This is an optimization exercise on Yosys and OpenROAD, whose aim is small area, not a production implementation.
The RTL was checked by simulation tests, not by an equivalence proof against the original design.
Some runs may be left out. An edit can pass the tests and still lose a function that they never use.

### flow/config.mk
export PLATFORM = sky130hd
export DESIGN_NAME = ticket_booking_system
export DESIGN_NICKNAME = ticket_booking_system
export VERILOG_FILES = /design/flow/design.v
export SDC_FILE = /design/flow/constraint.sdc
export NUM_CORES = 4
export LEC_CHECK = 0
export CAP_MARGIN = 20
export CORE_MARGIN = 2
export CORE_UTILIZATION = 55
export CTS_BUF_LIST = sky130_fd_sc_hd__clkbuf_4
export CTS_CLUSTER_DIAMETER = 40
export CTS_CLUSTER_SIZE = 8
export PLACE_DENSITY = 0.7
export SLEW_MARGIN = 20
export SYNTH_HIERARCHICAL = 1
export SYNTH_MINIMUM_KEEP_SIZE = 0
### flow/constraint.sdc
create_clock -name core_clock -period 8.0 [get_ports {clk}]
set_input_delay 1.6000 -clock core_clock [delete_from_list [all_inputs] [get_ports {clk}]]
set_output_delay 1.6000 -clock core_clock [all_outputs]
set_load 0.01 [all_outputs]
### flow/design.v
`timescale 1ns/1ps
module ticket_booking_system (
    input clk,
    input rst,
    input book,
    input cancel,
    input check,
    input [3:0] seat_type,
    input [4:0] travel_date,
    output reg [7:0] price,
    output reg [7:0] seats_left,
    output reg booking_success,
    output reg cancel_success,
    output reg availability_status
);
    reg         busy;
    reg [1:0]   pulse_count;
    reg         valid;              
    reg [335:0] mem;                
    wire busy_d, bs_d, cs_d, av_d;
    wire [1:0] pc_d;
    wire [7:1] price_d;
    wire [3:0] sl_d;
    wire valid_d, wpinv;
    wire [7:0] blkv_n, wrb_n;
    wire [5:0] pos_n, wpos_n;
    wire [6:0] nv, raw;
    wire wr;
    reg        wp;                  
    reg [2:0]  wblk, wpos;
    reg [6:0]  nvr;
    tbk_glue g (
        .book(book), .cancel(cancel), .check(check),
        .seat_type(seat_type), .travel_date(travel_date),
        .busy(busy), .pc(pulse_count), .bs(booking_success), .cs(cancel_success),
        .av(availability_status), .price(price[7:1]), .sl(seats_left[3:0]), .valid(valid),
        .raw(raw),
        .busy_d(busy_d), .pc_d(pc_d), .bs_d(bs_d), .cs_d(cs_d), .av_d(av_d),
        .price_d(price_d), .sl_d(sl_d), .valid_d(valid_d),
        .blkv_n(blkv_n), .pos_n(pos_n), .wr(wr), .nv(nv),
        .wp(wp), .wblk(wblk), .wpos(wpos), .wpos_n(wpos_n),
        .wpinv(wpinv), .wrb_n(wrb_n));
    wire [47:0] sel;
    tbk_nor2_1 s0 (.A(blkv_n[0]), .B(pos_n[0]), .Y(sel[0]));
    tbk_nor2_1 s1 (.A(blkv_n[0]), .B(pos_n[1]), .Y(sel[1]));
    tbk_nor2_1 s2 (.A(blkv_n[0]), .B(pos_n[2]), .Y(sel[2]));
    tbk_nor2_1 s3 (.A(blkv_n[0]), .B(pos_n[3]), .Y(sel[3]));
    tbk_nor2_1 s4 (.A(blkv_n[0]), .B(pos_n[4]), .Y(sel[4]));
    tbk_nor2_1 s5 (.A(blkv_n[0]), .B(pos_n[5]), .Y(sel[5]));
    tbk_nor2_1 s6 (.A(blkv_n[1]), .B(pos_n[0]), .Y(sel[6]));
    tbk_nor2_1 s7 (.A(blkv_n[1]), .B(pos_n[1]), .Y(sel[7]));
    tbk_nor2_1 s8 (.A(blkv_n[1]), .B(pos_n[2]), .Y(sel[8]));
    tbk_nor2_1 s9 (.A(blkv_n[1]), .B(pos_n[3]), .Y(sel[9]));
    tbk_nor2_1 s10 (.A(blkv_n[1]), .B(pos_n[4]), .Y(sel[10]));
    tbk_nor2_1 s11 (.A(blkv_n[1]), .B(pos_n[5]), .Y(sel[11]));
    tbk_nor2_1 s12 (.A(blkv_n[2]), .B(pos_n[0]), .Y(sel[12]));
    tbk_nor2_1 s13 (.A(blkv_n[2]), .B(pos_n[1]), .Y(sel[13]));
    tbk_nor2_1 s14 (.A(blkv_n[2]), .B(pos_n[2]), .Y(sel[14]));
    tbk_nor2_1 s15 (.A(blkv_n[2]), .B(pos_n[3]), .Y(sel[15]));
    tbk_nor2_1 s16 (.A(blkv_n[2]), .B(pos_n[4]), .Y(sel[16]));
    tbk_nor2_1 s17 (.A(blkv_n[2]), .B(pos_n[5]), .Y(sel[17]));
    tbk_nor2_1 s18 (.A(blkv_n[3]), .B(pos_n[0]), .Y(sel[18]));
    tbk_nor2_1 s19 (.A(blkv_n[3]), .B(pos_n[1]), .Y(sel[19]));
    tbk_nor2_1 s20 (.A(blkv_n[3]), .B(pos_n[2]), .Y(sel[20]));
    tbk_nor2_1 s21 (.A(blkv_n[3]), .B(pos_n[3]), .Y(sel[21]));
    tbk_nor2_1 s22 (.A(blkv_n[3]), .B(pos_n[4]), .Y(sel[22]));
    tbk_nor2_1 s23 (.A(blkv_n[3]), .B(pos_n[5]), .Y(sel[23]));
    tbk_nor2_1 s24 (.A(blkv_n[4]), .B(pos_n[0]), .Y(sel[24]));
    tbk_nor2_1 s25 (.A(blkv_n[4]), .B(pos_n[1]), .Y(sel[25]));
    tbk_nor2_1 s26 (.A(blkv_n[4]), .B(pos_n[2]), .Y(sel[26]));
    tbk_nor2_1 s27 (.A(blkv_n[4]), .B(pos_n[3]), .Y(sel[27]));
    tbk_nor2_1 s28 (.A(blkv_n[4]), .B(pos_n[4]), .Y(sel[28]));
    tbk_nor2_1 s29 (.A(blkv_n[4]), .B(pos_n[5]), .Y(sel[29]));
    tbk_nor2_1 s30 (.A(blkv_n[5]), .B(pos_n[0]), .Y(sel[30]));
    tbk_nor2_1 s31 (.A(blkv_n[5]), .B(pos_n[1]), .Y(sel[31]));
    tbk_nor2_1 s32 (.A(blkv_n[5]), .B(pos_n[2]), .Y(sel[32]));
    tbk_nor2_1 s33 (.A(blkv_n[5]), .B(pos_n[3]), .Y(sel[33]));
    tbk_nor2_1 s34 (.A(blkv_n[5]), .B(pos_n[4]), .Y(sel[34]));
    tbk_nor2_1 s35 (.A(blkv_n[5]), .B(pos_n[5]), .Y(sel[35]));
    tbk_nor2_1 s36 (.A(blkv_n[6]), .B(pos_n[0]), .Y(sel[36]));
    tbk_nor2_1 s37 (.A(blkv_n[6]), .B(pos_n[1]), .Y(sel[37]));
    tbk_nor2_1 s38 (.A(blkv_n[6]), .B(pos_n[2]), .Y(sel[38]));
    tbk_nor2_1 s39 (.A(blkv_n[6]), .B(pos_n[3]), .Y(sel[39]));
    tbk_nor2_1 s40 (.A(blkv_n[6]), .B(pos_n[4]), .Y(sel[40]));
    tbk_nor2_1 s41 (.A(blkv_n[6]), .B(pos_n[5]), .Y(sel[41]));
    tbk_nor2_1 s42 (.A(blkv_n[7]), .B(pos_n[0]), .Y(sel[42]));
    tbk_nor2_1 s43 (.A(blkv_n[7]), .B(pos_n[1]), .Y(sel[43]));
    tbk_nor2_1 s44 (.A(blkv_n[7]), .B(pos_n[2]), .Y(sel[44]));
    tbk_nor2_1 s45 (.A(blkv_n[7]), .B(pos_n[3]), .Y(sel[45]));
    tbk_nor2_1 s46 (.A(blkv_n[7]), .B(pos_n[4]), .Y(sel[46]));
    tbk_nor2_1 s47 (.A(blkv_n[7]), .B(pos_n[5]), .Y(sel[47]));
    wire [15:0] g0;
    wire [3:0] h0;
    tbk_a222oi_1 r0_0 (.A1(mem[0]), .A2(sel[0]), .B1(mem[7]), .B2(sel[1]), .C1(mem[14]), .C2(sel[2]), .Y(g0[0]));
    tbk_a222oi_1 r0_1 (.A1(mem[21]), .A2(sel[3]), .B1(mem[28]), .B2(sel[4]), .C1(mem[35]), .C2(sel[5]), .Y(g0[1]));
    tbk_a222oi_1 r0_2 (.A1(mem[42]), .A2(sel[6]), .B1(mem[49]), .B2(sel[7]), .C1(mem[56]), .C2(sel[8]), .Y(g0[2]));
    tbk_a222oi_1 r0_3 (.A1(mem[63]), .A2(sel[9]), .B1(mem[70]), .B2(sel[10]), .C1(mem[77]), .C2(sel[11]), .Y(g0[3]));
    tbk_a222oi_1 r0_4 (.A1(mem[84]), .A2(sel[12]), .B1(mem[91]), .B2(sel[13]), .C1(mem[98]), .C2(sel[14]), .Y(g0[4]));
    tbk_a222oi_1 r0_5 (.A1(mem[105]), .A2(sel[15]), .B1(mem[112]), .B2(sel[16]), .C1(mem[119]), .C2(sel[17]), .Y(g0[5]));
    tbk_a222oi_1 r0_6 (.A1(mem[126]), .A2(sel[18]), .B1(mem[133]), .B2(sel[19]), .C1(mem[140]), .C2(sel[20]), .Y(g0[6]));
    tbk_a222oi_1 r0_7 (.A1(mem[147]), .A2(sel[21]), .B1(mem[154]), .B2(sel[22]), .C1(mem[161]), .C2(sel[23]), .Y(g0[7]));
    tbk_a222oi_1 r0_8 (.A1(mem[168]), .A2(sel[24]), .B1(mem[175]), .B2(sel[25]), .C1(mem[182]), .C2(sel[26]), .Y(g0[8]));
    tbk_a222oi_1 r0_9 (.A1(mem[189]), .A2(sel[27]), .B1(mem[196]), .B2(sel[28]), .C1(mem[203]), .C2(sel[29]), .Y(g0[9]));
    tbk_a222oi_1 r0_10 (.A1(mem[210]), .A2(sel[30]), .B1(mem[217]), .B2(sel[31]), .C1(mem[224]), .C2(sel[32]), .Y(g0[10]));
    tbk_a222oi_1 r0_11 (.A1(mem[231]), .A2(sel[33]), .B1(mem[238]), .B2(sel[34]), .C1(mem[245]), .C2(sel[35]), .Y(g0[11]));
    tbk_a222oi_1 r0_12 (.A1(mem[252]), .A2(sel[36]), .B1(mem[259]), .B2(sel[37]), .C1(mem[266]), .C2(sel[38]), .Y(g0[12]));
    tbk_a222oi_1 r0_13 (.A1(mem[273]), .A2(sel[39]), .B1(mem[280]), .B2(sel[40]), .C1(mem[287]), .C2(sel[41]), .Y(g0[13]));
    tbk_a222oi_1 r0_14 (.A1(mem[294]), .A2(sel[42]), .B1(mem[301]), .B2(sel[43]), .C1(mem[308]), .C2(sel[44]), .Y(g0[14]));
    tbk_a222oi_1 r0_15 (.A1(mem[315]), .A2(sel[45]), .B1(mem[322]), .B2(sel[46]), .C1(mem[329]), .C2(sel[47]), .Y(g0[15]));
    tbk_nand4_1 n0_0 (.A(g0[0]), .B(g0[1]), .C(g0[2]), .D(g0[3]), .Y(h0[0]));
    tbk_nand4_1 n0_1 (.A(g0[4]), .B(g0[5]), .C(g0[6]), .D(g0[7]), .Y(h0[1]));
    tbk_nand4_1 n0_2 (.A(g0[8]), .B(g0[9]), .C(g0[10]), .D(g0[11]), .Y(h0[2]));
    tbk_nand4_1 n0_3 (.A(g0[12]), .B(g0[13]), .C(g0[14]), .D(g0[15]), .Y(h0[3]));
    tbk_or4_1 o0 (.A(h0[0]), .B(h0[1]), .C(h0[2]), .D(h0[3]), .X(raw[0]));
    wire [15:0] g1;
    wire [3:0] h1;
    tbk_a222oi_1 r1_0 (.A1(mem[1]), .A2(sel[0]), .B1(mem[8]), .B2(sel[1]), .C1(mem[15]), .C2(sel[2]), .Y(g1[0]));
    tbk_a222oi_1 r1_1 (.A1(mem[22]), .A2(sel[3]), .B1(mem[29]), .B2(sel[4]), .C1(mem[36]), .C2(sel[5]), .Y(g1[1]));
    tbk_a222oi_1 r1_2 (.A1(mem[43]), .A2(sel[6]), .B1(mem[50]), .B2(sel[7]), .C1(mem[57]), .C2(sel[8]), .Y(g1[2]));
    tbk_a222oi_1 r1_3 (.A1(mem[64]), .A2(sel[9]), .B1(mem[71]), .B2(sel[10]), .C1(mem[78]), .C2(sel[11]), .Y(g1[3]));
    tbk_a222oi_1 r1_4 (.A1(mem[85]), .A2(sel[12]), .B1(mem[92]), .B2(sel[13]), .C1(mem[99]), .C2(sel[14]), .Y(g1[4]));
    tbk_a222oi_1 r1_5 (.A1(mem[106]), .A2(sel[15]), .B1(mem[113]), .B2(sel[16]), .C1(mem[120]), .C2(sel[17]), .Y(g1[5]));
    tbk_a222oi_1 r1_6 (.A1(mem[127]), .A2(sel[18]), .B1(mem[134]), .B2(sel[19]), .C1(mem[141]), .C2(sel[20]), .Y(g1[6]));
    tbk_a222oi_1 r1_7 (.A1(mem[148]), .A2(sel[21]), .B1(mem[155]), .B2(sel[22]), .C1(mem[162]), .C2(sel[23]), .Y(g1[7]));
    tbk_a222oi_1 r1_8 (.A1(mem[169]), .A2(sel[24]), .B1(mem[176]), .B2(sel[25]), .C1(mem[183]), .C2(sel[26]), .Y(g1[8]));
    tbk_a222oi_1 r1_9 (.A1(mem[190]), .A2(sel[27]), .B1(mem[197]), .B2(sel[28]), .C1(mem[204]), .C2(sel[29]), .Y(g1[9]));
    tbk_a222oi_1 r1_10 (.A1(mem[211]), .A2(sel[30]), .B1(mem[218]), .B2(sel[31]), .C1(mem[225]), .C2(sel[32]), .Y(g1[10]));
    tbk_a222oi_1 r1_11 (.A1(mem[232]), .A2(sel[33]), .B1(mem[239]), .B2(sel[34]), .C1(mem[246]), .C2(sel[35]), .Y(g1[11]));
    tbk_a222oi_1 r1_12 (.A1(mem[253]), .A2(sel[36]), .B1(mem[260]), .B2(sel[37]), .C1(mem[267]), .C2(sel[38]), .Y(g1[12]));
    tbk_a222oi_1 r1_13 (.A1(mem[274]), .A2(sel[39]), .B1(mem[281]), .B2(sel[40]), .C1(mem[288]), .C2(sel[41]), .Y(g1[13]));
    tbk_a222oi_1 r1_14 (.A1(mem[295]), .A2(sel[42]), .B1(mem[302]), .B2(sel[43]), .C1(mem[309]), .C2(sel[44]), .Y(g1[14]));
    tbk_a222oi_1 r1_15 (.A1(mem[316]), .A2(sel[45]), .B1(mem[323]), .B2(sel[46]), .C1(mem[330]), .C2(sel[47]), .Y(g1[15]));
    tbk_nand4_1 n1_0 (.A(g1[0]), .B(g1[1]), .C(g1[2]), .D(g1[3]), .Y(h1[0]));
    tbk_nand4_1 n1_1 (.A(g1[4]), .B(g1[5]), .C(g1[6]), .D(g1[7]), .Y(h1[1]));
    tbk_nand4_1 n1_2 (.A(g1[8]), .B(g1[9]), .C(g1[10]), .D(g1[11]), .Y(h1[2]));
    tbk_nand4_1 n1_3 (.A(g1[12]), .B(g1[13]), .C(g1[14]), .D(g1[15]), .Y(h1[3]));
    tbk_or4_1 o1 (.A(h1[0]), .B(h1[1]), .C(h1[2]), .D(h1[3]), .X(raw[1]));
    wire [15:0] g2;
    wire [3:0] h2;
    tbk_a222oi_1 r2_0 (.A1(mem[2]), .A2(sel[0]), .B1(mem[9]), .B2(sel[1]), .C1(mem[16]), .C2(sel[2]), .Y(g2[0]));
    tbk_a222oi_1 r2_1 (.A1(mem[23]), .A2(sel[3]), .B1(mem[30]), .B2(sel[4]), .C1(mem[37]), .C2(sel[5]), .Y(g2[1]));
    tbk_a222oi_1 r2_2 (.A1(mem[44]), .A2(sel[6]), .B1(mem[51]), .B2(sel[7]), .C1(mem[58]), .C2(sel[8]), .Y(g2[2]));
    tbk_a222oi_1 r2_3 (.A1(mem[65]), .A2(sel[9]), .B1(mem[72]), .B2(sel[10]), .C1(mem[79]), .C2(sel[11]), .Y(g2[3]));
    tbk_a222oi_1 r2_4 (.A1(mem[86]), .A2(sel[12]), .B1(mem[93]), .B2(sel[13]), .C1(mem[100]), .C2(sel[14]), .Y(g2[4]));
    tbk_a222oi_1 r2_5 (.A1(mem[107]), .A2(sel[15]), .B1(mem[114]), .B2(sel[16]), .C1(mem[121]), .C2(sel[17]), .Y(g2[5]));
    tbk_a222oi_1 r2_6 (.A1(mem[128]), .A2(sel[18]), .B1(mem[135]), .B2(sel[19]), .C1(mem[142]), .C2(sel[20]), .Y(g2[6]));
    tbk_a222oi_1 r2_7 (.A1(mem[149]), .A2(sel[21]), .B1(mem[156]), .B2(sel[22]), .C1(mem[163]), .C2(sel[23]), .Y(g2[7]));
    tbk_a222oi_1 r2_8 (.A1(mem[170]), .A2(sel[24]), .B1(mem[177]), .B2(sel[25]), .C1(mem[184]), .C2(sel[26]), .Y(g2[8]));
    tbk_a222oi_1 r2_9 (.A1(mem[191]), .A2(sel[27]), .B1(mem[198]), .B2(sel[28]), .C1(mem[205]), .C2(sel[29]), .Y(g2[9]));
    tbk_a222oi_1 r2_10 (.A1(mem[212]), .A2(sel[30]), .B1(mem[219]), .B2(sel[31]), .C1(mem[226]), .C2(sel[32]), .Y(g2[10]));
    tbk_a222oi_1 r2_11 (.A1(mem[233]), .A2(sel[33]), .B1(mem[240]), .B2(sel[34]), .C1(mem[247]), .C2(sel[35]), .Y(g2[11]));
    tbk_a222oi_1 r2_12 (.A1(mem[254]), .A2(sel[36]), .B1(mem[261]), .B2(sel[37]), .C1(mem[268]), .C2(sel[38]), .Y(g2[12]));
    tbk_a222oi_1 r2_13 (.A1(mem[275]), .A2(sel[39]), .B1(mem[282]), .B2(sel[40]), .C1(mem[289]), .C2(sel[41]), .Y(g2[13]));
    tbk_a222oi_1 r2_14 (.A1(mem[296]), .A2(sel[42]), .B1(mem[303]), .B2(sel[43]), .C1(mem[310]), .C2(sel[44]), .Y(g2[14]));
    tbk_a222oi_1 r2_15 (.A1(mem[317]), .A2(sel[45]), .B1(mem[324]), .B2(sel[46]), .C1(mem[331]), .C2(sel[47]), .Y(g2[15]));
    tbk_nand4_1 n2_0 (.A(g2[0]), .B(g2[1]), .C(g2[2]), .D(g2[3]), .Y(h2[0]));
    tbk_nand4_1 n2_1 (.A(g2[4]), .B(g2[5]), .C(g2[6]), .D(g2[7]), .Y(h2[1]));
    tbk_nand4_1 n2_2 (.A(g2[8]), .B(g2[9]), .C(g2[10]), .D(g2[11]), .Y(h2[2]));
    tbk_nand4_1 n2_3 (.A(g2[12]), .B(g2[13]), .C(g2[14]), .D(g2[15]), .Y(h2[3]));
    tbk_or4_1 o2 (.A(h2[0]), .B(h2[1]), .C(h2[2]), .D(h2[3]), .X(raw[2]));
    wire [15:0] g3;
    wire [3:0] h3;
    tbk_a222oi_1 r3_0 (.A1(mem[3]), .A2(sel[0]), .B1(mem[10]), .B2(sel[1]), .C1(mem[17]), .C2(sel[2]), .Y(g3[0]));
    tbk_a222oi_1 r3_1 (.A1(mem[24]), .A2(sel[3]), .B1(mem[31]), .B2(sel[4]), .C1(mem[38]), .C2(sel[5]), .Y(g3[1]));
    tbk_a222oi_1 r3_2 (.A1(mem[45]), .A2(sel[6]), .B1(mem[52]), .B2(sel[7]), .C1(mem[59]), .C2(sel[8]), .Y(g3[2]));
    tbk_a222oi_1 r3_3 (.A1(mem[66]), .A2(sel[9]), .B1(mem[73]), .B2(sel[10]), .C1(mem[80]), .C2(sel[11]), .Y(g3[3]));
    tbk_a222oi_1 r3_4 (.A1(mem[87]), .A2(sel[12]), .B1(mem[94]), .B2(sel[13]), .C1(mem[101]), .C2(sel[14]), .Y(g3[4]));
    tbk_a222oi_1 r3_5 (.A1(mem[108]), .A2(sel[15]), .B1(mem[115]), .B2(sel[16]), .C1(mem[122]), .C2(sel[17]), .Y(g3[5]));
    tbk_a222oi_1 r3_6 (.A1(mem[129]), .A2(sel[18]), .B1(mem[136]), .B2(sel[19]), .C1(mem[143]), .C2(sel[20]), .Y(g3[6]));
    tbk_a222oi_1 r3_7 (.A1(mem[150]), .A2(sel[21]), .B1(mem[157]), .B2(sel[22]), .C1(mem[164]), .C2(sel[23]), .Y(g3[7]));
    tbk_a222oi_1 r3_8 (.A1(mem[171]), .A2(sel[24]), .B1(mem[178]), .B2(sel[25]), .C1(mem[185]), .C2(sel[26]), .Y(g3[8]));
    tbk_a222oi_1 r3_9 (.A1(mem[192]), .A2(sel[27]), .B1(mem[199]), .B2(sel[28]), .C1(mem[206]), .C2(sel[29]), .Y(g3[9]));
    tbk_a222oi_1 r3_10 (.A1(mem[213]), .A2(sel[30]), .B1(mem[220]), .B2(sel[31]), .C1(mem[227]), .C2(sel[32]), .Y(g3[10]));
    tbk_a222oi_1 r3_11 (.A1(mem[234]), .A2(sel[33]), .B1(mem[241]), .B2(sel[34]), .C1(mem[248]), .C2(sel[35]), .Y(g3[11]));
    tbk_a222oi_1 r3_12 (.A1(mem[255]), .A2(sel[36]), .B1(mem[262]), .B2(sel[37]), .C1(mem[269]), .C2(sel[38]), .Y(g3[12]));
    tbk_a222oi_1 r3_13 (.A1(mem[276]), .A2(sel[39]), .B1(mem[283]), .B2(sel[40]), .C1(mem[290]), .C2(sel[41]), .Y(g3[13]));
    tbk_a222oi_1 r3_14 (.A1(mem[297]), .A2(sel[42]), .B1(mem[304]), .B2(sel[43]), .C1(mem[311]), .C2(sel[44]), .Y(g3[14]));
    tbk_a222oi_1 r3_15 (.A1(mem[318]), .A2(sel[45]), .B1(mem[325]), .B2(sel[46]), .C1(mem[332]), .C2(sel[47]), .Y(g3[15]));
    tbk_nand4_1 n3_0 (.A(g3[0]), .B(g3[1]), .C(g3[2]), .D(g3[3]), .Y(h3[0]));
    tbk_nand4_1 n3_1 (.A(g3[4]), .B(g3[5]), .C(g3[6]), .D(g3[7]), .Y(h3[1]));
    tbk_nand4_1 n3_2 (.A(g3[8]), .B(g3[9]), .C(g3[10]), .D(g3[11]), .Y(h3[2]));
    tbk_nand4_1 n3_3 (.A(g3[12]), .B(g3[13]), .C(g3[14]), .D(g3[15]), .Y(h3[3]));
    tbk_or4_1 o3 (.A(h3[0]), .B(h3[1]), .C(h3[2]), .D(h3[3]), .X(raw[3]));
    wire [15:0] g4;
    wire [3:0] h4;
    tbk_a222oi_1 r4_0 (.A1(mem[4]), .A2(sel[0]), .B1(mem[11]), .B2(sel[1]), .C1(mem[18]), .C2(sel[2]), .Y(g4[0]));
    tbk_a222oi_1 r4_1 (.A1(mem[25]), .A2(sel[3]), .B1(mem[32]), .B2(sel[4]), .C1(mem[39]), .C2(sel[5]), .Y(g4[1]));
    tbk_a222oi_1 r4_2 (.A1(mem[46]), .A2(sel[6]), .B1(mem[53]), .B2(sel[7]), .C1(mem[60]), .C2(sel[8]), .Y(g4[2]));
    tbk_a222oi_1 r4_3 (.A1(mem[67]), .A2(sel[9]), .B1(mem[74]), .B2(sel[10]), .C1(mem[81]), .C2(sel[11]), .Y(g4[3]));
    tbk_a222oi_1 r4_4 (.A1(mem[88]), .A2(sel[12]), .B1(mem[95]), .B2(sel[13]), .C1(mem[102]), .C2(sel[14]), .Y(g4[4]));
    tbk_a222oi_1 r4_5 (.A1(mem[109]), .A2(sel[15]), .B1(mem[116]), .B2(sel[16]), .C1(mem[123]), .C2(sel[17]), .Y(g4[5]));
    tbk_a222oi_1 r4_6 (.A1(mem[130]), .A2(sel[18]), .B1(mem[137]), .B2(sel[19]), .C1(mem[144]), .C2(sel[20]), .Y(g4[6]));
    tbk_a222oi_1 r4_7 (.A1(mem[151]), .A2(sel[21]), .B1(mem[158]), .B2(sel[22]), .C1(mem[165]), .C2(sel[23]), .Y(g4[7]));
    tbk_a222oi_1 r4_8 (.A1(mem[172]), .A2(sel[24]), .B1(mem[179]), .B2(sel[25]), .C1(mem[186]), .C2(sel[26]), .Y(g4[8]));
    tbk_a222oi_1 r4_9 (.A1(mem[193]), .A2(sel[27]), .B1(mem[200]), .B2(sel[28]), .C1(mem[207]), .C2(sel[29]), .Y(g4[9]));
    tbk_a222oi_1 r4_10 (.A1(mem[214]), .A2(sel[30]), .B1(mem[221]), .B2(sel[31]), .C1(mem[228]), .C2(sel[32]), .Y(g4[10]));
    tbk_a222oi_1 r4_11 (.A1(mem[235]), .A2(sel[33]), .B1(mem[242]), .B2(sel[34]), .C1(mem[249]), .C2(sel[35]), .Y(g4[11]));
    tbk_a222oi_1 r4_12 (.A1(mem[256]), .A2(sel[36]), .B1(mem[263]), .B2(sel[37]), .C1(mem[270]), .C2(sel[38]), .Y(g4[12]));
    tbk_a222oi_1 r4_13 (.A1(mem[277]), .A2(sel[39]), .B1(mem[284]), .B2(sel[40]), .C1(mem[291]), .C2(sel[41]), .Y(g4[13]));
    tbk_a222oi_1 r4_14 (.A1(mem[298]), .A2(sel[42]), .B1(mem[305]), .B2(sel[43]), .C1(mem[312]), .C2(sel[44]), .Y(g4[14]));
    tbk_a222oi_1 r4_15 (.A1(mem[319]), .A2(sel[45]), .B1(mem[326]), .B2(sel[46]), .C1(mem[333]), .C2(sel[47]), .Y(g4[15]));
    tbk_nand4_1 n4_0 (.A(g4[0]), .B(g4[1]), .C(g4[2]), .D(g4[3]), .Y(h4[0]));
    tbk_nand4_1 n4_1 (.A(g4[4]), .B(g4[5]), .C(g4[6]), .D(g4[7]), .Y(h4[1]));
    tbk_nand4_1 n4_2 (.A(g4[8]), .B(g4[9]), .C(g4[10]), .D(g4[11]), .Y(h4[2]));
    tbk_nand4_1 n4_3 (.A(g4[12]), .B(g4[13]), .C(g4[14]), .D(g4[15]), .Y(h4[3]));
    tbk_or4_1 o4 (.A(h4[0]), .B(h4[1]), .C(h4[2]), .D(h4[3]), .X(raw[4]));
    wire [15:0] g5;
    wire [3:0] h5;
    tbk_a222oi_1 r5_0 (.A1(mem[5]), .A2(sel[0]), .B1(mem[12]), .B2(sel[1]), .C1(mem[19]), .C2(sel[2]), .Y(g5[0]));
    tbk_a222oi_1 r5_1 (.A1(mem[26]), .A2(sel[3]), .B1(mem[33]), .B2(sel[4]), .C1(mem[40]), .C2(sel[5]), .Y(g5[1]));
    tbk_a222oi_1 r5_2 (.A1(mem[47]), .A2(sel[6]), .B1(mem[54]), .B2(sel[7]), .C1(mem[61]), .C2(sel[8]), .Y(g5[2]));
    tbk_a222oi_1 r5_3 (.A1(mem[68]), .A2(sel[9]), .B1(mem[75]), .B2(sel[10]), .C1(mem[82]), .C2(sel[11]), .Y(g5[3]));
    tbk_a222oi_1 r5_4 (.A1(mem[89]), .A2(sel[12]), .B1(mem[96]), .B2(sel[13]), .C1(mem[103]), .C2(sel[14]), .Y(g5[4]));
    tbk_a222oi_1 r5_5 (.A1(mem[110]), .A2(sel[15]), .B1(mem[117]), .B2(sel[16]), .C1(mem[124]), .C2(sel[17]), .Y(g5[5]));
    tbk_a222oi_1 r5_6 (.A1(mem[131]), .A2(sel[18]), .B1(mem[138]), .B2(sel[19]), .C1(mem[145]), .C2(sel[20]), .Y(g5[6]));
    tbk_a222oi_1 r5_7 (.A1(mem[152]), .A2(sel[21]), .B1(mem[159]), .B2(sel[22]), .C1(mem[166]), .C2(sel[23]), .Y(g5[7]));
    tbk_a222oi_1 r5_8 (.A1(mem[173]), .A2(sel[24]), .B1(mem[180]), .B2(sel[25]), .C1(mem[187]), .C2(sel[26]), .Y(g5[8]));
    tbk_a222oi_1 r5_9 (.A1(mem[194]), .A2(sel[27]), .B1(mem[201]), .B2(sel[28]), .C1(mem[208]), .C2(sel[29]), .Y(g5[9]));
    tbk_a222oi_1 r5_10 (.A1(mem[215]), .A2(sel[30]), .B1(mem[222]), .B2(sel[31]), .C1(mem[229]), .C2(sel[32]), .Y(g5[10]));
    tbk_a222oi_1 r5_11 (.A1(mem[236]), .A2(sel[33]), .B1(mem[243]), .B2(sel[34]), .C1(mem[250]), .C2(sel[35]), .Y(g5[11]));
    tbk_a222oi_1 r5_12 (.A1(mem[257]), .A2(sel[36]), .B1(mem[264]), .B2(sel[37]), .C1(mem[271]), .C2(sel[38]), .Y(g5[12]));
    tbk_a222oi_1 r5_13 (.A1(mem[278]), .A2(sel[39]), .B1(mem[285]), .B2(sel[40]), .C1(mem[292]), .C2(sel[41]), .Y(g5[13]));
    tbk_a222oi_1 r5_14 (.A1(mem[299]), .A2(sel[42]), .B1(mem[306]), .B2(sel[43]), .C1(mem[313]), .C2(sel[44]), .Y(g5[14]));
    tbk_a222oi_1 r5_15 (.A1(mem[320]), .A2(sel[45]), .B1(mem[327]), .B2(sel[46]), .C1(mem[334]), .C2(sel[47]), .Y(g5[15]));
    tbk_nand4_1 n5_0 (.A(g5[0]), .B(g5[1]), .C(g5[2]), .D(g5[3]), .Y(h5[0]));
    tbk_nand4_1 n5_1 (.A(g5[4]), .B(g5[5]), .C(g5[6]), .D(g5[7]), .Y(h5[1]));
    tbk_nand4_1 n5_2 (.A(g5[8]), .B(g5[9]), .C(g5[10]), .D(g5[11]), .Y(h5[2]));
    tbk_nand4_1 n5_3 (.A(g5[12]), .B(g5[13]), .C(g5[14]), .D(g5[15]), .Y(h5[3]));
    tbk_or4_1 o5 (.A(h5[0]), .B(h5[1]), .C(h5[2]), .D(h5[3]), .X(raw[5]));
    wire [15:0] g6;
    wire [3:0] h6;
    tbk_a222oi_1 r6_0 (.A1(mem[6]), .A2(sel[0]), .B1(mem[13]), .B2(sel[1]), .C1(mem[20]), .C2(sel[2]), .Y(g6[0]));
    tbk_a222oi_1 r6_1 (.A1(mem[27]), .A2(sel[3]), .B1(mem[34]), .B2(sel[4]), .C1(mem[41]), .C2(sel[5]), .Y(g6[1]));
    tbk_a222oi_1 r6_2 (.A1(mem[48]), .A2(sel[6]), .B1(mem[55]), .B2(sel[7]), .C1(mem[62]), .C2(sel[8]), .Y(g6[2]));
    tbk_a222oi_1 r6_3 (.A1(mem[69]), .A2(sel[9]), .B1(mem[76]), .B2(sel[10]), .C1(mem[83]), .C2(sel[11]), .Y(g6[3]));
    tbk_a222oi_1 r6_4 (.A1(mem[90]), .A2(sel[12]), .B1(mem[97]), .B2(sel[13]), .C1(mem[104]), .C2(sel[14]), .Y(g6[4]));
    tbk_a222oi_1 r6_5 (.A1(mem[111]), .A2(sel[15]), .B1(mem[118]), .B2(sel[16]), .C1(mem[125]), .C2(sel[17]), .Y(g6[5]));
    tbk_a222oi_1 r6_6 (.A1(mem[132]), .A2(sel[18]), .B1(mem[139]), .B2(sel[19]), .C1(mem[146]), .C2(sel[20]), .Y(g6[6]));
    tbk_a222oi_1 r6_7 (.A1(mem[153]), .A2(sel[21]), .B1(mem[160]), .B2(sel[22]), .C1(mem[167]), .C2(sel[23]), .Y(g6[7]));
    tbk_a222oi_1 r6_8 (.A1(mem[174]), .A2(sel[24]), .B1(mem[181]), .B2(sel[25]), .C1(mem[188]), .C2(sel[26]), .Y(g6[8]));
    tbk_a222oi_1 r6_9 (.A1(mem[195]), .A2(sel[27]), .B1(mem[202]), .B2(sel[28]), .C1(mem[209]), .C2(sel[29]), .Y(g6[9]));
    tbk_a222oi_1 r6_10 (.A1(mem[216]), .A2(sel[30]), .B1(mem[223]), .B2(sel[31]), .C1(mem[230]), .C2(sel[32]), .Y(g6[10]));
    tbk_a222oi_1 r6_11 (.A1(mem[237]), .A2(sel[33]), .B1(mem[244]), .B2(sel[34]), .C1(mem[251]), .C2(sel[35]), .Y(g6[11]));
    tbk_a222oi_1 r6_12 (.A1(mem[258]), .A2(sel[36]), .B1(mem[265]), .B2(sel[37]), .C1(mem[272]), .C2(sel[38]), .Y(g6[12]));
    tbk_a222oi_1 r6_13 (.A1(mem[279]), .A2(sel[39]), .B1(mem[286]), .B2(sel[40]), .C1(mem[293]), .C2(sel[41]), .Y(g6[13]));
    tbk_a222oi_1 r6_14 (.A1(mem[300]), .A2(sel[42]), .B1(mem[307]), .B2(sel[43]), .C1(mem[314]), .C2(sel[44]), .Y(g6[14]));
    tbk_a222oi_1 r6_15 (.A1(mem[321]), .A2(sel[45]), .B1(mem[328]), .B2(sel[46]), .C1(mem[335]), .C2(sel[47]), .Y(g6[15]));
    tbk_nand4_1 n6_0 (.A(g6[0]), .B(g6[1]), .C(g6[2]), .D(g6[3]), .Y(h6[0]));
    tbk_nand4_1 n6_1 (.A(g6[4]), .B(g6[5]), .C(g6[6]), .D(g6[7]), .Y(h6[1]));
    tbk_nand4_1 n6_2 (.A(g6[8]), .B(g6[9]), .C(g6[10]), .D(g6[11]), .Y(h6[2]));
    tbk_nand4_1 n6_3 (.A(g6[12]), .B(g6[13]), .C(g6[14]), .D(g6[15]), .Y(h6[3]));
    tbk_or4_1 o6 (.A(h6[0]), .B(h6[1]), .C(h6[2]), .D(h6[3]), .X(raw[6]));
    wire [47:0] hold, ensel;
    wire [335:0] mem_d;
    tbk_nor2_1 we0 (.A(wrb_n[0]), .B(wpos_n[0]), .Y(ensel[0]));
    tbk_nor2_1 wh0 (.A(ensel[0]), .B(wpinv), .Y(hold[0]));
    tbk_a22o_1 wd0_0 (.A1(mem[0]), .A2(hold[0]), .B1(nvr[0]), .B2(ensel[0]), .X(mem_d[0]));
    tbk_a22o_1 wd0_1 (.A1(mem[1]), .A2(hold[0]), .B1(nvr[1]), .B2(ensel[0]), .X(mem_d[1]));
    tbk_a22o_1 wd0_2 (.A1(mem[2]), .A2(hold[0]), .B1(nvr[2]), .B2(ensel[0]), .X(mem_d[2]));
    tbk_a22o_1 wd0_3 (.A1(mem[3]), .A2(hold[0]), .B1(nvr[3]), .B2(ensel[0]), .X(mem_d[3]));
    tbk_a22o_1 wd0_4 (.A1(mem[4]), .A2(hold[0]), .B1(nvr[4]), .B2(ensel[0]), .X(mem_d[4]));
    tbk_a22o_1 wd0_5 (.A1(mem[5]), .A2(hold[0]), .B1(nvr[5]), .B2(ensel[0]), .X(mem_d[5]));
    tbk_a22o_1 wd0_6 (.A1(mem[6]), .A2(hold[0]), .B1(nvr[6]), .B2(ensel[0]), .X(mem_d[6]));
    tbk_nor2_1 we1 (.A(wrb_n[0]), .B(wpos_n[1]), .Y(ensel[1]));
    tbk_nor2_1 wh1 (.A(ensel[1]), .B(wpinv), .Y(hold[1]));
    tbk_a22o_1 wd1_0 (.A1(mem[7]), .A2(hold[1]), .B1(nvr[0]), .B2(ensel[1]), .X(mem_d[7]));
    tbk_a22o_1 wd1_1 (.A1(mem[8]), .A2(hold[1]), .B1(nvr[1]), .B2(ensel[1]), .X(mem_d[8]));
    tbk_a22o_1 wd1_2 (.A1(mem[9]), .A2(hold[1]), .B1(nvr[2]), .B2(ensel[1]), .X(mem_d[9]));
    tbk_a22o_1 wd1_3 (.A1(mem[10]), .A2(hold[1]), .B1(nvr[3]), .B2(ensel[1]), .X(mem_d[10]));
    tbk_a22o_1 wd1_4 (.A1(mem[11]), .A2(hold[1]), .B1(nvr[4]), .B2(ensel[1]), .X(mem_d[11]));
    tbk_a22o_1 wd1_5 (.A1(mem[12]), .A2(hold[1]), .B1(nvr[5]), .B2(ensel[1]), .X(mem_d[12]));
    tbk_a22o_1 wd1_6 (.A1(mem[13]), .A2(hold[1]), .B1(nvr[6]), .B2(ensel[1]), .X(mem_d[13]));
    tbk_nor2_1 we2 (.A(wrb_n[0]), .B(wpos_n[2]), .Y(ensel[2]));
    tbk_nor2_1 wh2 (.A(ensel[2]), .B(wpinv), .Y(hold[2]));
    tbk_a22o_1 wd2_0 (.A1(mem[14]), .A2(hold[2]), .B1(nvr[0]), .B2(ensel[2]), .X(mem_d[14]));
    tbk_a22o_1 wd2_1 (.A1(mem[15]), .A2(hold[2]), .B1(nvr[1]), .B2(ensel[2]), .X(mem_d[15]));
    tbk_a22o_1 wd2_2 (.A1(mem[16]), .A2(hold[2]), .B1(nvr[2]), .B2(ensel[2]), .X(mem_d[16]));
    tbk_a22o_1 wd2_3 (.A1(mem[17]), .A2(hold[2]), .B1(nvr[3]), .B2(ensel[2]), .X(mem_d[17]));
    tbk_a22o_1 wd2_4 (.A1(mem[18]), .A2(hold[2]), .B1(nvr[4]), .B2(ensel[2]), .X(mem_d[18]));
    tbk_a22o_1 wd2_5 (.A1(mem[19]), .A2(hold[2]), .B1(nvr[5]), .B2(ensel[2]), .X(mem_d[19]));
    tbk_a22o_1 wd2_6 (.A1(mem[20]), .A2(hold[2]), .B1(nvr[6]), .B2(ensel[2]), .X(mem_d[20]));
    tbk_nor2_1 we3 (.A(wrb_n[0]), .B(wpos_n[3]), .Y(ensel[3]));
    tbk_nor2_1 wh3 (.A(ensel[3]), .B(wpinv), .Y(hold[3]));
    tbk_a22o_1 wd3_0 (.A1(mem[21]), .A2(hold[3]), .B1(nvr[0]), .B2(ensel[3]), .X(mem_d[21]));
    tbk_a22o_1 wd3_1 (.A1(mem[22]), .A2(hold[3]), .B1(nvr[1]), .B2(ensel[3]), .X(mem_d[22]));
    tbk_a22o_1 wd3_2 (.A1(mem[23]), .A2(hold[3]), .B1(nvr[2]), .B2(ensel[3]), .X(mem_d[23]));
    tbk_a22o_1 wd3_3 (.A1(mem[24]), .A2(hold[3]), .B1(nvr[3]), .B2(ensel[3]), .X(mem_d[24]));
    tbk_a22o_1 wd3_4 (.A1(mem[25]), .A2(hold[3]), .B1(nvr[4]), .B2(ensel[3]), .X(mem_d[25]));
    tbk_a22o_1 wd3_5 (.A1(mem[26]), .A2(hold[3]), .B1(nvr[5]), .B2(ensel[3]), .X(mem_d[26]));
    tbk_a22o_1 wd3_6 (.A1(mem[27]), .A2(hold[3]), .B1(nvr[6]), .B2(ensel[3]), .X(mem_d[27]));
    tbk_nor2_1 we4 (.A(wrb_n[0]), .B(wpos_n[4]), .Y(ensel[4]));
    tbk_nor2_1 wh4 (.A(ensel[4]), .B(wpinv), .Y(hold[4]));
    tbk_a22o_1 wd4_0 (.A1(mem[28]), .A2(hold[4]), .B1(nvr[0]), .B2(ensel[4]), .X(mem_d[28]));
    tbk_a22o_1 wd4_1 (.A1(mem[29]), .A2(hold[4]), .B1(nvr[1]), .B2(ensel[4]), .X(mem_d[29]));
    tbk_a22o_1 wd4_2 (.A1(mem[30]), .A2(hold[4]), .B1(nvr[2]), .B2(ensel[4]), .X(mem_d[30]));
    tbk_a22o_1 wd4_3 (.A1(mem[31]), .A2(hold[4]), .B1(nvr[3]), .B2(ensel[4]), .X(mem_d[31]));
    tbk_a22o_1 wd4_4 (.A1(mem[32]), .A2(hold[4]), .B1(nvr[4]), .B2(ensel[4]), .X(mem_d[32]));
    tbk_a22o_1 wd4_5 (.A1(mem[33]), .A2(hold[4]), .B1(nvr[5]), .B2(ensel[4]), .X(mem_d[33]));
    tbk_a22o_1 wd4_6 (.A1(mem[34]), .A2(hold[4]), .B1(nvr[6]), .B2(ensel[4]), .X(mem_d[34]));
    tbk_nor2_1 we5 (.A(wrb_n[0]), .B(wpos_n[5]), .Y(ensel[5]));
    tbk_nor2_1 wh5 (.A(ensel[5]), .B(wpinv), .Y(hold[5]));
    tbk_a22o_1 wd5_0 (.A1(mem[35]), .A2(hold[5]), .B1(nvr[0]), .B2(ensel[5]), .X(mem_d[35]));
    tbk_a22o_1 wd5_1 (.A1(mem[36]), .A2(hold[5]), .B1(nvr[1]), .B2(ensel[5]), .X(mem_d[36]));
    tbk_a22o_1 wd5_2 (.A1(mem[37]), .A2(hold[5]), .B1(nvr[2]), .B2(ensel[5]), .X(mem_d[37]));
    tbk_a22o_1 wd5_3 (.A1(mem[38]), .A2(hold[5]), .B1(nvr[3]), .B2(ensel[5]), .X(mem_d[38]));
    tbk_a22o_1 wd5_4 (.A1(mem[39]), .A2(hold[5]), .B1(nvr[4]), .B2(ensel[5]), .X(mem_d[39]));
    tbk_a22o_1 wd5_5 (.A1(mem[40]), .A2(hold[5]), .B1(nvr[5]), .B2(ensel[5]), .X(mem_d[40]));
    tbk_a22o_1 wd5_6 (.A1(mem[41]), .A2(hold[5]), .B1(nvr[6]), .B2(ensel[5]), .X(mem_d[41]));
    tbk_nor2_1 we6 (.A(wrb_n[1]), .B(wpos_n[0]), .Y(ensel[6]));
    tbk_nor2_1 wh6 (.A(ensel[6]), .B(wpinv), .Y(hold[6]));
    tbk_a22o_1 wd6_0 (.A1(mem[42]), .A2(hold[6]), .B1(nvr[0]), .B2(ensel[6]), .X(mem_d[42]));
    tbk_a22o_1 wd6_1 (.A1(mem[43]), .A2(hold[6]), .B1(nvr[1]), .B2(ensel[6]), .X(mem_d[43]));
    tbk_a22o_1 wd6_2 (.A1(mem[44]), .A2(hold[6]), .B1(nvr[2]), .B2(ensel[6]), .X(mem_d[44]));
    tbk_a22o_1 wd6_3 (.A1(mem[45]), .A2(hold[6]), .B1(nvr[3]), .B2(ensel[6]), .X(mem_d[45]));
    tbk_a22o_1 wd6_4 (.A1(mem[46]), .A2(hold[6]), .B1(nvr[4]), .B2(ensel[6]), .X(mem_d[46]));
    tbk_a22o_1 wd6_5 (.A1(mem[47]), .A2(hold[6]), .B1(nvr[5]), .B2(ensel[6]), .X(mem_d[47]));
    tbk_a22o_1 wd6_6 (.A1(mem[48]), .A2(hold[6]), .B1(nvr[6]), .B2(ensel[6]), .X(mem_d[48]));
    tbk_nor2_1 we7 (.A(wrb_n[1]), .B(wpos_n[1]), .Y(ensel[7]));
    tbk_nor2_1 wh7 (.A(ensel[7]), .B(wpinv), .Y(hold[7]));
    tbk_a22o_1 wd7_0 (.A1(mem[49]), .A2(hold[7]), .B1(nvr[0]), .B2(ensel[7]), .X(mem_d[49]));
    tbk_a22o_1 wd7_1 (.A1(mem[50]), .A2(hold[7]), .B1(nvr[1]), .B2(ensel[7]), .X(mem_d[50]));
    tbk_a22o_1 wd7_2 (.A1(mem[51]), .A2(hold[7]), .B1(nvr[2]), .B2(ensel[7]), .X(mem_d[51]));
    tbk_a22o_1 wd7_3 (.A1(mem[52]), .A2(hold[7]), .B1(nvr[3]), .B2(ensel[7]), .X(mem_d[52]));
    tbk_a22o_1 wd7_4 (.A1(mem[53]), .A2(hold[7]), .B1(nvr[4]), .B2(ensel[7]), .X(mem_d[53]));
    tbk_a22o_1 wd7_5 (.A1(mem[54]), .A2(hold[7]), .B1(nvr[5]), .B2(ensel[7]), .X(mem_d[54]));
    tbk_a22o_1 wd7_6 (.A1(mem[55]), .A2(hold[7]), .B1(nvr[6]), .B2(ensel[7]), .X(mem_d[55]));
    tbk_nor2_1 we8 (.A(wrb_n[1]), .B(wpos_n[2]), .Y(ensel[8]));
    tbk_nor2_1 wh8 (.A(ensel[8]), .B(wpinv), .Y(hold[8]));
    tbk_a22o_1 wd8_0 (.A1(mem[56]), .A2(hold[8]), .B1(nvr[0]), .B2(ensel[8]), .X(mem_d[56]));
    tbk_a22o_1 wd8_1 (.A1(mem[57]), .A2(hold[8]), .B1(nvr[1]), .B2(ensel[8]), .X(mem_d[57]));
    tbk_a22o_1 wd8_2 (.A1(mem[58]), .A2(hold[8]), .B1(nvr[2]), .B2(ensel[8]), .X(mem_d[58]));
    tbk_a22o_1 wd8_3 (.A1(mem[59]), .A2(hold[8]), .B1(nvr[3]), .B2(ensel[8]), .X(mem_d[59]));
    tbk_a22o_1 wd8_4 (.A1(mem[60]), .A2(hold[8]), .B1(nvr[4]), .B2(ensel[8]), .X(mem_d[60]));
    tbk_a22o_1 wd8_5 (.A1(mem[61]), .A2(hold[8]), .B1(nvr[5]), .B2(ensel[8]), .X(mem_d[61]));
    tbk_a22o_1 wd8_6 (.A1(mem[62]), .A2(hold[8]), .B1(nvr[6]), .B2(ensel[8]), .X(mem_d[62]));
    tbk_nor2_1 we9 (.A(wrb_n[1]), .B(wpos_n[3]), .Y(ensel[9]));
    tbk_nor2_1 wh9 (.A(ensel[9]), .B(wpinv), .Y(hold[9]));
    tbk_a22o_1 wd9_0 (.A1(mem[63]), .A2(hold[9]), .B1(nvr[0]), .B2(ensel[9]), .X(mem_d[63]));
    tbk_a22o_1 wd9_1 (.A1(mem[64]), .A2(hold[9]), .B1(nvr[1]), .B2(ensel[9]), .X(mem_d[64]));
    tbk_a22o_1 wd9_2 (.A1(mem[65]), .A2(hold[9]), .B1(nvr[2]), .B2(ensel[9]), .X(mem_d[65]));
    tbk_a22o_1 wd9_3 (.A1(mem[66]), .A2(hold[9]), .B1(nvr[3]), .B2(ensel[9]), .X(mem_d[66]));
    tbk_a22o_1 wd9_4 (.A1(mem[67]), .A2(hold[9]), .B1(nvr[4]), .B2(ensel[9]), .X(mem_d[67]));
    tbk_a22o_1 wd9_5 (.A1(mem[68]), .A2(hold[9]), .B1(nvr[5]), .B2(ensel[9]), .X(mem_d[68]));
    tbk_a22o_1 wd9_6 (.A1(mem[69]), .A2(hold[9]), .B1(nvr[6]), .B2(ensel[9]), .X(mem_d[69]));
    tbk_nor2_1 we10 (.A(wrb_n[1]), .B(wpos_n[4]), .Y(ensel[10]));
    tbk_nor2_1 wh10 (.A(ensel[10]), .B(wpinv), .Y(hold[10]));
    tbk_a22o_1 wd10_0 (.A1(mem[70]), .A2(hold[10]), .B1(nvr[0]), .B2(ensel[10]), .X(mem_d[70]));
    tbk_a22o_1 wd10_1 (.A1(mem[71]), .A2(hold[10]), .B1(nvr[1]), .B2(ensel[10]), .X(mem_d[71]));
    tbk_a22o_1 wd10_2 (.A1(mem[72]), .A2(hold[10]), .B1(nvr[2]), .B2(ensel[10]), .X(mem_d[72]));
    tbk_a22o_1 wd10_3 (.A1(mem[73]), .A2(hold[10]), .B1(nvr[3]), .B2(ensel[10]), .X(mem_d[73]));
    tbk_a22o_1 wd10_4 (.A1(mem[74]), .A2(hold[10]), .B1(nvr[4]), .B2(ensel[10]), .X(mem_d[74]));
    tbk_a22o_1 wd10_5 (.A1(mem[75]), .A2(hold[10]), .B1(nvr[5]), .B2(ensel[10]), .X(mem_d[75]));
    tbk_a22o_1 wd10_6 (.A1(mem[76]), .A2(hold[10]), .B1(nvr[6]), .B2(ensel[10]), .X(mem_d[76]));
    tbk_nor2_1 we11 (.A(wrb_n[1]), .B(wpos_n[5]), .Y(ensel[11]));
    tbk_nor2_1 wh11 (.A(ensel[11]), .B(wpinv), .Y(hold[11]));
    tbk_a22o_1 wd11_0 (.A1(mem[77]), .A2(hold[11]), .B1(nvr[0]), .B2(ensel[11]), .X(mem_d[77]));
    tbk_a22o_1 wd11_1 (.A1(mem[78]), .A2(hold[11]), .B1(nvr[1]), .B2(ensel[11]), .X(mem_d[78]));
    tbk_a22o_1 wd11_2 (.A1(mem[79]), .A2(hold[11]), .B1(nvr[2]), .B2(ensel[11]), .X(mem_d[79]));
    tbk_a22o_1 wd11_3 (.A1(mem[80]), .A2(hold[11]), .B1(nvr[3]), .B2(ensel[11]), .X(mem_d[80]));
    tbk_a22o_1 wd11_4 (.A1(mem[81]), .A2(hold[11]), .B1(nvr[4]), .B2(ensel[11]), .X(mem_d[81]));
    tbk_a22o_1 wd11_5 (.A1(mem[82]), .A2(hold[11]), .B1(nvr[5]), .B2(ensel[11]), .X(mem_d[82]));
    tbk_a22o_1 wd11_6 (.A1(mem[83]), .A2(hold[11]), .B1(nvr[6]), .B2(ensel[11]), .X(mem_d[83]));
    tbk_nor2_1 we12 (.A(wrb_n[2]), .B(wpos_n[0]), .Y(ensel[12]));
    tbk_nor2_1 wh12 (.A(ensel[12]), .B(wpinv), .Y(hold[12]));
    tbk_a22o_1 wd12_0 (.A1(mem[84]), .A2(hold[12]), .B1(nvr[0]), .B2(ensel[12]), .X(mem_d[84]));
    tbk_a22o_1 wd12_1 (.A1(mem[85]), .A2(hold[12]), .B1(nvr[1]), .B2(ensel[12]), .X(mem_d[85]));
    tbk_a22o_1 wd12_2 (.A1(mem[86]), .A2(hold[12]), .B1(nvr[2]), .B2(ensel[12]), .X(mem_d[86]));
    tbk_a22o_1 wd12_3 (.A1(mem[87]), .A2(hold[12]), .B1(nvr[3]), .B2(ensel[12]), .X(mem_d[87]));
    tbk_a22o_1 wd12_4 (.A1(mem[88]), .A2(hold[12]), .B1(nvr[4]), .B2(ensel[12]), .X(mem_d[88]));
    tbk_a22o_1 wd12_5 (.A1(mem[89]), .A2(hold[12]), .B1(nvr[5]), .B2(ensel[12]), .X(mem_d[89]));
    tbk_a22o_1 wd12_6 (.A1(mem[90]), .A2(hold[12]), .B1(nvr[6]), .B2(ensel[12]), .X(mem_d[90]));
    tbk_nor2_1 we13 (.A(wrb_n[2]), .B(wpos_n[1]), .Y(ensel[13]));
    tbk_nor2_1 wh13 (.A(ensel[13]), .B(wpinv), .Y(hold[13]));
    tbk_a22o_1 wd13_0 (.A1(mem[91]), .A2(hold[13]), .B1(nvr[0]), .B2(ensel[13]), .X(mem_d[91]));
    tbk_a22o_1 wd13_1 (.A1(mem[92]), .A2(hold[13]), .B1(nvr[1]), .B2(ensel[13]), .X(mem_d[92]));
    tbk_a22o_1 wd13_2 (.A1(mem[93]), .A2(hold[13]), .B1(nvr[2]), .B2(ensel[13]), .X(mem_d[93]));
    tbk_a22o_1 wd13_3 (.A1(mem[94]), .A2(hold[13]), .B1(nvr[3]), .B2(ensel[13]), .X(mem_d[94]));
    tbk_a22o_1 wd13_4 (.A1(mem[95]), .A2(hold[13]), .B1(nvr[4]), .B2(ensel[13]), .X(mem_d[95]));
    tbk_a22o_1 wd13_5 (.A1(mem[96]), .A2(hold[13]), .B1(nvr[5]), .B2(ensel[13]), .X(mem_d[96]));
    tbk_a22o_1 wd13_6 (.A1(mem[97]), .A2(hold[13]), .B1(nvr[6]), .B2(ensel[13]), .X(mem_d[97]));
    tbk_nor2_1 we14 (.A(wrb_n[2]), .B(wpos_n[2]), .Y(ensel[14]));
    tbk_nor2_1 wh14 (.A(ensel[14]), .B(wpinv), .Y(hold[14]));
    tbk_a22o_1 wd14_0 (.A1(mem[98]), .A2(hold[14]), .B1(nvr[0]), .B2(ensel[14]), .X(mem_d[98]));
    tbk_a22o_1 wd14_1 (.A1(mem[99]), .A2(hold[14]), .B1(nvr[1]), .B2(ensel[14]), .X(mem_d[99]));
    tbk_a22o_1 wd14_2 (.A1(mem[100]), .A2(hold[14]), .B1(nvr[2]), .B2(ensel[14]), .X(mem_d[100]));
    tbk_a22o_1 wd14_3 (.A1(mem[101]), .A2(hold[14]), .B1(nvr[3]), .B2(ensel[14]), .X(mem_d[101]));
    tbk_a22o_1 wd14_4 (.A1(mem[102]), .A2(hold[14]), .B1(nvr[4]), .B2(ensel[14]), .X(mem_d[102]));
    tbk_a22o_1 wd14_5 (.A1(mem[103]), .A2(hold[14]), .B1(nvr[5]), .B2(ensel[14]), .X(mem_d[103]));
    tbk_a22o_1 wd14_6 (.A1(mem[104]), .A2(hold[14]), .B1(nvr[6]), .B2(ensel[14]), .X(mem_d[104]));
    tbk_nor2_1 we15 (.A(wrb_n[2]), .B(wpos_n[3]), .Y(ensel[15]));
    tbk_nor2_1 wh15 (.A(ensel[15]), .B(wpinv), .Y(hold[15]));
    tbk_a22o_1 wd15_0 (.A1(mem[105]), .A2(hold[15]), .B1(nvr[0]), .B2(ensel[15]), .X(mem_d[105]));
    tbk_a22o_1 wd15_1 (.A1(mem[106]), .A2(hold[15]), .B1(nvr[1]), .B2(ensel[15]), .X(mem_d[106]));
    tbk_a22o_1 wd15_2 (.A1(mem[107]), .A2(hold[15]), .B1(nvr[2]), .B2(ensel[15]), .X(mem_d[107]));
    tbk_a22o_1 wd15_3 (.A1(mem[108]), .A2(hold[15]), .B1(nvr[3]), .B2(ensel[15]), .X(mem_d[108]));
    tbk_a22o_1 wd15_4 (.A1(mem[109]), .A2(hold[15]), .B1(nvr[4]), .B2(ensel[15]), .X(mem_d[109]));
    tbk_a22o_1 wd15_5 (.A1(mem[110]), .A2(hold[15]), .B1(nvr[5]), .B2(ensel[15]), .X(mem_d[110]));
    tbk_a22o_1 wd15_6 (.A1(mem[111]), .A2(hold[15]), .B1(nvr[6]), .B2(ensel[15]), .X(mem_d[111]));
    tbk_nor2_1 we16 (.A(wrb_n[2]), .B(wpos_n[4]), .Y(ensel[16]));
    tbk_nor2_1 wh16 (.A(ensel[16]), .B(wpinv), .Y(hold[16]));
    tbk_a22o_1 wd16_0 (.A1(mem[112]), .A2(hold[16]), .B1(nvr[0]), .B2(ensel[16]), .X(mem_d[112]));
    tbk_a22o_1 wd16_1 (.A1(mem[113]), .A2(hold[16]), .B1(nvr[1]), .B2(ensel[16]), .X(mem_d[113]));
    tbk_a22o_1 wd16_2 (.A1(mem[114]), .A2(hold[16]), .B1(nvr[2]), .B2(ensel[16]), .X(mem_d[114]));
    tbk_a22o_1 wd16_3 (.A1(mem[115]), .A2(hold[16]), .B1(nvr[3]), .B2(ensel[16]), .X(mem_d[115]));
    tbk_a22o_1 wd16_4 (.A1(mem[116]), .A2(hold[16]), .B1(nvr[4]), .B2(ensel[16]), .X(mem_d[116]));
    tbk_a22o_1 wd16_5 (.A1(mem[117]), .A2(hold[16]), .B1(nvr[5]), .B2(ensel[16]), .X(mem_d[117]));
    tbk_a22o_1 wd16_6 (.A1(mem[118]), .A2(hold[16]), .B1(nvr[6]), .B2(ensel[16]), .X(mem_d[118]));
    tbk_nor2_1 we17 (.A(wrb_n[2]), .B(wpos_n[5]), .Y(ensel[17]));
    tbk_nor2_1 wh17 (.A(ensel[17]), .B(wpinv), .Y(hold[17]));
    tbk_a22o_1 wd17_0 (.A1(mem[119]), .A2(hold[17]), .B1(nvr[0]), .B2(ensel[17]), .X(mem_d[119]));
    tbk_a22o_1 wd17_1 (.A1(mem[120]), .A2(hold[17]), .B1(nvr[1]), .B2(ensel[17]), .X(mem_d[120]));
    tbk_a22o_1 wd17_2 (.A1(mem[121]), .A2(hold[17]), .B1(nvr[2]), .B2(ensel[17]), .X(mem_d[121]));
    tbk_a22o_1 wd17_3 (.A1(mem[122]), .A2(hold[17]), .B1(nvr[3]), .B2(ensel[17]), .X(mem_d[122]));
    tbk_a22o_1 wd17_4 (.A1(mem[123]), .A2(hold[17]), .B1(nvr[4]), .B2(ensel[17]), .X(mem_d[123]));
    tbk_a22o_1 wd17_5 (.A1(mem[124]), .A2(hold[17]), .B1(nvr[5]), .B2(ensel[17]), .X(mem_d[124]));
    tbk_a22o_1 wd17_6 (.A1(mem[125]), .A2(hold[17]), .B1(nvr[6]), .B2(ensel[17]), .X(mem_d[125]));
    tbk_nor2_1 we18 (.A(wrb_n[3]), .B(wpos_n[0]), .Y(ensel[18]));
    tbk_nor2_1 wh18 (.A(ensel[18]), .B(wpinv), .Y(hold[18]));
    tbk_a22o_1 wd18_0 (.A1(mem[126]), .A2(hold[18]), .B1(nvr[0]), .B2(ensel[18]), .X(mem_d[126]));
    tbk_a22o_1 wd18_1 (.A1(mem[127]), .A2(hold[18]), .B1(nvr[1]), .B2(ensel[18]), .X(mem_d[127]));
    tbk_a22o_1 wd18_2 (.A1(mem[128]), .A2(hold[18]), .B1(nvr[2]), .B2(ensel[18]), .X(mem_d[128]));
    tbk_a22o_1 wd18_3 (.A1(mem[129]), .A2(hold[18]), .B1(nvr[3]), .B2(ensel[18]), .X(mem_d[129]));
    tbk_a22o_1 wd18_4 (.A1(mem[130]), .A2(hold[18]), .B1(nvr[4]), .B2(ensel[18]), .X(mem_d[130]));
    tbk_a22o_1 wd18_5 (.A1(mem[131]), .A2(hold[18]), .B1(nvr[5]), .B2(ensel[18]), .X(mem_d[131]));
    tbk_a22o_1 wd18_6 (.A1(mem[132]), .A2(hold[18]), .B1(nvr[6]), .B2(ensel[18]), .X(mem_d[132]));
    tbk_nor2_1 we19 (.A(wrb_n[3]), .B(wpos_n[1]), .Y(ensel[19]));
    tbk_nor2_1 wh19 (.A(ensel[19]), .B(wpinv), .Y(hold[19]));
    tbk_a22o_1 wd19_0 (.A1(mem[133]), .A2(hold[19]), .B1(nvr[0]), .B2(ensel[19]), .X(mem_d[133]));
    tbk_a22o_1 wd19_1 (.A1(mem[134]), .A2(hold[19]), .B1(nvr[1]), .B2(ensel[19]), .X(mem_d[134]));
    tbk_a22o_1 wd19_2 (.A1(mem[135]), .A2(hold[19]), .B1(nvr[2]), .B2(ensel[19]), .X(mem_d[135]));
    tbk_a22o_1 wd19_3 (.A1(mem[136]), .A2(hold[19]), .B1(nvr[3]), .B2(ensel[19]), .X(mem_d[136]));
    tbk_a22o_1 wd19_4 (.A1(mem[137]), .A2(hold[19]), .B1(nvr[4]), .B2(ensel[19]), .X(mem_d[137]));
    tbk_a22o_1 wd19_5 (.A1(mem[138]), .A2(hold[19]), .B1(nvr[5]), .B2(ensel[19]), .X(mem_d[138]));
    tbk_a22o_1 wd19_6 (.A1(mem[139]), .A2(hold[19]), .B1(nvr[6]), .B2(ensel[19]), .X(mem_d[139]));
    tbk_nor2_1 we20 (.A(wrb_n[3]), .B(wpos_n[2]), .Y(ensel[20]));
    tbk_nor2_1 wh20 (.A(ensel[20]), .B(wpinv), .Y(hold[20]));
    tbk_a22o_1 wd20_0 (.A1(mem[140]), .A2(hold[20]), .B1(nvr[0]), .B2(ensel[20]), .X(mem_d[140]));
    tbk_a22o_1 wd20_1 (.A1(mem[141]), .A2(hold[20]), .B1(nvr[1]), .B2(ensel[20]), .X(mem_d[141]));
    tbk_a22o_1 wd20_2 (.A1(mem[142]), .A2(hold[20]), .B1(nvr[2]), .B2(ensel[20]), .X(mem_d[142]));
    tbk_a22o_1 wd20_3 (.A1(mem[143]), .A2(hold[20]), .B1(nvr[3]), .B2(ensel[20]), .X(mem_d[143]));
    tbk_a22o_1 wd20_4 (.A1(mem[144]), .A2(hold[20]), .B1(nvr[4]), .B2(ensel[20]), .X(mem_d[144]));
    tbk_a22o_1 wd20_5 (.A1(mem[145]), .A2(hold[20]), .B1(nvr[5]), .B2(ensel[20]), .X(mem_d[145]));
    tbk_a22o_1 wd20_6 (.A1(mem[146]), .A2(hold[20]), .B1(nvr[6]), .B2(ensel[20]), .X(mem_d[146]));
    tbk_nor2_1 we21 (.A(wrb_n[3]), .B(wpos_n[3]), .Y(ensel[21]));
    tbk_nor2_1 wh21 (.A(ensel[21]), .B(wpinv), .Y(hold[21]));
    tbk_a22o_1 wd21_0 (.A1(mem[147]), .A2(hold[21]), .B1(nvr[0]), .B2(ensel[21]), .X(mem_d[147]));
    tbk_a22o_1 wd21_1 (.A1(mem[148]), .A2(hold[21]), .B1(nvr[1]), .B2(ensel[21]), .X(mem_d[148]));
    tbk_a22o_1 wd21_2 (.A1(mem[149]), .A2(hold[21]), .B1(nvr[2]), .B2(ensel[21]), .X(mem_d[149]));
    tbk_a22o_1 wd21_3 (.A1(mem[150]), .A2(hold[21]), .B1(nvr[3]), .B2(ensel[21]), .X(mem_d[150]));
    tbk_a22o_1 wd21_4 (.A1(mem[151]), .A2(hold[21]), .B1(nvr[4]), .B2(ensel[21]), .X(mem_d[151]));
    tbk_a22o_1 wd21_5 (.A1(mem[152]), .A2(hold[21]), .B1(nvr[5]), .B2(ensel[21]), .X(mem_d[152]));
    tbk_a22o_1 wd21_6 (.A1(mem[153]), .A2(hold[21]), .B1(nvr[6]), .B2(ensel[21]), .X(mem_d[153]));
    tbk_nor2_1 we22 (.A(wrb_n[3]), .B(wpos_n[4]), .Y(ensel[22]));
    tbk_nor2_1 wh22 (.A(ensel[22]), .B(wpinv), .Y(hold[22]));
    tbk_a22o_1 wd22_0 (.A1(mem[154]), .A2(hold[22]), .B1(nvr[0]), .B2(ensel[22]), .X(mem_d[154]));
    tbk_a22o_1 wd22_1 (.A1(mem[155]), .A2(hold[22]), .B1(nvr[1]), .B2(ensel[22]), .X(mem_d[155]));
    tbk_a22o_1 wd22_2 (.A1(mem[156]), .A2(hold[22]), .B1(nvr[2]), .B2(ensel[22]), .X(mem_d[156]));
    tbk_a22o_1 wd22_3 (.A1(mem[157]), .A2(hold[22]), .B1(nvr[3]), .B2(ensel[22]), .X(mem_d[157]));
    tbk_a22o_1 wd22_4 (.A1(mem[158]), .A2(hold[22]), .B1(nvr[4]), .B2(ensel[22]), .X(mem_d[158]));
    tbk_a22o_1 wd22_5 (.A1(mem[159]), .A2(hold[22]), .B1(nvr[5]), .B2(ensel[22]), .X(mem_d[159]));
    tbk_a22o_1 wd22_6 (.A1(mem[160]), .A2(hold[22]), .B1(nvr[6]), .B2(ensel[22]), .X(mem_d[160]));
    tbk_nor2_1 we23 (.A(wrb_n[3]), .B(wpos_n[5]), .Y(ensel[23]));
    tbk_nor2_1 wh23 (.A(ensel[23]), .B(wpinv), .Y(hold[23]));
    tbk_a22o_1 wd23_0 (.A1(mem[161]), .A2(hold[23]), .B1(nvr[0]), .B2(ensel[23]), .X(mem_d[161]));
    tbk_a22o_1 wd23_1 (.A1(mem[162]), .A2(hold[23]), .B1(nvr[1]), .B2(ensel[23]), .X(mem_d[162]));
    tbk_a22o_1 wd23_2 (.A1(mem[163]), .A2(hold[23]), .B1(nvr[2]), .B2(ensel[23]), .X(mem_d[163]));
    tbk_a22o_1 wd23_3 (.A1(mem[164]), .A2(hold[23]), .B1(nvr[3]), .B2(ensel[23]), .X(mem_d[164]));
    tbk_a22o_1 wd23_4 (.A1(mem[165]), .A2(hold[23]), .B1(nvr[4]), .B2(ensel[23]), .X(mem_d[165]));
    tbk_a22o_1 wd23_5 (.A1(mem[166]), .A2(hold[23]), .B1(nvr[5]), .B2(ensel[23]), .X(mem_d[166]));
    tbk_a22o_1 wd23_6 (.A1(mem[167]), .A2(hold[23]), .B1(nvr[6]), .B2(ensel[23]), .X(mem_d[167]));
    tbk_nor2_1 we24 (.A(wrb_n[4]), .B(wpos_n[0]), .Y(ensel[24]));
    tbk_nor2_1 wh24 (.A(ensel[24]), .B(wpinv), .Y(hold[24]));
    tbk_a22o_1 wd24_0 (.A1(mem[168]), .A2(hold[24]), .B1(nvr[0]), .B2(ensel[24]), .X(mem_d[168]));
    tbk_a22o_1 wd24_1 (.A1(mem[169]), .A2(hold[24]), .B1(nvr[1]), .B2(ensel[24]), .X(mem_d[169]));
    tbk_a22o_1 wd24_2 (.A1(mem[170]), .A2(hold[24]), .B1(nvr[2]), .B2(ensel[24]), .X(mem_d[170]));
    tbk_a22o_1 wd24_3 (.A1(mem[171]), .A2(hold[24]), .B1(nvr[3]), .B2(ensel[24]), .X(mem_d[171]));
    tbk_a22o_1 wd24_4 (.A1(mem[172]), .A2(hold[24]), .B1(nvr[4]), .B2(ensel[24]), .X(mem_d[172]));
    tbk_a22o_1 wd24_5 (.A1(mem[173]), .A2(hold[24]), .B1(nvr[5]), .B2(ensel[24]), .X(mem_d[173]));
    tbk_a22o_1 wd24_6 (.A1(mem[174]), .A2(hold[24]), .B1(nvr[6]), .B2(ensel[24]), .X(mem_d[174]));
    tbk_nor2_1 we25 (.A(wrb_n[4]), .B(wpos_n[1]), .Y(ensel[25]));
    tbk_nor2_1 wh25 (.A(ensel[25]), .B(wpinv), .Y(hold[25]));
    tbk_a22o_1 wd25_0 (.A1(mem[175]), .A2(hold[25]), .B1(nvr[0]), .B2(ensel[25]), .X(mem_d[175]));
    tbk_a22o_1 wd25_1 (.A1(mem[176]), .A2(hold[25]), .B1(nvr[1]), .B2(ensel[25]), .X(mem_d[176]));
    tbk_a22o_1 wd25_2 (.A1(mem[177]), .A2(hold[25]), .B1(nvr[2]), .B2(ensel[25]), .X(mem_d[177]));
    tbk_a22o_1 wd25_3 (.A1(mem[178]), .A2(hold[25]), .B1(nvr[3]), .B2(ensel[25]), .X(mem_d[178]));
    tbk_a22o_1 wd25_4 (.A1(mem[179]), .A2(hold[25]), .B1(nvr[4]), .B2(ensel[25]), .X(mem_d[179]));
    tbk_a22o_1 wd25_5 (.A1(mem[180]), .A2(hold[25]), .B1(nvr[5]), .B2(ensel[25]), .X(mem_d[180]));
    tbk_a22o_1 wd25_6 (.A1(mem[181]), .A2(hold[25]), .B1(nvr[6]), .B2(ensel[25]), .X(mem_d[181]));
    tbk_nor2_1 we26 (.A(wrb_n[4]), .B(wpos_n[2]), .Y(ensel[26]));
    tbk_nor2_1 wh26 (.A(ensel[26]), .B(wpinv), .Y(hold[26]));
    tbk_a22o_1 wd26_0 (.A1(mem[182]), .A2(hold[26]), .B1(nvr[0]), .B2(ensel[26]), .X(mem_d[182]));
    tbk_a22o_1 wd26_1 (.A1(mem[183]), .A2(hold[26]), .B1(nvr[1]), .B2(ensel[26]), .X(mem_d[183]));
    tbk_a22o_1 wd26_2 (.A1(mem[184]), .A2(hold[26]), .B1(nvr[2]), .B2(ensel[26]), .X(mem_d[184]));
    tbk_a22o_1 wd26_3 (.A1(mem[185]), .A2(hold[26]), .B1(nvr[3]), .B2(ensel[26]), .X(mem_d[185]));
    tbk_a22o_1 wd26_4 (.A1(mem[186]), .A2(hold[26]), .B1(nvr[4]), .B2(ensel[26]), .X(mem_d[186]));
    tbk_a22o_1 wd26_5 (.A1(mem[187]), .A2(hold[26]), .B1(nvr[5]), .B2(ensel[26]), .X(mem_d[187]));
    tbk_a22o_1 wd26_6 (.A1(mem[188]), .A2(hold[26]), .B1(nvr[6]), .B2(ensel[26]), .X(mem_d[188]));
    tbk_nor2_1 we27 (.A(wrb_n[4]), .B(wpos_n[3]), .Y(ensel[27]));
    tbk_nor2_1 wh27 (.A(ensel[27]), .B(wpinv), .Y(hold[27]));
    tbk_a22o_1 wd27_0 (.A1(mem[189]), .A2(hold[27]), .B1(nvr[0]), .B2(ensel[27]), .X(mem_d[189]));
    tbk_a22o_1 wd27_1 (.A1(mem[190]), .A2(hold[27]), .B1(nvr[1]), .B2(ensel[27]), .X(mem_d[190]));
    tbk_a22o_1 wd27_2 (.A1(mem[191]), .A2(hold[27]), .B1(nvr[2]), .B2(ensel[27]), .X(mem_d[191]));
    tbk_a22o_1 wd27_3 (.A1(mem[192]), .A2(hold[27]), .B1(nvr[3]), .B2(ensel[27]), .X(mem_d[192]));
    tbk_a22o_1 wd27_4 (.A1(mem[193]), .A2(hold[27]), .B1(nvr[4]), .B2(ensel[27]), .X(mem_d[193]));
    tbk_a22o_1 wd27_5 (.A1(mem[194]), .A2(hold[27]), .B1(nvr[5]), .B2(ensel[27]), .X(mem_d[194]));
    tbk_a22o_1 wd27_6 (.A1(mem[195]), .A2(hold[27]), .B1(nvr[6]), .B2(ensel[27]), .X(mem_d[195]));
    tbk_nor2_1 we28 (.A(wrb_n[4]), .B(wpos_n[4]), .Y(ensel[28]));
    tbk_nor2_1 wh28 (.A(ensel[28]), .B(wpinv), .Y(hold[28]));
    tbk_a22o_1 wd28_0 (.A1(mem[196]), .A2(hold[28]), .B1(nvr[0]), .B2(ensel[28]), .X(mem_d[196]));
    tbk_a22o_1 wd28_1 (.A1(mem[197]), .A2(hold[28]), .B1(nvr[1]), .B2(ensel[28]), .X(mem_d[197]));
    tbk_a22o_1 wd28_2 (.A1(mem[198]), .A2(hold[28]), .B1(nvr[2]), .B2(ensel[28]), .X(mem_d[198]));
    tbk_a22o_1 wd28_3 (.A1(mem[199]), .A2(hold[28]), .B1(nvr[3]), .B2(ensel[28]), .X(mem_d[199]));
    tbk_a22o_1 wd28_4 (.A1(mem[200]), .A2(hold[28]), .B1(nvr[4]), .B2(ensel[28]), .X(mem_d[200]));
    tbk_a22o_1 wd28_5 (.A1(mem[201]), .A2(hold[28]), .B1(nvr[5]), .B2(ensel[28]), .X(mem_d[201]));
    tbk_a22o_1 wd28_6 (.A1(mem[202]), .A2(hold[28]), .B1(nvr[6]), .B2(ensel[28]), .X(mem_d[202]));
    tbk_nor2_1 we29 (.A(wrb_n[4]), .B(wpos_n[5]), .Y(ensel[29]));
    tbk_nor2_1 wh29 (.A(ensel[29]), .B(wpinv), .Y(hold[29]));
    tbk_a22o_1 wd29_0 (.A1(mem[203]), .A2(hold[29]), .B1(nvr[0]), .B2(ensel[29]), .X(mem_d[203]));
    tbk_a22o_1 wd29_1 (.A1(mem[204]), .A2(hold[29]), .B1(nvr[1]), .B2(ensel[29]), .X(mem_d[204]));
    tbk_a22o_1 wd29_2 (.A1(mem[205]), .A2(hold[29]), .B1(nvr[2]), .B2(ensel[29]), .X(mem_d[205]));
    tbk_a22o_1 wd29_3 (.A1(mem[206]), .A2(hold[29]), .B1(nvr[3]), .B2(ensel[29]), .X(mem_d[206]));
    tbk_a22o_1 wd29_4 (.A1(mem[207]), .A2(hold[29]), .B1(nvr[4]), .B2(ensel[29]), .X(mem_d[207]));
    tbk_a22o_1 wd29_5 (.A1(mem[208]), .A2(hold[29]), .B1(nvr[5]), .B2(ensel[29]), .X(mem_d[208]));
    tbk_a22o_1 wd29_6 (.A1(mem[209]), .A2(hold[29]), .B1(nvr[6]), .B2(ensel[29]), .X(mem_d[209]));
    tbk_nor2_1 we30 (.A(wrb_n[5]), .B(wpos_n[0]), .Y(ensel[30]));
    tbk_nor2_1 wh30 (.A(ensel[30]), .B(wpinv), .Y(hold[30]));
    tbk_a22o_1 wd30_0 (.A1(mem[210]), .A2(hold[30]), .B1(nvr[0]), .B2(ensel[30]), .X(mem_d[210]));
    tbk_a22o_1 wd30_1 (.A1(mem[211]), .A2(hold[30]), .B1(nvr[1]), .B2(ensel[30]), .X(mem_d[211]));
    tbk_a22o_1 wd30_2 (.A1(mem[212]), .A2(hold[30]), .B1(nvr[2]), .B2(ensel[30]), .X(mem_d[212]));
    tbk_a22o_1 wd30_3 (.A1(mem[213]), .A2(hold[30]), .B1(nvr[3]), .B2(ensel[30]), .X(mem_d[213]));
    tbk_a22o_1 wd30_4 (.A1(mem[214]), .A2(hold[30]), .B1(nvr[4]), .B2(ensel[30]), .X(mem_d[214]));
    tbk_a22o_1 wd30_5 (.A1(mem[215]), .A2(hold[30]), .B1(nvr[5]), .B2(ensel[30]), .X(mem_d[215]));
    tbk_a22o_1 wd30_6 (.A1(mem[216]), .A2(hold[30]), .B1(nvr[6]), .B2(ensel[30]), .X(mem_d[216]));
    tbk_nor2_1 we31 (.A(wrb_n[5]), .B(wpos_n[1]), .Y(ensel[31]));
    tbk_nor2_1 wh31 (.A(ensel[31]), .B(wpinv), .Y(hold[31]));
    tbk_a22o_1 wd31_0 (.A1(mem[217]), .A2(hold[31]), .B1(nvr[0]), .B2(ensel[31]), .X(mem_d[217]));
    tbk_a22o_1 wd31_1 (.A1(mem[218]), .A2(hold[31]), .B1(nvr[1]), .B2(ensel[31]), .X(mem_d[218]));
    tbk_a22o_1 wd31_2 (.A1(mem[219]), .A2(hold[31]), .B1(nvr[2]), .B2(ensel[31]), .X(mem_d[219]));
    tbk_a22o_1 wd31_3 (.A1(mem[220]), .A2(hold[31]), .B1(nvr[3]), .B2(ensel[31]), .X(mem_d[220]));
    tbk_a22o_1 wd31_4 (.A1(mem[221]), .A2(hold[31]), .B1(nvr[4]), .B2(ensel[31]), .X(mem_d[221]));
    tbk_a22o_1 wd31_5 (.A1(mem[222]), .A2(hold[31]), .B1(nvr[5]), .B2(ensel[31]), .X(mem_d[222]));
    tbk_a22o_1 wd31_6 (.A1(mem[223]), .A2(hold[31]), .B1(nvr[6]), .B2(ensel[31]), .X(mem_d[223]));
    tbk_nor2_1 we32 (.A(wrb_n[5]), .B(wpos_n[2]), .Y(ensel[32]));
    tbk_nor2_1 wh32 (.A(ensel[32]), .B(wpinv), .Y(hold[32]));
    tbk_a22o_1 wd32_0 (.A1(mem[224]), .A2(hold[32]), .B1(nvr[0]), .B2(ensel[32]), .X(mem_d[224]));
    tbk_a22o_1 wd32_1 (.A1(mem[225]), .A2(hold[32]), .B1(nvr[1]), .B2(ensel[32]), .X(mem_d[225]));
    tbk_a22o_1 wd32_2 (.A1(mem[226]), .A2(hold[32]), .B1(nvr[2]), .B2(ensel[32]), .X(mem_d[226]));
    tbk_a22o_1 wd32_3 (.A1(mem[227]), .A2(hold[32]), .B1(nvr[3]), .B2(ensel[32]), .X(mem_d[227]));
    tbk_a22o_1 wd32_4 (.A1(mem[228]), .A2(hold[32]), .B1(nvr[4]), .B2(ensel[32]), .X(mem_d[228]));
    tbk_a22o_1 wd32_5 (.A1(mem[229]), .A2(hold[32]), .B1(nvr[5]), .B2(ensel[32]), .X(mem_d[229]));
    tbk_a22o_1 wd32_6 (.A1(mem[230]), .A2(hold[32]), .B1(nvr[6]), .B2(ensel[32]), .X(mem_d[230]));
    tbk_nor2_1 we33 (.A(wrb_n[5]), .B(wpos_n[3]), .Y(ensel[33]));
    tbk_nor2_1 wh33 (.A(ensel[33]), .B(wpinv), .Y(hold[33]));
    tbk_a22o_1 wd33_0 (.A1(mem[231]), .A2(hold[33]), .B1(nvr[0]), .B2(ensel[33]), .X(mem_d[231]));
    tbk_a22o_1 wd33_1 (.A1(mem[232]), .A2(hold[33]), .B1(nvr[1]), .B2(ensel[33]), .X(mem_d[232]));
    tbk_a22o_1 wd33_2 (.A1(mem[233]), .A2(hold[33]), .B1(nvr[2]), .B2(ensel[33]), .X(mem_d[233]));
    tbk_a22o_1 wd33_3 (.A1(mem[234]), .A2(hold[33]), .B1(nvr[3]), .B2(ensel[33]), .X(mem_d[234]));
    tbk_a22o_1 wd33_4 (.A1(mem[235]), .A2(hold[33]), .B1(nvr[4]), .B2(ensel[33]), .X(mem_d[235]));
    tbk_a22o_1 wd33_5 (.A1(mem[236]), .A2(hold[33]), .B1(nvr[5]), .B2(ensel[33]), .X(mem_d[236]));
    tbk_a22o_1 wd33_6 (.A1(mem[237]), .A2(hold[33]), .B1(nvr[6]), .B2(ensel[33]), .X(mem_d[237]));
    tbk_nor2_1 we34 (.A(wrb_n[5]), .B(wpos_n[4]), .Y(ensel[34]));
    tbk_nor2_1 wh34 (.A(ensel[34]), .B(wpinv), .Y(hold[34]));
    tbk_a22o_1 wd34_0 (.A1(mem[238]), .A2(hold[34]), .B1(nvr[0]), .B2(ensel[34]), .X(mem_d[238]));
    tbk_a22o_1 wd34_1 (.A1(mem[239]), .A2(hold[34]), .B1(nvr[1]), .B2(ensel[34]), .X(mem_d[239]));
    tbk_a22o_1 wd34_2 (.A1(mem[240]), .A2(hold[34]), .B1(nvr[2]), .B2(ensel[34]), .X(mem_d[240]));
    tbk_a22o_1 wd34_3 (.A1(mem[241]), .A2(hold[34]), .B1(nvr[3]), .B2(ensel[34]), .X(mem_d[241]));
    tbk_a22o_1 wd34_4 (.A1(mem[242]), .A2(hold[34]), .B1(nvr[4]), .B2(ensel[34]), .X(mem_d[242]));
    tbk_a22o_1 wd34_5 (.A1(mem[243]), .A2(hold[34]), .B1(nvr[5]), .B2(ensel[34]), .X(mem_d[243]));
    tbk_a22o_1 wd34_6 (.A1(mem[244]), .A2(hold[34]), .B1(nvr[6]), .B2(ensel[34]), .X(mem_d[244]));
    tbk_nor2_1 we35 (.A(wrb_n[5]), .B(wpos_n[5]), .Y(ensel[35]));
    tbk_nor2_1 wh35 (.A(ensel[35]), .B(wpinv), .Y(hold[35]));
    tbk_a22o_1 wd35_0 (.A1(mem[245]), .A2(hold[35]), .B1(nvr[0]), .B2(ensel[35]), .X(mem_d[245]));
    tbk_a22o_1 wd35_1 (.A1(mem[246]), .A2(hold[35]), .B1(nvr[1]), .B2(ensel[35]), .X(mem_d[246]));
    tbk_a22o_1 wd35_2 (.A1(mem[247]), .A2(hold[35]), .B1(nvr[2]), .B2(ensel[35]), .X(mem_d[247]));
    tbk_a22o_1 wd35_3 (.A1(mem[248]), .A2(hold[35]), .B1(nvr[3]), .B2(ensel[35]), .X(mem_d[248]));
    tbk_a22o_1 wd35_4 (.A1(mem[249]), .A2(hold[35]), .B1(nvr[4]), .B2(ensel[35]), .X(mem_d[249]));
    tbk_a22o_1 wd35_5 (.A1(mem[250]), .A2(hold[35]), .B1(nvr[5]), .B2(ensel[35]), .X(mem_d[250]));
    tbk_a22o_1 wd35_6 (.A1(mem[251]), .A2(hold[35]), .B1(nvr[6]), .B2(ensel[35]), .X(mem_d[251]));
    tbk_nor2_1 we36 (.A(wrb_n[6]), .B(wpos_n[0]), .Y(ensel[36]));
    tbk_nor2_1 wh36 (.A(ensel[36]), .B(wpinv), .Y(hold[36]));
    tbk_a22o_1 wd36_0 (.A1(mem[252]), .A2(hold[36]), .B1(nvr[0]), .B2(ensel[36]), .X(mem_d[252]));
    tbk_a22o_1 wd36_1 (.A1(mem[253]), .A2(hold[36]), .B1(nvr[1]), .B2(ensel[36]), .X(mem_d[253]));
    tbk_a22o_1 wd36_2 (.A1(mem[254]), .A2(hold[36]), .B1(nvr[2]), .B2(ensel[36]), .X(mem_d[254]));
    tbk_a22o_1 wd36_3 (.A1(mem[255]), .A2(hold[36]), .B1(nvr[3]), .B2(ensel[36]), .X(mem_d[255]));
    tbk_a22o_1 wd36_4 (.A1(mem[256]), .A2(hold[36]), .B1(nvr[4]), .B2(ensel[36]), .X(mem_d[256]));
    tbk_a22o_1 wd36_5 (.A1(mem[257]), .A2(hold[36]), .B1(nvr[5]), .B2(ensel[36]), .X(mem_d[257]));
    tbk_a22o_1 wd36_6 (.A1(mem[258]), .A2(hold[36]), .B1(nvr[6]), .B2(ensel[36]), .X(mem_d[258]));
    tbk_nor2_1 we37 (.A(wrb_n[6]), .B(wpos_n[1]), .Y(ensel[37]));
    tbk_nor2_1 wh37 (.A(ensel[37]), .B(wpinv), .Y(hold[37]));
    tbk_a22o_1 wd37_0 (.A1(mem[259]), .A2(hold[37]), .B1(nvr[0]), .B2(ensel[37]), .X(mem_d[259]));
    tbk_a22o_1 wd37_1 (.A1(mem[260]), .A2(hold[37]), .B1(nvr[1]), .B2(ensel[37]), .X(mem_d[260]));
    tbk_a22o_1 wd37_2 (.A1(mem[261]), .A2(hold[37]), .B1(nvr[2]), .B2(ensel[37]), .X(mem_d[261]));
    tbk_a22o_1 wd37_3 (.A1(mem[262]), .A2(hold[37]), .B1(nvr[3]), .B2(ensel[37]), .X(mem_d[262]));
    tbk_a22o_1 wd37_4 (.A1(mem[263]), .A2(hold[37]), .B1(nvr[4]), .B2(ensel[37]), .X(mem_d[263]));
    tbk_a22o_1 wd37_5 (.A1(mem[264]), .A2(hold[37]), .B1(nvr[5]), .B2(ensel[37]), .X(mem_d[264]));
    tbk_a22o_1 wd37_6 (.A1(mem[265]), .A2(hold[37]), .B1(nvr[6]), .B2(ensel[37]), .X(mem_d[265]));
    tbk_nor2_1 we38 (.A(wrb_n[6]), .B(wpos_n[2]), .Y(ensel[38]));
    tbk_nor2_1 wh38 (.A(ensel[38]), .B(wpinv), .Y(hold[38]));
    tbk_a22o_1 wd38_0 (.A1(mem[266]), .A2(hold[38]), .B1(nvr[0]), .B2(ensel[38]), .X(mem_d[266]));
    tbk_a22o_1 wd38_1 (.A1(mem[267]), .A2(hold[38]), .B1(nvr[1]), .B2(ensel[38]), .X(mem_d[267]));
    tbk_a22o_1 wd38_2 (.A1(mem[268]), .A2(hold[38]), .B1(nvr[2]), .B2(ensel[38]), .X(mem_d[268]));
    tbk_a22o_1 wd38_3 (.A1(mem[269]), .A2(hold[38]), .B1(nvr[3]), .B2(ensel[38]), .X(mem_d[269]));
    tbk_a22o_1 wd38_4 (.A1(mem[270]), .A2(hold[38]), .B1(nvr[4]), .B2(ensel[38]), .X(mem_d[270]));
    tbk_a22o_1 wd38_5 (.A1(mem[271]), .A2(hold[38]), .B1(nvr[5]), .B2(ensel[38]), .X(mem_d[271]));
    tbk_a22o_1 wd38_6 (.A1(mem[272]), .A2(hold[38]), .B1(nvr[6]), .B2(ensel[38]), .X(mem_d[272]));
    tbk_nor2_1 we39 (.A(wrb_n[6]), .B(wpos_n[3]), .Y(ensel[39]));
    tbk_nor2_1 wh39 (.A(ensel[39]), .B(wpinv), .Y(hold[39]));
    tbk_a22o_1 wd39_0 (.A1(mem[273]), .A2(hold[39]), .B1(nvr[0]), .B2(ensel[39]), .X(mem_d[273]));
    tbk_a22o_1 wd39_1 (.A1(mem[274]), .A2(hold[39]), .B1(nvr[1]), .B2(ensel[39]), .X(mem_d[274]));
    tbk_a22o_1 wd39_2 (.A1(mem[275]), .A2(hold[39]), .B1(nvr[2]), .B2(ensel[39]), .X(mem_d[275]));
    tbk_a22o_1 wd39_3 (.A1(mem[276]), .A2(hold[39]), .B1(nvr[3]), .B2(ensel[39]), .X(mem_d[276]));
    tbk_a22o_1 wd39_4 (.A1(mem[277]), .A2(hold[39]), .B1(nvr[4]), .B2(ensel[39]), .X(mem_d[277]));
    tbk_a22o_1 wd39_5 (.A1(mem[278]), .A2(hold[39]), .B1(nvr[5]), .B2(ensel[39]), .X(mem_d[278]));
    tbk_a22o_1 wd39_6 (.A1(mem[279]), .A2(hold[39]), .B1(nvr[6]), .B2(ensel[39]), .X(mem_d[279]));
    tbk_nor2_1 we40 (.A(wrb_n[6]), .B(wpos_n[4]), .Y(ensel[40]));
    tbk_nor2_1 wh40 (.A(ensel[40]), .B(wpinv), .Y(hold[40]));
    tbk_a22o_1 wd40_0 (.A1(mem[280]), .A2(hold[40]), .B1(nvr[0]), .B2(ensel[40]), .X(mem_d[280]));
    tbk_a22o_1 wd40_1 (.A1(mem[281]), .A2(hold[40]), .B1(nvr[1]), .B2(ensel[40]), .X(mem_d[281]));
    tbk_a22o_1 wd40_2 (.A1(mem[282]), .A2(hold[40]), .B1(nvr[2]), .B2(ensel[40]), .X(mem_d[282]));
    tbk_a22o_1 wd40_3 (.A1(mem[283]), .A2(hold[40]), .B1(nvr[3]), .B2(ensel[40]), .X(mem_d[283]));
    tbk_a22o_1 wd40_4 (.A1(mem[284]), .A2(hold[40]), .B1(nvr[4]), .B2(ensel[40]), .X(mem_d[284]));
    tbk_a22o_1 wd40_5 (.A1(mem[285]), .A2(hold[40]), .B1(nvr[5]), .B2(ensel[40]), .X(mem_d[285]));
    tbk_a22o_1 wd40_6 (.A1(mem[286]), .A2(hold[40]), .B1(nvr[6]), .B2(ensel[40]), .X(mem_d[286]));
    tbk_nor2_1 we41 (.A(wrb_n[6]), .B(wpos_n[5]), .Y(ensel[41]));
    tbk_nor2_1 wh41 (.A(ensel[41]), .B(wpinv), .Y(hold[41]));
    tbk_a22o_1 wd41_0 (.A1(mem[287]), .A2(hold[41]), .B1(nvr[0]), .B2(ensel[41]), .X(mem_d[287]));
    tbk_a22o_1 wd41_1 (.A1(mem[288]), .A2(hold[41]), .B1(nvr[1]), .B2(ensel[41]), .X(mem_d[288]));
    tbk_a22o_1 wd41_2 (.A1(mem[289]), .A2(hold[41]), .B1(nvr[2]), .B2(ensel[41]), .X(mem_d[289]));
    tbk_a22o_1 wd41_3 (.A1(mem[290]), .A2(hold[41]), .B1(nvr[3]), .B2(ensel[41]), .X(mem_d[290]));
    tbk_a22o_1 wd41_4 (.A1(mem[291]), .A2(hold[41]), .B1(nvr[4]), .B2(ensel[41]), .X(mem_d[291]));
    tbk_a22o_1 wd41_5 (.A1(mem[292]), .A2(hold[41]), .B1(nvr[5]), .B2(ensel[41]), .X(mem_d[292]));
    tbk_a22o_1 wd41_6 (.A1(mem[293]), .A2(hold[41]), .B1(nvr[6]), .B2(ensel[41]), .X(mem_d[293]));
    tbk_nor2_1 we42 (.A(wrb_n[7]), .B(wpos_n[0]), .Y(ensel[42]));
    tbk_nor2_1 wh42 (.A(ensel[42]), .B(wpinv), .Y(hold[42]));
    tbk_a22o_1 wd42_0 (.A1(mem[294]), .A2(hold[42]), .B1(nvr[0]), .B2(ensel[42]), .X(mem_d[294]));
    tbk_a22o_1 wd42_1 (.A1(mem[295]), .A2(hold[42]), .B1(nvr[1]), .B2(ensel[42]), .X(mem_d[295]));
    tbk_a22o_1 wd42_2 (.A1(mem[296]), .A2(hold[42]), .B1(nvr[2]), .B2(ensel[42]), .X(mem_d[296]));
    tbk_a22o_1 wd42_3 (.A1(mem[297]), .A2(hold[42]), .B1(nvr[3]), .B2(ensel[42]), .X(mem_d[297]));
    tbk_a22o_1 wd42_4 (.A1(mem[298]), .A2(hold[42]), .B1(nvr[4]), .B2(ensel[42]), .X(mem_d[298]));
    tbk_a22o_1 wd42_5 (.A1(mem[299]), .A2(hold[42]), .B1(nvr[5]), .B2(ensel[42]), .X(mem_d[299]));
    tbk_a22o_1 wd42_6 (.A1(mem[300]), .A2(hold[42]), .B1(nvr[6]), .B2(ensel[42]), .X(mem_d[300]));
    tbk_nor2_1 we43 (.A(wrb_n[7]), .B(wpos_n[1]), .Y(ensel[43]));
    tbk_nor2_1 wh43 (.A(ensel[43]), .B(wpinv), .Y(hold[43]));
    tbk_a22o_1 wd43_0 (.A1(mem[301]), .A2(hold[43]), .B1(nvr[0]), .B2(ensel[43]), .X(mem_d[301]));
    tbk_a22o_1 wd43_1 (.A1(mem[302]), .A2(hold[43]), .B1(nvr[1]), .B2(ensel[43]), .X(mem_d[302]));
    tbk_a22o_1 wd43_2 (.A1(mem[303]), .A2(hold[43]), .B1(nvr[2]), .B2(ensel[43]), .X(mem_d[303]));
    tbk_a22o_1 wd43_3 (.A1(mem[304]), .A2(hold[43]), .B1(nvr[3]), .B2(ensel[43]), .X(mem_d[304]));
    tbk_a22o_1 wd43_4 (.A1(mem[305]), .A2(hold[43]), .B1(nvr[4]), .B2(ensel[43]), .X(mem_d[305]));
    tbk_a22o_1 wd43_5 (.A1(mem[306]), .A2(hold[43]), .B1(nvr[5]), .B2(ensel[43]), .X(mem_d[306]));
    tbk_a22o_1 wd43_6 (.A1(mem[307]), .A2(hold[43]), .B1(nvr[6]), .B2(ensel[43]), .X(mem_d[307]));
    tbk_nor2_1 we44 (.A(wrb_n[7]), .B(wpos_n[2]), .Y(ensel[44]));
    tbk_nor2_1 wh44 (.A(ensel[44]), .B(wpinv), .Y(hold[44]));
    tbk_a22o_1 wd44_0 (.A1(mem[308]), .A2(hold[44]), .B1(nvr[0]), .B2(ensel[44]), .X(mem_d[308]));
    tbk_a22o_1 wd44_1 (.A1(mem[309]), .A2(hold[44]), .B1(nvr[1]), .B2(ensel[44]), .X(mem_d[309]));
    tbk_a22o_1 wd44_2 (.A1(mem[310]), .A2(hold[44]), .B1(nvr[2]), .B2(ensel[44]), .X(mem_d[310]));
    tbk_a22o_1 wd44_3 (.A1(mem[311]), .A2(hold[44]), .B1(nvr[3]), .B2(ensel[44]), .X(mem_d[311]));
    tbk_a22o_1 wd44_4 (.A1(mem[312]), .A2(hold[44]), .B1(nvr[4]), .B2(ensel[44]), .X(mem_d[312]));
    tbk_a22o_1 wd44_5 (.A1(mem[313]), .A2(hold[44]), .B1(nvr[5]), .B2(ensel[44]), .X(mem_d[313]));
    tbk_a22o_1 wd44_6 (.A1(mem[314]), .A2(hold[44]), .B1(nvr[6]), .B2(ensel[44]), .X(mem_d[314]));
    tbk_nor2_1 we45 (.A(wrb_n[7]), .B(wpos_n[3]), .Y(ensel[45]));
    tbk_nor2_1 wh45 (.A(ensel[45]), .B(wpinv), .Y(hold[45]));
    tbk_a22o_1 wd45_0 (.A1(mem[315]), .A2(hold[45]), .B1(nvr[0]), .B2(ensel[45]), .X(mem_d[315]));
    tbk_a22o_1 wd45_1 (.A1(mem[316]), .A2(hold[45]), .B1(nvr[1]), .B2(ensel[45]), .X(mem_d[316]));
    tbk_a22o_1 wd45_2 (.A1(mem[317]), .A2(hold[45]), .B1(nvr[2]), .B2(ensel[45]), .X(mem_d[317]));
    tbk_a22o_1 wd45_3 (.A1(mem[318]), .A2(hold[45]), .B1(nvr[3]), .B2(ensel[45]), .X(mem_d[318]));
    tbk_a22o_1 wd45_4 (.A1(mem[319]), .A2(hold[45]), .B1(nvr[4]), .B2(ensel[45]), .X(mem_d[319]));
    tbk_a22o_1 wd45_5 (.A1(mem[320]), .A2(hold[45]), .B1(nvr[5]), .B2(ensel[45]), .X(mem_d[320]));
    tbk_a22o_1 wd45_6 (.A1(mem[321]), .A2(hold[45]), .B1(nvr[6]), .B2(ensel[45]), .X(mem_d[321]));
    tbk_nor2_1 we46 (.A(wrb_n[7]), .B(wpos_n[4]), .Y(ensel[46]));
    tbk_nor2_1 wh46 (.A(ensel[46]), .B(wpinv), .Y(hold[46]));
    tbk_a22o_1 wd46_0 (.A1(mem[322]), .A2(hold[46]), .B1(nvr[0]), .B2(ensel[46]), .X(mem_d[322]));
    tbk_a22o_1 wd46_1 (.A1(mem[323]), .A2(hold[46]), .B1(nvr[1]), .B2(ensel[46]), .X(mem_d[323]));
    tbk_a22o_1 wd46_2 (.A1(mem[324]), .A2(hold[46]), .B1(nvr[2]), .B2(ensel[46]), .X(mem_d[324]));
    tbk_a22o_1 wd46_3 (.A1(mem[325]), .A2(hold[46]), .B1(nvr[3]), .B2(ensel[46]), .X(mem_d[325]));
    tbk_a22o_1 wd46_4 (.A1(mem[326]), .A2(hold[46]), .B1(nvr[4]), .B2(ensel[46]), .X(mem_d[326]));
    tbk_a22o_1 wd46_5 (.A1(mem[327]), .A2(hold[46]), .B1(nvr[5]), .B2(ensel[46]), .X(mem_d[327]));
    tbk_a22o_1 wd46_6 (.A1(mem[328]), .A2(hold[46]), .B1(nvr[6]), .B2(ensel[46]), .X(mem_d[328]));
    tbk_nor2_1 we47 (.A(wrb_n[7]), .B(wpos_n[5]), .Y(ensel[47]));
    tbk_nor2_1 wh47 (.A(ensel[47]), .B(wpinv), .Y(hold[47]));
    tbk_a22o_1 wd47_0 (.A1(mem[329]), .A2(hold[47]), .B1(nvr[0]), .B2(ensel[47]), .X(mem_d[329]));
    tbk_a22o_1 wd47_1 (.A1(mem[330]), .A2(hold[47]), .B1(nvr[1]), .B2(ensel[47]), .X(mem_d[330]));
    tbk_a22o_1 wd47_2 (.A1(mem[331]), .A2(hold[47]), .B1(nvr[2]), .B2(ensel[47]), .X(mem_d[331]));
    tbk_a22o_1 wd47_3 (.A1(mem[332]), .A2(hold[47]), .B1(nvr[3]), .B2(ensel[47]), .X(mem_d[332]));
    tbk_a22o_1 wd47_4 (.A1(mem[333]), .A2(hold[47]), .B1(nvr[4]), .B2(ensel[47]), .X(mem_d[333]));
    tbk_a22o_1 wd47_5 (.A1(mem[334]), .A2(hold[47]), .B1(nvr[5]), .B2(ensel[47]), .X(mem_d[334]));
    tbk_a22o_1 wd47_6 (.A1(mem[335]), .A2(hold[47]), .B1(nvr[6]), .B2(ensel[47]), .X(mem_d[335]));
    always @(posedge clk) begin
        mem <= mem_d;
        wblk <= travel_date[4:2];
        wpos <= {seat_type[1:0], travel_date[1]};
        nvr <= nv;
    end
    always @(posedge clk or posedge rst) begin
        if (rst) begin
            busy <= 1'b0;
            wp <= 1'b0;
            valid <= 1'b0;
            price <= 8'd0;
            seats_left <= 8'd0;
            booking_success <= 1'b0;
            cancel_success <= 1'b0;
            availability_status <= 1'b0;
            pulse_count <= 2'd0;
        end else begin
            busy <= busy_d;
            wp <= wr;
            valid <= valid_d;
            price <= {price_d, 1'b0};
            seats_left <= {4'd0, sl_d};
            booking_success <= bs_d;
            cancel_success <= cs_d;
            availability_status <= av_d;
            pulse_count <= pc_d;
        end
    end
endmodule
module tbk_glue(book, cancel, check, seat_type, travel_date, busy, pc, bs, cs, av, price, sl, valid, raw, busy_d, pc_d, bs_d, cs_d, av_d, price_d, sl_d
, valid_d, blkv_n, pos_n, wr, nv, wp, wblk, wpos, wpos_n, wpinv, wrb_n);
  input book;
  wire book;
  input cancel;
  wire cancel;
  input check;
  wire check;
  input [3:0] seat_type;
  wire [3:0] seat_type;
  input [4:0] travel_date;
  wire [4:0] travel_date;
  input busy;
  wire busy;
  input [1:0] pc;
  wire [1:0] pc;
  input bs;
  wire bs;
  input cs;
  wire cs;
  input av;
  wire av;
  input [7:1] price;
  wire [7:1] price;
  input [3:0] sl;
  wire [3:0] sl;
  input valid;
  wire valid;
  input [6:0] raw;
  wire [6:0] raw;
  output busy_d;
  wire busy_d;
  output [1:0] pc_d;
  wire [1:0] pc_d;
  output bs_d;
  wire bs_d;
  output cs_d;
  wire cs_d;
  output av_d;
  wire av_d;
  output [7:1] price_d;
  wire [7:1] price_d;
  output [3:0] sl_d;
  wire [3:0] sl_d;
  output valid_d;
  wire valid_d;
  output [7:0] blkv_n;
  wire [7:0] blkv_n;
  output [5:0] pos_n;
  wire [5:0] pos_n;
  output wr;
  wire wr;
  output [6:0] nv;
  wire [6:0] nv;
  input wp;
  wire wp;
  input [2:0] wblk;
  wire [2:0] wblk;
  input [2:0] wpos;
  wire [2:0] wpos;
  output [5:0] wpos_n;
  wire [5:0] wpos_n;
  output wpinv;
  wire wpinv;
  output [7:0] wrb_n;
  wire [7:0] wrb_n;
  wire _000_;
  wire _001_;
  wire _002_;
  wire _003_;
  wire _004_;
  wire _005_;
  wire _006_;
  wire _007_;
  wire _008_;
  wire _009_;
  wire _010_;
  wire _011_;
  wire _012_;
  wire _013_;
  wire _014_;
  wire _015_;
  wire _016_;
  wire _017_;
  wire _018_;
  wire _019_;
  wire _020_;
  wire _021_;
  wire _022_;
  wire _023_;
  wire _024_;
  wire _025_;
  wire _026_;
  wire _027_;
  wire _028_;
  wire _029_;
  wire _030_;
  wire _031_;
  wire _032_;
  wire _033_;
  wire _034_;
  wire _035_;
  wire _036_;
  wire _037_;
  wire _038_;
  wire _039_;
  wire _040_;
  wire _041_;
  wire _042_;
  wire _043_;
  wire _044_;
  wire _045_;
  wire _046_;
  wire _047_;
  wire _048_;
  wire _049_;
  wire _050_;
  wire _051_;
  wire _052_;
  wire _053_;
  wire _054_;
  wire _055_;
  wire _056_;
  wire _057_;
  wire _058_;
  wire _059_;
  wire _060_;
  wire _061_;
  wire _062_;
  wire _063_;
  wire _064_;
  wire _065_;
  wire _066_;
  wire _067_;
  wire _068_;
  wire _069_;
  wire _070_;
  wire _071_;
  wire _072_;
  wire _073_;
  wire _074_;
  wire _075_;
  wire _076_;
  wire _077_;
  wire _078_;
  wire _079_;
  wire _080_;
  wire _081_;
  wire _082_;
  wire _083_;
  wire _084_;
  wire _085_;
  wire _086_;
  wire _087_;
  wire _088_;
  wire _089_;
  wire _090_;
  wire _091_;
  wire _092_;
  wire _093_;
  wire _094_;
  wire _095_;
  wire _096_;
  wire _097_;
  wire _098_;
  wire _099_;
  wire [3:0] A;
  wire [2:0] B;
  wire accept;
  wire [2:0] blk;
  wire [6:0] cx;
  wire [6:0] enc;
  wire hi_sel;
  wire [7:0] pb;
  wire [2:0] pos;
  tbk_or2_0 _100_ (
    .A(cancel),
    .B(book),
    .X(_000_)
  );
  tbk_nor2_1 _101_ (
    .A(check),
    .B(_000_),
    .Y(_001_)
  );
  tbk_nor2_1 _102_ (
    .A(busy),
    .B(_001_),
    .Y(busy_d)
  );
  tbk_clkinv_1 _103_ (
    .A(busy_d),
    .Y(_002_)
  );
  tbk_a2111o_1 _104_ (
    .A1(seat_type[1]),
    .A2(seat_type[0]),
    .B1(seat_type[3]),
    .C1(seat_type[2]),
    .D1(_002_),
    .X(_003_)
  );
  tbk_or3_1 _105_ (
    .A(cancel),
    .B(book),
    .C(_003_),
    .X(_004_)
  );
  tbk_clkinv_1 _106_ (
    .A(travel_date[0]),
    .Y(_005_)
  );
  tbk_clkinv_1 _107_ (
    .A(raw[5]),
    .Y(_006_)
  );
  tbk_nor2_1 _108_ (
    .A(raw[3]),
    .B(_006_),
    .Y(_007_)
  );
  tbk_nor2_1 _109_ (
    .A(_006_),
    .B(raw[6]),
    .Y(_008_)
  );
  tbk_clkinv_1 _110_ (
    .A(raw[3]),
    .Y(_009_)
  );
  tbk_clkinv_1 _111_ (
    .A(raw[4]),
    .Y(_010_)
  );
  tbk_and3b_1 _112_ (
    .A_N(raw[6]),
    .B(_009_),
    .C(_010_),
    .X(_011_)
  );
  tbk_nor2_1 _113_ (
    .A(_008_),
    .B(_011_),
    .Y(_012_)
  );
  tbk_o32a_1 _114_ (
    .A1(raw[4]),
    .A2(_007_),
    .A3(_012_),
    .B1(raw[1]),
    .B2(_008_),
    .X(_013_)
  );
  tbk_clkinv_1 _115_ (
    .A(raw[1]),
    .Y(_014_)
  );
  tbk_o22ai_1 _116_ (
    .A1(_014_),
    .A2(_012_),
    .B1(_010_),
    .B2(_008_),
    .Y(_015_)
  );
  tbk_o22ai_1 _117_ (
    .A1(_005_),
    .A2(_013_),
    .B1(travel_date[0]),
    .B2(_015_),
    .Y(_016_)
  );
  tbk_clkinv_1 _118_ (
    .A(_016_),
    .Y(_017_)
  );
  tbk_clkinv_1 _119_ (
    .A(sl[1]),
    .Y(_018_)
  );
  tbk_nor2_1 _120_ (
    .A(_000_),
    .B(_002_),
    .Y(_019_)
  );
  tbk_o22ai_1 _121_ (
    .A1(_004_),
    .A2(_017_),
    .B1(_018_),
    .B2(_019_),
    .Y(sl_d[1])
  );
  tbk_o22ai_1 _122_ (
    .A1(raw[0]),
    .A2(_012_),
    .B1(_009_),
    .B2(_008_),
    .Y(_020_)
  );
  tbk_o21a_1 _123_ (
    .A1(raw[4]),
    .A2(raw[2]),
    .B1(_007_),
    .X(_021_)
  );
  tbk_clkinv_1 _124_ (
    .A(_012_),
    .Y(_022_)
  );
  tbk_o22ai_1 _125_ (
    .A1(_012_),
    .A2(_021_),
    .B1(raw[0]),
    .B2(_022_),
    .Y(_023_)
  );
  tbk_o22ai_1 _126_ (
    .A1(travel_date[0]),
    .A2(_020_),
    .B1(_005_),
    .B2(_023_),
    .Y(_024_)
  );
  tbk_clkinv_1 _127_ (
    .A(_024_),
    .Y(_025_)
  );
  tbk_clkinv_1 _128_ (
    .A(sl[0]),
    .Y(_026_)
  );
  tbk_o22ai_1 _129_ (
    .A1(_004_),
    .A2(_025_),
    .B1(_026_),
    .B2(_019_),
    .Y(sl_d[0])
  );
  tbk_nor2_1 _130_ (
    .A(_006_),
    .B(_011_),
    .Y(_027_)
  );
  tbk_nor2_1 _131_ (
    .A(raw[6]),
    .B(_027_),
    .Y(_028_)
  );
  tbk_o22ai_1 _132_ (
    .A1(_005_),
    .A2(_022_),
    .B1(travel_date[0]),
    .B2(_028_),
    .Y(_029_)
  );
  tbk_o21ai_0 _133_ (
    .A1(raw[6]),
    .A2(raw[2]),
    .B1(_027_),
    .Y(_030_)
  );
  tbk_nand3_1 _134_ (
    .A(travel_date[0]),
    .B(_012_),
    .C(raw[2]),
    .Y(_031_)
  );
  tbk_o21ai_0 _135_ (
    .A1(travel_date[0]),
    .A2(_030_),
    .B1(_031_),
    .Y(_032_)
  );
  tbk_clkinv_1 _136_ (
    .A(_032_),
    .Y(_033_)
  );
  tbk_clkinv_1 _137_ (
    .A(book),
    .Y(_034_)
  );
  tbk_nand3_1 _138_ (
    .A(_034_),
    .B(_016_),
    .C(_024_),
    .Y(_035_)
  );
  tbk_nand3_1 _139_ (
    .A(book),
    .B(_017_),
    .C(_025_),
    .Y(_036_)
  );
  tbk_o22ai_1 _140_ (
    .A1(_033_),
    .A2(_035_),
    .B1(_032_),
    .B2(_036_),
    .Y(_037_)
  );
  tbk_nand2_1 _141_ (
    .A(_029_),
    .B(_037_),
    .Y(_038_)
  );
  tbk_clkinv_1 _142_ (
    .A(_003_),
    .Y(_039_)
  );
  tbk_nand3_1 _143_ (
    .A(book),
    .B(_038_),
    .C(_039_),
    .Y(_040_)
  );
  tbk_clkinv_1 _144_ (
    .A(_040_),
    .Y(_041_)
  );
  tbk_o22ai_1 _145_ (
    .A1(book),
    .A2(_017_),
    .B1(_034_),
    .B2(_016_),
    .Y(_042_)
  );
  tbk_nand2_1 _146_ (
    .A(_025_),
    .B(_042_),
    .Y(_043_)
  );
  tbk_o2111a_1 _147_ (
    .A1(_029_),
    .A2(_043_),
    .B1(cancel),
    .C1(_034_),
    .D1(_039_),
    .X(_044_)
  );
  tbk_nor2_1 _148_ (
    .A(_041_),
    .B(_044_),
    .Y(_045_)
  );
  tbk_nand2_1 _149_ (
    .A(price[6]),
    .B(_045_),
    .Y(_046_)
  );
  tbk_o21ai_0 _150_ (
    .A1(seat_type[0]),
    .A2(_040_),
    .B1(_046_),
    .Y(price_d[6])
  );
  tbk_nor2_1 _151_ (
    .A(seat_type[1]),
    .B(seat_type[0]),
    .Y(_047_)
  );
  tbk_a22o_1 _152_ (
    .A1(price[5]),
    .A2(_045_),
    .B1(_041_),
    .B2(_047_),
    .X(price_d[5])
  );
  tbk_clkinv_1 _153_ (
    .A(price[4]),
    .Y(_048_)
  );
  tbk_clkinv_1 _154_ (
    .A(_045_),
    .Y(wr)
  );
  tbk_nand2_1 _155_ (
    .A(seat_type[0]),
    .B(_041_),
    .Y(_049_)
  );
  tbk_o21ai_0 _156_ (
    .A1(_048_),
    .A2(wr),
    .B1(_049_),
    .Y(price_d[4])
  );
  tbk_clkinv_1 _157_ (
    .A(seat_type[1]),
    .Y(_050_)
  );
  tbk_nand2_1 _158_ (
    .A(price[3]),
    .B(_045_),
    .Y(_051_)
  );
  tbk_o21ai_0 _159_ (
    .A1(_050_),
    .A2(_040_),
    .B1(_051_),
    .Y(price_d[3])
  );
  tbk_nand2_1 _160_ (
    .A(price[2]),
    .B(_045_),
    .Y(_052_)
  );
  tbk_o21ai_0 _161_ (
    .A1(seat_type[1]),
    .A2(_040_),
    .B1(_052_),
    .Y(price_d[2])
  );
  tbk_clkinv_1 _162_ (
    .A(price[1]),
    .Y(_053_)
  );
  tbk_o21ai_0 _163_ (
    .A1(_053_),
    .A2(wr),
    .B1(_049_),
    .Y(price_d[1])
  );
  tbk_clkinv_1 _164_ (
    .A(pc[1]),
    .Y(_054_)
  );
  tbk_nand2_1 _165_ (
    .A(pc[1]),
    .B(pc[0]),
    .Y(_055_)
  );
  tbk_clkinv_1 _166_ (
    .A(_019_),
    .Y(_056_)
  );
  tbk_nand3_1 _167_ (
    .A(_045_),
    .B(_055_),
    .C(_056_),
    .Y(pc_d[1])
  );
  tbk_nor2_1 _168_ (
    .A(_054_),
    .B(pc_d[1]),
    .Y(pc_d[0])
  );
  tbk_clkinv_1 _169_ (
    .A(wblk[0]),
    .Y(_057_)
  );
  tbk_and2_0 _170_ (
    .A(wp),
    .B(wblk[2]),
    .X(_058_)
  );
  tbk_nand3_1 _171_ (
    .A(_057_),
    .B(wblk[1]),
    .C(_058_),
    .Y(wrb_n[6])
  );
  tbk_clkinv_1 _172_ (
    .A(wblk[1]),
    .Y(_059_)
  );
  tbk_nand3_1 _173_ (
    .A(wblk[0]),
    .B(_059_),
    .C(_058_),
    .Y(wrb_n[5])
  );
  tbk_nand3_1 _174_ (
    .A(_057_),
    .B(_059_),
    .C(_058_),
    .Y(wrb_n[4])
  );
  tbk_clkinv_1 _175_ (
    .A(wp),
    .Y(_060_)
  );
  tbk_nor2_1 _176_ (
    .A(_060_),
    .B(wblk[2]),
    .Y(_061_)
  );
  tbk_nand3_1 _177_ (
    .A(wblk[0]),
    .B(wblk[1]),
    .C(_061_),
    .Y(wrb_n[3])
  );
  tbk_nand3_1 _178_ (
    .A(_057_),
    .B(wblk[1]),
    .C(_061_),
    .Y(wrb_n[2])
  );
  tbk_nand3_1 _179_ (
    .A(wblk[0]),
    .B(_059_),
    .C(_061_),
    .Y(wrb_n[1])
  );
  tbk_nand3_1 _180_ (
    .A(_057_),
    .B(_059_),
    .C(_061_),
    .Y(wrb_n[0])
  );
  tbk_o21a_1 _181_ (
    .A1(_029_),
    .A2(_037_),
    .B1(_038_),
    .X(_062_)
  );
  tbk_o22ai_1 _182_ (
    .A1(_005_),
    .A2(_062_),
    .B1(travel_date[0]),
    .B2(_012_),
    .Y(_063_)
  );
  tbk_nand2_1 _183_ (
    .A(travel_date[0]),
    .B(_028_),
    .Y(_064_)
  );
  tbk_o21ai_0 _184_ (
    .A1(travel_date[0]),
    .A2(_062_),
    .B1(_064_),
    .Y(_065_)
  );
  tbk_clkinv_1 _185_ (
    .A(_065_),
    .Y(_066_)
  );
  tbk_xor2_1 _186_ (
    .A(_005_),
    .B(_023_),
    .X(_067_)
  );
  tbk_or2_0 _187_ (
    .A(_066_),
    .B(_067_),
    .X(_068_)
  );
  tbk_nand2_1 _188_ (
    .A(_035_),
    .B(_036_),
    .Y(_069_)
  );
  tbk_nand2_1 _189_ (
    .A(_032_),
    .B(_069_),
    .Y(_070_)
  );
  tbk_o21ai_0 _190_ (
    .A1(_032_),
    .A2(_069_),
    .B1(_070_),
    .Y(_071_)
  );
  tbk_o22ai_1 _191_ (
    .A1(travel_date[0]),
    .A2(_071_),
    .B1(_005_),
    .B2(_030_),
    .Y(_072_)
  );
  tbk_or2_0 _192_ (
    .A(_065_),
    .B(_072_),
    .X(_073_)
  );
  tbk_clkinv_1 _193_ (
    .A(_063_),
    .Y(_074_)
  );
  tbk_clkinv_1 _194_ (
    .A(_071_),
    .Y(_075_)
  );
  tbk_o22a_1 _195_ (
    .A1(_005_),
    .A2(_075_),
    .B1(travel_date[0]),
    .B2(raw[2]),
    .X(_076_)
  );
  tbk_a32o_1 _196_ (
    .A1(_063_),
    .A2(_068_),
    .A3(_073_),
    .B1(_074_),
    .B2(_076_),
    .X(nv[2])
  );
  tbk_clkinv_1 _197_ (
    .A(valid),
    .Y(_077_)
  );
  tbk_nor2_1 _198_ (
    .A(_077_),
    .B(travel_date[2]),
    .Y(_078_)
  );
  tbk_nand3_1 _199_ (
    .A(travel_date[4]),
    .B(travel_date[3]),
    .C(_078_),
    .Y(blkv_n[6])
  );
  tbk_clkinv_1 _200_ (
    .A(travel_date[3]),
    .Y(_079_)
  );
  tbk_and2_0 _201_ (
    .A(valid),
    .B(travel_date[2]),
    .X(_080_)
  );
  tbk_nand3_1 _202_ (
    .A(travel_date[4]),
    .B(_079_),
    .C(_080_),
    .Y(blkv_n[5])
  );
  tbk_nand3_1 _203_ (
    .A(travel_date[4]),
    .B(_079_),
    .C(_078_),
    .Y(blkv_n[4])
  );
  tbk_clkinv_1 _204_ (
    .A(travel_date[4]),
    .Y(_081_)
  );
  tbk_nand3_1 _205_ (
    .A(_081_),
    .B(travel_date[3]),
    .C(_080_),
    .Y(blkv_n[3])
  );
  tbk_nand3_1 _206_ (
    .A(_081_),
    .B(travel_date[3]),
    .C(_078_),
    .Y(blkv_n[2])
  );
  tbk_nand3_1 _207_ (
    .A(_081_),
    .B(_079_),
    .C(_080_),
    .Y(blkv_n[1])
  );
  tbk_nand3_1 _208_ (
    .A(_081_),
    .B(_079_),
    .C(_078_),
    .Y(blkv_n[0])
  );
  tbk_clkinv_1 _209_ (
    .A(wpos[1]),
    .Y(_082_)
  );
  tbk_clkinv_1 _210_ (
    .A(wpos[0]),
    .Y(_083_)
  );
  tbk_nand3_1 _211_ (
    .A(wpos[2]),
    .B(_082_),
    .C(_083_),
    .Y(wpos_n[4])
  );
  tbk_clkinv_1 _212_ (
    .A(wpos[2]),
    .Y(_084_)
  );
  tbk_nand3_1 _213_ (
    .A(_084_),
    .B(wpos[0]),
    .C(wpos[1]),
    .Y(wpos_n[3])
  );
  tbk_nand3_1 _214_ (
    .A(_084_),
    .B(_083_),
    .C(wpos[1]),
    .Y(wpos_n[2])
  );
  tbk_nand3_1 _215_ (
    .A(_084_),
    .B(wpos[0]),
    .C(_082_),
    .Y(wpos_n[1])
  );
  tbk_nand3_1 _216_ (
    .A(_084_),
    .B(_083_),
    .C(_082_),
    .Y(wpos_n[0])
  );
  tbk_clkinv_1 _217_ (
    .A(seat_type[0]),
    .Y(_085_)
  );
  tbk_clkinv_1 _218_ (
    .A(travel_date[1]),
    .Y(_086_)
  );
  tbk_nand3_1 _219_ (
    .A(seat_type[1]),
    .B(_085_),
    .C(_086_),
    .Y(pos_n[4])
  );
  tbk_nand3_1 _220_ (
    .A(_050_),
    .B(seat_type[0]),
    .C(travel_date[1]),
    .Y(pos_n[3])
  );
  tbk_nand3_1 _221_ (
    .A(_050_),
    .B(seat_type[0]),
    .C(_086_),
    .Y(pos_n[2])
  );
  tbk_nand2_1 _222_ (
    .A(travel_date[1]),
    .B(_047_),
    .Y(pos_n[1])
  );
  tbk_nand2_1 _223_ (
    .A(_086_),
    .B(_047_),
    .Y(pos_n[0])
  );
  tbk_o21a_1 _224_ (
    .A1(_025_),
    .A2(_042_),
    .B1(_043_),
    .X(_087_)
  );
  tbk_o22ai_1 _225_ (
    .A1(_005_),
    .A2(_015_),
    .B1(travel_date[0]),
    .B2(_087_),
    .Y(_088_)
  );
  tbk_o22ai_1 _226_ (
    .A1(_005_),
    .A2(_087_),
    .B1(travel_date[0]),
    .B2(_013_),
    .Y(_089_)
  );
  tbk_nand2_1 _227_ (
    .A(_063_),
    .B(_066_),
    .Y(_090_)
  );
  tbk_o22ai_1 _228_ (
    .A1(_063_),
    .A2(_088_),
    .B1(_089_),
    .B2(_090_),
    .Y(nv[4])
  );
  tbk_xor2_1 _229_ (
    .A(travel_date[0]),
    .B(_020_),
    .X(_091_)
  );
  tbk_o22ai_1 _230_ (
    .A1(_067_),
    .A2(_090_),
    .B1(_063_),
    .B2(_091_),
    .Y(nv[3])
  );
  tbk_o22ai_1 _231_ (
    .A1(_063_),
    .A2(_089_),
    .B1(_074_),
    .B2(_088_),
    .Y(nv[1])
  );
  tbk_o22a_1 _232_ (
    .A1(_074_),
    .A2(_091_),
    .B1(_063_),
    .B2(_067_),
    .X(nv[0])
  );
  tbk_nand2_1 _233_ (
    .A(_063_),
    .B(_089_),
    .Y(_092_)
  );
  tbk_o22a_1 _234_ (
    .A1(_063_),
    .A2(_072_),
    .B1(_068_),
    .B2(_092_),
    .X(nv[5])
  );
  tbk_clkinv_1 _235_ (
    .A(sl[3]),
    .Y(_093_)
  );
  tbk_o22ai_1 _236_ (
    .A1(_004_),
    .A2(_029_),
    .B1(_093_),
    .B2(_019_),
    .Y(sl_d[3])
  );
  tbk_clkinv_1 _237_ (
    .A(price[7]),
    .Y(_094_)
  );
  tbk_o22ai_1 _238_ (
    .A1(_040_),
    .A2(_047_),
    .B1(_094_),
    .B2(wr),
    .Y(price_d[7])
  );
  tbk_clkinv_1 _239_ (
    .A(av),
    .Y(_095_)
  );
  tbk_nor2_1 _240_ (
    .A(pc[1]),
    .B(pc[0]),
    .Y(_096_)
  );
  tbk_o21ai_0 _241_ (
    .A1(_095_),
    .A2(_096_),
    .B1(_056_),
    .Y(av_d)
  );
  tbk_clkinv_1 _242_ (
    .A(cs),
    .Y(_097_)
  );
  tbk_o21bai_1 _243_ (
    .A1(_097_),
    .A2(_096_),
    .B1_N(_044_),
    .Y(cs_d)
  );
  tbk_clkinv_1 _244_ (
    .A(bs),
    .Y(_098_)
  );
  tbk_o21ai_0 _245_ (
    .A1(_098_),
    .A2(_096_),
    .B1(_040_),
    .Y(bs_d)
  );
  tbk_nand2_1 _246_ (
    .A(_060_),
    .B(_077_),
    .Y(valid_d)
  );
  tbk_nand3_1 _247_ (
    .A(wblk[0]),
    .B(wblk[1]),
    .C(_058_),
    .Y(wrb_n[7])
  );
  tbk_nor2_1 _248_ (
    .A(_063_),
    .B(_065_),
    .Y(nv[6])
  );
  tbk_clkinv_1 _249_ (
    .A(sl[2]),
    .Y(_099_)
  );
  tbk_o22ai_1 _250_ (
    .A1(_004_),
    .A2(_033_),
    .B1(_099_),
    .B2(_019_),
    .Y(sl_d[2])
  );
  tbk_nor2_1 _251_ (
    .A(_060_),
    .B(valid),
    .Y(wpinv)
  );
  tbk_nand3_1 _252_ (
    .A(travel_date[4]),
    .B(travel_date[3]),
    .C(_080_),
    .Y(blkv_n[7])
  );
  tbk_nand3_1 _253_ (
    .A(wpos[2]),
    .B(_082_),
    .C(wpos[0]),
    .Y(wpos_n[5])
  );
  tbk_nand3_1 _254_ (
    .A(seat_type[1]),
    .B(_085_),
    .C(travel_date[1]),
    .Y(pos_n[5])
  );
  assign { pb[4], pb[0] } = { pb[1], 1'h0 };
  assign accept = busy_d;
  assign { enc[5], enc[2], enc[0] } = { nv[5], nv[2], nv[0] };
  assign { B[2], B[0] } = { raw[2], raw[0] };
  assign A[2] = raw[5];
  assign cx = { A[3], raw[5], A[1:0], raw[2], B[1], raw[0] };
  assign hi_sel = travel_date[0];
  assign pos = { seat_type[1:0], travel_date[1] };
  assign blk = travel_date[4:2];
endmodule
module tbk_a2111o_1 (input A1, A2, B1, C1, D1, output X);
    assign X = (A1&A2) | (B1) | (C1) | (D1);
endmodule
module tbk_a222oi_1 (input A1, A2, B1, B2, C1, C2, output Y);
    assign Y = (~A1&~B1&~C1) | (~A1&~B1&~C2) | (~A1&~B2&~C1) | (~A2&~B1&~C1) | (~A1&~B2&~C2) | (~A2&~B1&~C2) | (~A2&~B2&~C1) | (~A2&~B2&~C2);
endmodule
module tbk_a22o_1 (input A1, A2, B1, B2, output X);
    assign X = (B1&B2) | (A1&A2);
endmodule
module tbk_a32o_1 (input A1, A2, A3, B1, B2, output X);
    assign X = (A1&A2&A3) | (B1&B2);
endmodule
module tbk_and2_0 (input A, B, output X);
    assign X = (A&B);
endmodule
module tbk_and3b_1 (input A_N, B, C, output X);
    assign X = (~A_N&B&C);
endmodule
module tbk_clkinv_1 (input A, output Y);
    assign Y = (~A);
endmodule
module tbk_nand2_1 (input A, B, output Y);
    assign Y = (~A) | (~B);
endmodule
module tbk_nand3_1 (input A, B, C, output Y);
    assign Y = (~A) | (~B) | (~C);
endmodule
module tbk_nand4_1 (input A, B, C, D, output Y);
    assign Y = (~A) | (~B) | (~C) | (~D);
endmodule
module tbk_nor2_1 (input A, B, output Y);
    assign Y = (~A&~B);
endmodule
module tbk_o2111a_1 (input A1, A2, B1, C1, D1, output X);
    assign X = (A1&B1&C1&D1) | (A2&B1&C1&D1);
endmodule
module tbk_o21a_1 (input A1, A2, B1, output X);
    assign X = (A1&B1) | (A2&B1);
endmodule
module tbk_o21ai_0 (input A1, A2, B1, output Y);
    assign Y = (~A1&~A2) | (~B1);
endmodule
module tbk_o21bai_1 (input A1, A2, B1_N, output Y);
    assign Y = (~A1&~A2) | (B1_N);
endmodule
module tbk_o22a_1 (input A1, A2, B1, B2, output X);
    assign X = (A1&B1) | (A2&B1) | (A1&B2) | (A2&B2);
endmodule
module tbk_o22ai_1 (input A1, A2, B1, B2, output Y);
    assign Y = (~B1&~B2) | (~A1&~A2);
endmodule
module tbk_o32a_1 (input A1, A2, A3, B1, B2, output X);
    assign X = (A1&B1) | (A1&B2) | (A2&B1) | (A3&B1) | (A2&B2) | (A3&B2);
endmodule
module tbk_or2_0 (input A, B, output X);
    assign X = (A) | (B);
endmodule
module tbk_or3_1 (input A, B, C, output X);
    assign X = (A) | (B) | (C);
endmodule
module tbk_or4_1 (input A, B, C, D, output X);
    assign X = (A) | (B) | (C) | (D);
endmodule
module tbk_xor2_1 (input A, B, output X);
    assign X = (A&~B) | (~A&B);
endmodule
### flow/flow/run.sh
#!/bin/bash
# The standard layout (standard.sh: ORFS synthesis to final layout),
# with one change: the port buffers that global placement inserts are the
# platform's smallest buffer instead of the one buffer_ports picks by itself.
set -euo pipefail
export BUFFER_PORTS_ARGS="-buffer_cell sky130_fd_sc_hd__buf_1"
bash standard.sh > standard.log 2>&1
### flow/standard.sh
#!/bin/bash
# synth_recipe.tcl (not shown) runs the flow's synth.tcl, then flattens the netlist and writes it again
# the make line also repeats each setting of config.mk as NAME=value (left out here)
make -C /OpenROAD-flow-scripts/flow DESIGN_CONFIG=/design/flow/config.mk WORK_HOME=/design/flow/orfs CLKGATE_MAP_FILE= SYNTH_SCRIPT=/design/flow/synth_recipe.tcl "${@:-finish}"
run_1/layers.png
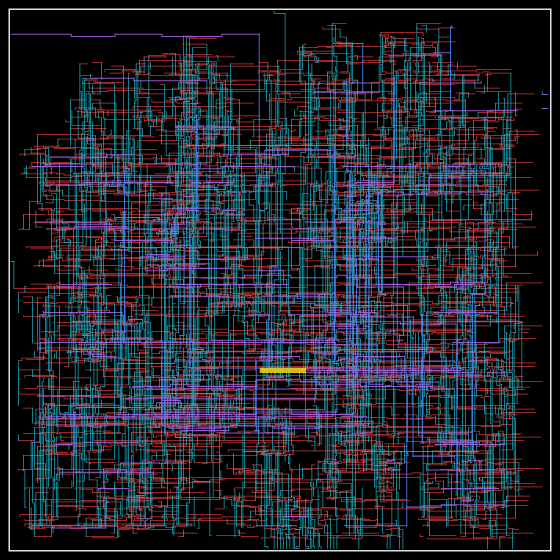
Red is M1, wire length 17000 µm. Purple is M3, wire length 4200 µm. Cyan is M2, wire length 17300 µm. Yellow is M5, wire length 12.0 µm. Blue is M4, wire length 1450 µm.

run_1/clock_wires.png
Bar = 50 µm.
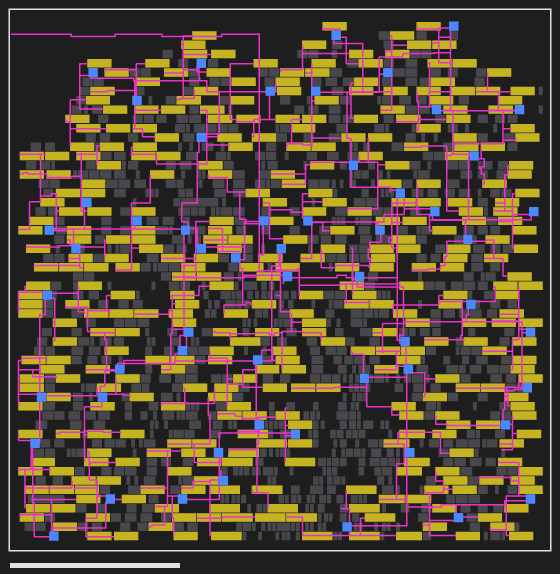
Magenta is clock wires, length 4170 µm. Blue is clock-net drivers, count 56. Yellow is flip-flops, count 368.
Position of the flops: spread over the die.

==> flow_summary_export.csv, run 1 <==
group,metric,value,unit
synth,synth_area,13120,µm²
critical_path,critPathLaunchType,"primary input",
routing,viasPerCell,6.942,
global_routing,grt_pass1_wl,60.38,mm
layout,reg_top3,"mem: 336 flops, nvr: 7 flops, price: 7 flops",
layout,regMostFlops,"mem",
critical_path,criticalPathCategory,"in2reg",
die,start_util,0.5588,
routing,drc,0,
layout,nMultiInputCombCells,746,
timing,drv_slew,0,
clock_tree,cts_resized,0,
die,io_pins,33,
global_routing,grt_remaining_overflow,0,
layout,clock_buffers,64,
placed_design,io_buffer_count,27,
clock_tree,path_clk_slew,0.09,ns
layout,fin_util,0.6083,
timing,holdWs,0.4161,ns
synth,yosysUniqueCellTypes,26,
layout,clkCellAreaFrac,0.04233,
clock_tree,cts_setup_buffers,0,
critical_path,worstSetupEndpointType,"register",
timing,min_period_over_period,0.7906,
clock_tree,root_buffer,"clkbuf_4",
die,rows,56,
routing,first_pass_iters,9,
timing,relSlewSlack,0.4091,
layout,instances_no_fill,1589,
synth,synth_cells,1157,
timing,tns,0,ns
global_routing,grt_use_met2,0.4791,
routing,wl_met3,4.196,mm
placed_design,placed_cell_area,13670,µm²
layout,antenna_cells,1,
synth,synth_compound_area_frac,0.3318,
layout,buffer_area_frac,0.01130,
global_routing,gr-usage-met1,0.4337,
status,status,"timing/DRC/antenna clean",
timing,rsz0062_at_grt,"false",
timing,fmax,158.1,MHz
synth,synth_top_cell_area_share,0.5327,
timing,tightest_slew,0.8838,ns
layout,multi_input_area,5482,µm²
layout,signal_buffers,35,
timing,finClkSkew,0.06264,ns
layout,seqCellArea,7471,µm²
timing,period_minus_slack,6.325,ns
synth,synthAdderAreaFrac,0,
min_path,worstHoldPathCells,1,
routing,wire_per_inst,25.17,µm
global_routing,grt_max_degree,49,
critical_path,r2r_slack,2.68,ns
layout,fin_nets,1263,
critical_path,required,8.58,ns
critical_path,critPathTopFamily,"simple AND/OR/NAND/NOR gates",
layout,final_area,14280,µm²
die,nWellTaps,319,
die,core_area,23470,µm²
critical_path,crit_slowest_cell,"or4_1",
synth,synthSimpleGateAreaFrac,0.08280,
critical_path,crit_chain,"buf_1 > inv_1 > nand3_1 > nor2_1 > a222oi_1 > nand4_1 > or4_1 > inv_1 > nor2_1 > nor2_1 > inv_1 > o22ai_1 > o22ai_1 > inv_1 > nand3_1 > o22ai_1 > nand2_1 > o21a_1 > o22ai_1 > inv_1 > a32o_1",
run_1/gates.png
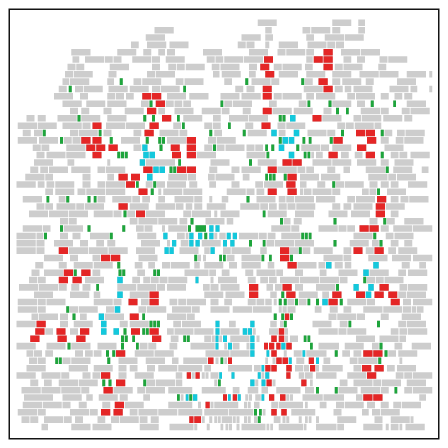
Red is aoi and oai cells, cells 144, most used a222oi_1, where spread over the die. Cyan is nand cells, cells 74, most used nand3_1. Green is nor cells, cells 160, most used nor2_1.
fraction of area in multi-input gates: 0.3839
most common cell after layout, fill and taps aside: dfxtp_1

==> run 1: how the worst max path moves through the flow <==
stage	start	end	slack, ns	cells after the start
finish	seat_type[1]	nvr[2]$_DFF_P_	1.67	21
floorplan	travel_date[2]	nvr[2]$_DFF_P_	2.66	20
detailed placement	seat_type[1]	nvr[2]$_DFF_P_	1.15	21
CTS	seat_type[1]	nvr[2]$_DFF_P_	1.90	21
global route	seat_type[1]	nvr[2]$_DFF_P_	1.36	21
global placement	seat_type[1]	nvr[2]$_DFF_P_	1.25	21
==> run 1: cell usage after synthesis, drive strengths merged <==
cell type / count
a22o: 337
nor2: 160
o2111a: 1
a222oi: 112
xor2: 2
or4: 7
o32a: 1
o21bai: 1
conb: 1
o21a: 3
o22a: 3
a2111o: 1
dfxtp: 349
dfrtp: 19
a32o: 1
inv: 42
nand3: 31
o22ai: 20
nand4: 28
or2: 3
o21ai: 11
nand2: 15
and3b: 1
or3: 1
and2: 2
buf: 5
==> run 2, diff against run 1 <==
--- a/flow/config.mk
+++ b/flow/config.mk
@@ -12,3 +12,3 @@
 export CTS_CLUSTER_DIAMETER = 40
-export CTS_CLUSTER_SIZE = 8
+export CTS_CLUSTER_SIZE = 10
 export PLACE_DENSITY = 0.7
==> run 2 against run 1 <==
Net effect: via count decreased by 0.18%; final cell count decreased by 0.50%; wire length about the same; critical path depth unchanged; sequential cell count unchanged; core utilization decreased by 0.14 points; register-to-register slack improved by 0.03 ns; design area decreased by 0.24%; critical path type unchanged.
==> flow_summary_export.csv, run 2 <==
group,metric,value,unit
flow_run,maxCapViolations,0,
layout,reg_top3,"mem: 336 flops, nvr: 7 flops, price: 7 flops",
placed_design,preCtsSetupSlack,1.150,ns
placed_design,io_buffer_count,27,
routing,topRoutingLayerUsed,"met5",
critical_path,path_depth,21,
synth,synth_area_per_cell,11.34,µm²
timing,tightest_slew,0.8871,ns
synth,synth_compound_area_frac,0.3318,
die,core_area,23470,µm²
critical_path,crit_slowest_cell,"or4_1",
min_path,worstHoldPathCells,1,
timing,drv_slew,0,
critical_path,crit_chain,"buf_1 > inv_1 > nand3_1 > nor2_1 > a222oi_1 > nand4_1 > or4_1 > inv_1 > nor2_1 > nor2_1 > inv_1 > o22ai_1 > o22ai_1 > inv_1 > nand3_1 > o22ai_1 > nand2_1 > o21a_1 > o22ai_1 > inv_1 > a32o_1",
critical_path,critPathLaunchType,"primary input",
clock_tree,cts_resized,0,
global_routing,antenna_found_initial,2,
clock_tree,holdBufCountCts,0,
timing,holdWs,0.4162,ns
routing,ant_nets,0,
routing,drc,0,
synth,synthAdderAreaFrac,0,
synth,ys_async_sr_fraction,0.05163,
clock_tree,numCtsBuffers,47,
timing,min_period_over_period,0.7874,
clock_tree,htreeDepth,2,
die,dieHeight,158.4,µm
timing,relSlewSlack,0.4070,
routing,viasPerCell,6.965,
critical_path,criticalPathCategory,"in2reg",
placed_design,placed_cell_area,13670,µm²
synth,netlist_top_cells_count,"dfxtp_1, a22o_1, nor2_1, a222oi_1, inv_1",
clock_tree,path_clk_slew,0.10,ns
timing,fmax,158.7,MHz
routing,via_count,11010,
layout,regMostFlops,"mem",
synth,synth-xor-area-share,0.001335,
synth,synth_flop_cell,"dfxtp_1",
global_routing,busiest_layer,"met2",
min_path,worst_hold_path_type,"reg2reg",
critical_path,worst_r2r_path_depth,21,
critical_path,arrival,6.90,ns
critical_path,slowest_delay,0.59,ns
routing,wire_per_inst,25.27,µm
synth,synth_top_cell_area_share,0.5327,
clock_tree,cts_max_path_buffers,3,
routing,first_pass_iters,8,
placed_design,dp.cells,1510,
critical_path,critPathTopFamily,"simple AND/OR/NAND/NOR gates",
critical_path,worstPathMaxFanout,10,
clock_tree,root_buffer,"clkbuf_4",
global_routing,grt_max_degree,49,
layout,largest_reg_flops,336,
status,status,"timing/DRC/antenna clean",
synth,synth_top_area_cell,"dfxtp_1",
critical_path,timing.critical_path.buf_inv,6,
global_routing,grt_remaining_overflow,0,
die,die_w,158.4,µm
synth,synth_cells,1157,
synth,synth_seq_area_share,0.5689,
synth,synth_area,13120,µm²
die,rows,56,
global_routing,grt_pass1_wl,60.42,mm
synth,synthSimpleGateAreaFrac,0.08280,
synth,synth_edf_count,0,
critical_path,worstSetupEndpointType,"register",
die,start_util,0.5588,
synth,yosysMostFrequentCell,"dfxtp_1",
die,io_pins,33,
layout,fin_nets,1254,
synth,ys.warnings.count,7,
global_routing,grt_pass1_vias,10350,
timing,rsz0062_at_grt,"false",
routing,wl_met3,4.410,mm
critical_path,required,8.60,ns
synth,yosysUniqueCellTypes,26,
layout,layout_commonest_cell,"dfxtp_1",
clock_tree,cts_setup_buffers,0,
layout,area_delta_synth_final,8.595,%
synth,ys_ff_latch,368,
critical_path,path_common_cell,"inv_1",
layout,final_area,14240,µm²
[run 2: cell counts after synthesis]
No cell type changed its count.
[run 2: path summary, 6_finish.rpt]
check / start / endpoint / slack (ns)
max: seat_type[1] / nvr[2]$_DFF_P_ / 1.70
min: busy$_DFF_PP0_ / busy$_DFF_PP0_ / 0.42
max reg2reg: valid$_DFF_PP0_ / nvr[2]$_DFF_P_ / 2.71
min reg2reg: busy$_DFF_PP0_ / busy$_DFF_PP0_ / 0.42
max in group asynchronous: rst / price[3]$_DFF_PP0_ / 6.55
min in group asynchronous: rst / valid$_DFF_PP0_ / 0.97
[run 2: layout make-up]
type | count | area [µm²] | share of cell area
Timing Repair Buffer | 35 | 161.4 | 0.01133
Inverter | 42 | 157.7 | 0.01107
Antenna cell | 1 | 2.502 | 0.0001757
Multi-Input combinational cell | 746 | 5482 | 0.3848
Sequential cell | 368 | 7471 | 0.5245
Clock buffer | 54 | 405.4 | 0.02846
Tap cell | 319 | 399.1 | 0.02802
Clock inverter | 16 | 165.2 | 0.01160
run_2/congestion_map.png
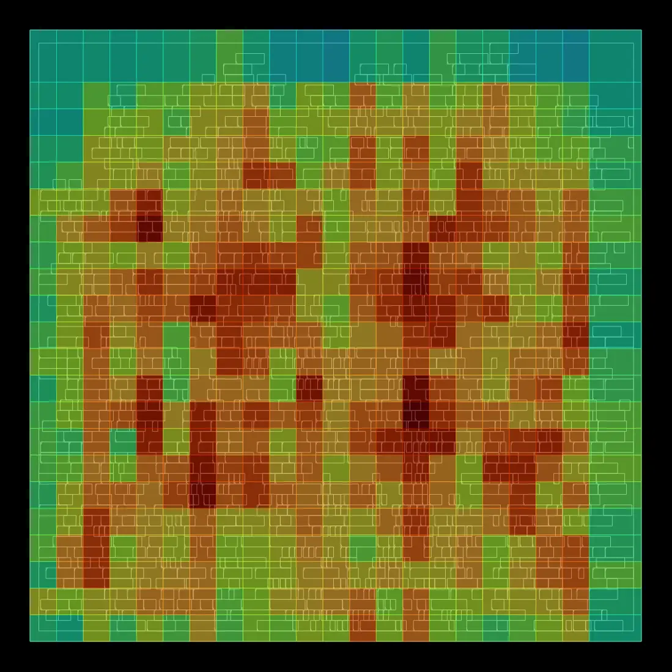
met2 Usage GRT: 0.4776
met3 Track Usage GR: 0.06995
Total GRT Usage: 0.3152
met1 Use GR: 0.4368
Layout Utilization: 0.6068

run_2/critical_path.png
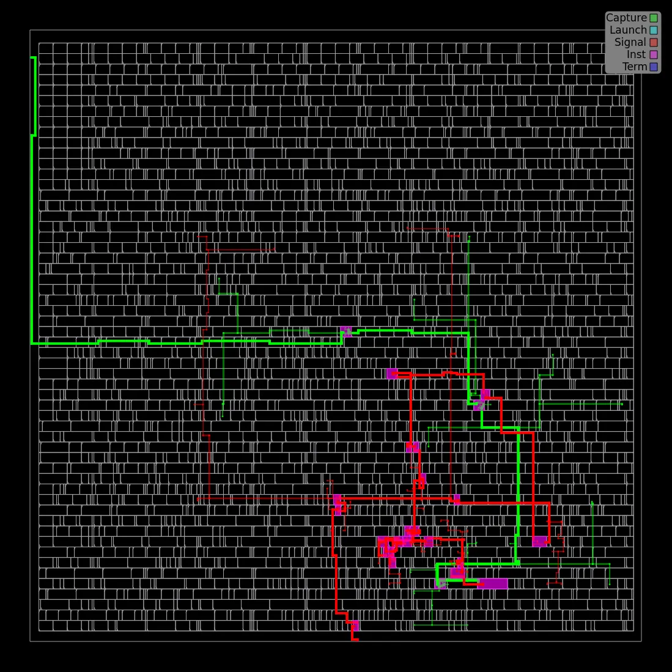
setup_tns: 0 ns
Non-Filler Instances: 1581
min Tclk post-route: 6.300 ns
worst setup margin: 1.701 ns

run_2/clock_wires.png
Bar = 50 µm.
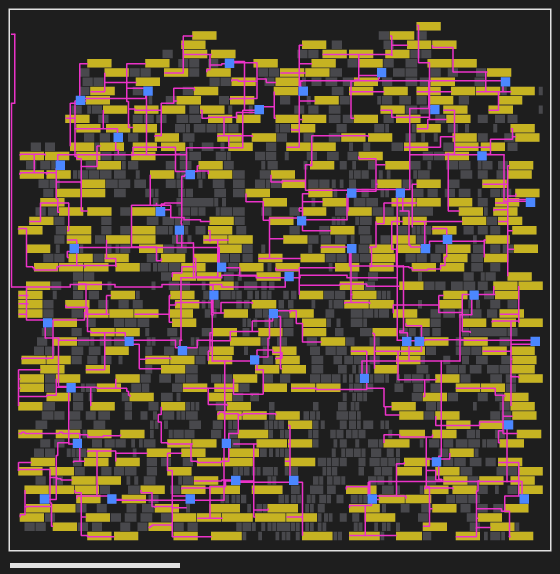
Blue is clock-net drivers, count 47. Yellow is flip-flops, count 368. Magenta is clock wires, length 4100 µm.
There are 48 routed clock nets.
Final Skew: 0.04595 ns

==> run 3, diff against run 2 <==
--- a/flow/config.mk
+++ b/flow/config.mk
@@ -11,3 +11,3 @@
 export CTS_BUF_LIST = sky130_fd_sc_hd__clkbuf_4
-export CTS_CLUSTER_DIAMETER = 40
+export CTS_CLUSTER_DIAMETER = 50
 export CTS_CLUSTER_SIZE = 10
==> run 3 against run 2 <==
Net effect: still clean on timing, DRC and antenna; via count down 0.69%; sequential share of layout area up 0.54 points; worst hold slack better by 0.00065 ns; clock skew up 0.0085 ns; core utilization down 0.62 points; maximum frequency down 0.45%; wire length down 0.34%; sequential cell count unchanged; largest cell class unchanged.
==> flow_summary_export.csv, run 3 <==
group,metric,value,unit
timing,setup_slack,1.672,ns
routing,first_pass_iters,9,
die,die-area,25100,µm²
synth,yosysMostFrequentCell,"dfxtp_1",
routing,ant_nets,0,
placed_design,io_buffer_count,27,
die,core_area,23470,µm²
synth,synth_top_family_by_area,"compound AO/OA/AOI/OAI gates",
timing,min_period_over_period,0.7910,
status,status,"timing/DRC/antenna clean",
layout,layout_commonest_cell,"dfxtp_1",
critical_path,arrival,6.92,ns
layout,final_area,14100,µm²
global_routing,antenna_found_initial,1,
die,io_pins,33,
layout,largest_reg_flops,336,
synth,synth_compound_area_frac,0.3318,
critical_path,timing.critical_path.buf_inv,6,
synth,ys_async_sr_fraction,0.05163,
timing,relSlewSlack,0.3630,
synth,netlist_top_cells_count,"dfxtp_1, a22o_1, nor2_1, a222oi_1, inv_1",
synth,synth_top_area_cell,"dfxtp_1",
critical_path,criticalPathCategory,"in2reg",
critical_path,required,8.59,ns
die,die_w,158.4,µm
clock_tree,htreeDepth,2,
synth,synth_area,13120,µm²
critical_path,crit_chain,"buf_1 > inv_1 > nand3_1 > nor2_1 > a222oi_1 > nand4_1 > or4_1 > inv_1 > nor2_1 > nor2_1 > inv_1 > o22ai_1 > o22ai_1 > inv_1 > nand3_1 > o22ai_1 > nand2_1 > o21a_1 > o22ai_1 > inv_1 > a32o_1",
synth,synth_seq_area_share,0.5689,
synth,synth-xor-area-share,0.001335,
die,start_util,0.5588,
layout,area_delta_synth_final,7.488,%
global_routing,grt_usage,0.3136,
synth,synthTopCellsByArea,"dfxtp_1, a22o_1, a222oi_1",
placed_design,gp_congestion,0.9390,
clock_tree,path_clk_slew,0.11,ns
timing,tns,0,ns
die,dieHeight,158.4,µm
critical_path,critPathLaunchType,"primary input",
synth,synth_cells,1157,
clock_tree,root_buffer,"clkbuf_4",
clock_tree,cts_setup_buffers,0,
synth,ys_ff_latch,368,
clock_tree,cts_max_path_buffers,3,
timing,rsz0062_at_grt,"false",
layout,fin_nets,1250,
synth,synth_area_per_cell,11.34,µm²
global_routing,grt_pass1_wl,60.05,mm
layout,final_cell_mix,"dfxtp_1, a22o_1, nor2_1",
layout,reg_top3,"mem: 336 flops, nvr: 7 flops, price: 7 flops",
placed_design,dpl.hpwl,25.35,mm
timing,hold_violations,0,
timing,final-setup-viol-count,0,
clock_tree,cts_resized,0,
synth,synth_flop_cell,"dfxtp_1",
clock_tree,cts_tree,"done",
clock_tree,numClockSinks,368,
timing,drv_slew,0,
synth,yosysUniqueCellTypes,26,
clock_tree,numCtsBuffers,43,
flow_run,maxCapViolations,0,
placed_design,dp.cells,1510,
min_path,worst_hold_path_type,"reg2reg",
clock_tree,holdBufCountCts,0,
routing,drc,0,
critical_path,slowest_delay,0.60,ns
global_routing,grt_remaining_overflow,0,
timing,fmax,158.0,MHz
placed_design,placed_cell_area,13670,µm²
synth,synth.mux.area_fraction,0,
critical_path,crit_slowest_cell,"a222oi_1",
routing,viasPerCell,6.983,
critical_path,critPathTopFamily,"simple AND/OR/NAND/NOR gates",
critical_path,worstPathMaxFanout,10,
layout,drive_gt1_frac,0.05622,
layout,regMostFlops,"mem",
routing,dr.first_iter.drc_count,2318,
synth,synth_edf_count,0,
placed_design,preCtsSetupSlack,1.150,ns
synth,ys.warnings.count,7,
timing,tightest_slew,0.9529,ns
global_routing,grt_pass1_vias,10240,
synth,synthAdderAreaFrac,0,
global_routing,grt_max_degree,49,
synth,synth_top_cell_area_share,0.5327,
timing,holdWs,0.4168,ns
die,rows,56,
critical_path,path_common_cell,"inv_1",
critical_path,worstSetupEndpointType,"register",
synth,synthSimpleGateAreaFrac,0.08280,
[run 3: layer usage]
metal / track usage / routed length (µm)
met5: 0 / 0
met4: 0.1210 / 1430
met3: 0.06369 / 4081
met2: 0.4807 / 17250
met1: 0.4374 / 17060
[run 3: layout make-up]
class                           count  area, µm²
Multi-Input combinational cell    746       5482
Antenna cell                        2      5.005
Fill cell                        1939       9374
Inverter                           42      157.7
Timing Repair Buffer               35      161.4
Tap cell                          319      399.1
Sequential cell                   368       7471
Clock buffer                       51      382.9
Clock inverter                      3      40.04
[run 3: final timing paths]
path / slack [ns] / startpoint / cells after the start / end
max in group asynchronous: 6.53 / rst / 2 / price[3]$_DFF_PP0_
min reg2reg: 0.42 / busy$_DFF_PP0_ / 1 / busy$_DFF_PP0_
min in group asynchronous: 0.98 / rst / 2 / price[2]$_DFF_PP0_
min: 0.42 / busy$_DFF_PP0_ / 1 / busy$_DFF_PP0_
max reg2reg: 2.69 / valid$_DFF_PP0_ / 21 / nvr[2]$_DFF_P_
max: 1.67 / seat_type[1] / 21 / nvr[2]$_DFF_P_
run_3/critical_path.png
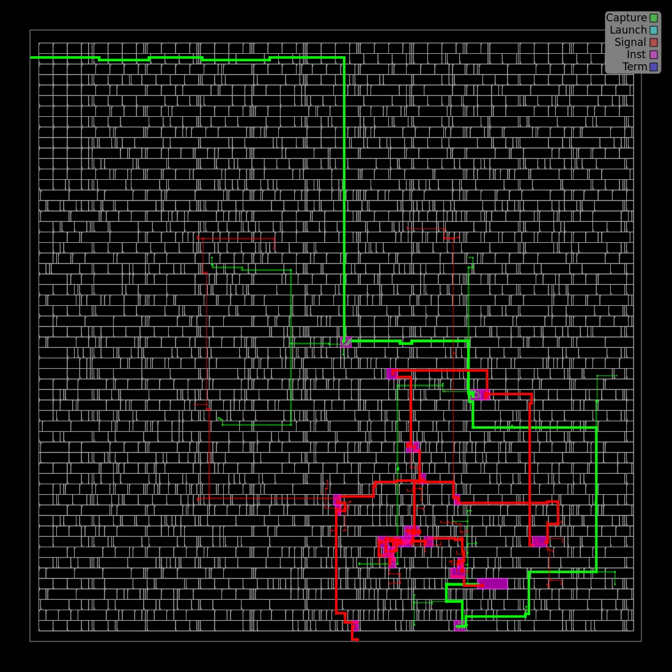
Non-Filler Instances: 1566
Layout Utilization: 0.6006
min Tclk post-route: 6.328 ns

run_3/layers.png
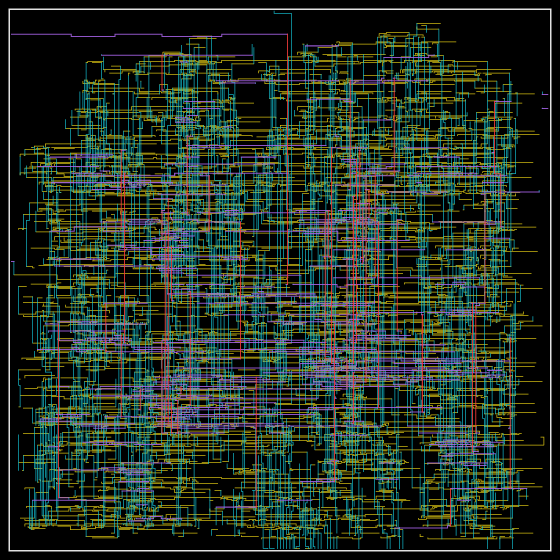
Purple is M3, wire length 4080 µm. Yellow is M1, wire length 17100 µm. Cyan is M2, wire length 17200 µm. Red is M4, wire length 1430 µm.
wire per inst: 25.43 µm
total wire length: 39.82 mm
vias after detailed routing: 10940

run_3/clock_wires.png
Bar = 50 µm.
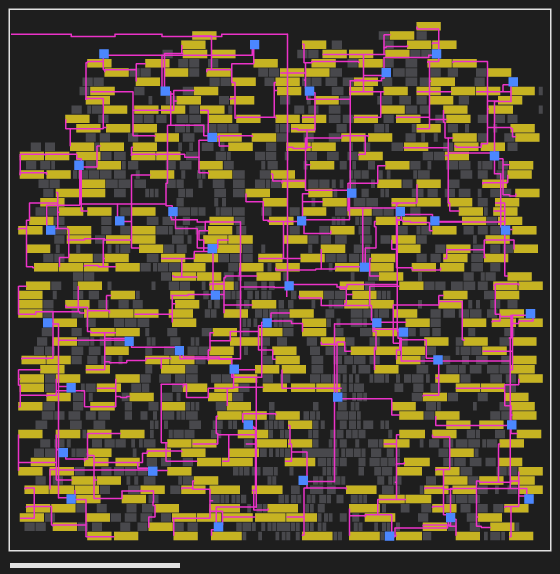
Magenta is clock wires, length 3980 µm. Blue is clock-net drivers, count 43. Yellow is flip-flops, count 368.
Position of the flops: spread over the die.
Worst-Skew Late Latency: 0.70 ns
Final Skew: 0.05441 ns

==> run 4, diff against run 3 <==
--- a/flow/config.mk
+++ b/flow/config.mk
@@ -10,5 +10,5 @@
 export CORE_UTILIZATION = 55
-export CTS_BUF_LIST = sky130_fd_sc_hd__clkbuf_4
+export CTS_BUF_LIST = sky130_fd_sc_hd__clkbuf_8
 export CTS_CLUSTER_DIAMETER = 50
-export CTS_CLUSTER_SIZE = 10
+export CTS_CLUSTER_SIZE = 18
 export PLACE_DENSITY = 0.7
==> run 4 against run 3 <==
Net effect: critical path depth unchanged; maximum frequency shrank 2.9%; sequential share of layout area fell by 1.1 points; count of clock-buffer cells in the layout decreased by 15; highest routed layer unchanged; sequential cell count stayed put; global-route usage hardly changed; area after synthesis did not move; critical path type unchanged; critical endpoint unchanged.
==> flow_summary_export.csv, run 4 <==
group,metric,value,unit
synth,ys.warnings.count,7,
layout,largest_reg_flops,336,
timing,drv_slew,0,
flow_run,maxCapViolations,0,
clock_tree,cts_tree,"done",
die,die_w,158.4,µm
layout,reg_top3,"mem: 336 flops, nvr: 7 flops, price: 7 flops",
layout,multi_input_area,5482,µm²
routing,first_pass_iters,10,
status,status,"timing/DRC/antenna clean",
critical_path,worst_r2r_path_depth,21,
layout,final_cell_mix,"dfxtp_1, a22o_1, nor2_1",
synth,yosysUniqueCellTypes,26,
synth,synth_edf_count,0,
global_routing,antenna_found_initial,2,
routing,ant_nets,0,
placed_design,preCtsSetupSlack,1.150,ns
synth,synth_flop_cell,"dfxtp_1",
timing,finClkSkew,0.02527,ns
die,rows,56,
global_routing,grt_max_degree,49,
clock_tree,holdBufCountCts,0,
layout,fin_nets,1241,
critical_path,path_depth,21,
critical_path,startpoint,"seat_type[1]",
clock_tree,root_buffer,"clkbuf_8",
synth,synth_area,13120,µm²
synth,ys_ff_latch,368,
clock_tree,numClockSinks,368,
placed_design,placed_cell_area,13670,µm²
layout,fillCellCount,1940,
synth,synth-xor-area-share,0.001335,
synth,synthSimpleGateAreaFrac,0.08280,
clock_tree,cts_resized,0,
synth,synthAdderAreaFrac,0,
critical_path,critPathLaunchType,"primary input",
layout,fin_util,0.6132,
critical_path,r2r_start,"valid$_DFF_PP0_",
critical_path,slowest_delay,0.58,ns
clock_tree,htreeDepth,2,
clock_tree,cts_setup_buffers,0,
synth,yosysMostFrequentCell,"dfxtp_1",
layout,layout_commonest_cell,"dfxtp_1",
timing,hold_violations,0,
critical_path,timing.rr.end,"nvr[2]$_DFF_P_",
global_routing,grt_pass1_wl,59.95,mm
die,core_area,23470,µm²
critical_path,timing.critical_path.buf_inv,6,
die,start_util,0.5588,
synth,netlist_top_cells_count,"dfxtp_1, a22o_1, nor2_1, a222oi_1, inv_1",
routing,drc,0,
timing,setup_slack,1.484,ns
layout,area_delta_synth_final,9.730,%
timing,rsz0062_at_grt,"false",
critical_path,criticalPathCategory,"in2reg",
critical_path,r2r_slack,2.67,ns
synth,synth_top_cell_area_share,0.5327,
synth,synth.mux.area_fraction,0,
synth,synth_seq_area_share,0.5689,
synth,synth_area_per_cell,11.34,µm²
global_routing,grt_pass1_vias,10200,
min_path,worst_hold_path_type,"reg2reg",
die,io_pins,33,
timing,relSlewSlack,0.3906,
die,die-area,25100,µm²
critical_path,crit_slowest_cell,"or4_1",
timing,fmax,153.5,MHz
routing,viasPerCell,6.977,
timing,final-setup-viol-count,0,
global_routing,grt_remaining_overflow,0,
critical_path,worstSetupEndpointType,"register",
synth,ys_async_sr_fraction,0.05163,
critical_path,path_common_cell,"inv_1",
synth,synth_top_family_by_area,"compound AO/OA/AOI/OAI gates",
timing,tns,0,ns
synth,synth_cells,1157,
placed_design,dp.cells,1510,
critical_path,critPathTopFamily,"simple AND/OR/NAND/NOR gates",
critical_path,crit_chain,"buf_1 > inv_1 > nand3_1 > nor2_1 > a222oi_1 > nand4_1 > or4_1 > inv_1 > nor2_1 > nor2_1 > inv_1 > o22ai_1 > o22ai_1 > inv_1 > nand3_1 > o22ai_1 > nand2_1 > o21a_1 > o22ai_1 > inv_1 > a32o_1",
placed_design,io_buffer_count,27,
layout,drive_gt1_frac,0.05835,
synth,synth_top_area_cell,"dfxtp_1",
layout,seqCellArea,7471,µm²
die,dieHeight,158.4,µm
clock_tree,path_clk_slew,0.08,ns
timing,holdWs,0.4162,ns
critical_path,arrival,6.94,ns
-- run 4: cell counts after synthesis --
No cell type changed its count.
-- run 4: worst min-delay path by stage --
stage | from | end | slack (ns) | cells past startpoint
finish | busy$_DFF_PP0_ | busy$_DFF_PP0_ | 0.42 | 1
global route | busy$_DFF_PP0_ | busy$_DFF_PP0_ | 0.44 | 1
CTS | busy$_DFF_PP0_ | busy$_DFF_PP0_ | 0.42 | 1
detailed placement | busy$_DFF_PP0_ | busy$_DFF_PP0_ | 0.41 | 1
global placement | busy$_DFF_PP0_ | busy$_DFF_PP0_ | 0.39 | 1
floorplan | busy$_DFF_PP0_ | busy$_DFF_PP0_ | 0.38 | 1
-- run 4: final cells by class --
type	count	share of cell area
clock inverters	24	0.01521
clock buffers	36	0.03443
repair buffers	35	0.01121
multi-input cells	746	0.3809
well taps	319	0.02773
inverters	42	0.01095
flip-flops and latches	368	0.5191
diodes	3	0.0005216
-- run 4: routing by layer --
metal | track usage | up-vias | part of all wire
met2 | 0.4768 | 681 | 0.43
met4 | 0.1291 | 0 | 0.039
met5 | 0 | - | 0
met1 | 0.4338 | 5230 | 0.43
li1 | - | 4950 | -
met3 | 0.07077 | 114 | 0.10
run_4/critical_path.png
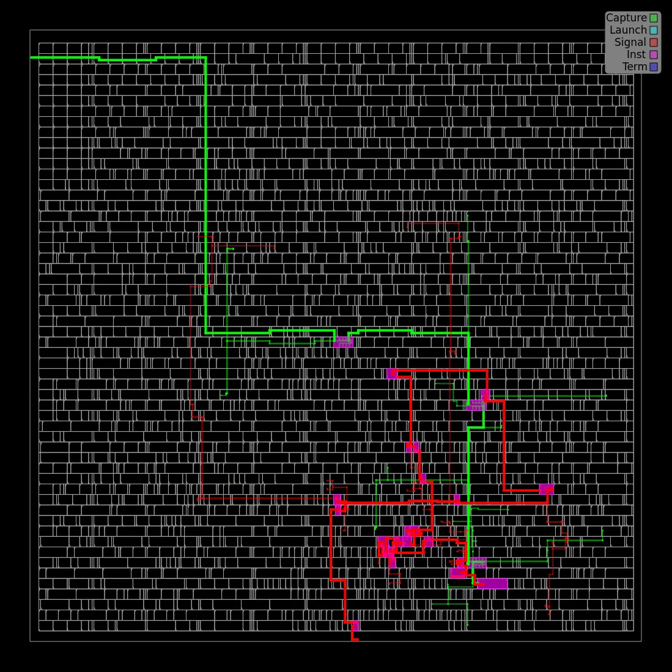
min Tclk post-route: 6.516 ns
Non-Filler Instances: 1573

run_4/layers.png
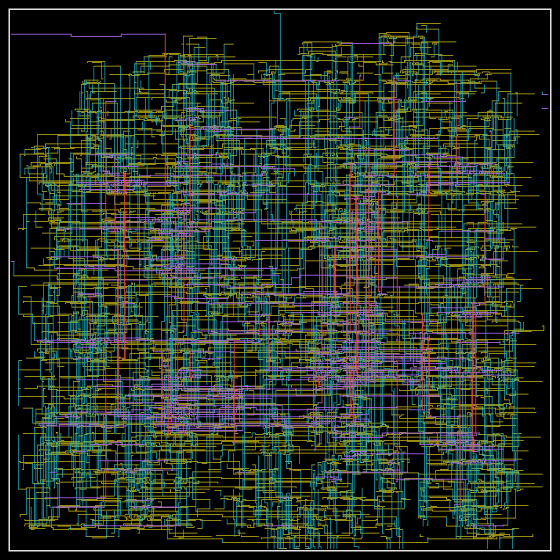
Red is M4, wire length 1550 µm. Yellow is M1, wire length 17200 µm. Purple is M3, wire length 3990 µm. Cyan is M2, wire length 17200 µm.
total wire length: 39.90 mm
Total GRT Usage: 0.3139
vias after detailed routing: 10980
wire per inst: 25.37 µm

run_4/gates.png
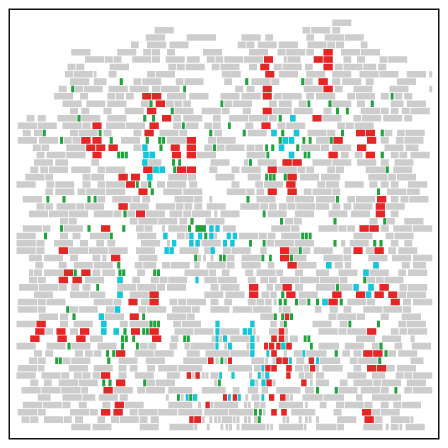
Green is nor cells, cells 160, most used nor2_1. Cyan is nand cells, cells 74, most used nand3_1. Red is aoi and oai cells, cells 144, most used a222oi_1, where spread over the die.

==> run 5, diff against run 4 <==
--- a/flow/config.mk
+++ b/flow/config.mk
@@ -10,5 +10,5 @@
 export CORE_UTILIZATION = 55
-export CTS_BUF_LIST = sky130_fd_sc_hd__clkbuf_8
+export CTS_BUF_LIST = sky130_fd_sc_hd__clkbuf_4 sky130_fd_sc_hd__clkbuf_8
 export CTS_CLUSTER_DIAMETER = 50
-export CTS_CLUSTER_SIZE = 18
+export CTS_CLUSTER_SIZE = 12
 export PLACE_DENSITY = 0.7
==> run 5 against run 4 <==
Net effect: first-iteration DRC count decreased by 8.0%; area after synthesis unchanged; global-route usage rose by 0.26 points; die area is the same; sequential cell count did not move; non-clock buffer count did not move; clock skew decreased by 0.0034 ns; still clean.
==> flow_summary_export.csv, run 5 <==
group,metric,value,unit
timing,rsz0062_at_grt,"false",
layout,seq_cells,368,
synth,ys.warnings.count,7,
timing,drv_slew,0,
die,nWellTaps,319,
clock_tree,cts_setup_buffers,0,
layout,antenna_cells,3,
min_path,worst_hold_path_type,"reg2reg",
synth,synth_top_cell_area_share,0.5327,
status,status,"timing/DRC/antenna clean",
timing,hold_violations,0,
layout,multi_input_area_share,0.3801,
layout,drive_gt1_frac,0.05622,
clock_tree,htreeDepth,2,
layout,signal_buffers,35,
global_routing,grt_usage,0.3165,
routing,wire_per_inst,25.58,µm
critical_path,path_common_cell,"inv_1",
layout,fin_nets,1245,
die,start_util,0.5588,
synth,synth_seq_area_share,0.5689,
clock_tree,root_buffer,"clkbuf_8",
synth,ys_ff_latch,368,
layout,seqCellArea,7471,µm²
synth,synth_flop_cell,"dfxtp_1",
global_routing,grt_max_degree,49,
critical_path,crit_chain,"buf_1 > inv_1 > nand3_1 > nor2_1 > a222oi_1 > nand4_1 > or4_1 > inv_1 > nor2_1 > nor2_1 > inv_1 > o22ai_1 > o22ai_1 > inv_1 > nand3_1 > o22ai_1 > nand2_1 > o21a_1 > o22ai_1 > inv_1 > a32o_1",
timing,finClkSkew,0.02186,ns
layout,nMultiInputCombCells,746,
flow_run,maxCapViolations,0,
layout,clock_buffers,49,
clock_tree,cts_tree,"done",
critical_path,slowest_delay,0.58,ns
routing,viasPerCell,7.011,
synth,synth_area,13120,µm²
timing,fmax,153.4,MHz
clock_tree,holdBufCountCts,0,
synth,synth_area_per_cell,11.34,µm²
critical_path,critPathTopFamily,"simple AND/OR/NAND/NOR gates",
synth,synth.mux.area_fraction,0,
die,core_area,23470,µm²
critical_path,worstSetupEndpointType,"register",
min_path,hp-start,"busy$_DFF_PP0_",
[run 5: cell counts after synthesis]
No cell type changed its count.
[run 5: final timing paths]
check                                      endpoint  slack [ns]  cells past startpoint
setup / recovery                     nvr[2]$_DFF_P_        1.48                     21
hold / removal                       busy$_DFF_PP0_        0.41                      1
setup reg to reg                     nvr[2]$_DFF_P_        2.67                     21
hold reg to reg                      busy$_DFF_PP0_        0.41                      1
max in group asynchronous  pulse_count[1]$_DFF_PP0_        6.39                      2
min in group asynchronous   seats_left[1]$_DFF_PP0_        1.14                      2
[run 5: metal layers]
layer,GRT usage,up-vias,share of wire
met1,0.4341,5186,0.42
met5,0.01242,-,0.00087
met2,0.4797,747,0.43
li1,-,4930,-
met3,0.07458,122,0.11
met4,0.1330,2,0.041
run_5/clock_wires.png
Bar = 50 µm.
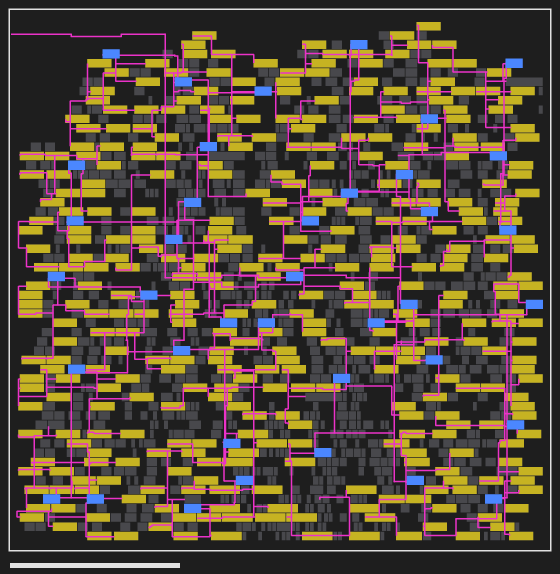
Magenta is clock wires, length 4060 µm. Blue is clock-net drivers, count 38. Yellow is flip-flops, count 368.
There are 39 routed clock nets. Position of the flops: spread over the die.

run_5/layers.png
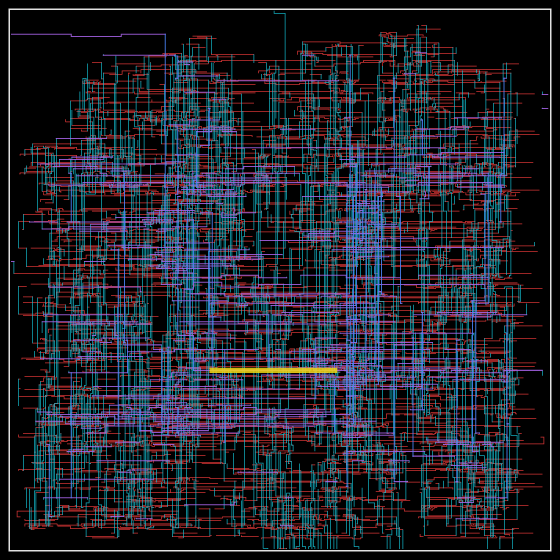
Purple is M3, wire length 4470 µm. Cyan is M2, wire length 17200 µm. Blue is M4, wire length 1640 µm. Yellow is M5, wire length 35.9 µm. Red is M1, wire length 16800 µm.

run_5/class_map.png
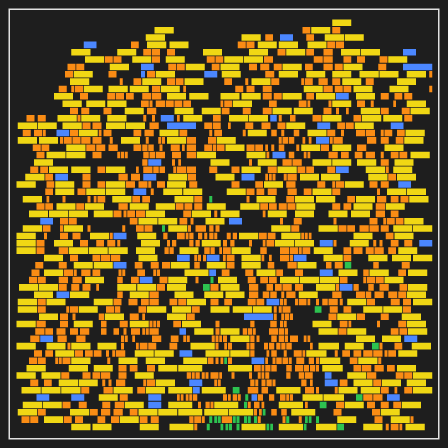
Green is remaining buffers and delay cells, cells 35. Orange is remaining logic cells, cells 788. Blue is clock drivers and dummy loads, cells 54. Yellow is registers, cells 368.

==> run 6, diff against run 5 <==
--- a/flow/config.mk
+++ b/flow/config.mk
@@ -9,7 +9,7 @@
 export CORE_MARGIN = 2
-export CORE_UTILIZATION = 55
-export CTS_BUF_LIST = sky130_fd_sc_hd__clkbuf_4 sky130_fd_sc_hd__clkbuf_8
+export CORE_UTILIZATION = 65
+export CTS_BUF_LIST = sky130_fd_sc_hd__clkbuf_4
 export CTS_CLUSTER_DIAMETER = 50
-export CTS_CLUSTER_SIZE = 12
-export PLACE_DENSITY = 0.7
+export CTS_CLUSTER_SIZE = 10
+export PLACE_DENSITY = 0.75
 export SLEW_MARGIN = 20
==> run 6 against run 5 <==
Net effect: still clean; design area down 2.7%; sequential share of layout area is 1.4 points higher; clock skew grew 0.0094 ns; maximum frequency rose by 2.2%; worst hold slack worse by 0.0039 ns; die area down 15%; setup slack improved by 0.14 ns; critical endpoint unchanged; largest cell class unchanged.
==> flow_summary_export.csv, run 6 <==
group,metric,value,unit
critical_path,endpoint,"nvr[2]$_DFF_P_",
critical_path,path_depth,18,
critical_path,timing.critical_path.buf_inv,3,
synth,synth_top_cell_area_share,0.5327,
synth,synth_area,13120,µm²
placed_design,io_buffer_count,27,
critical_path,crit_slowest_cell,"or4_1",
global_routing,grt_remaining_overflow,0,
layout,regMostFlops,"mem",
global_routing,grt_pass1_wl,60.11,mm
routing,viasPerCell,7.347,
critical_path,r2r_start,"valid$_DFF_PP0_",
global_routing,antenna_found_initial,3,
critical_path,worst_r2r_path_depth,18,
timing,setup_slack,1.624,ns
global_routing,grt_max_degree,49,
layout,fin_nets,1250,
synth,yosysUniqueCellTypes,26,
critical_path,critPathTopFamily,"simple AND/OR/NAND/NOR gates",
critical_path,startpoint,"seat_type[1]",
synth,ys_ff_latch,368,
synth,synth_area_per_cell,11.34,µm²
synth,netlist_top_cells_count,"dfxtp_1, a22o_1, nor2_1, a222oi_1, inv_1",
placed_design,dpl.hpwl,25.19,mm
clock_tree,root_buffer,"clkbuf_4",
clock_tree,numCtsBuffers,43,
die,start_util,0.6674,
layout,multi_input_area,5482,µm²
layout,instances_no_fill,1515,
critical_path,criticalPathCategory,"in2reg",
timing,tns,0,ns
timing,drv_slew,0,
die,io_pins,33,
critical_path,slowest_delay,0.65,ns
timing,hold_violations,0,
routing,totalWireLength,39.33,mm
min_path,worst_hold_path_type,"reg2reg",
synth,synth.mux.area_fraction,0,
timing,finClkSkew,0.03131,ns
status,status,"timing/DRC/antenna clean",
synth,synth_seq_area_share,0.5689,
clock_tree,cts_setup_buffers,0,
critical_path,worstSetupEndpointType,"register",
die,dieHeight,146.1,µm
timing,period_minus_slack,6.376,ns
timing,relSlewSlack,0.3919,
min_path,worstHoldPathCells,1,
synth,ys_async_sr_fraction,0.05163,
synth,synth_compound_area_frac,0.3318,
die,die-area,21330,µm²
timing,fmax,156.8,MHz
flow_run,maxCapViolations,0,
critical_path,critPathLaunchType,"primary input",
layout,drive_gt1_frac,0.05538,
synth,synthSimpleGateAreaFrac,0.08280,
die,die_w,146.1,µm
layout,layout_commonest_cell,"dfxtp_1",
min_path,hp-start,"busy$_DFF_PP0_",
synth,synth-xor-area-share,0.001335,
synth,synthTopCellsByArea,"dfxtp_1, a22o_1, a222oi_1",
layout,seqCellArea,7471,µm²
synth,synth_edf_count,0,
critical_path,crit_chain,"buf_1 > inv_1 > nand3_1 > nor2_1 > a222oi_1 > nand4_1 > or4_1 > nor2_1 > nor2_1 > o32a_1 > o22ai_1 > nand3_1 > o22ai_1 > nand2_1 > o21a_1 > o22ai_1 > inv_1 > a32o_1",
clock_tree,cts_max_path_buffers,3,
clock_tree,numClockSinks,368,
synth,ys.warnings.count,7,
placed_design,placed_cell_area,13600,µm²
min_path,hold_end,"busy$_DFF_PP0_",
synth,synth_top_family_by_area,"compound AO/OA/AOI/OAI gates",
placed_design,preCtsSetupSlack,1.189,ns
clock_tree,htreeDepth,2,
clock_tree,cts_tree,"done",
global_routing,grt_pass1_vias,10270,
timing,min_period_over_period,0.7970,
critical_path,r2r_slack,2.68,ns
timing,rsz0062_at_grt,"false",
layout,final_cell_mix,"dfxtp_1, a22o_1, nor2_1",
critical_path,timing.rr.end,"nvr[2]$_DFF_P_",
synth,synthAdderAreaFrac,0,
timing,tightest_slew,0.9096,ns
layout,reg_top3,"mem: 336 flops, nvr: 7 flops, price: 7 flops",
routing,first_pass_iters,10,
clock_tree,clk_latency,0.69,ns
timing,final-setup-viol-count,0,
synth,synth_flop_cell,"dfxtp_1",
critical_path,worstPathMaxFanout,10,
routing,ant_nets,0,
synth,synth_top_area_cell,"dfxtp_1",
clock_tree,holdBufCountCts,0,
clock_tree,cts_resized,0,
-- run 6: cell counts after synthesis --
Identical to the previous run, type by type.
-- run 6: final cells by class --
cell class,instances,share of cell area
Sequential cell,368,0.5323
Multi-Input combinational cell,746,0.3906
Clock buffer,50,0.02675
Tap cell,265,0.02362
Timing Repair Buffer,35,0.01150
Inverter,42,0.01123
Clock inverter,5,0.003299
Antenna cell,4,0.0007132
-- run 6: routing by layer --
metal | track usage | vias up | share of wire
met5 | 0 | - | 0.00031
met4 | 0.1442 | 2 | 0.039
met3 | 0.07219 | 134 | 0.12
met2 | 0.5375 | 768 | 0.43
met1 | 0.5092 | 5272 | 0.41
li1 | - | 4954 | -
-- run 6: Yosys stat by module, one instance, submodules excluded, a selection --
module | copies in the design | cells | cell area, µm²
ticket_booking_system | 1 | 375 | 7507
tbk_or3_1 | 1 | 1 | 6.256
tbk_clkinv_1 | 41 | 1 | 3.754
tbk_o32a_1 | 1 | 1 | 10.01
tbk_nand2_1 | 15 | 1 | 3.754
tbk_a32o_1 | 1 | 1 | 10.01
tbk_a2111o_1 | 1 | 1 | 11.26
tbk_nand3_1 | 31 | 1 | 5.005
tbk_o21ai_0 | 11 | 1 | 5.005
run_6/class_map.png
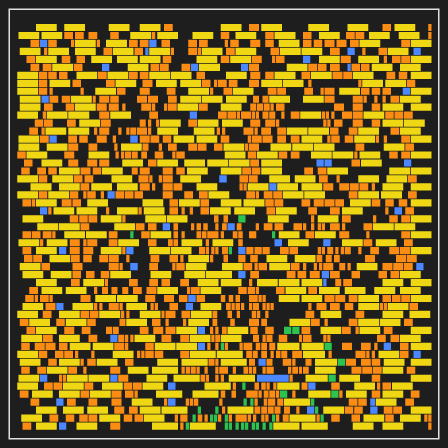
Yellow is registers, cells 368. Green is remaining buffers and delay cells, cells 35. Blue is clock drivers and dummy loads, cells 55. Orange is remaining logic cells, cells 788.
Layout Utilization: 0.7141
Core Area: 19650 µm²
cell area after layout: 14030 µm²
Row Count: 51
sequential share of cell area: 0.5323

run_6/layers.png
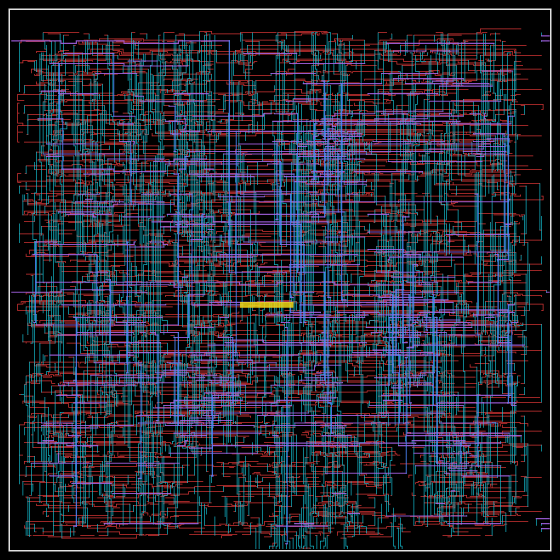
Purple is M3, wire length 4550 µm. Red is M1, wire length 16200 µm. Cyan is M2, wire length 17100 µm. Blue is M4, wire length 1520 µm. Yellow is M5, wire length 12.9 µm.
vias after detailed routing: 11130
wire per inst: 25.96 µm
Total GRT Usage: 0.3575

run_6/gates.png
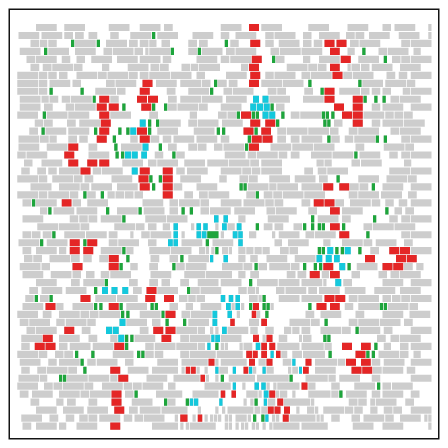
Red is aoi and oai cells, cells 144, most used a222oi_1, where spread over the die. Green is nor cells, cells 160, most used nor2_1, where spread over the die. Cyan is nand cells, cells 74, most used nand3_1.

==> run 7, diff against run 6 <==
--- a/flow/config.mk
+++ b/flow/config.mk
@@ -9,3 +9,3 @@
 export CORE_MARGIN = 2
-export CORE_UTILIZATION = 65
+export CORE_UTILIZATION = 70
 export CTS_BUF_LIST = sky130_fd_sc_hd__clkbuf_4
@@ -13,3 +13,3 @@
 export CTS_CLUSTER_SIZE = 10
-export PLACE_DENSITY = 0.75
+export PLACE_DENSITY = 0.8
 export SLEW_MARGIN = 20
==> run 7 against run 6 <==
Net effect: still clean on timing, DRC and antenna; highest routed layer unchanged; maximum frequency down 1.7%; critical path depth up 2; clock skew down 0.0031 ns; non-clock buffer count unchanged; area after synthesis unchanged.
==> flow_summary_export.csv, run 7 <==
group,metric,value,unit
status,status,"timing/DRC/antenna clean",
critical_path,timing.critical_path.buf_inv,5,
critical_path,startpoint,"seat_type[1]",
timing,setup_slack,1.517,ns
timing,drv_slew,0,
global_routing,grt_pass1_vias,10220,
timing,tightest_slew,0.8688,ns
global_routing,antenna_found_initial,4,
synth,synth_area_per_cell,11.34,µm²
synth,synth_top_area_cell,"dfxtp_1",
routing,totalWireLength,38.90,mm
synth,ys.warnings.count,7,
min_path,worstHoldPathCells,1,
timing,finClkSkew,0.02818,ns
global_routing,grt_pass1_wl,59.22,mm
layout,regMostFlops,"mem",
clock_tree,cts_max_path_buffers,3,
synth,synth_seq_area_share,0.5689,
clock_tree,cts_setup_buffers,0,
synth,synth_edf_count,0,
routing,viasPerCell,7.508,
synth,synth_area,13120,µm²
die,die_w,140.9,µm
layout,layout_commonest_cell,"dfxtp_1",
die,core_area,18520,µm²
clock_tree,holdBufCountCts,0,
die,start_util,0.7083,
clock_tree,htreeDepth,2,
timing,fmax,154.2,MHz
clock_tree,numClockSinks,368,
synth,ys_ff_latch,368,
placed_design,dpl.hpwl,25.03,mm
critical_path,timing.rr.end,"nvr[2]$_DFF_P_",
min_path,worst_hold_path_type,"reg2reg",
placed_design,preCtsSetupSlack,1.096,ns
==> run 7: logic make-up (layout without fill, tap and decap cells) <==
group	Yosys count	count (layout)	synth area share
buffers and inverters	47	128	0.01488
XOR/XNOR	2	2	0.001336
AND/OR/NAND/NOR	248	248	0.08280
flip-flops	368	368	0.5689
other	1	8	0.0002859
AO/OA/AOI/OAI	491	491	0.3318
==> run 7: layer usage <==
layer / vias to the layer above / wire, µm / global-route usage
li1: 4964 / - / -
met1: 5172 / 15700 / 0.5326
met2: 810 / 16700 / 0.5569
met3: 156 / 4649 / 0.08798
met4: 2 / 1850 / 0.2042
met5: - / 13 / 0
==> run 7: through the flow <==
step                      hold WS, ns
after floorplan                0.3844
after global placement         0.3938
after detailed placement       0.4064
after CTS                      0.4231
after global routing           0.4461
final                          0.4260
==> run 7: cell type report <==
type / instances / share of cell area
Sequential cell: 368 / 0.5355
Multi-Input combinational cell: 746 / 0.3929
Clock buffer: 50 / 0.02691
Tap cell: 234 / 0.02099
Timing Repair Buffer: 35 / 0.01157
Inverter: 42 / 0.01130
Antenna cell: 3 / 0.0005381
Clock inverter: 1 / 0.0002691
run_7/layers.png
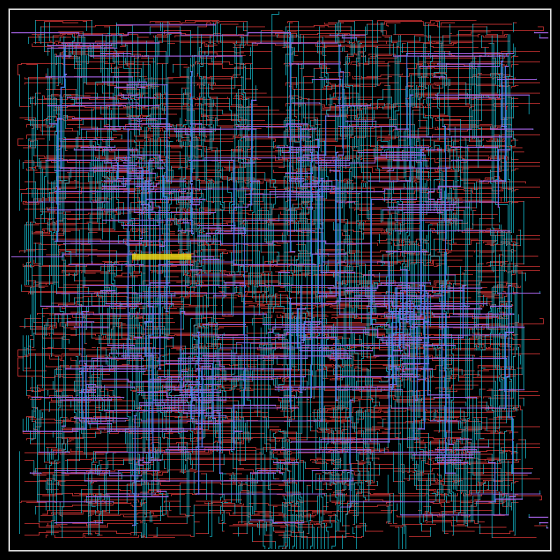
Blue is M4, wire length 1850 µm. Yellow is M5, wire length 13.8 µm. Cyan is M2, wire length 16700 µm. Red is M1, wire length 15700 µm. Purple is M3, wire length 4650 µm.

run_7/gates.png
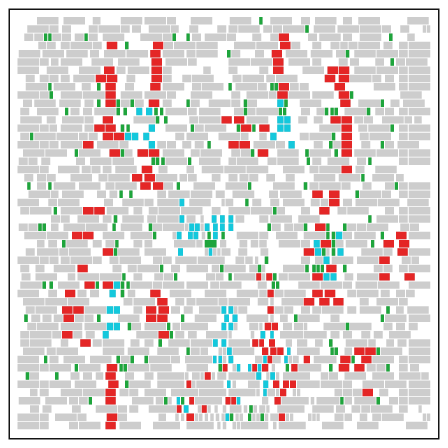
Red is aoi and oai cells, cells 144, most used a222oi_1. Green is nor cells, cells 160, most used nor2_1, where spread over the die. Cyan is nand cells, cells 74, most used nand3_1.
fraction of area in multi-input gates: 0.3929
Non-Filler Instances: 1479

run_7/congestion_map.png
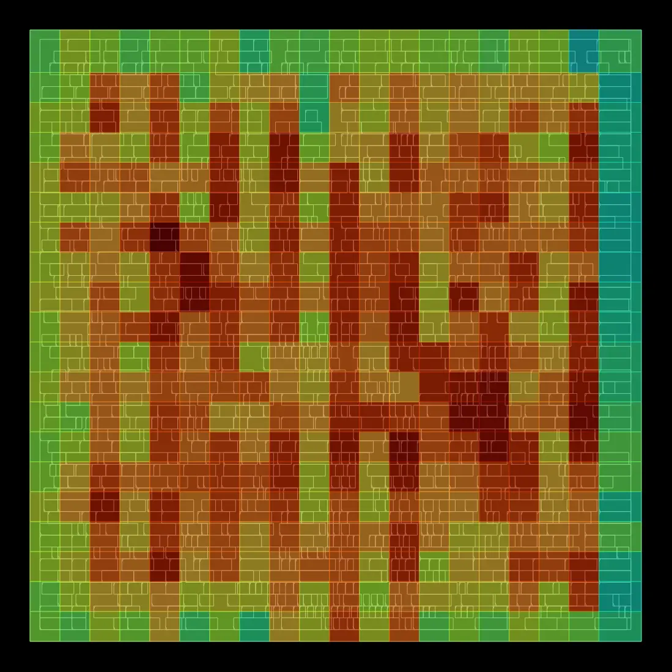
Layout Utilization: 0.7534
met2 Usage GRT: 0.5569
met1 Use GR: 0.5326


==> layout pictures side by side <==
Routed clock nets over the placement.
Bar = 50 µm.
shot_01.png
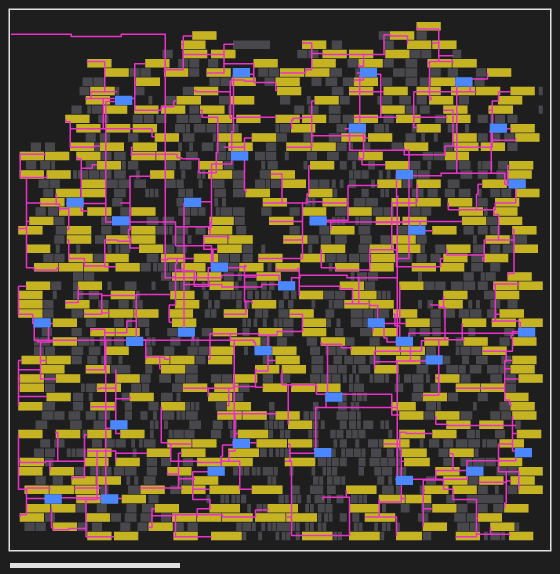
shot_02.png
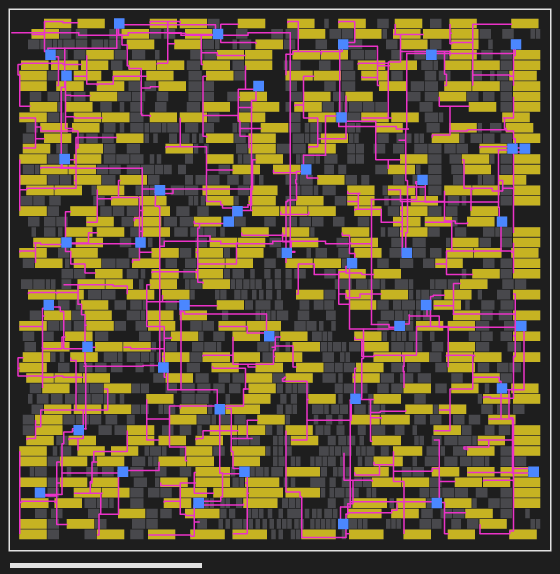
shot_03.png
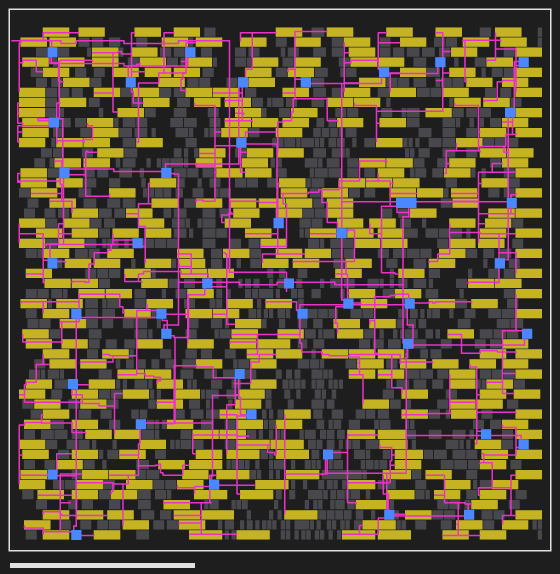
shot_01.png comes from run 4.
shot_03.png comes from run 6.
shot_02.png comes from run 7.
- largest die: shot_01.png

Key to shot_03.png:
Yellow is flip-flops, count 368. Magenta is clock wires, length 3820 µm. Blue is clock-net drivers, count 43.
Position of the flops: spread over the die. There are 44 routed clock nets.

-- port drivers added, routing unchanged --
In the flow no input, the clock included, has a driving cell. The finished layouts below were timed again as built, in two steps. Step 1, drivers: a clkbuf_16 drives clk and a buf_2 each remaining input, both assumed. Step 2 adds t to the input delays and takes it off the output delays; t is the mean of the earliest and latest rising clock arrival at the registers after step 1. Input paths then give back, and output paths get back, about the clock's delay inside the block. Slacks: ideal / step 1 / step 2; pairs: ideal / step 1.
run | t (ns) | slack for setup (ns) | hold WS [ns]
run 1 | 0.742 | 1.675 / 1.693 / 0.951 | 0.416 / 0.416 / 0.416
run 2 | 0.732 | 1.701 / 1.718 / 0.986 | 0.416 / 0.416 / 0.416
run 3 | 0.716 | 1.672 / 1.690 / 0.973 | 0.417 / 0.417 / 0.417
run 4 | 0.591 | 1.484 / 1.505 / 0.914 | 0.416 / 0.416 / 0.416
run 5 | 0.592 | 1.482 / 1.503 / 0.911 | 0.414 / 0.414 / 0.414
run 6 | 0.718 | 1.624 / 1.646 / 0.928 | 0.411 / 0.411 / 0.411
run 7 | 0.718 | 1.517 / 1.536 / 0.818 | 0.426 / 0.426 / 0.426
After both steps setup and hold are still met in every run listed. The setup slack of run 1, which loses most, moves by +0.018 ns with the drivers and by -0.724 ns with both steps.
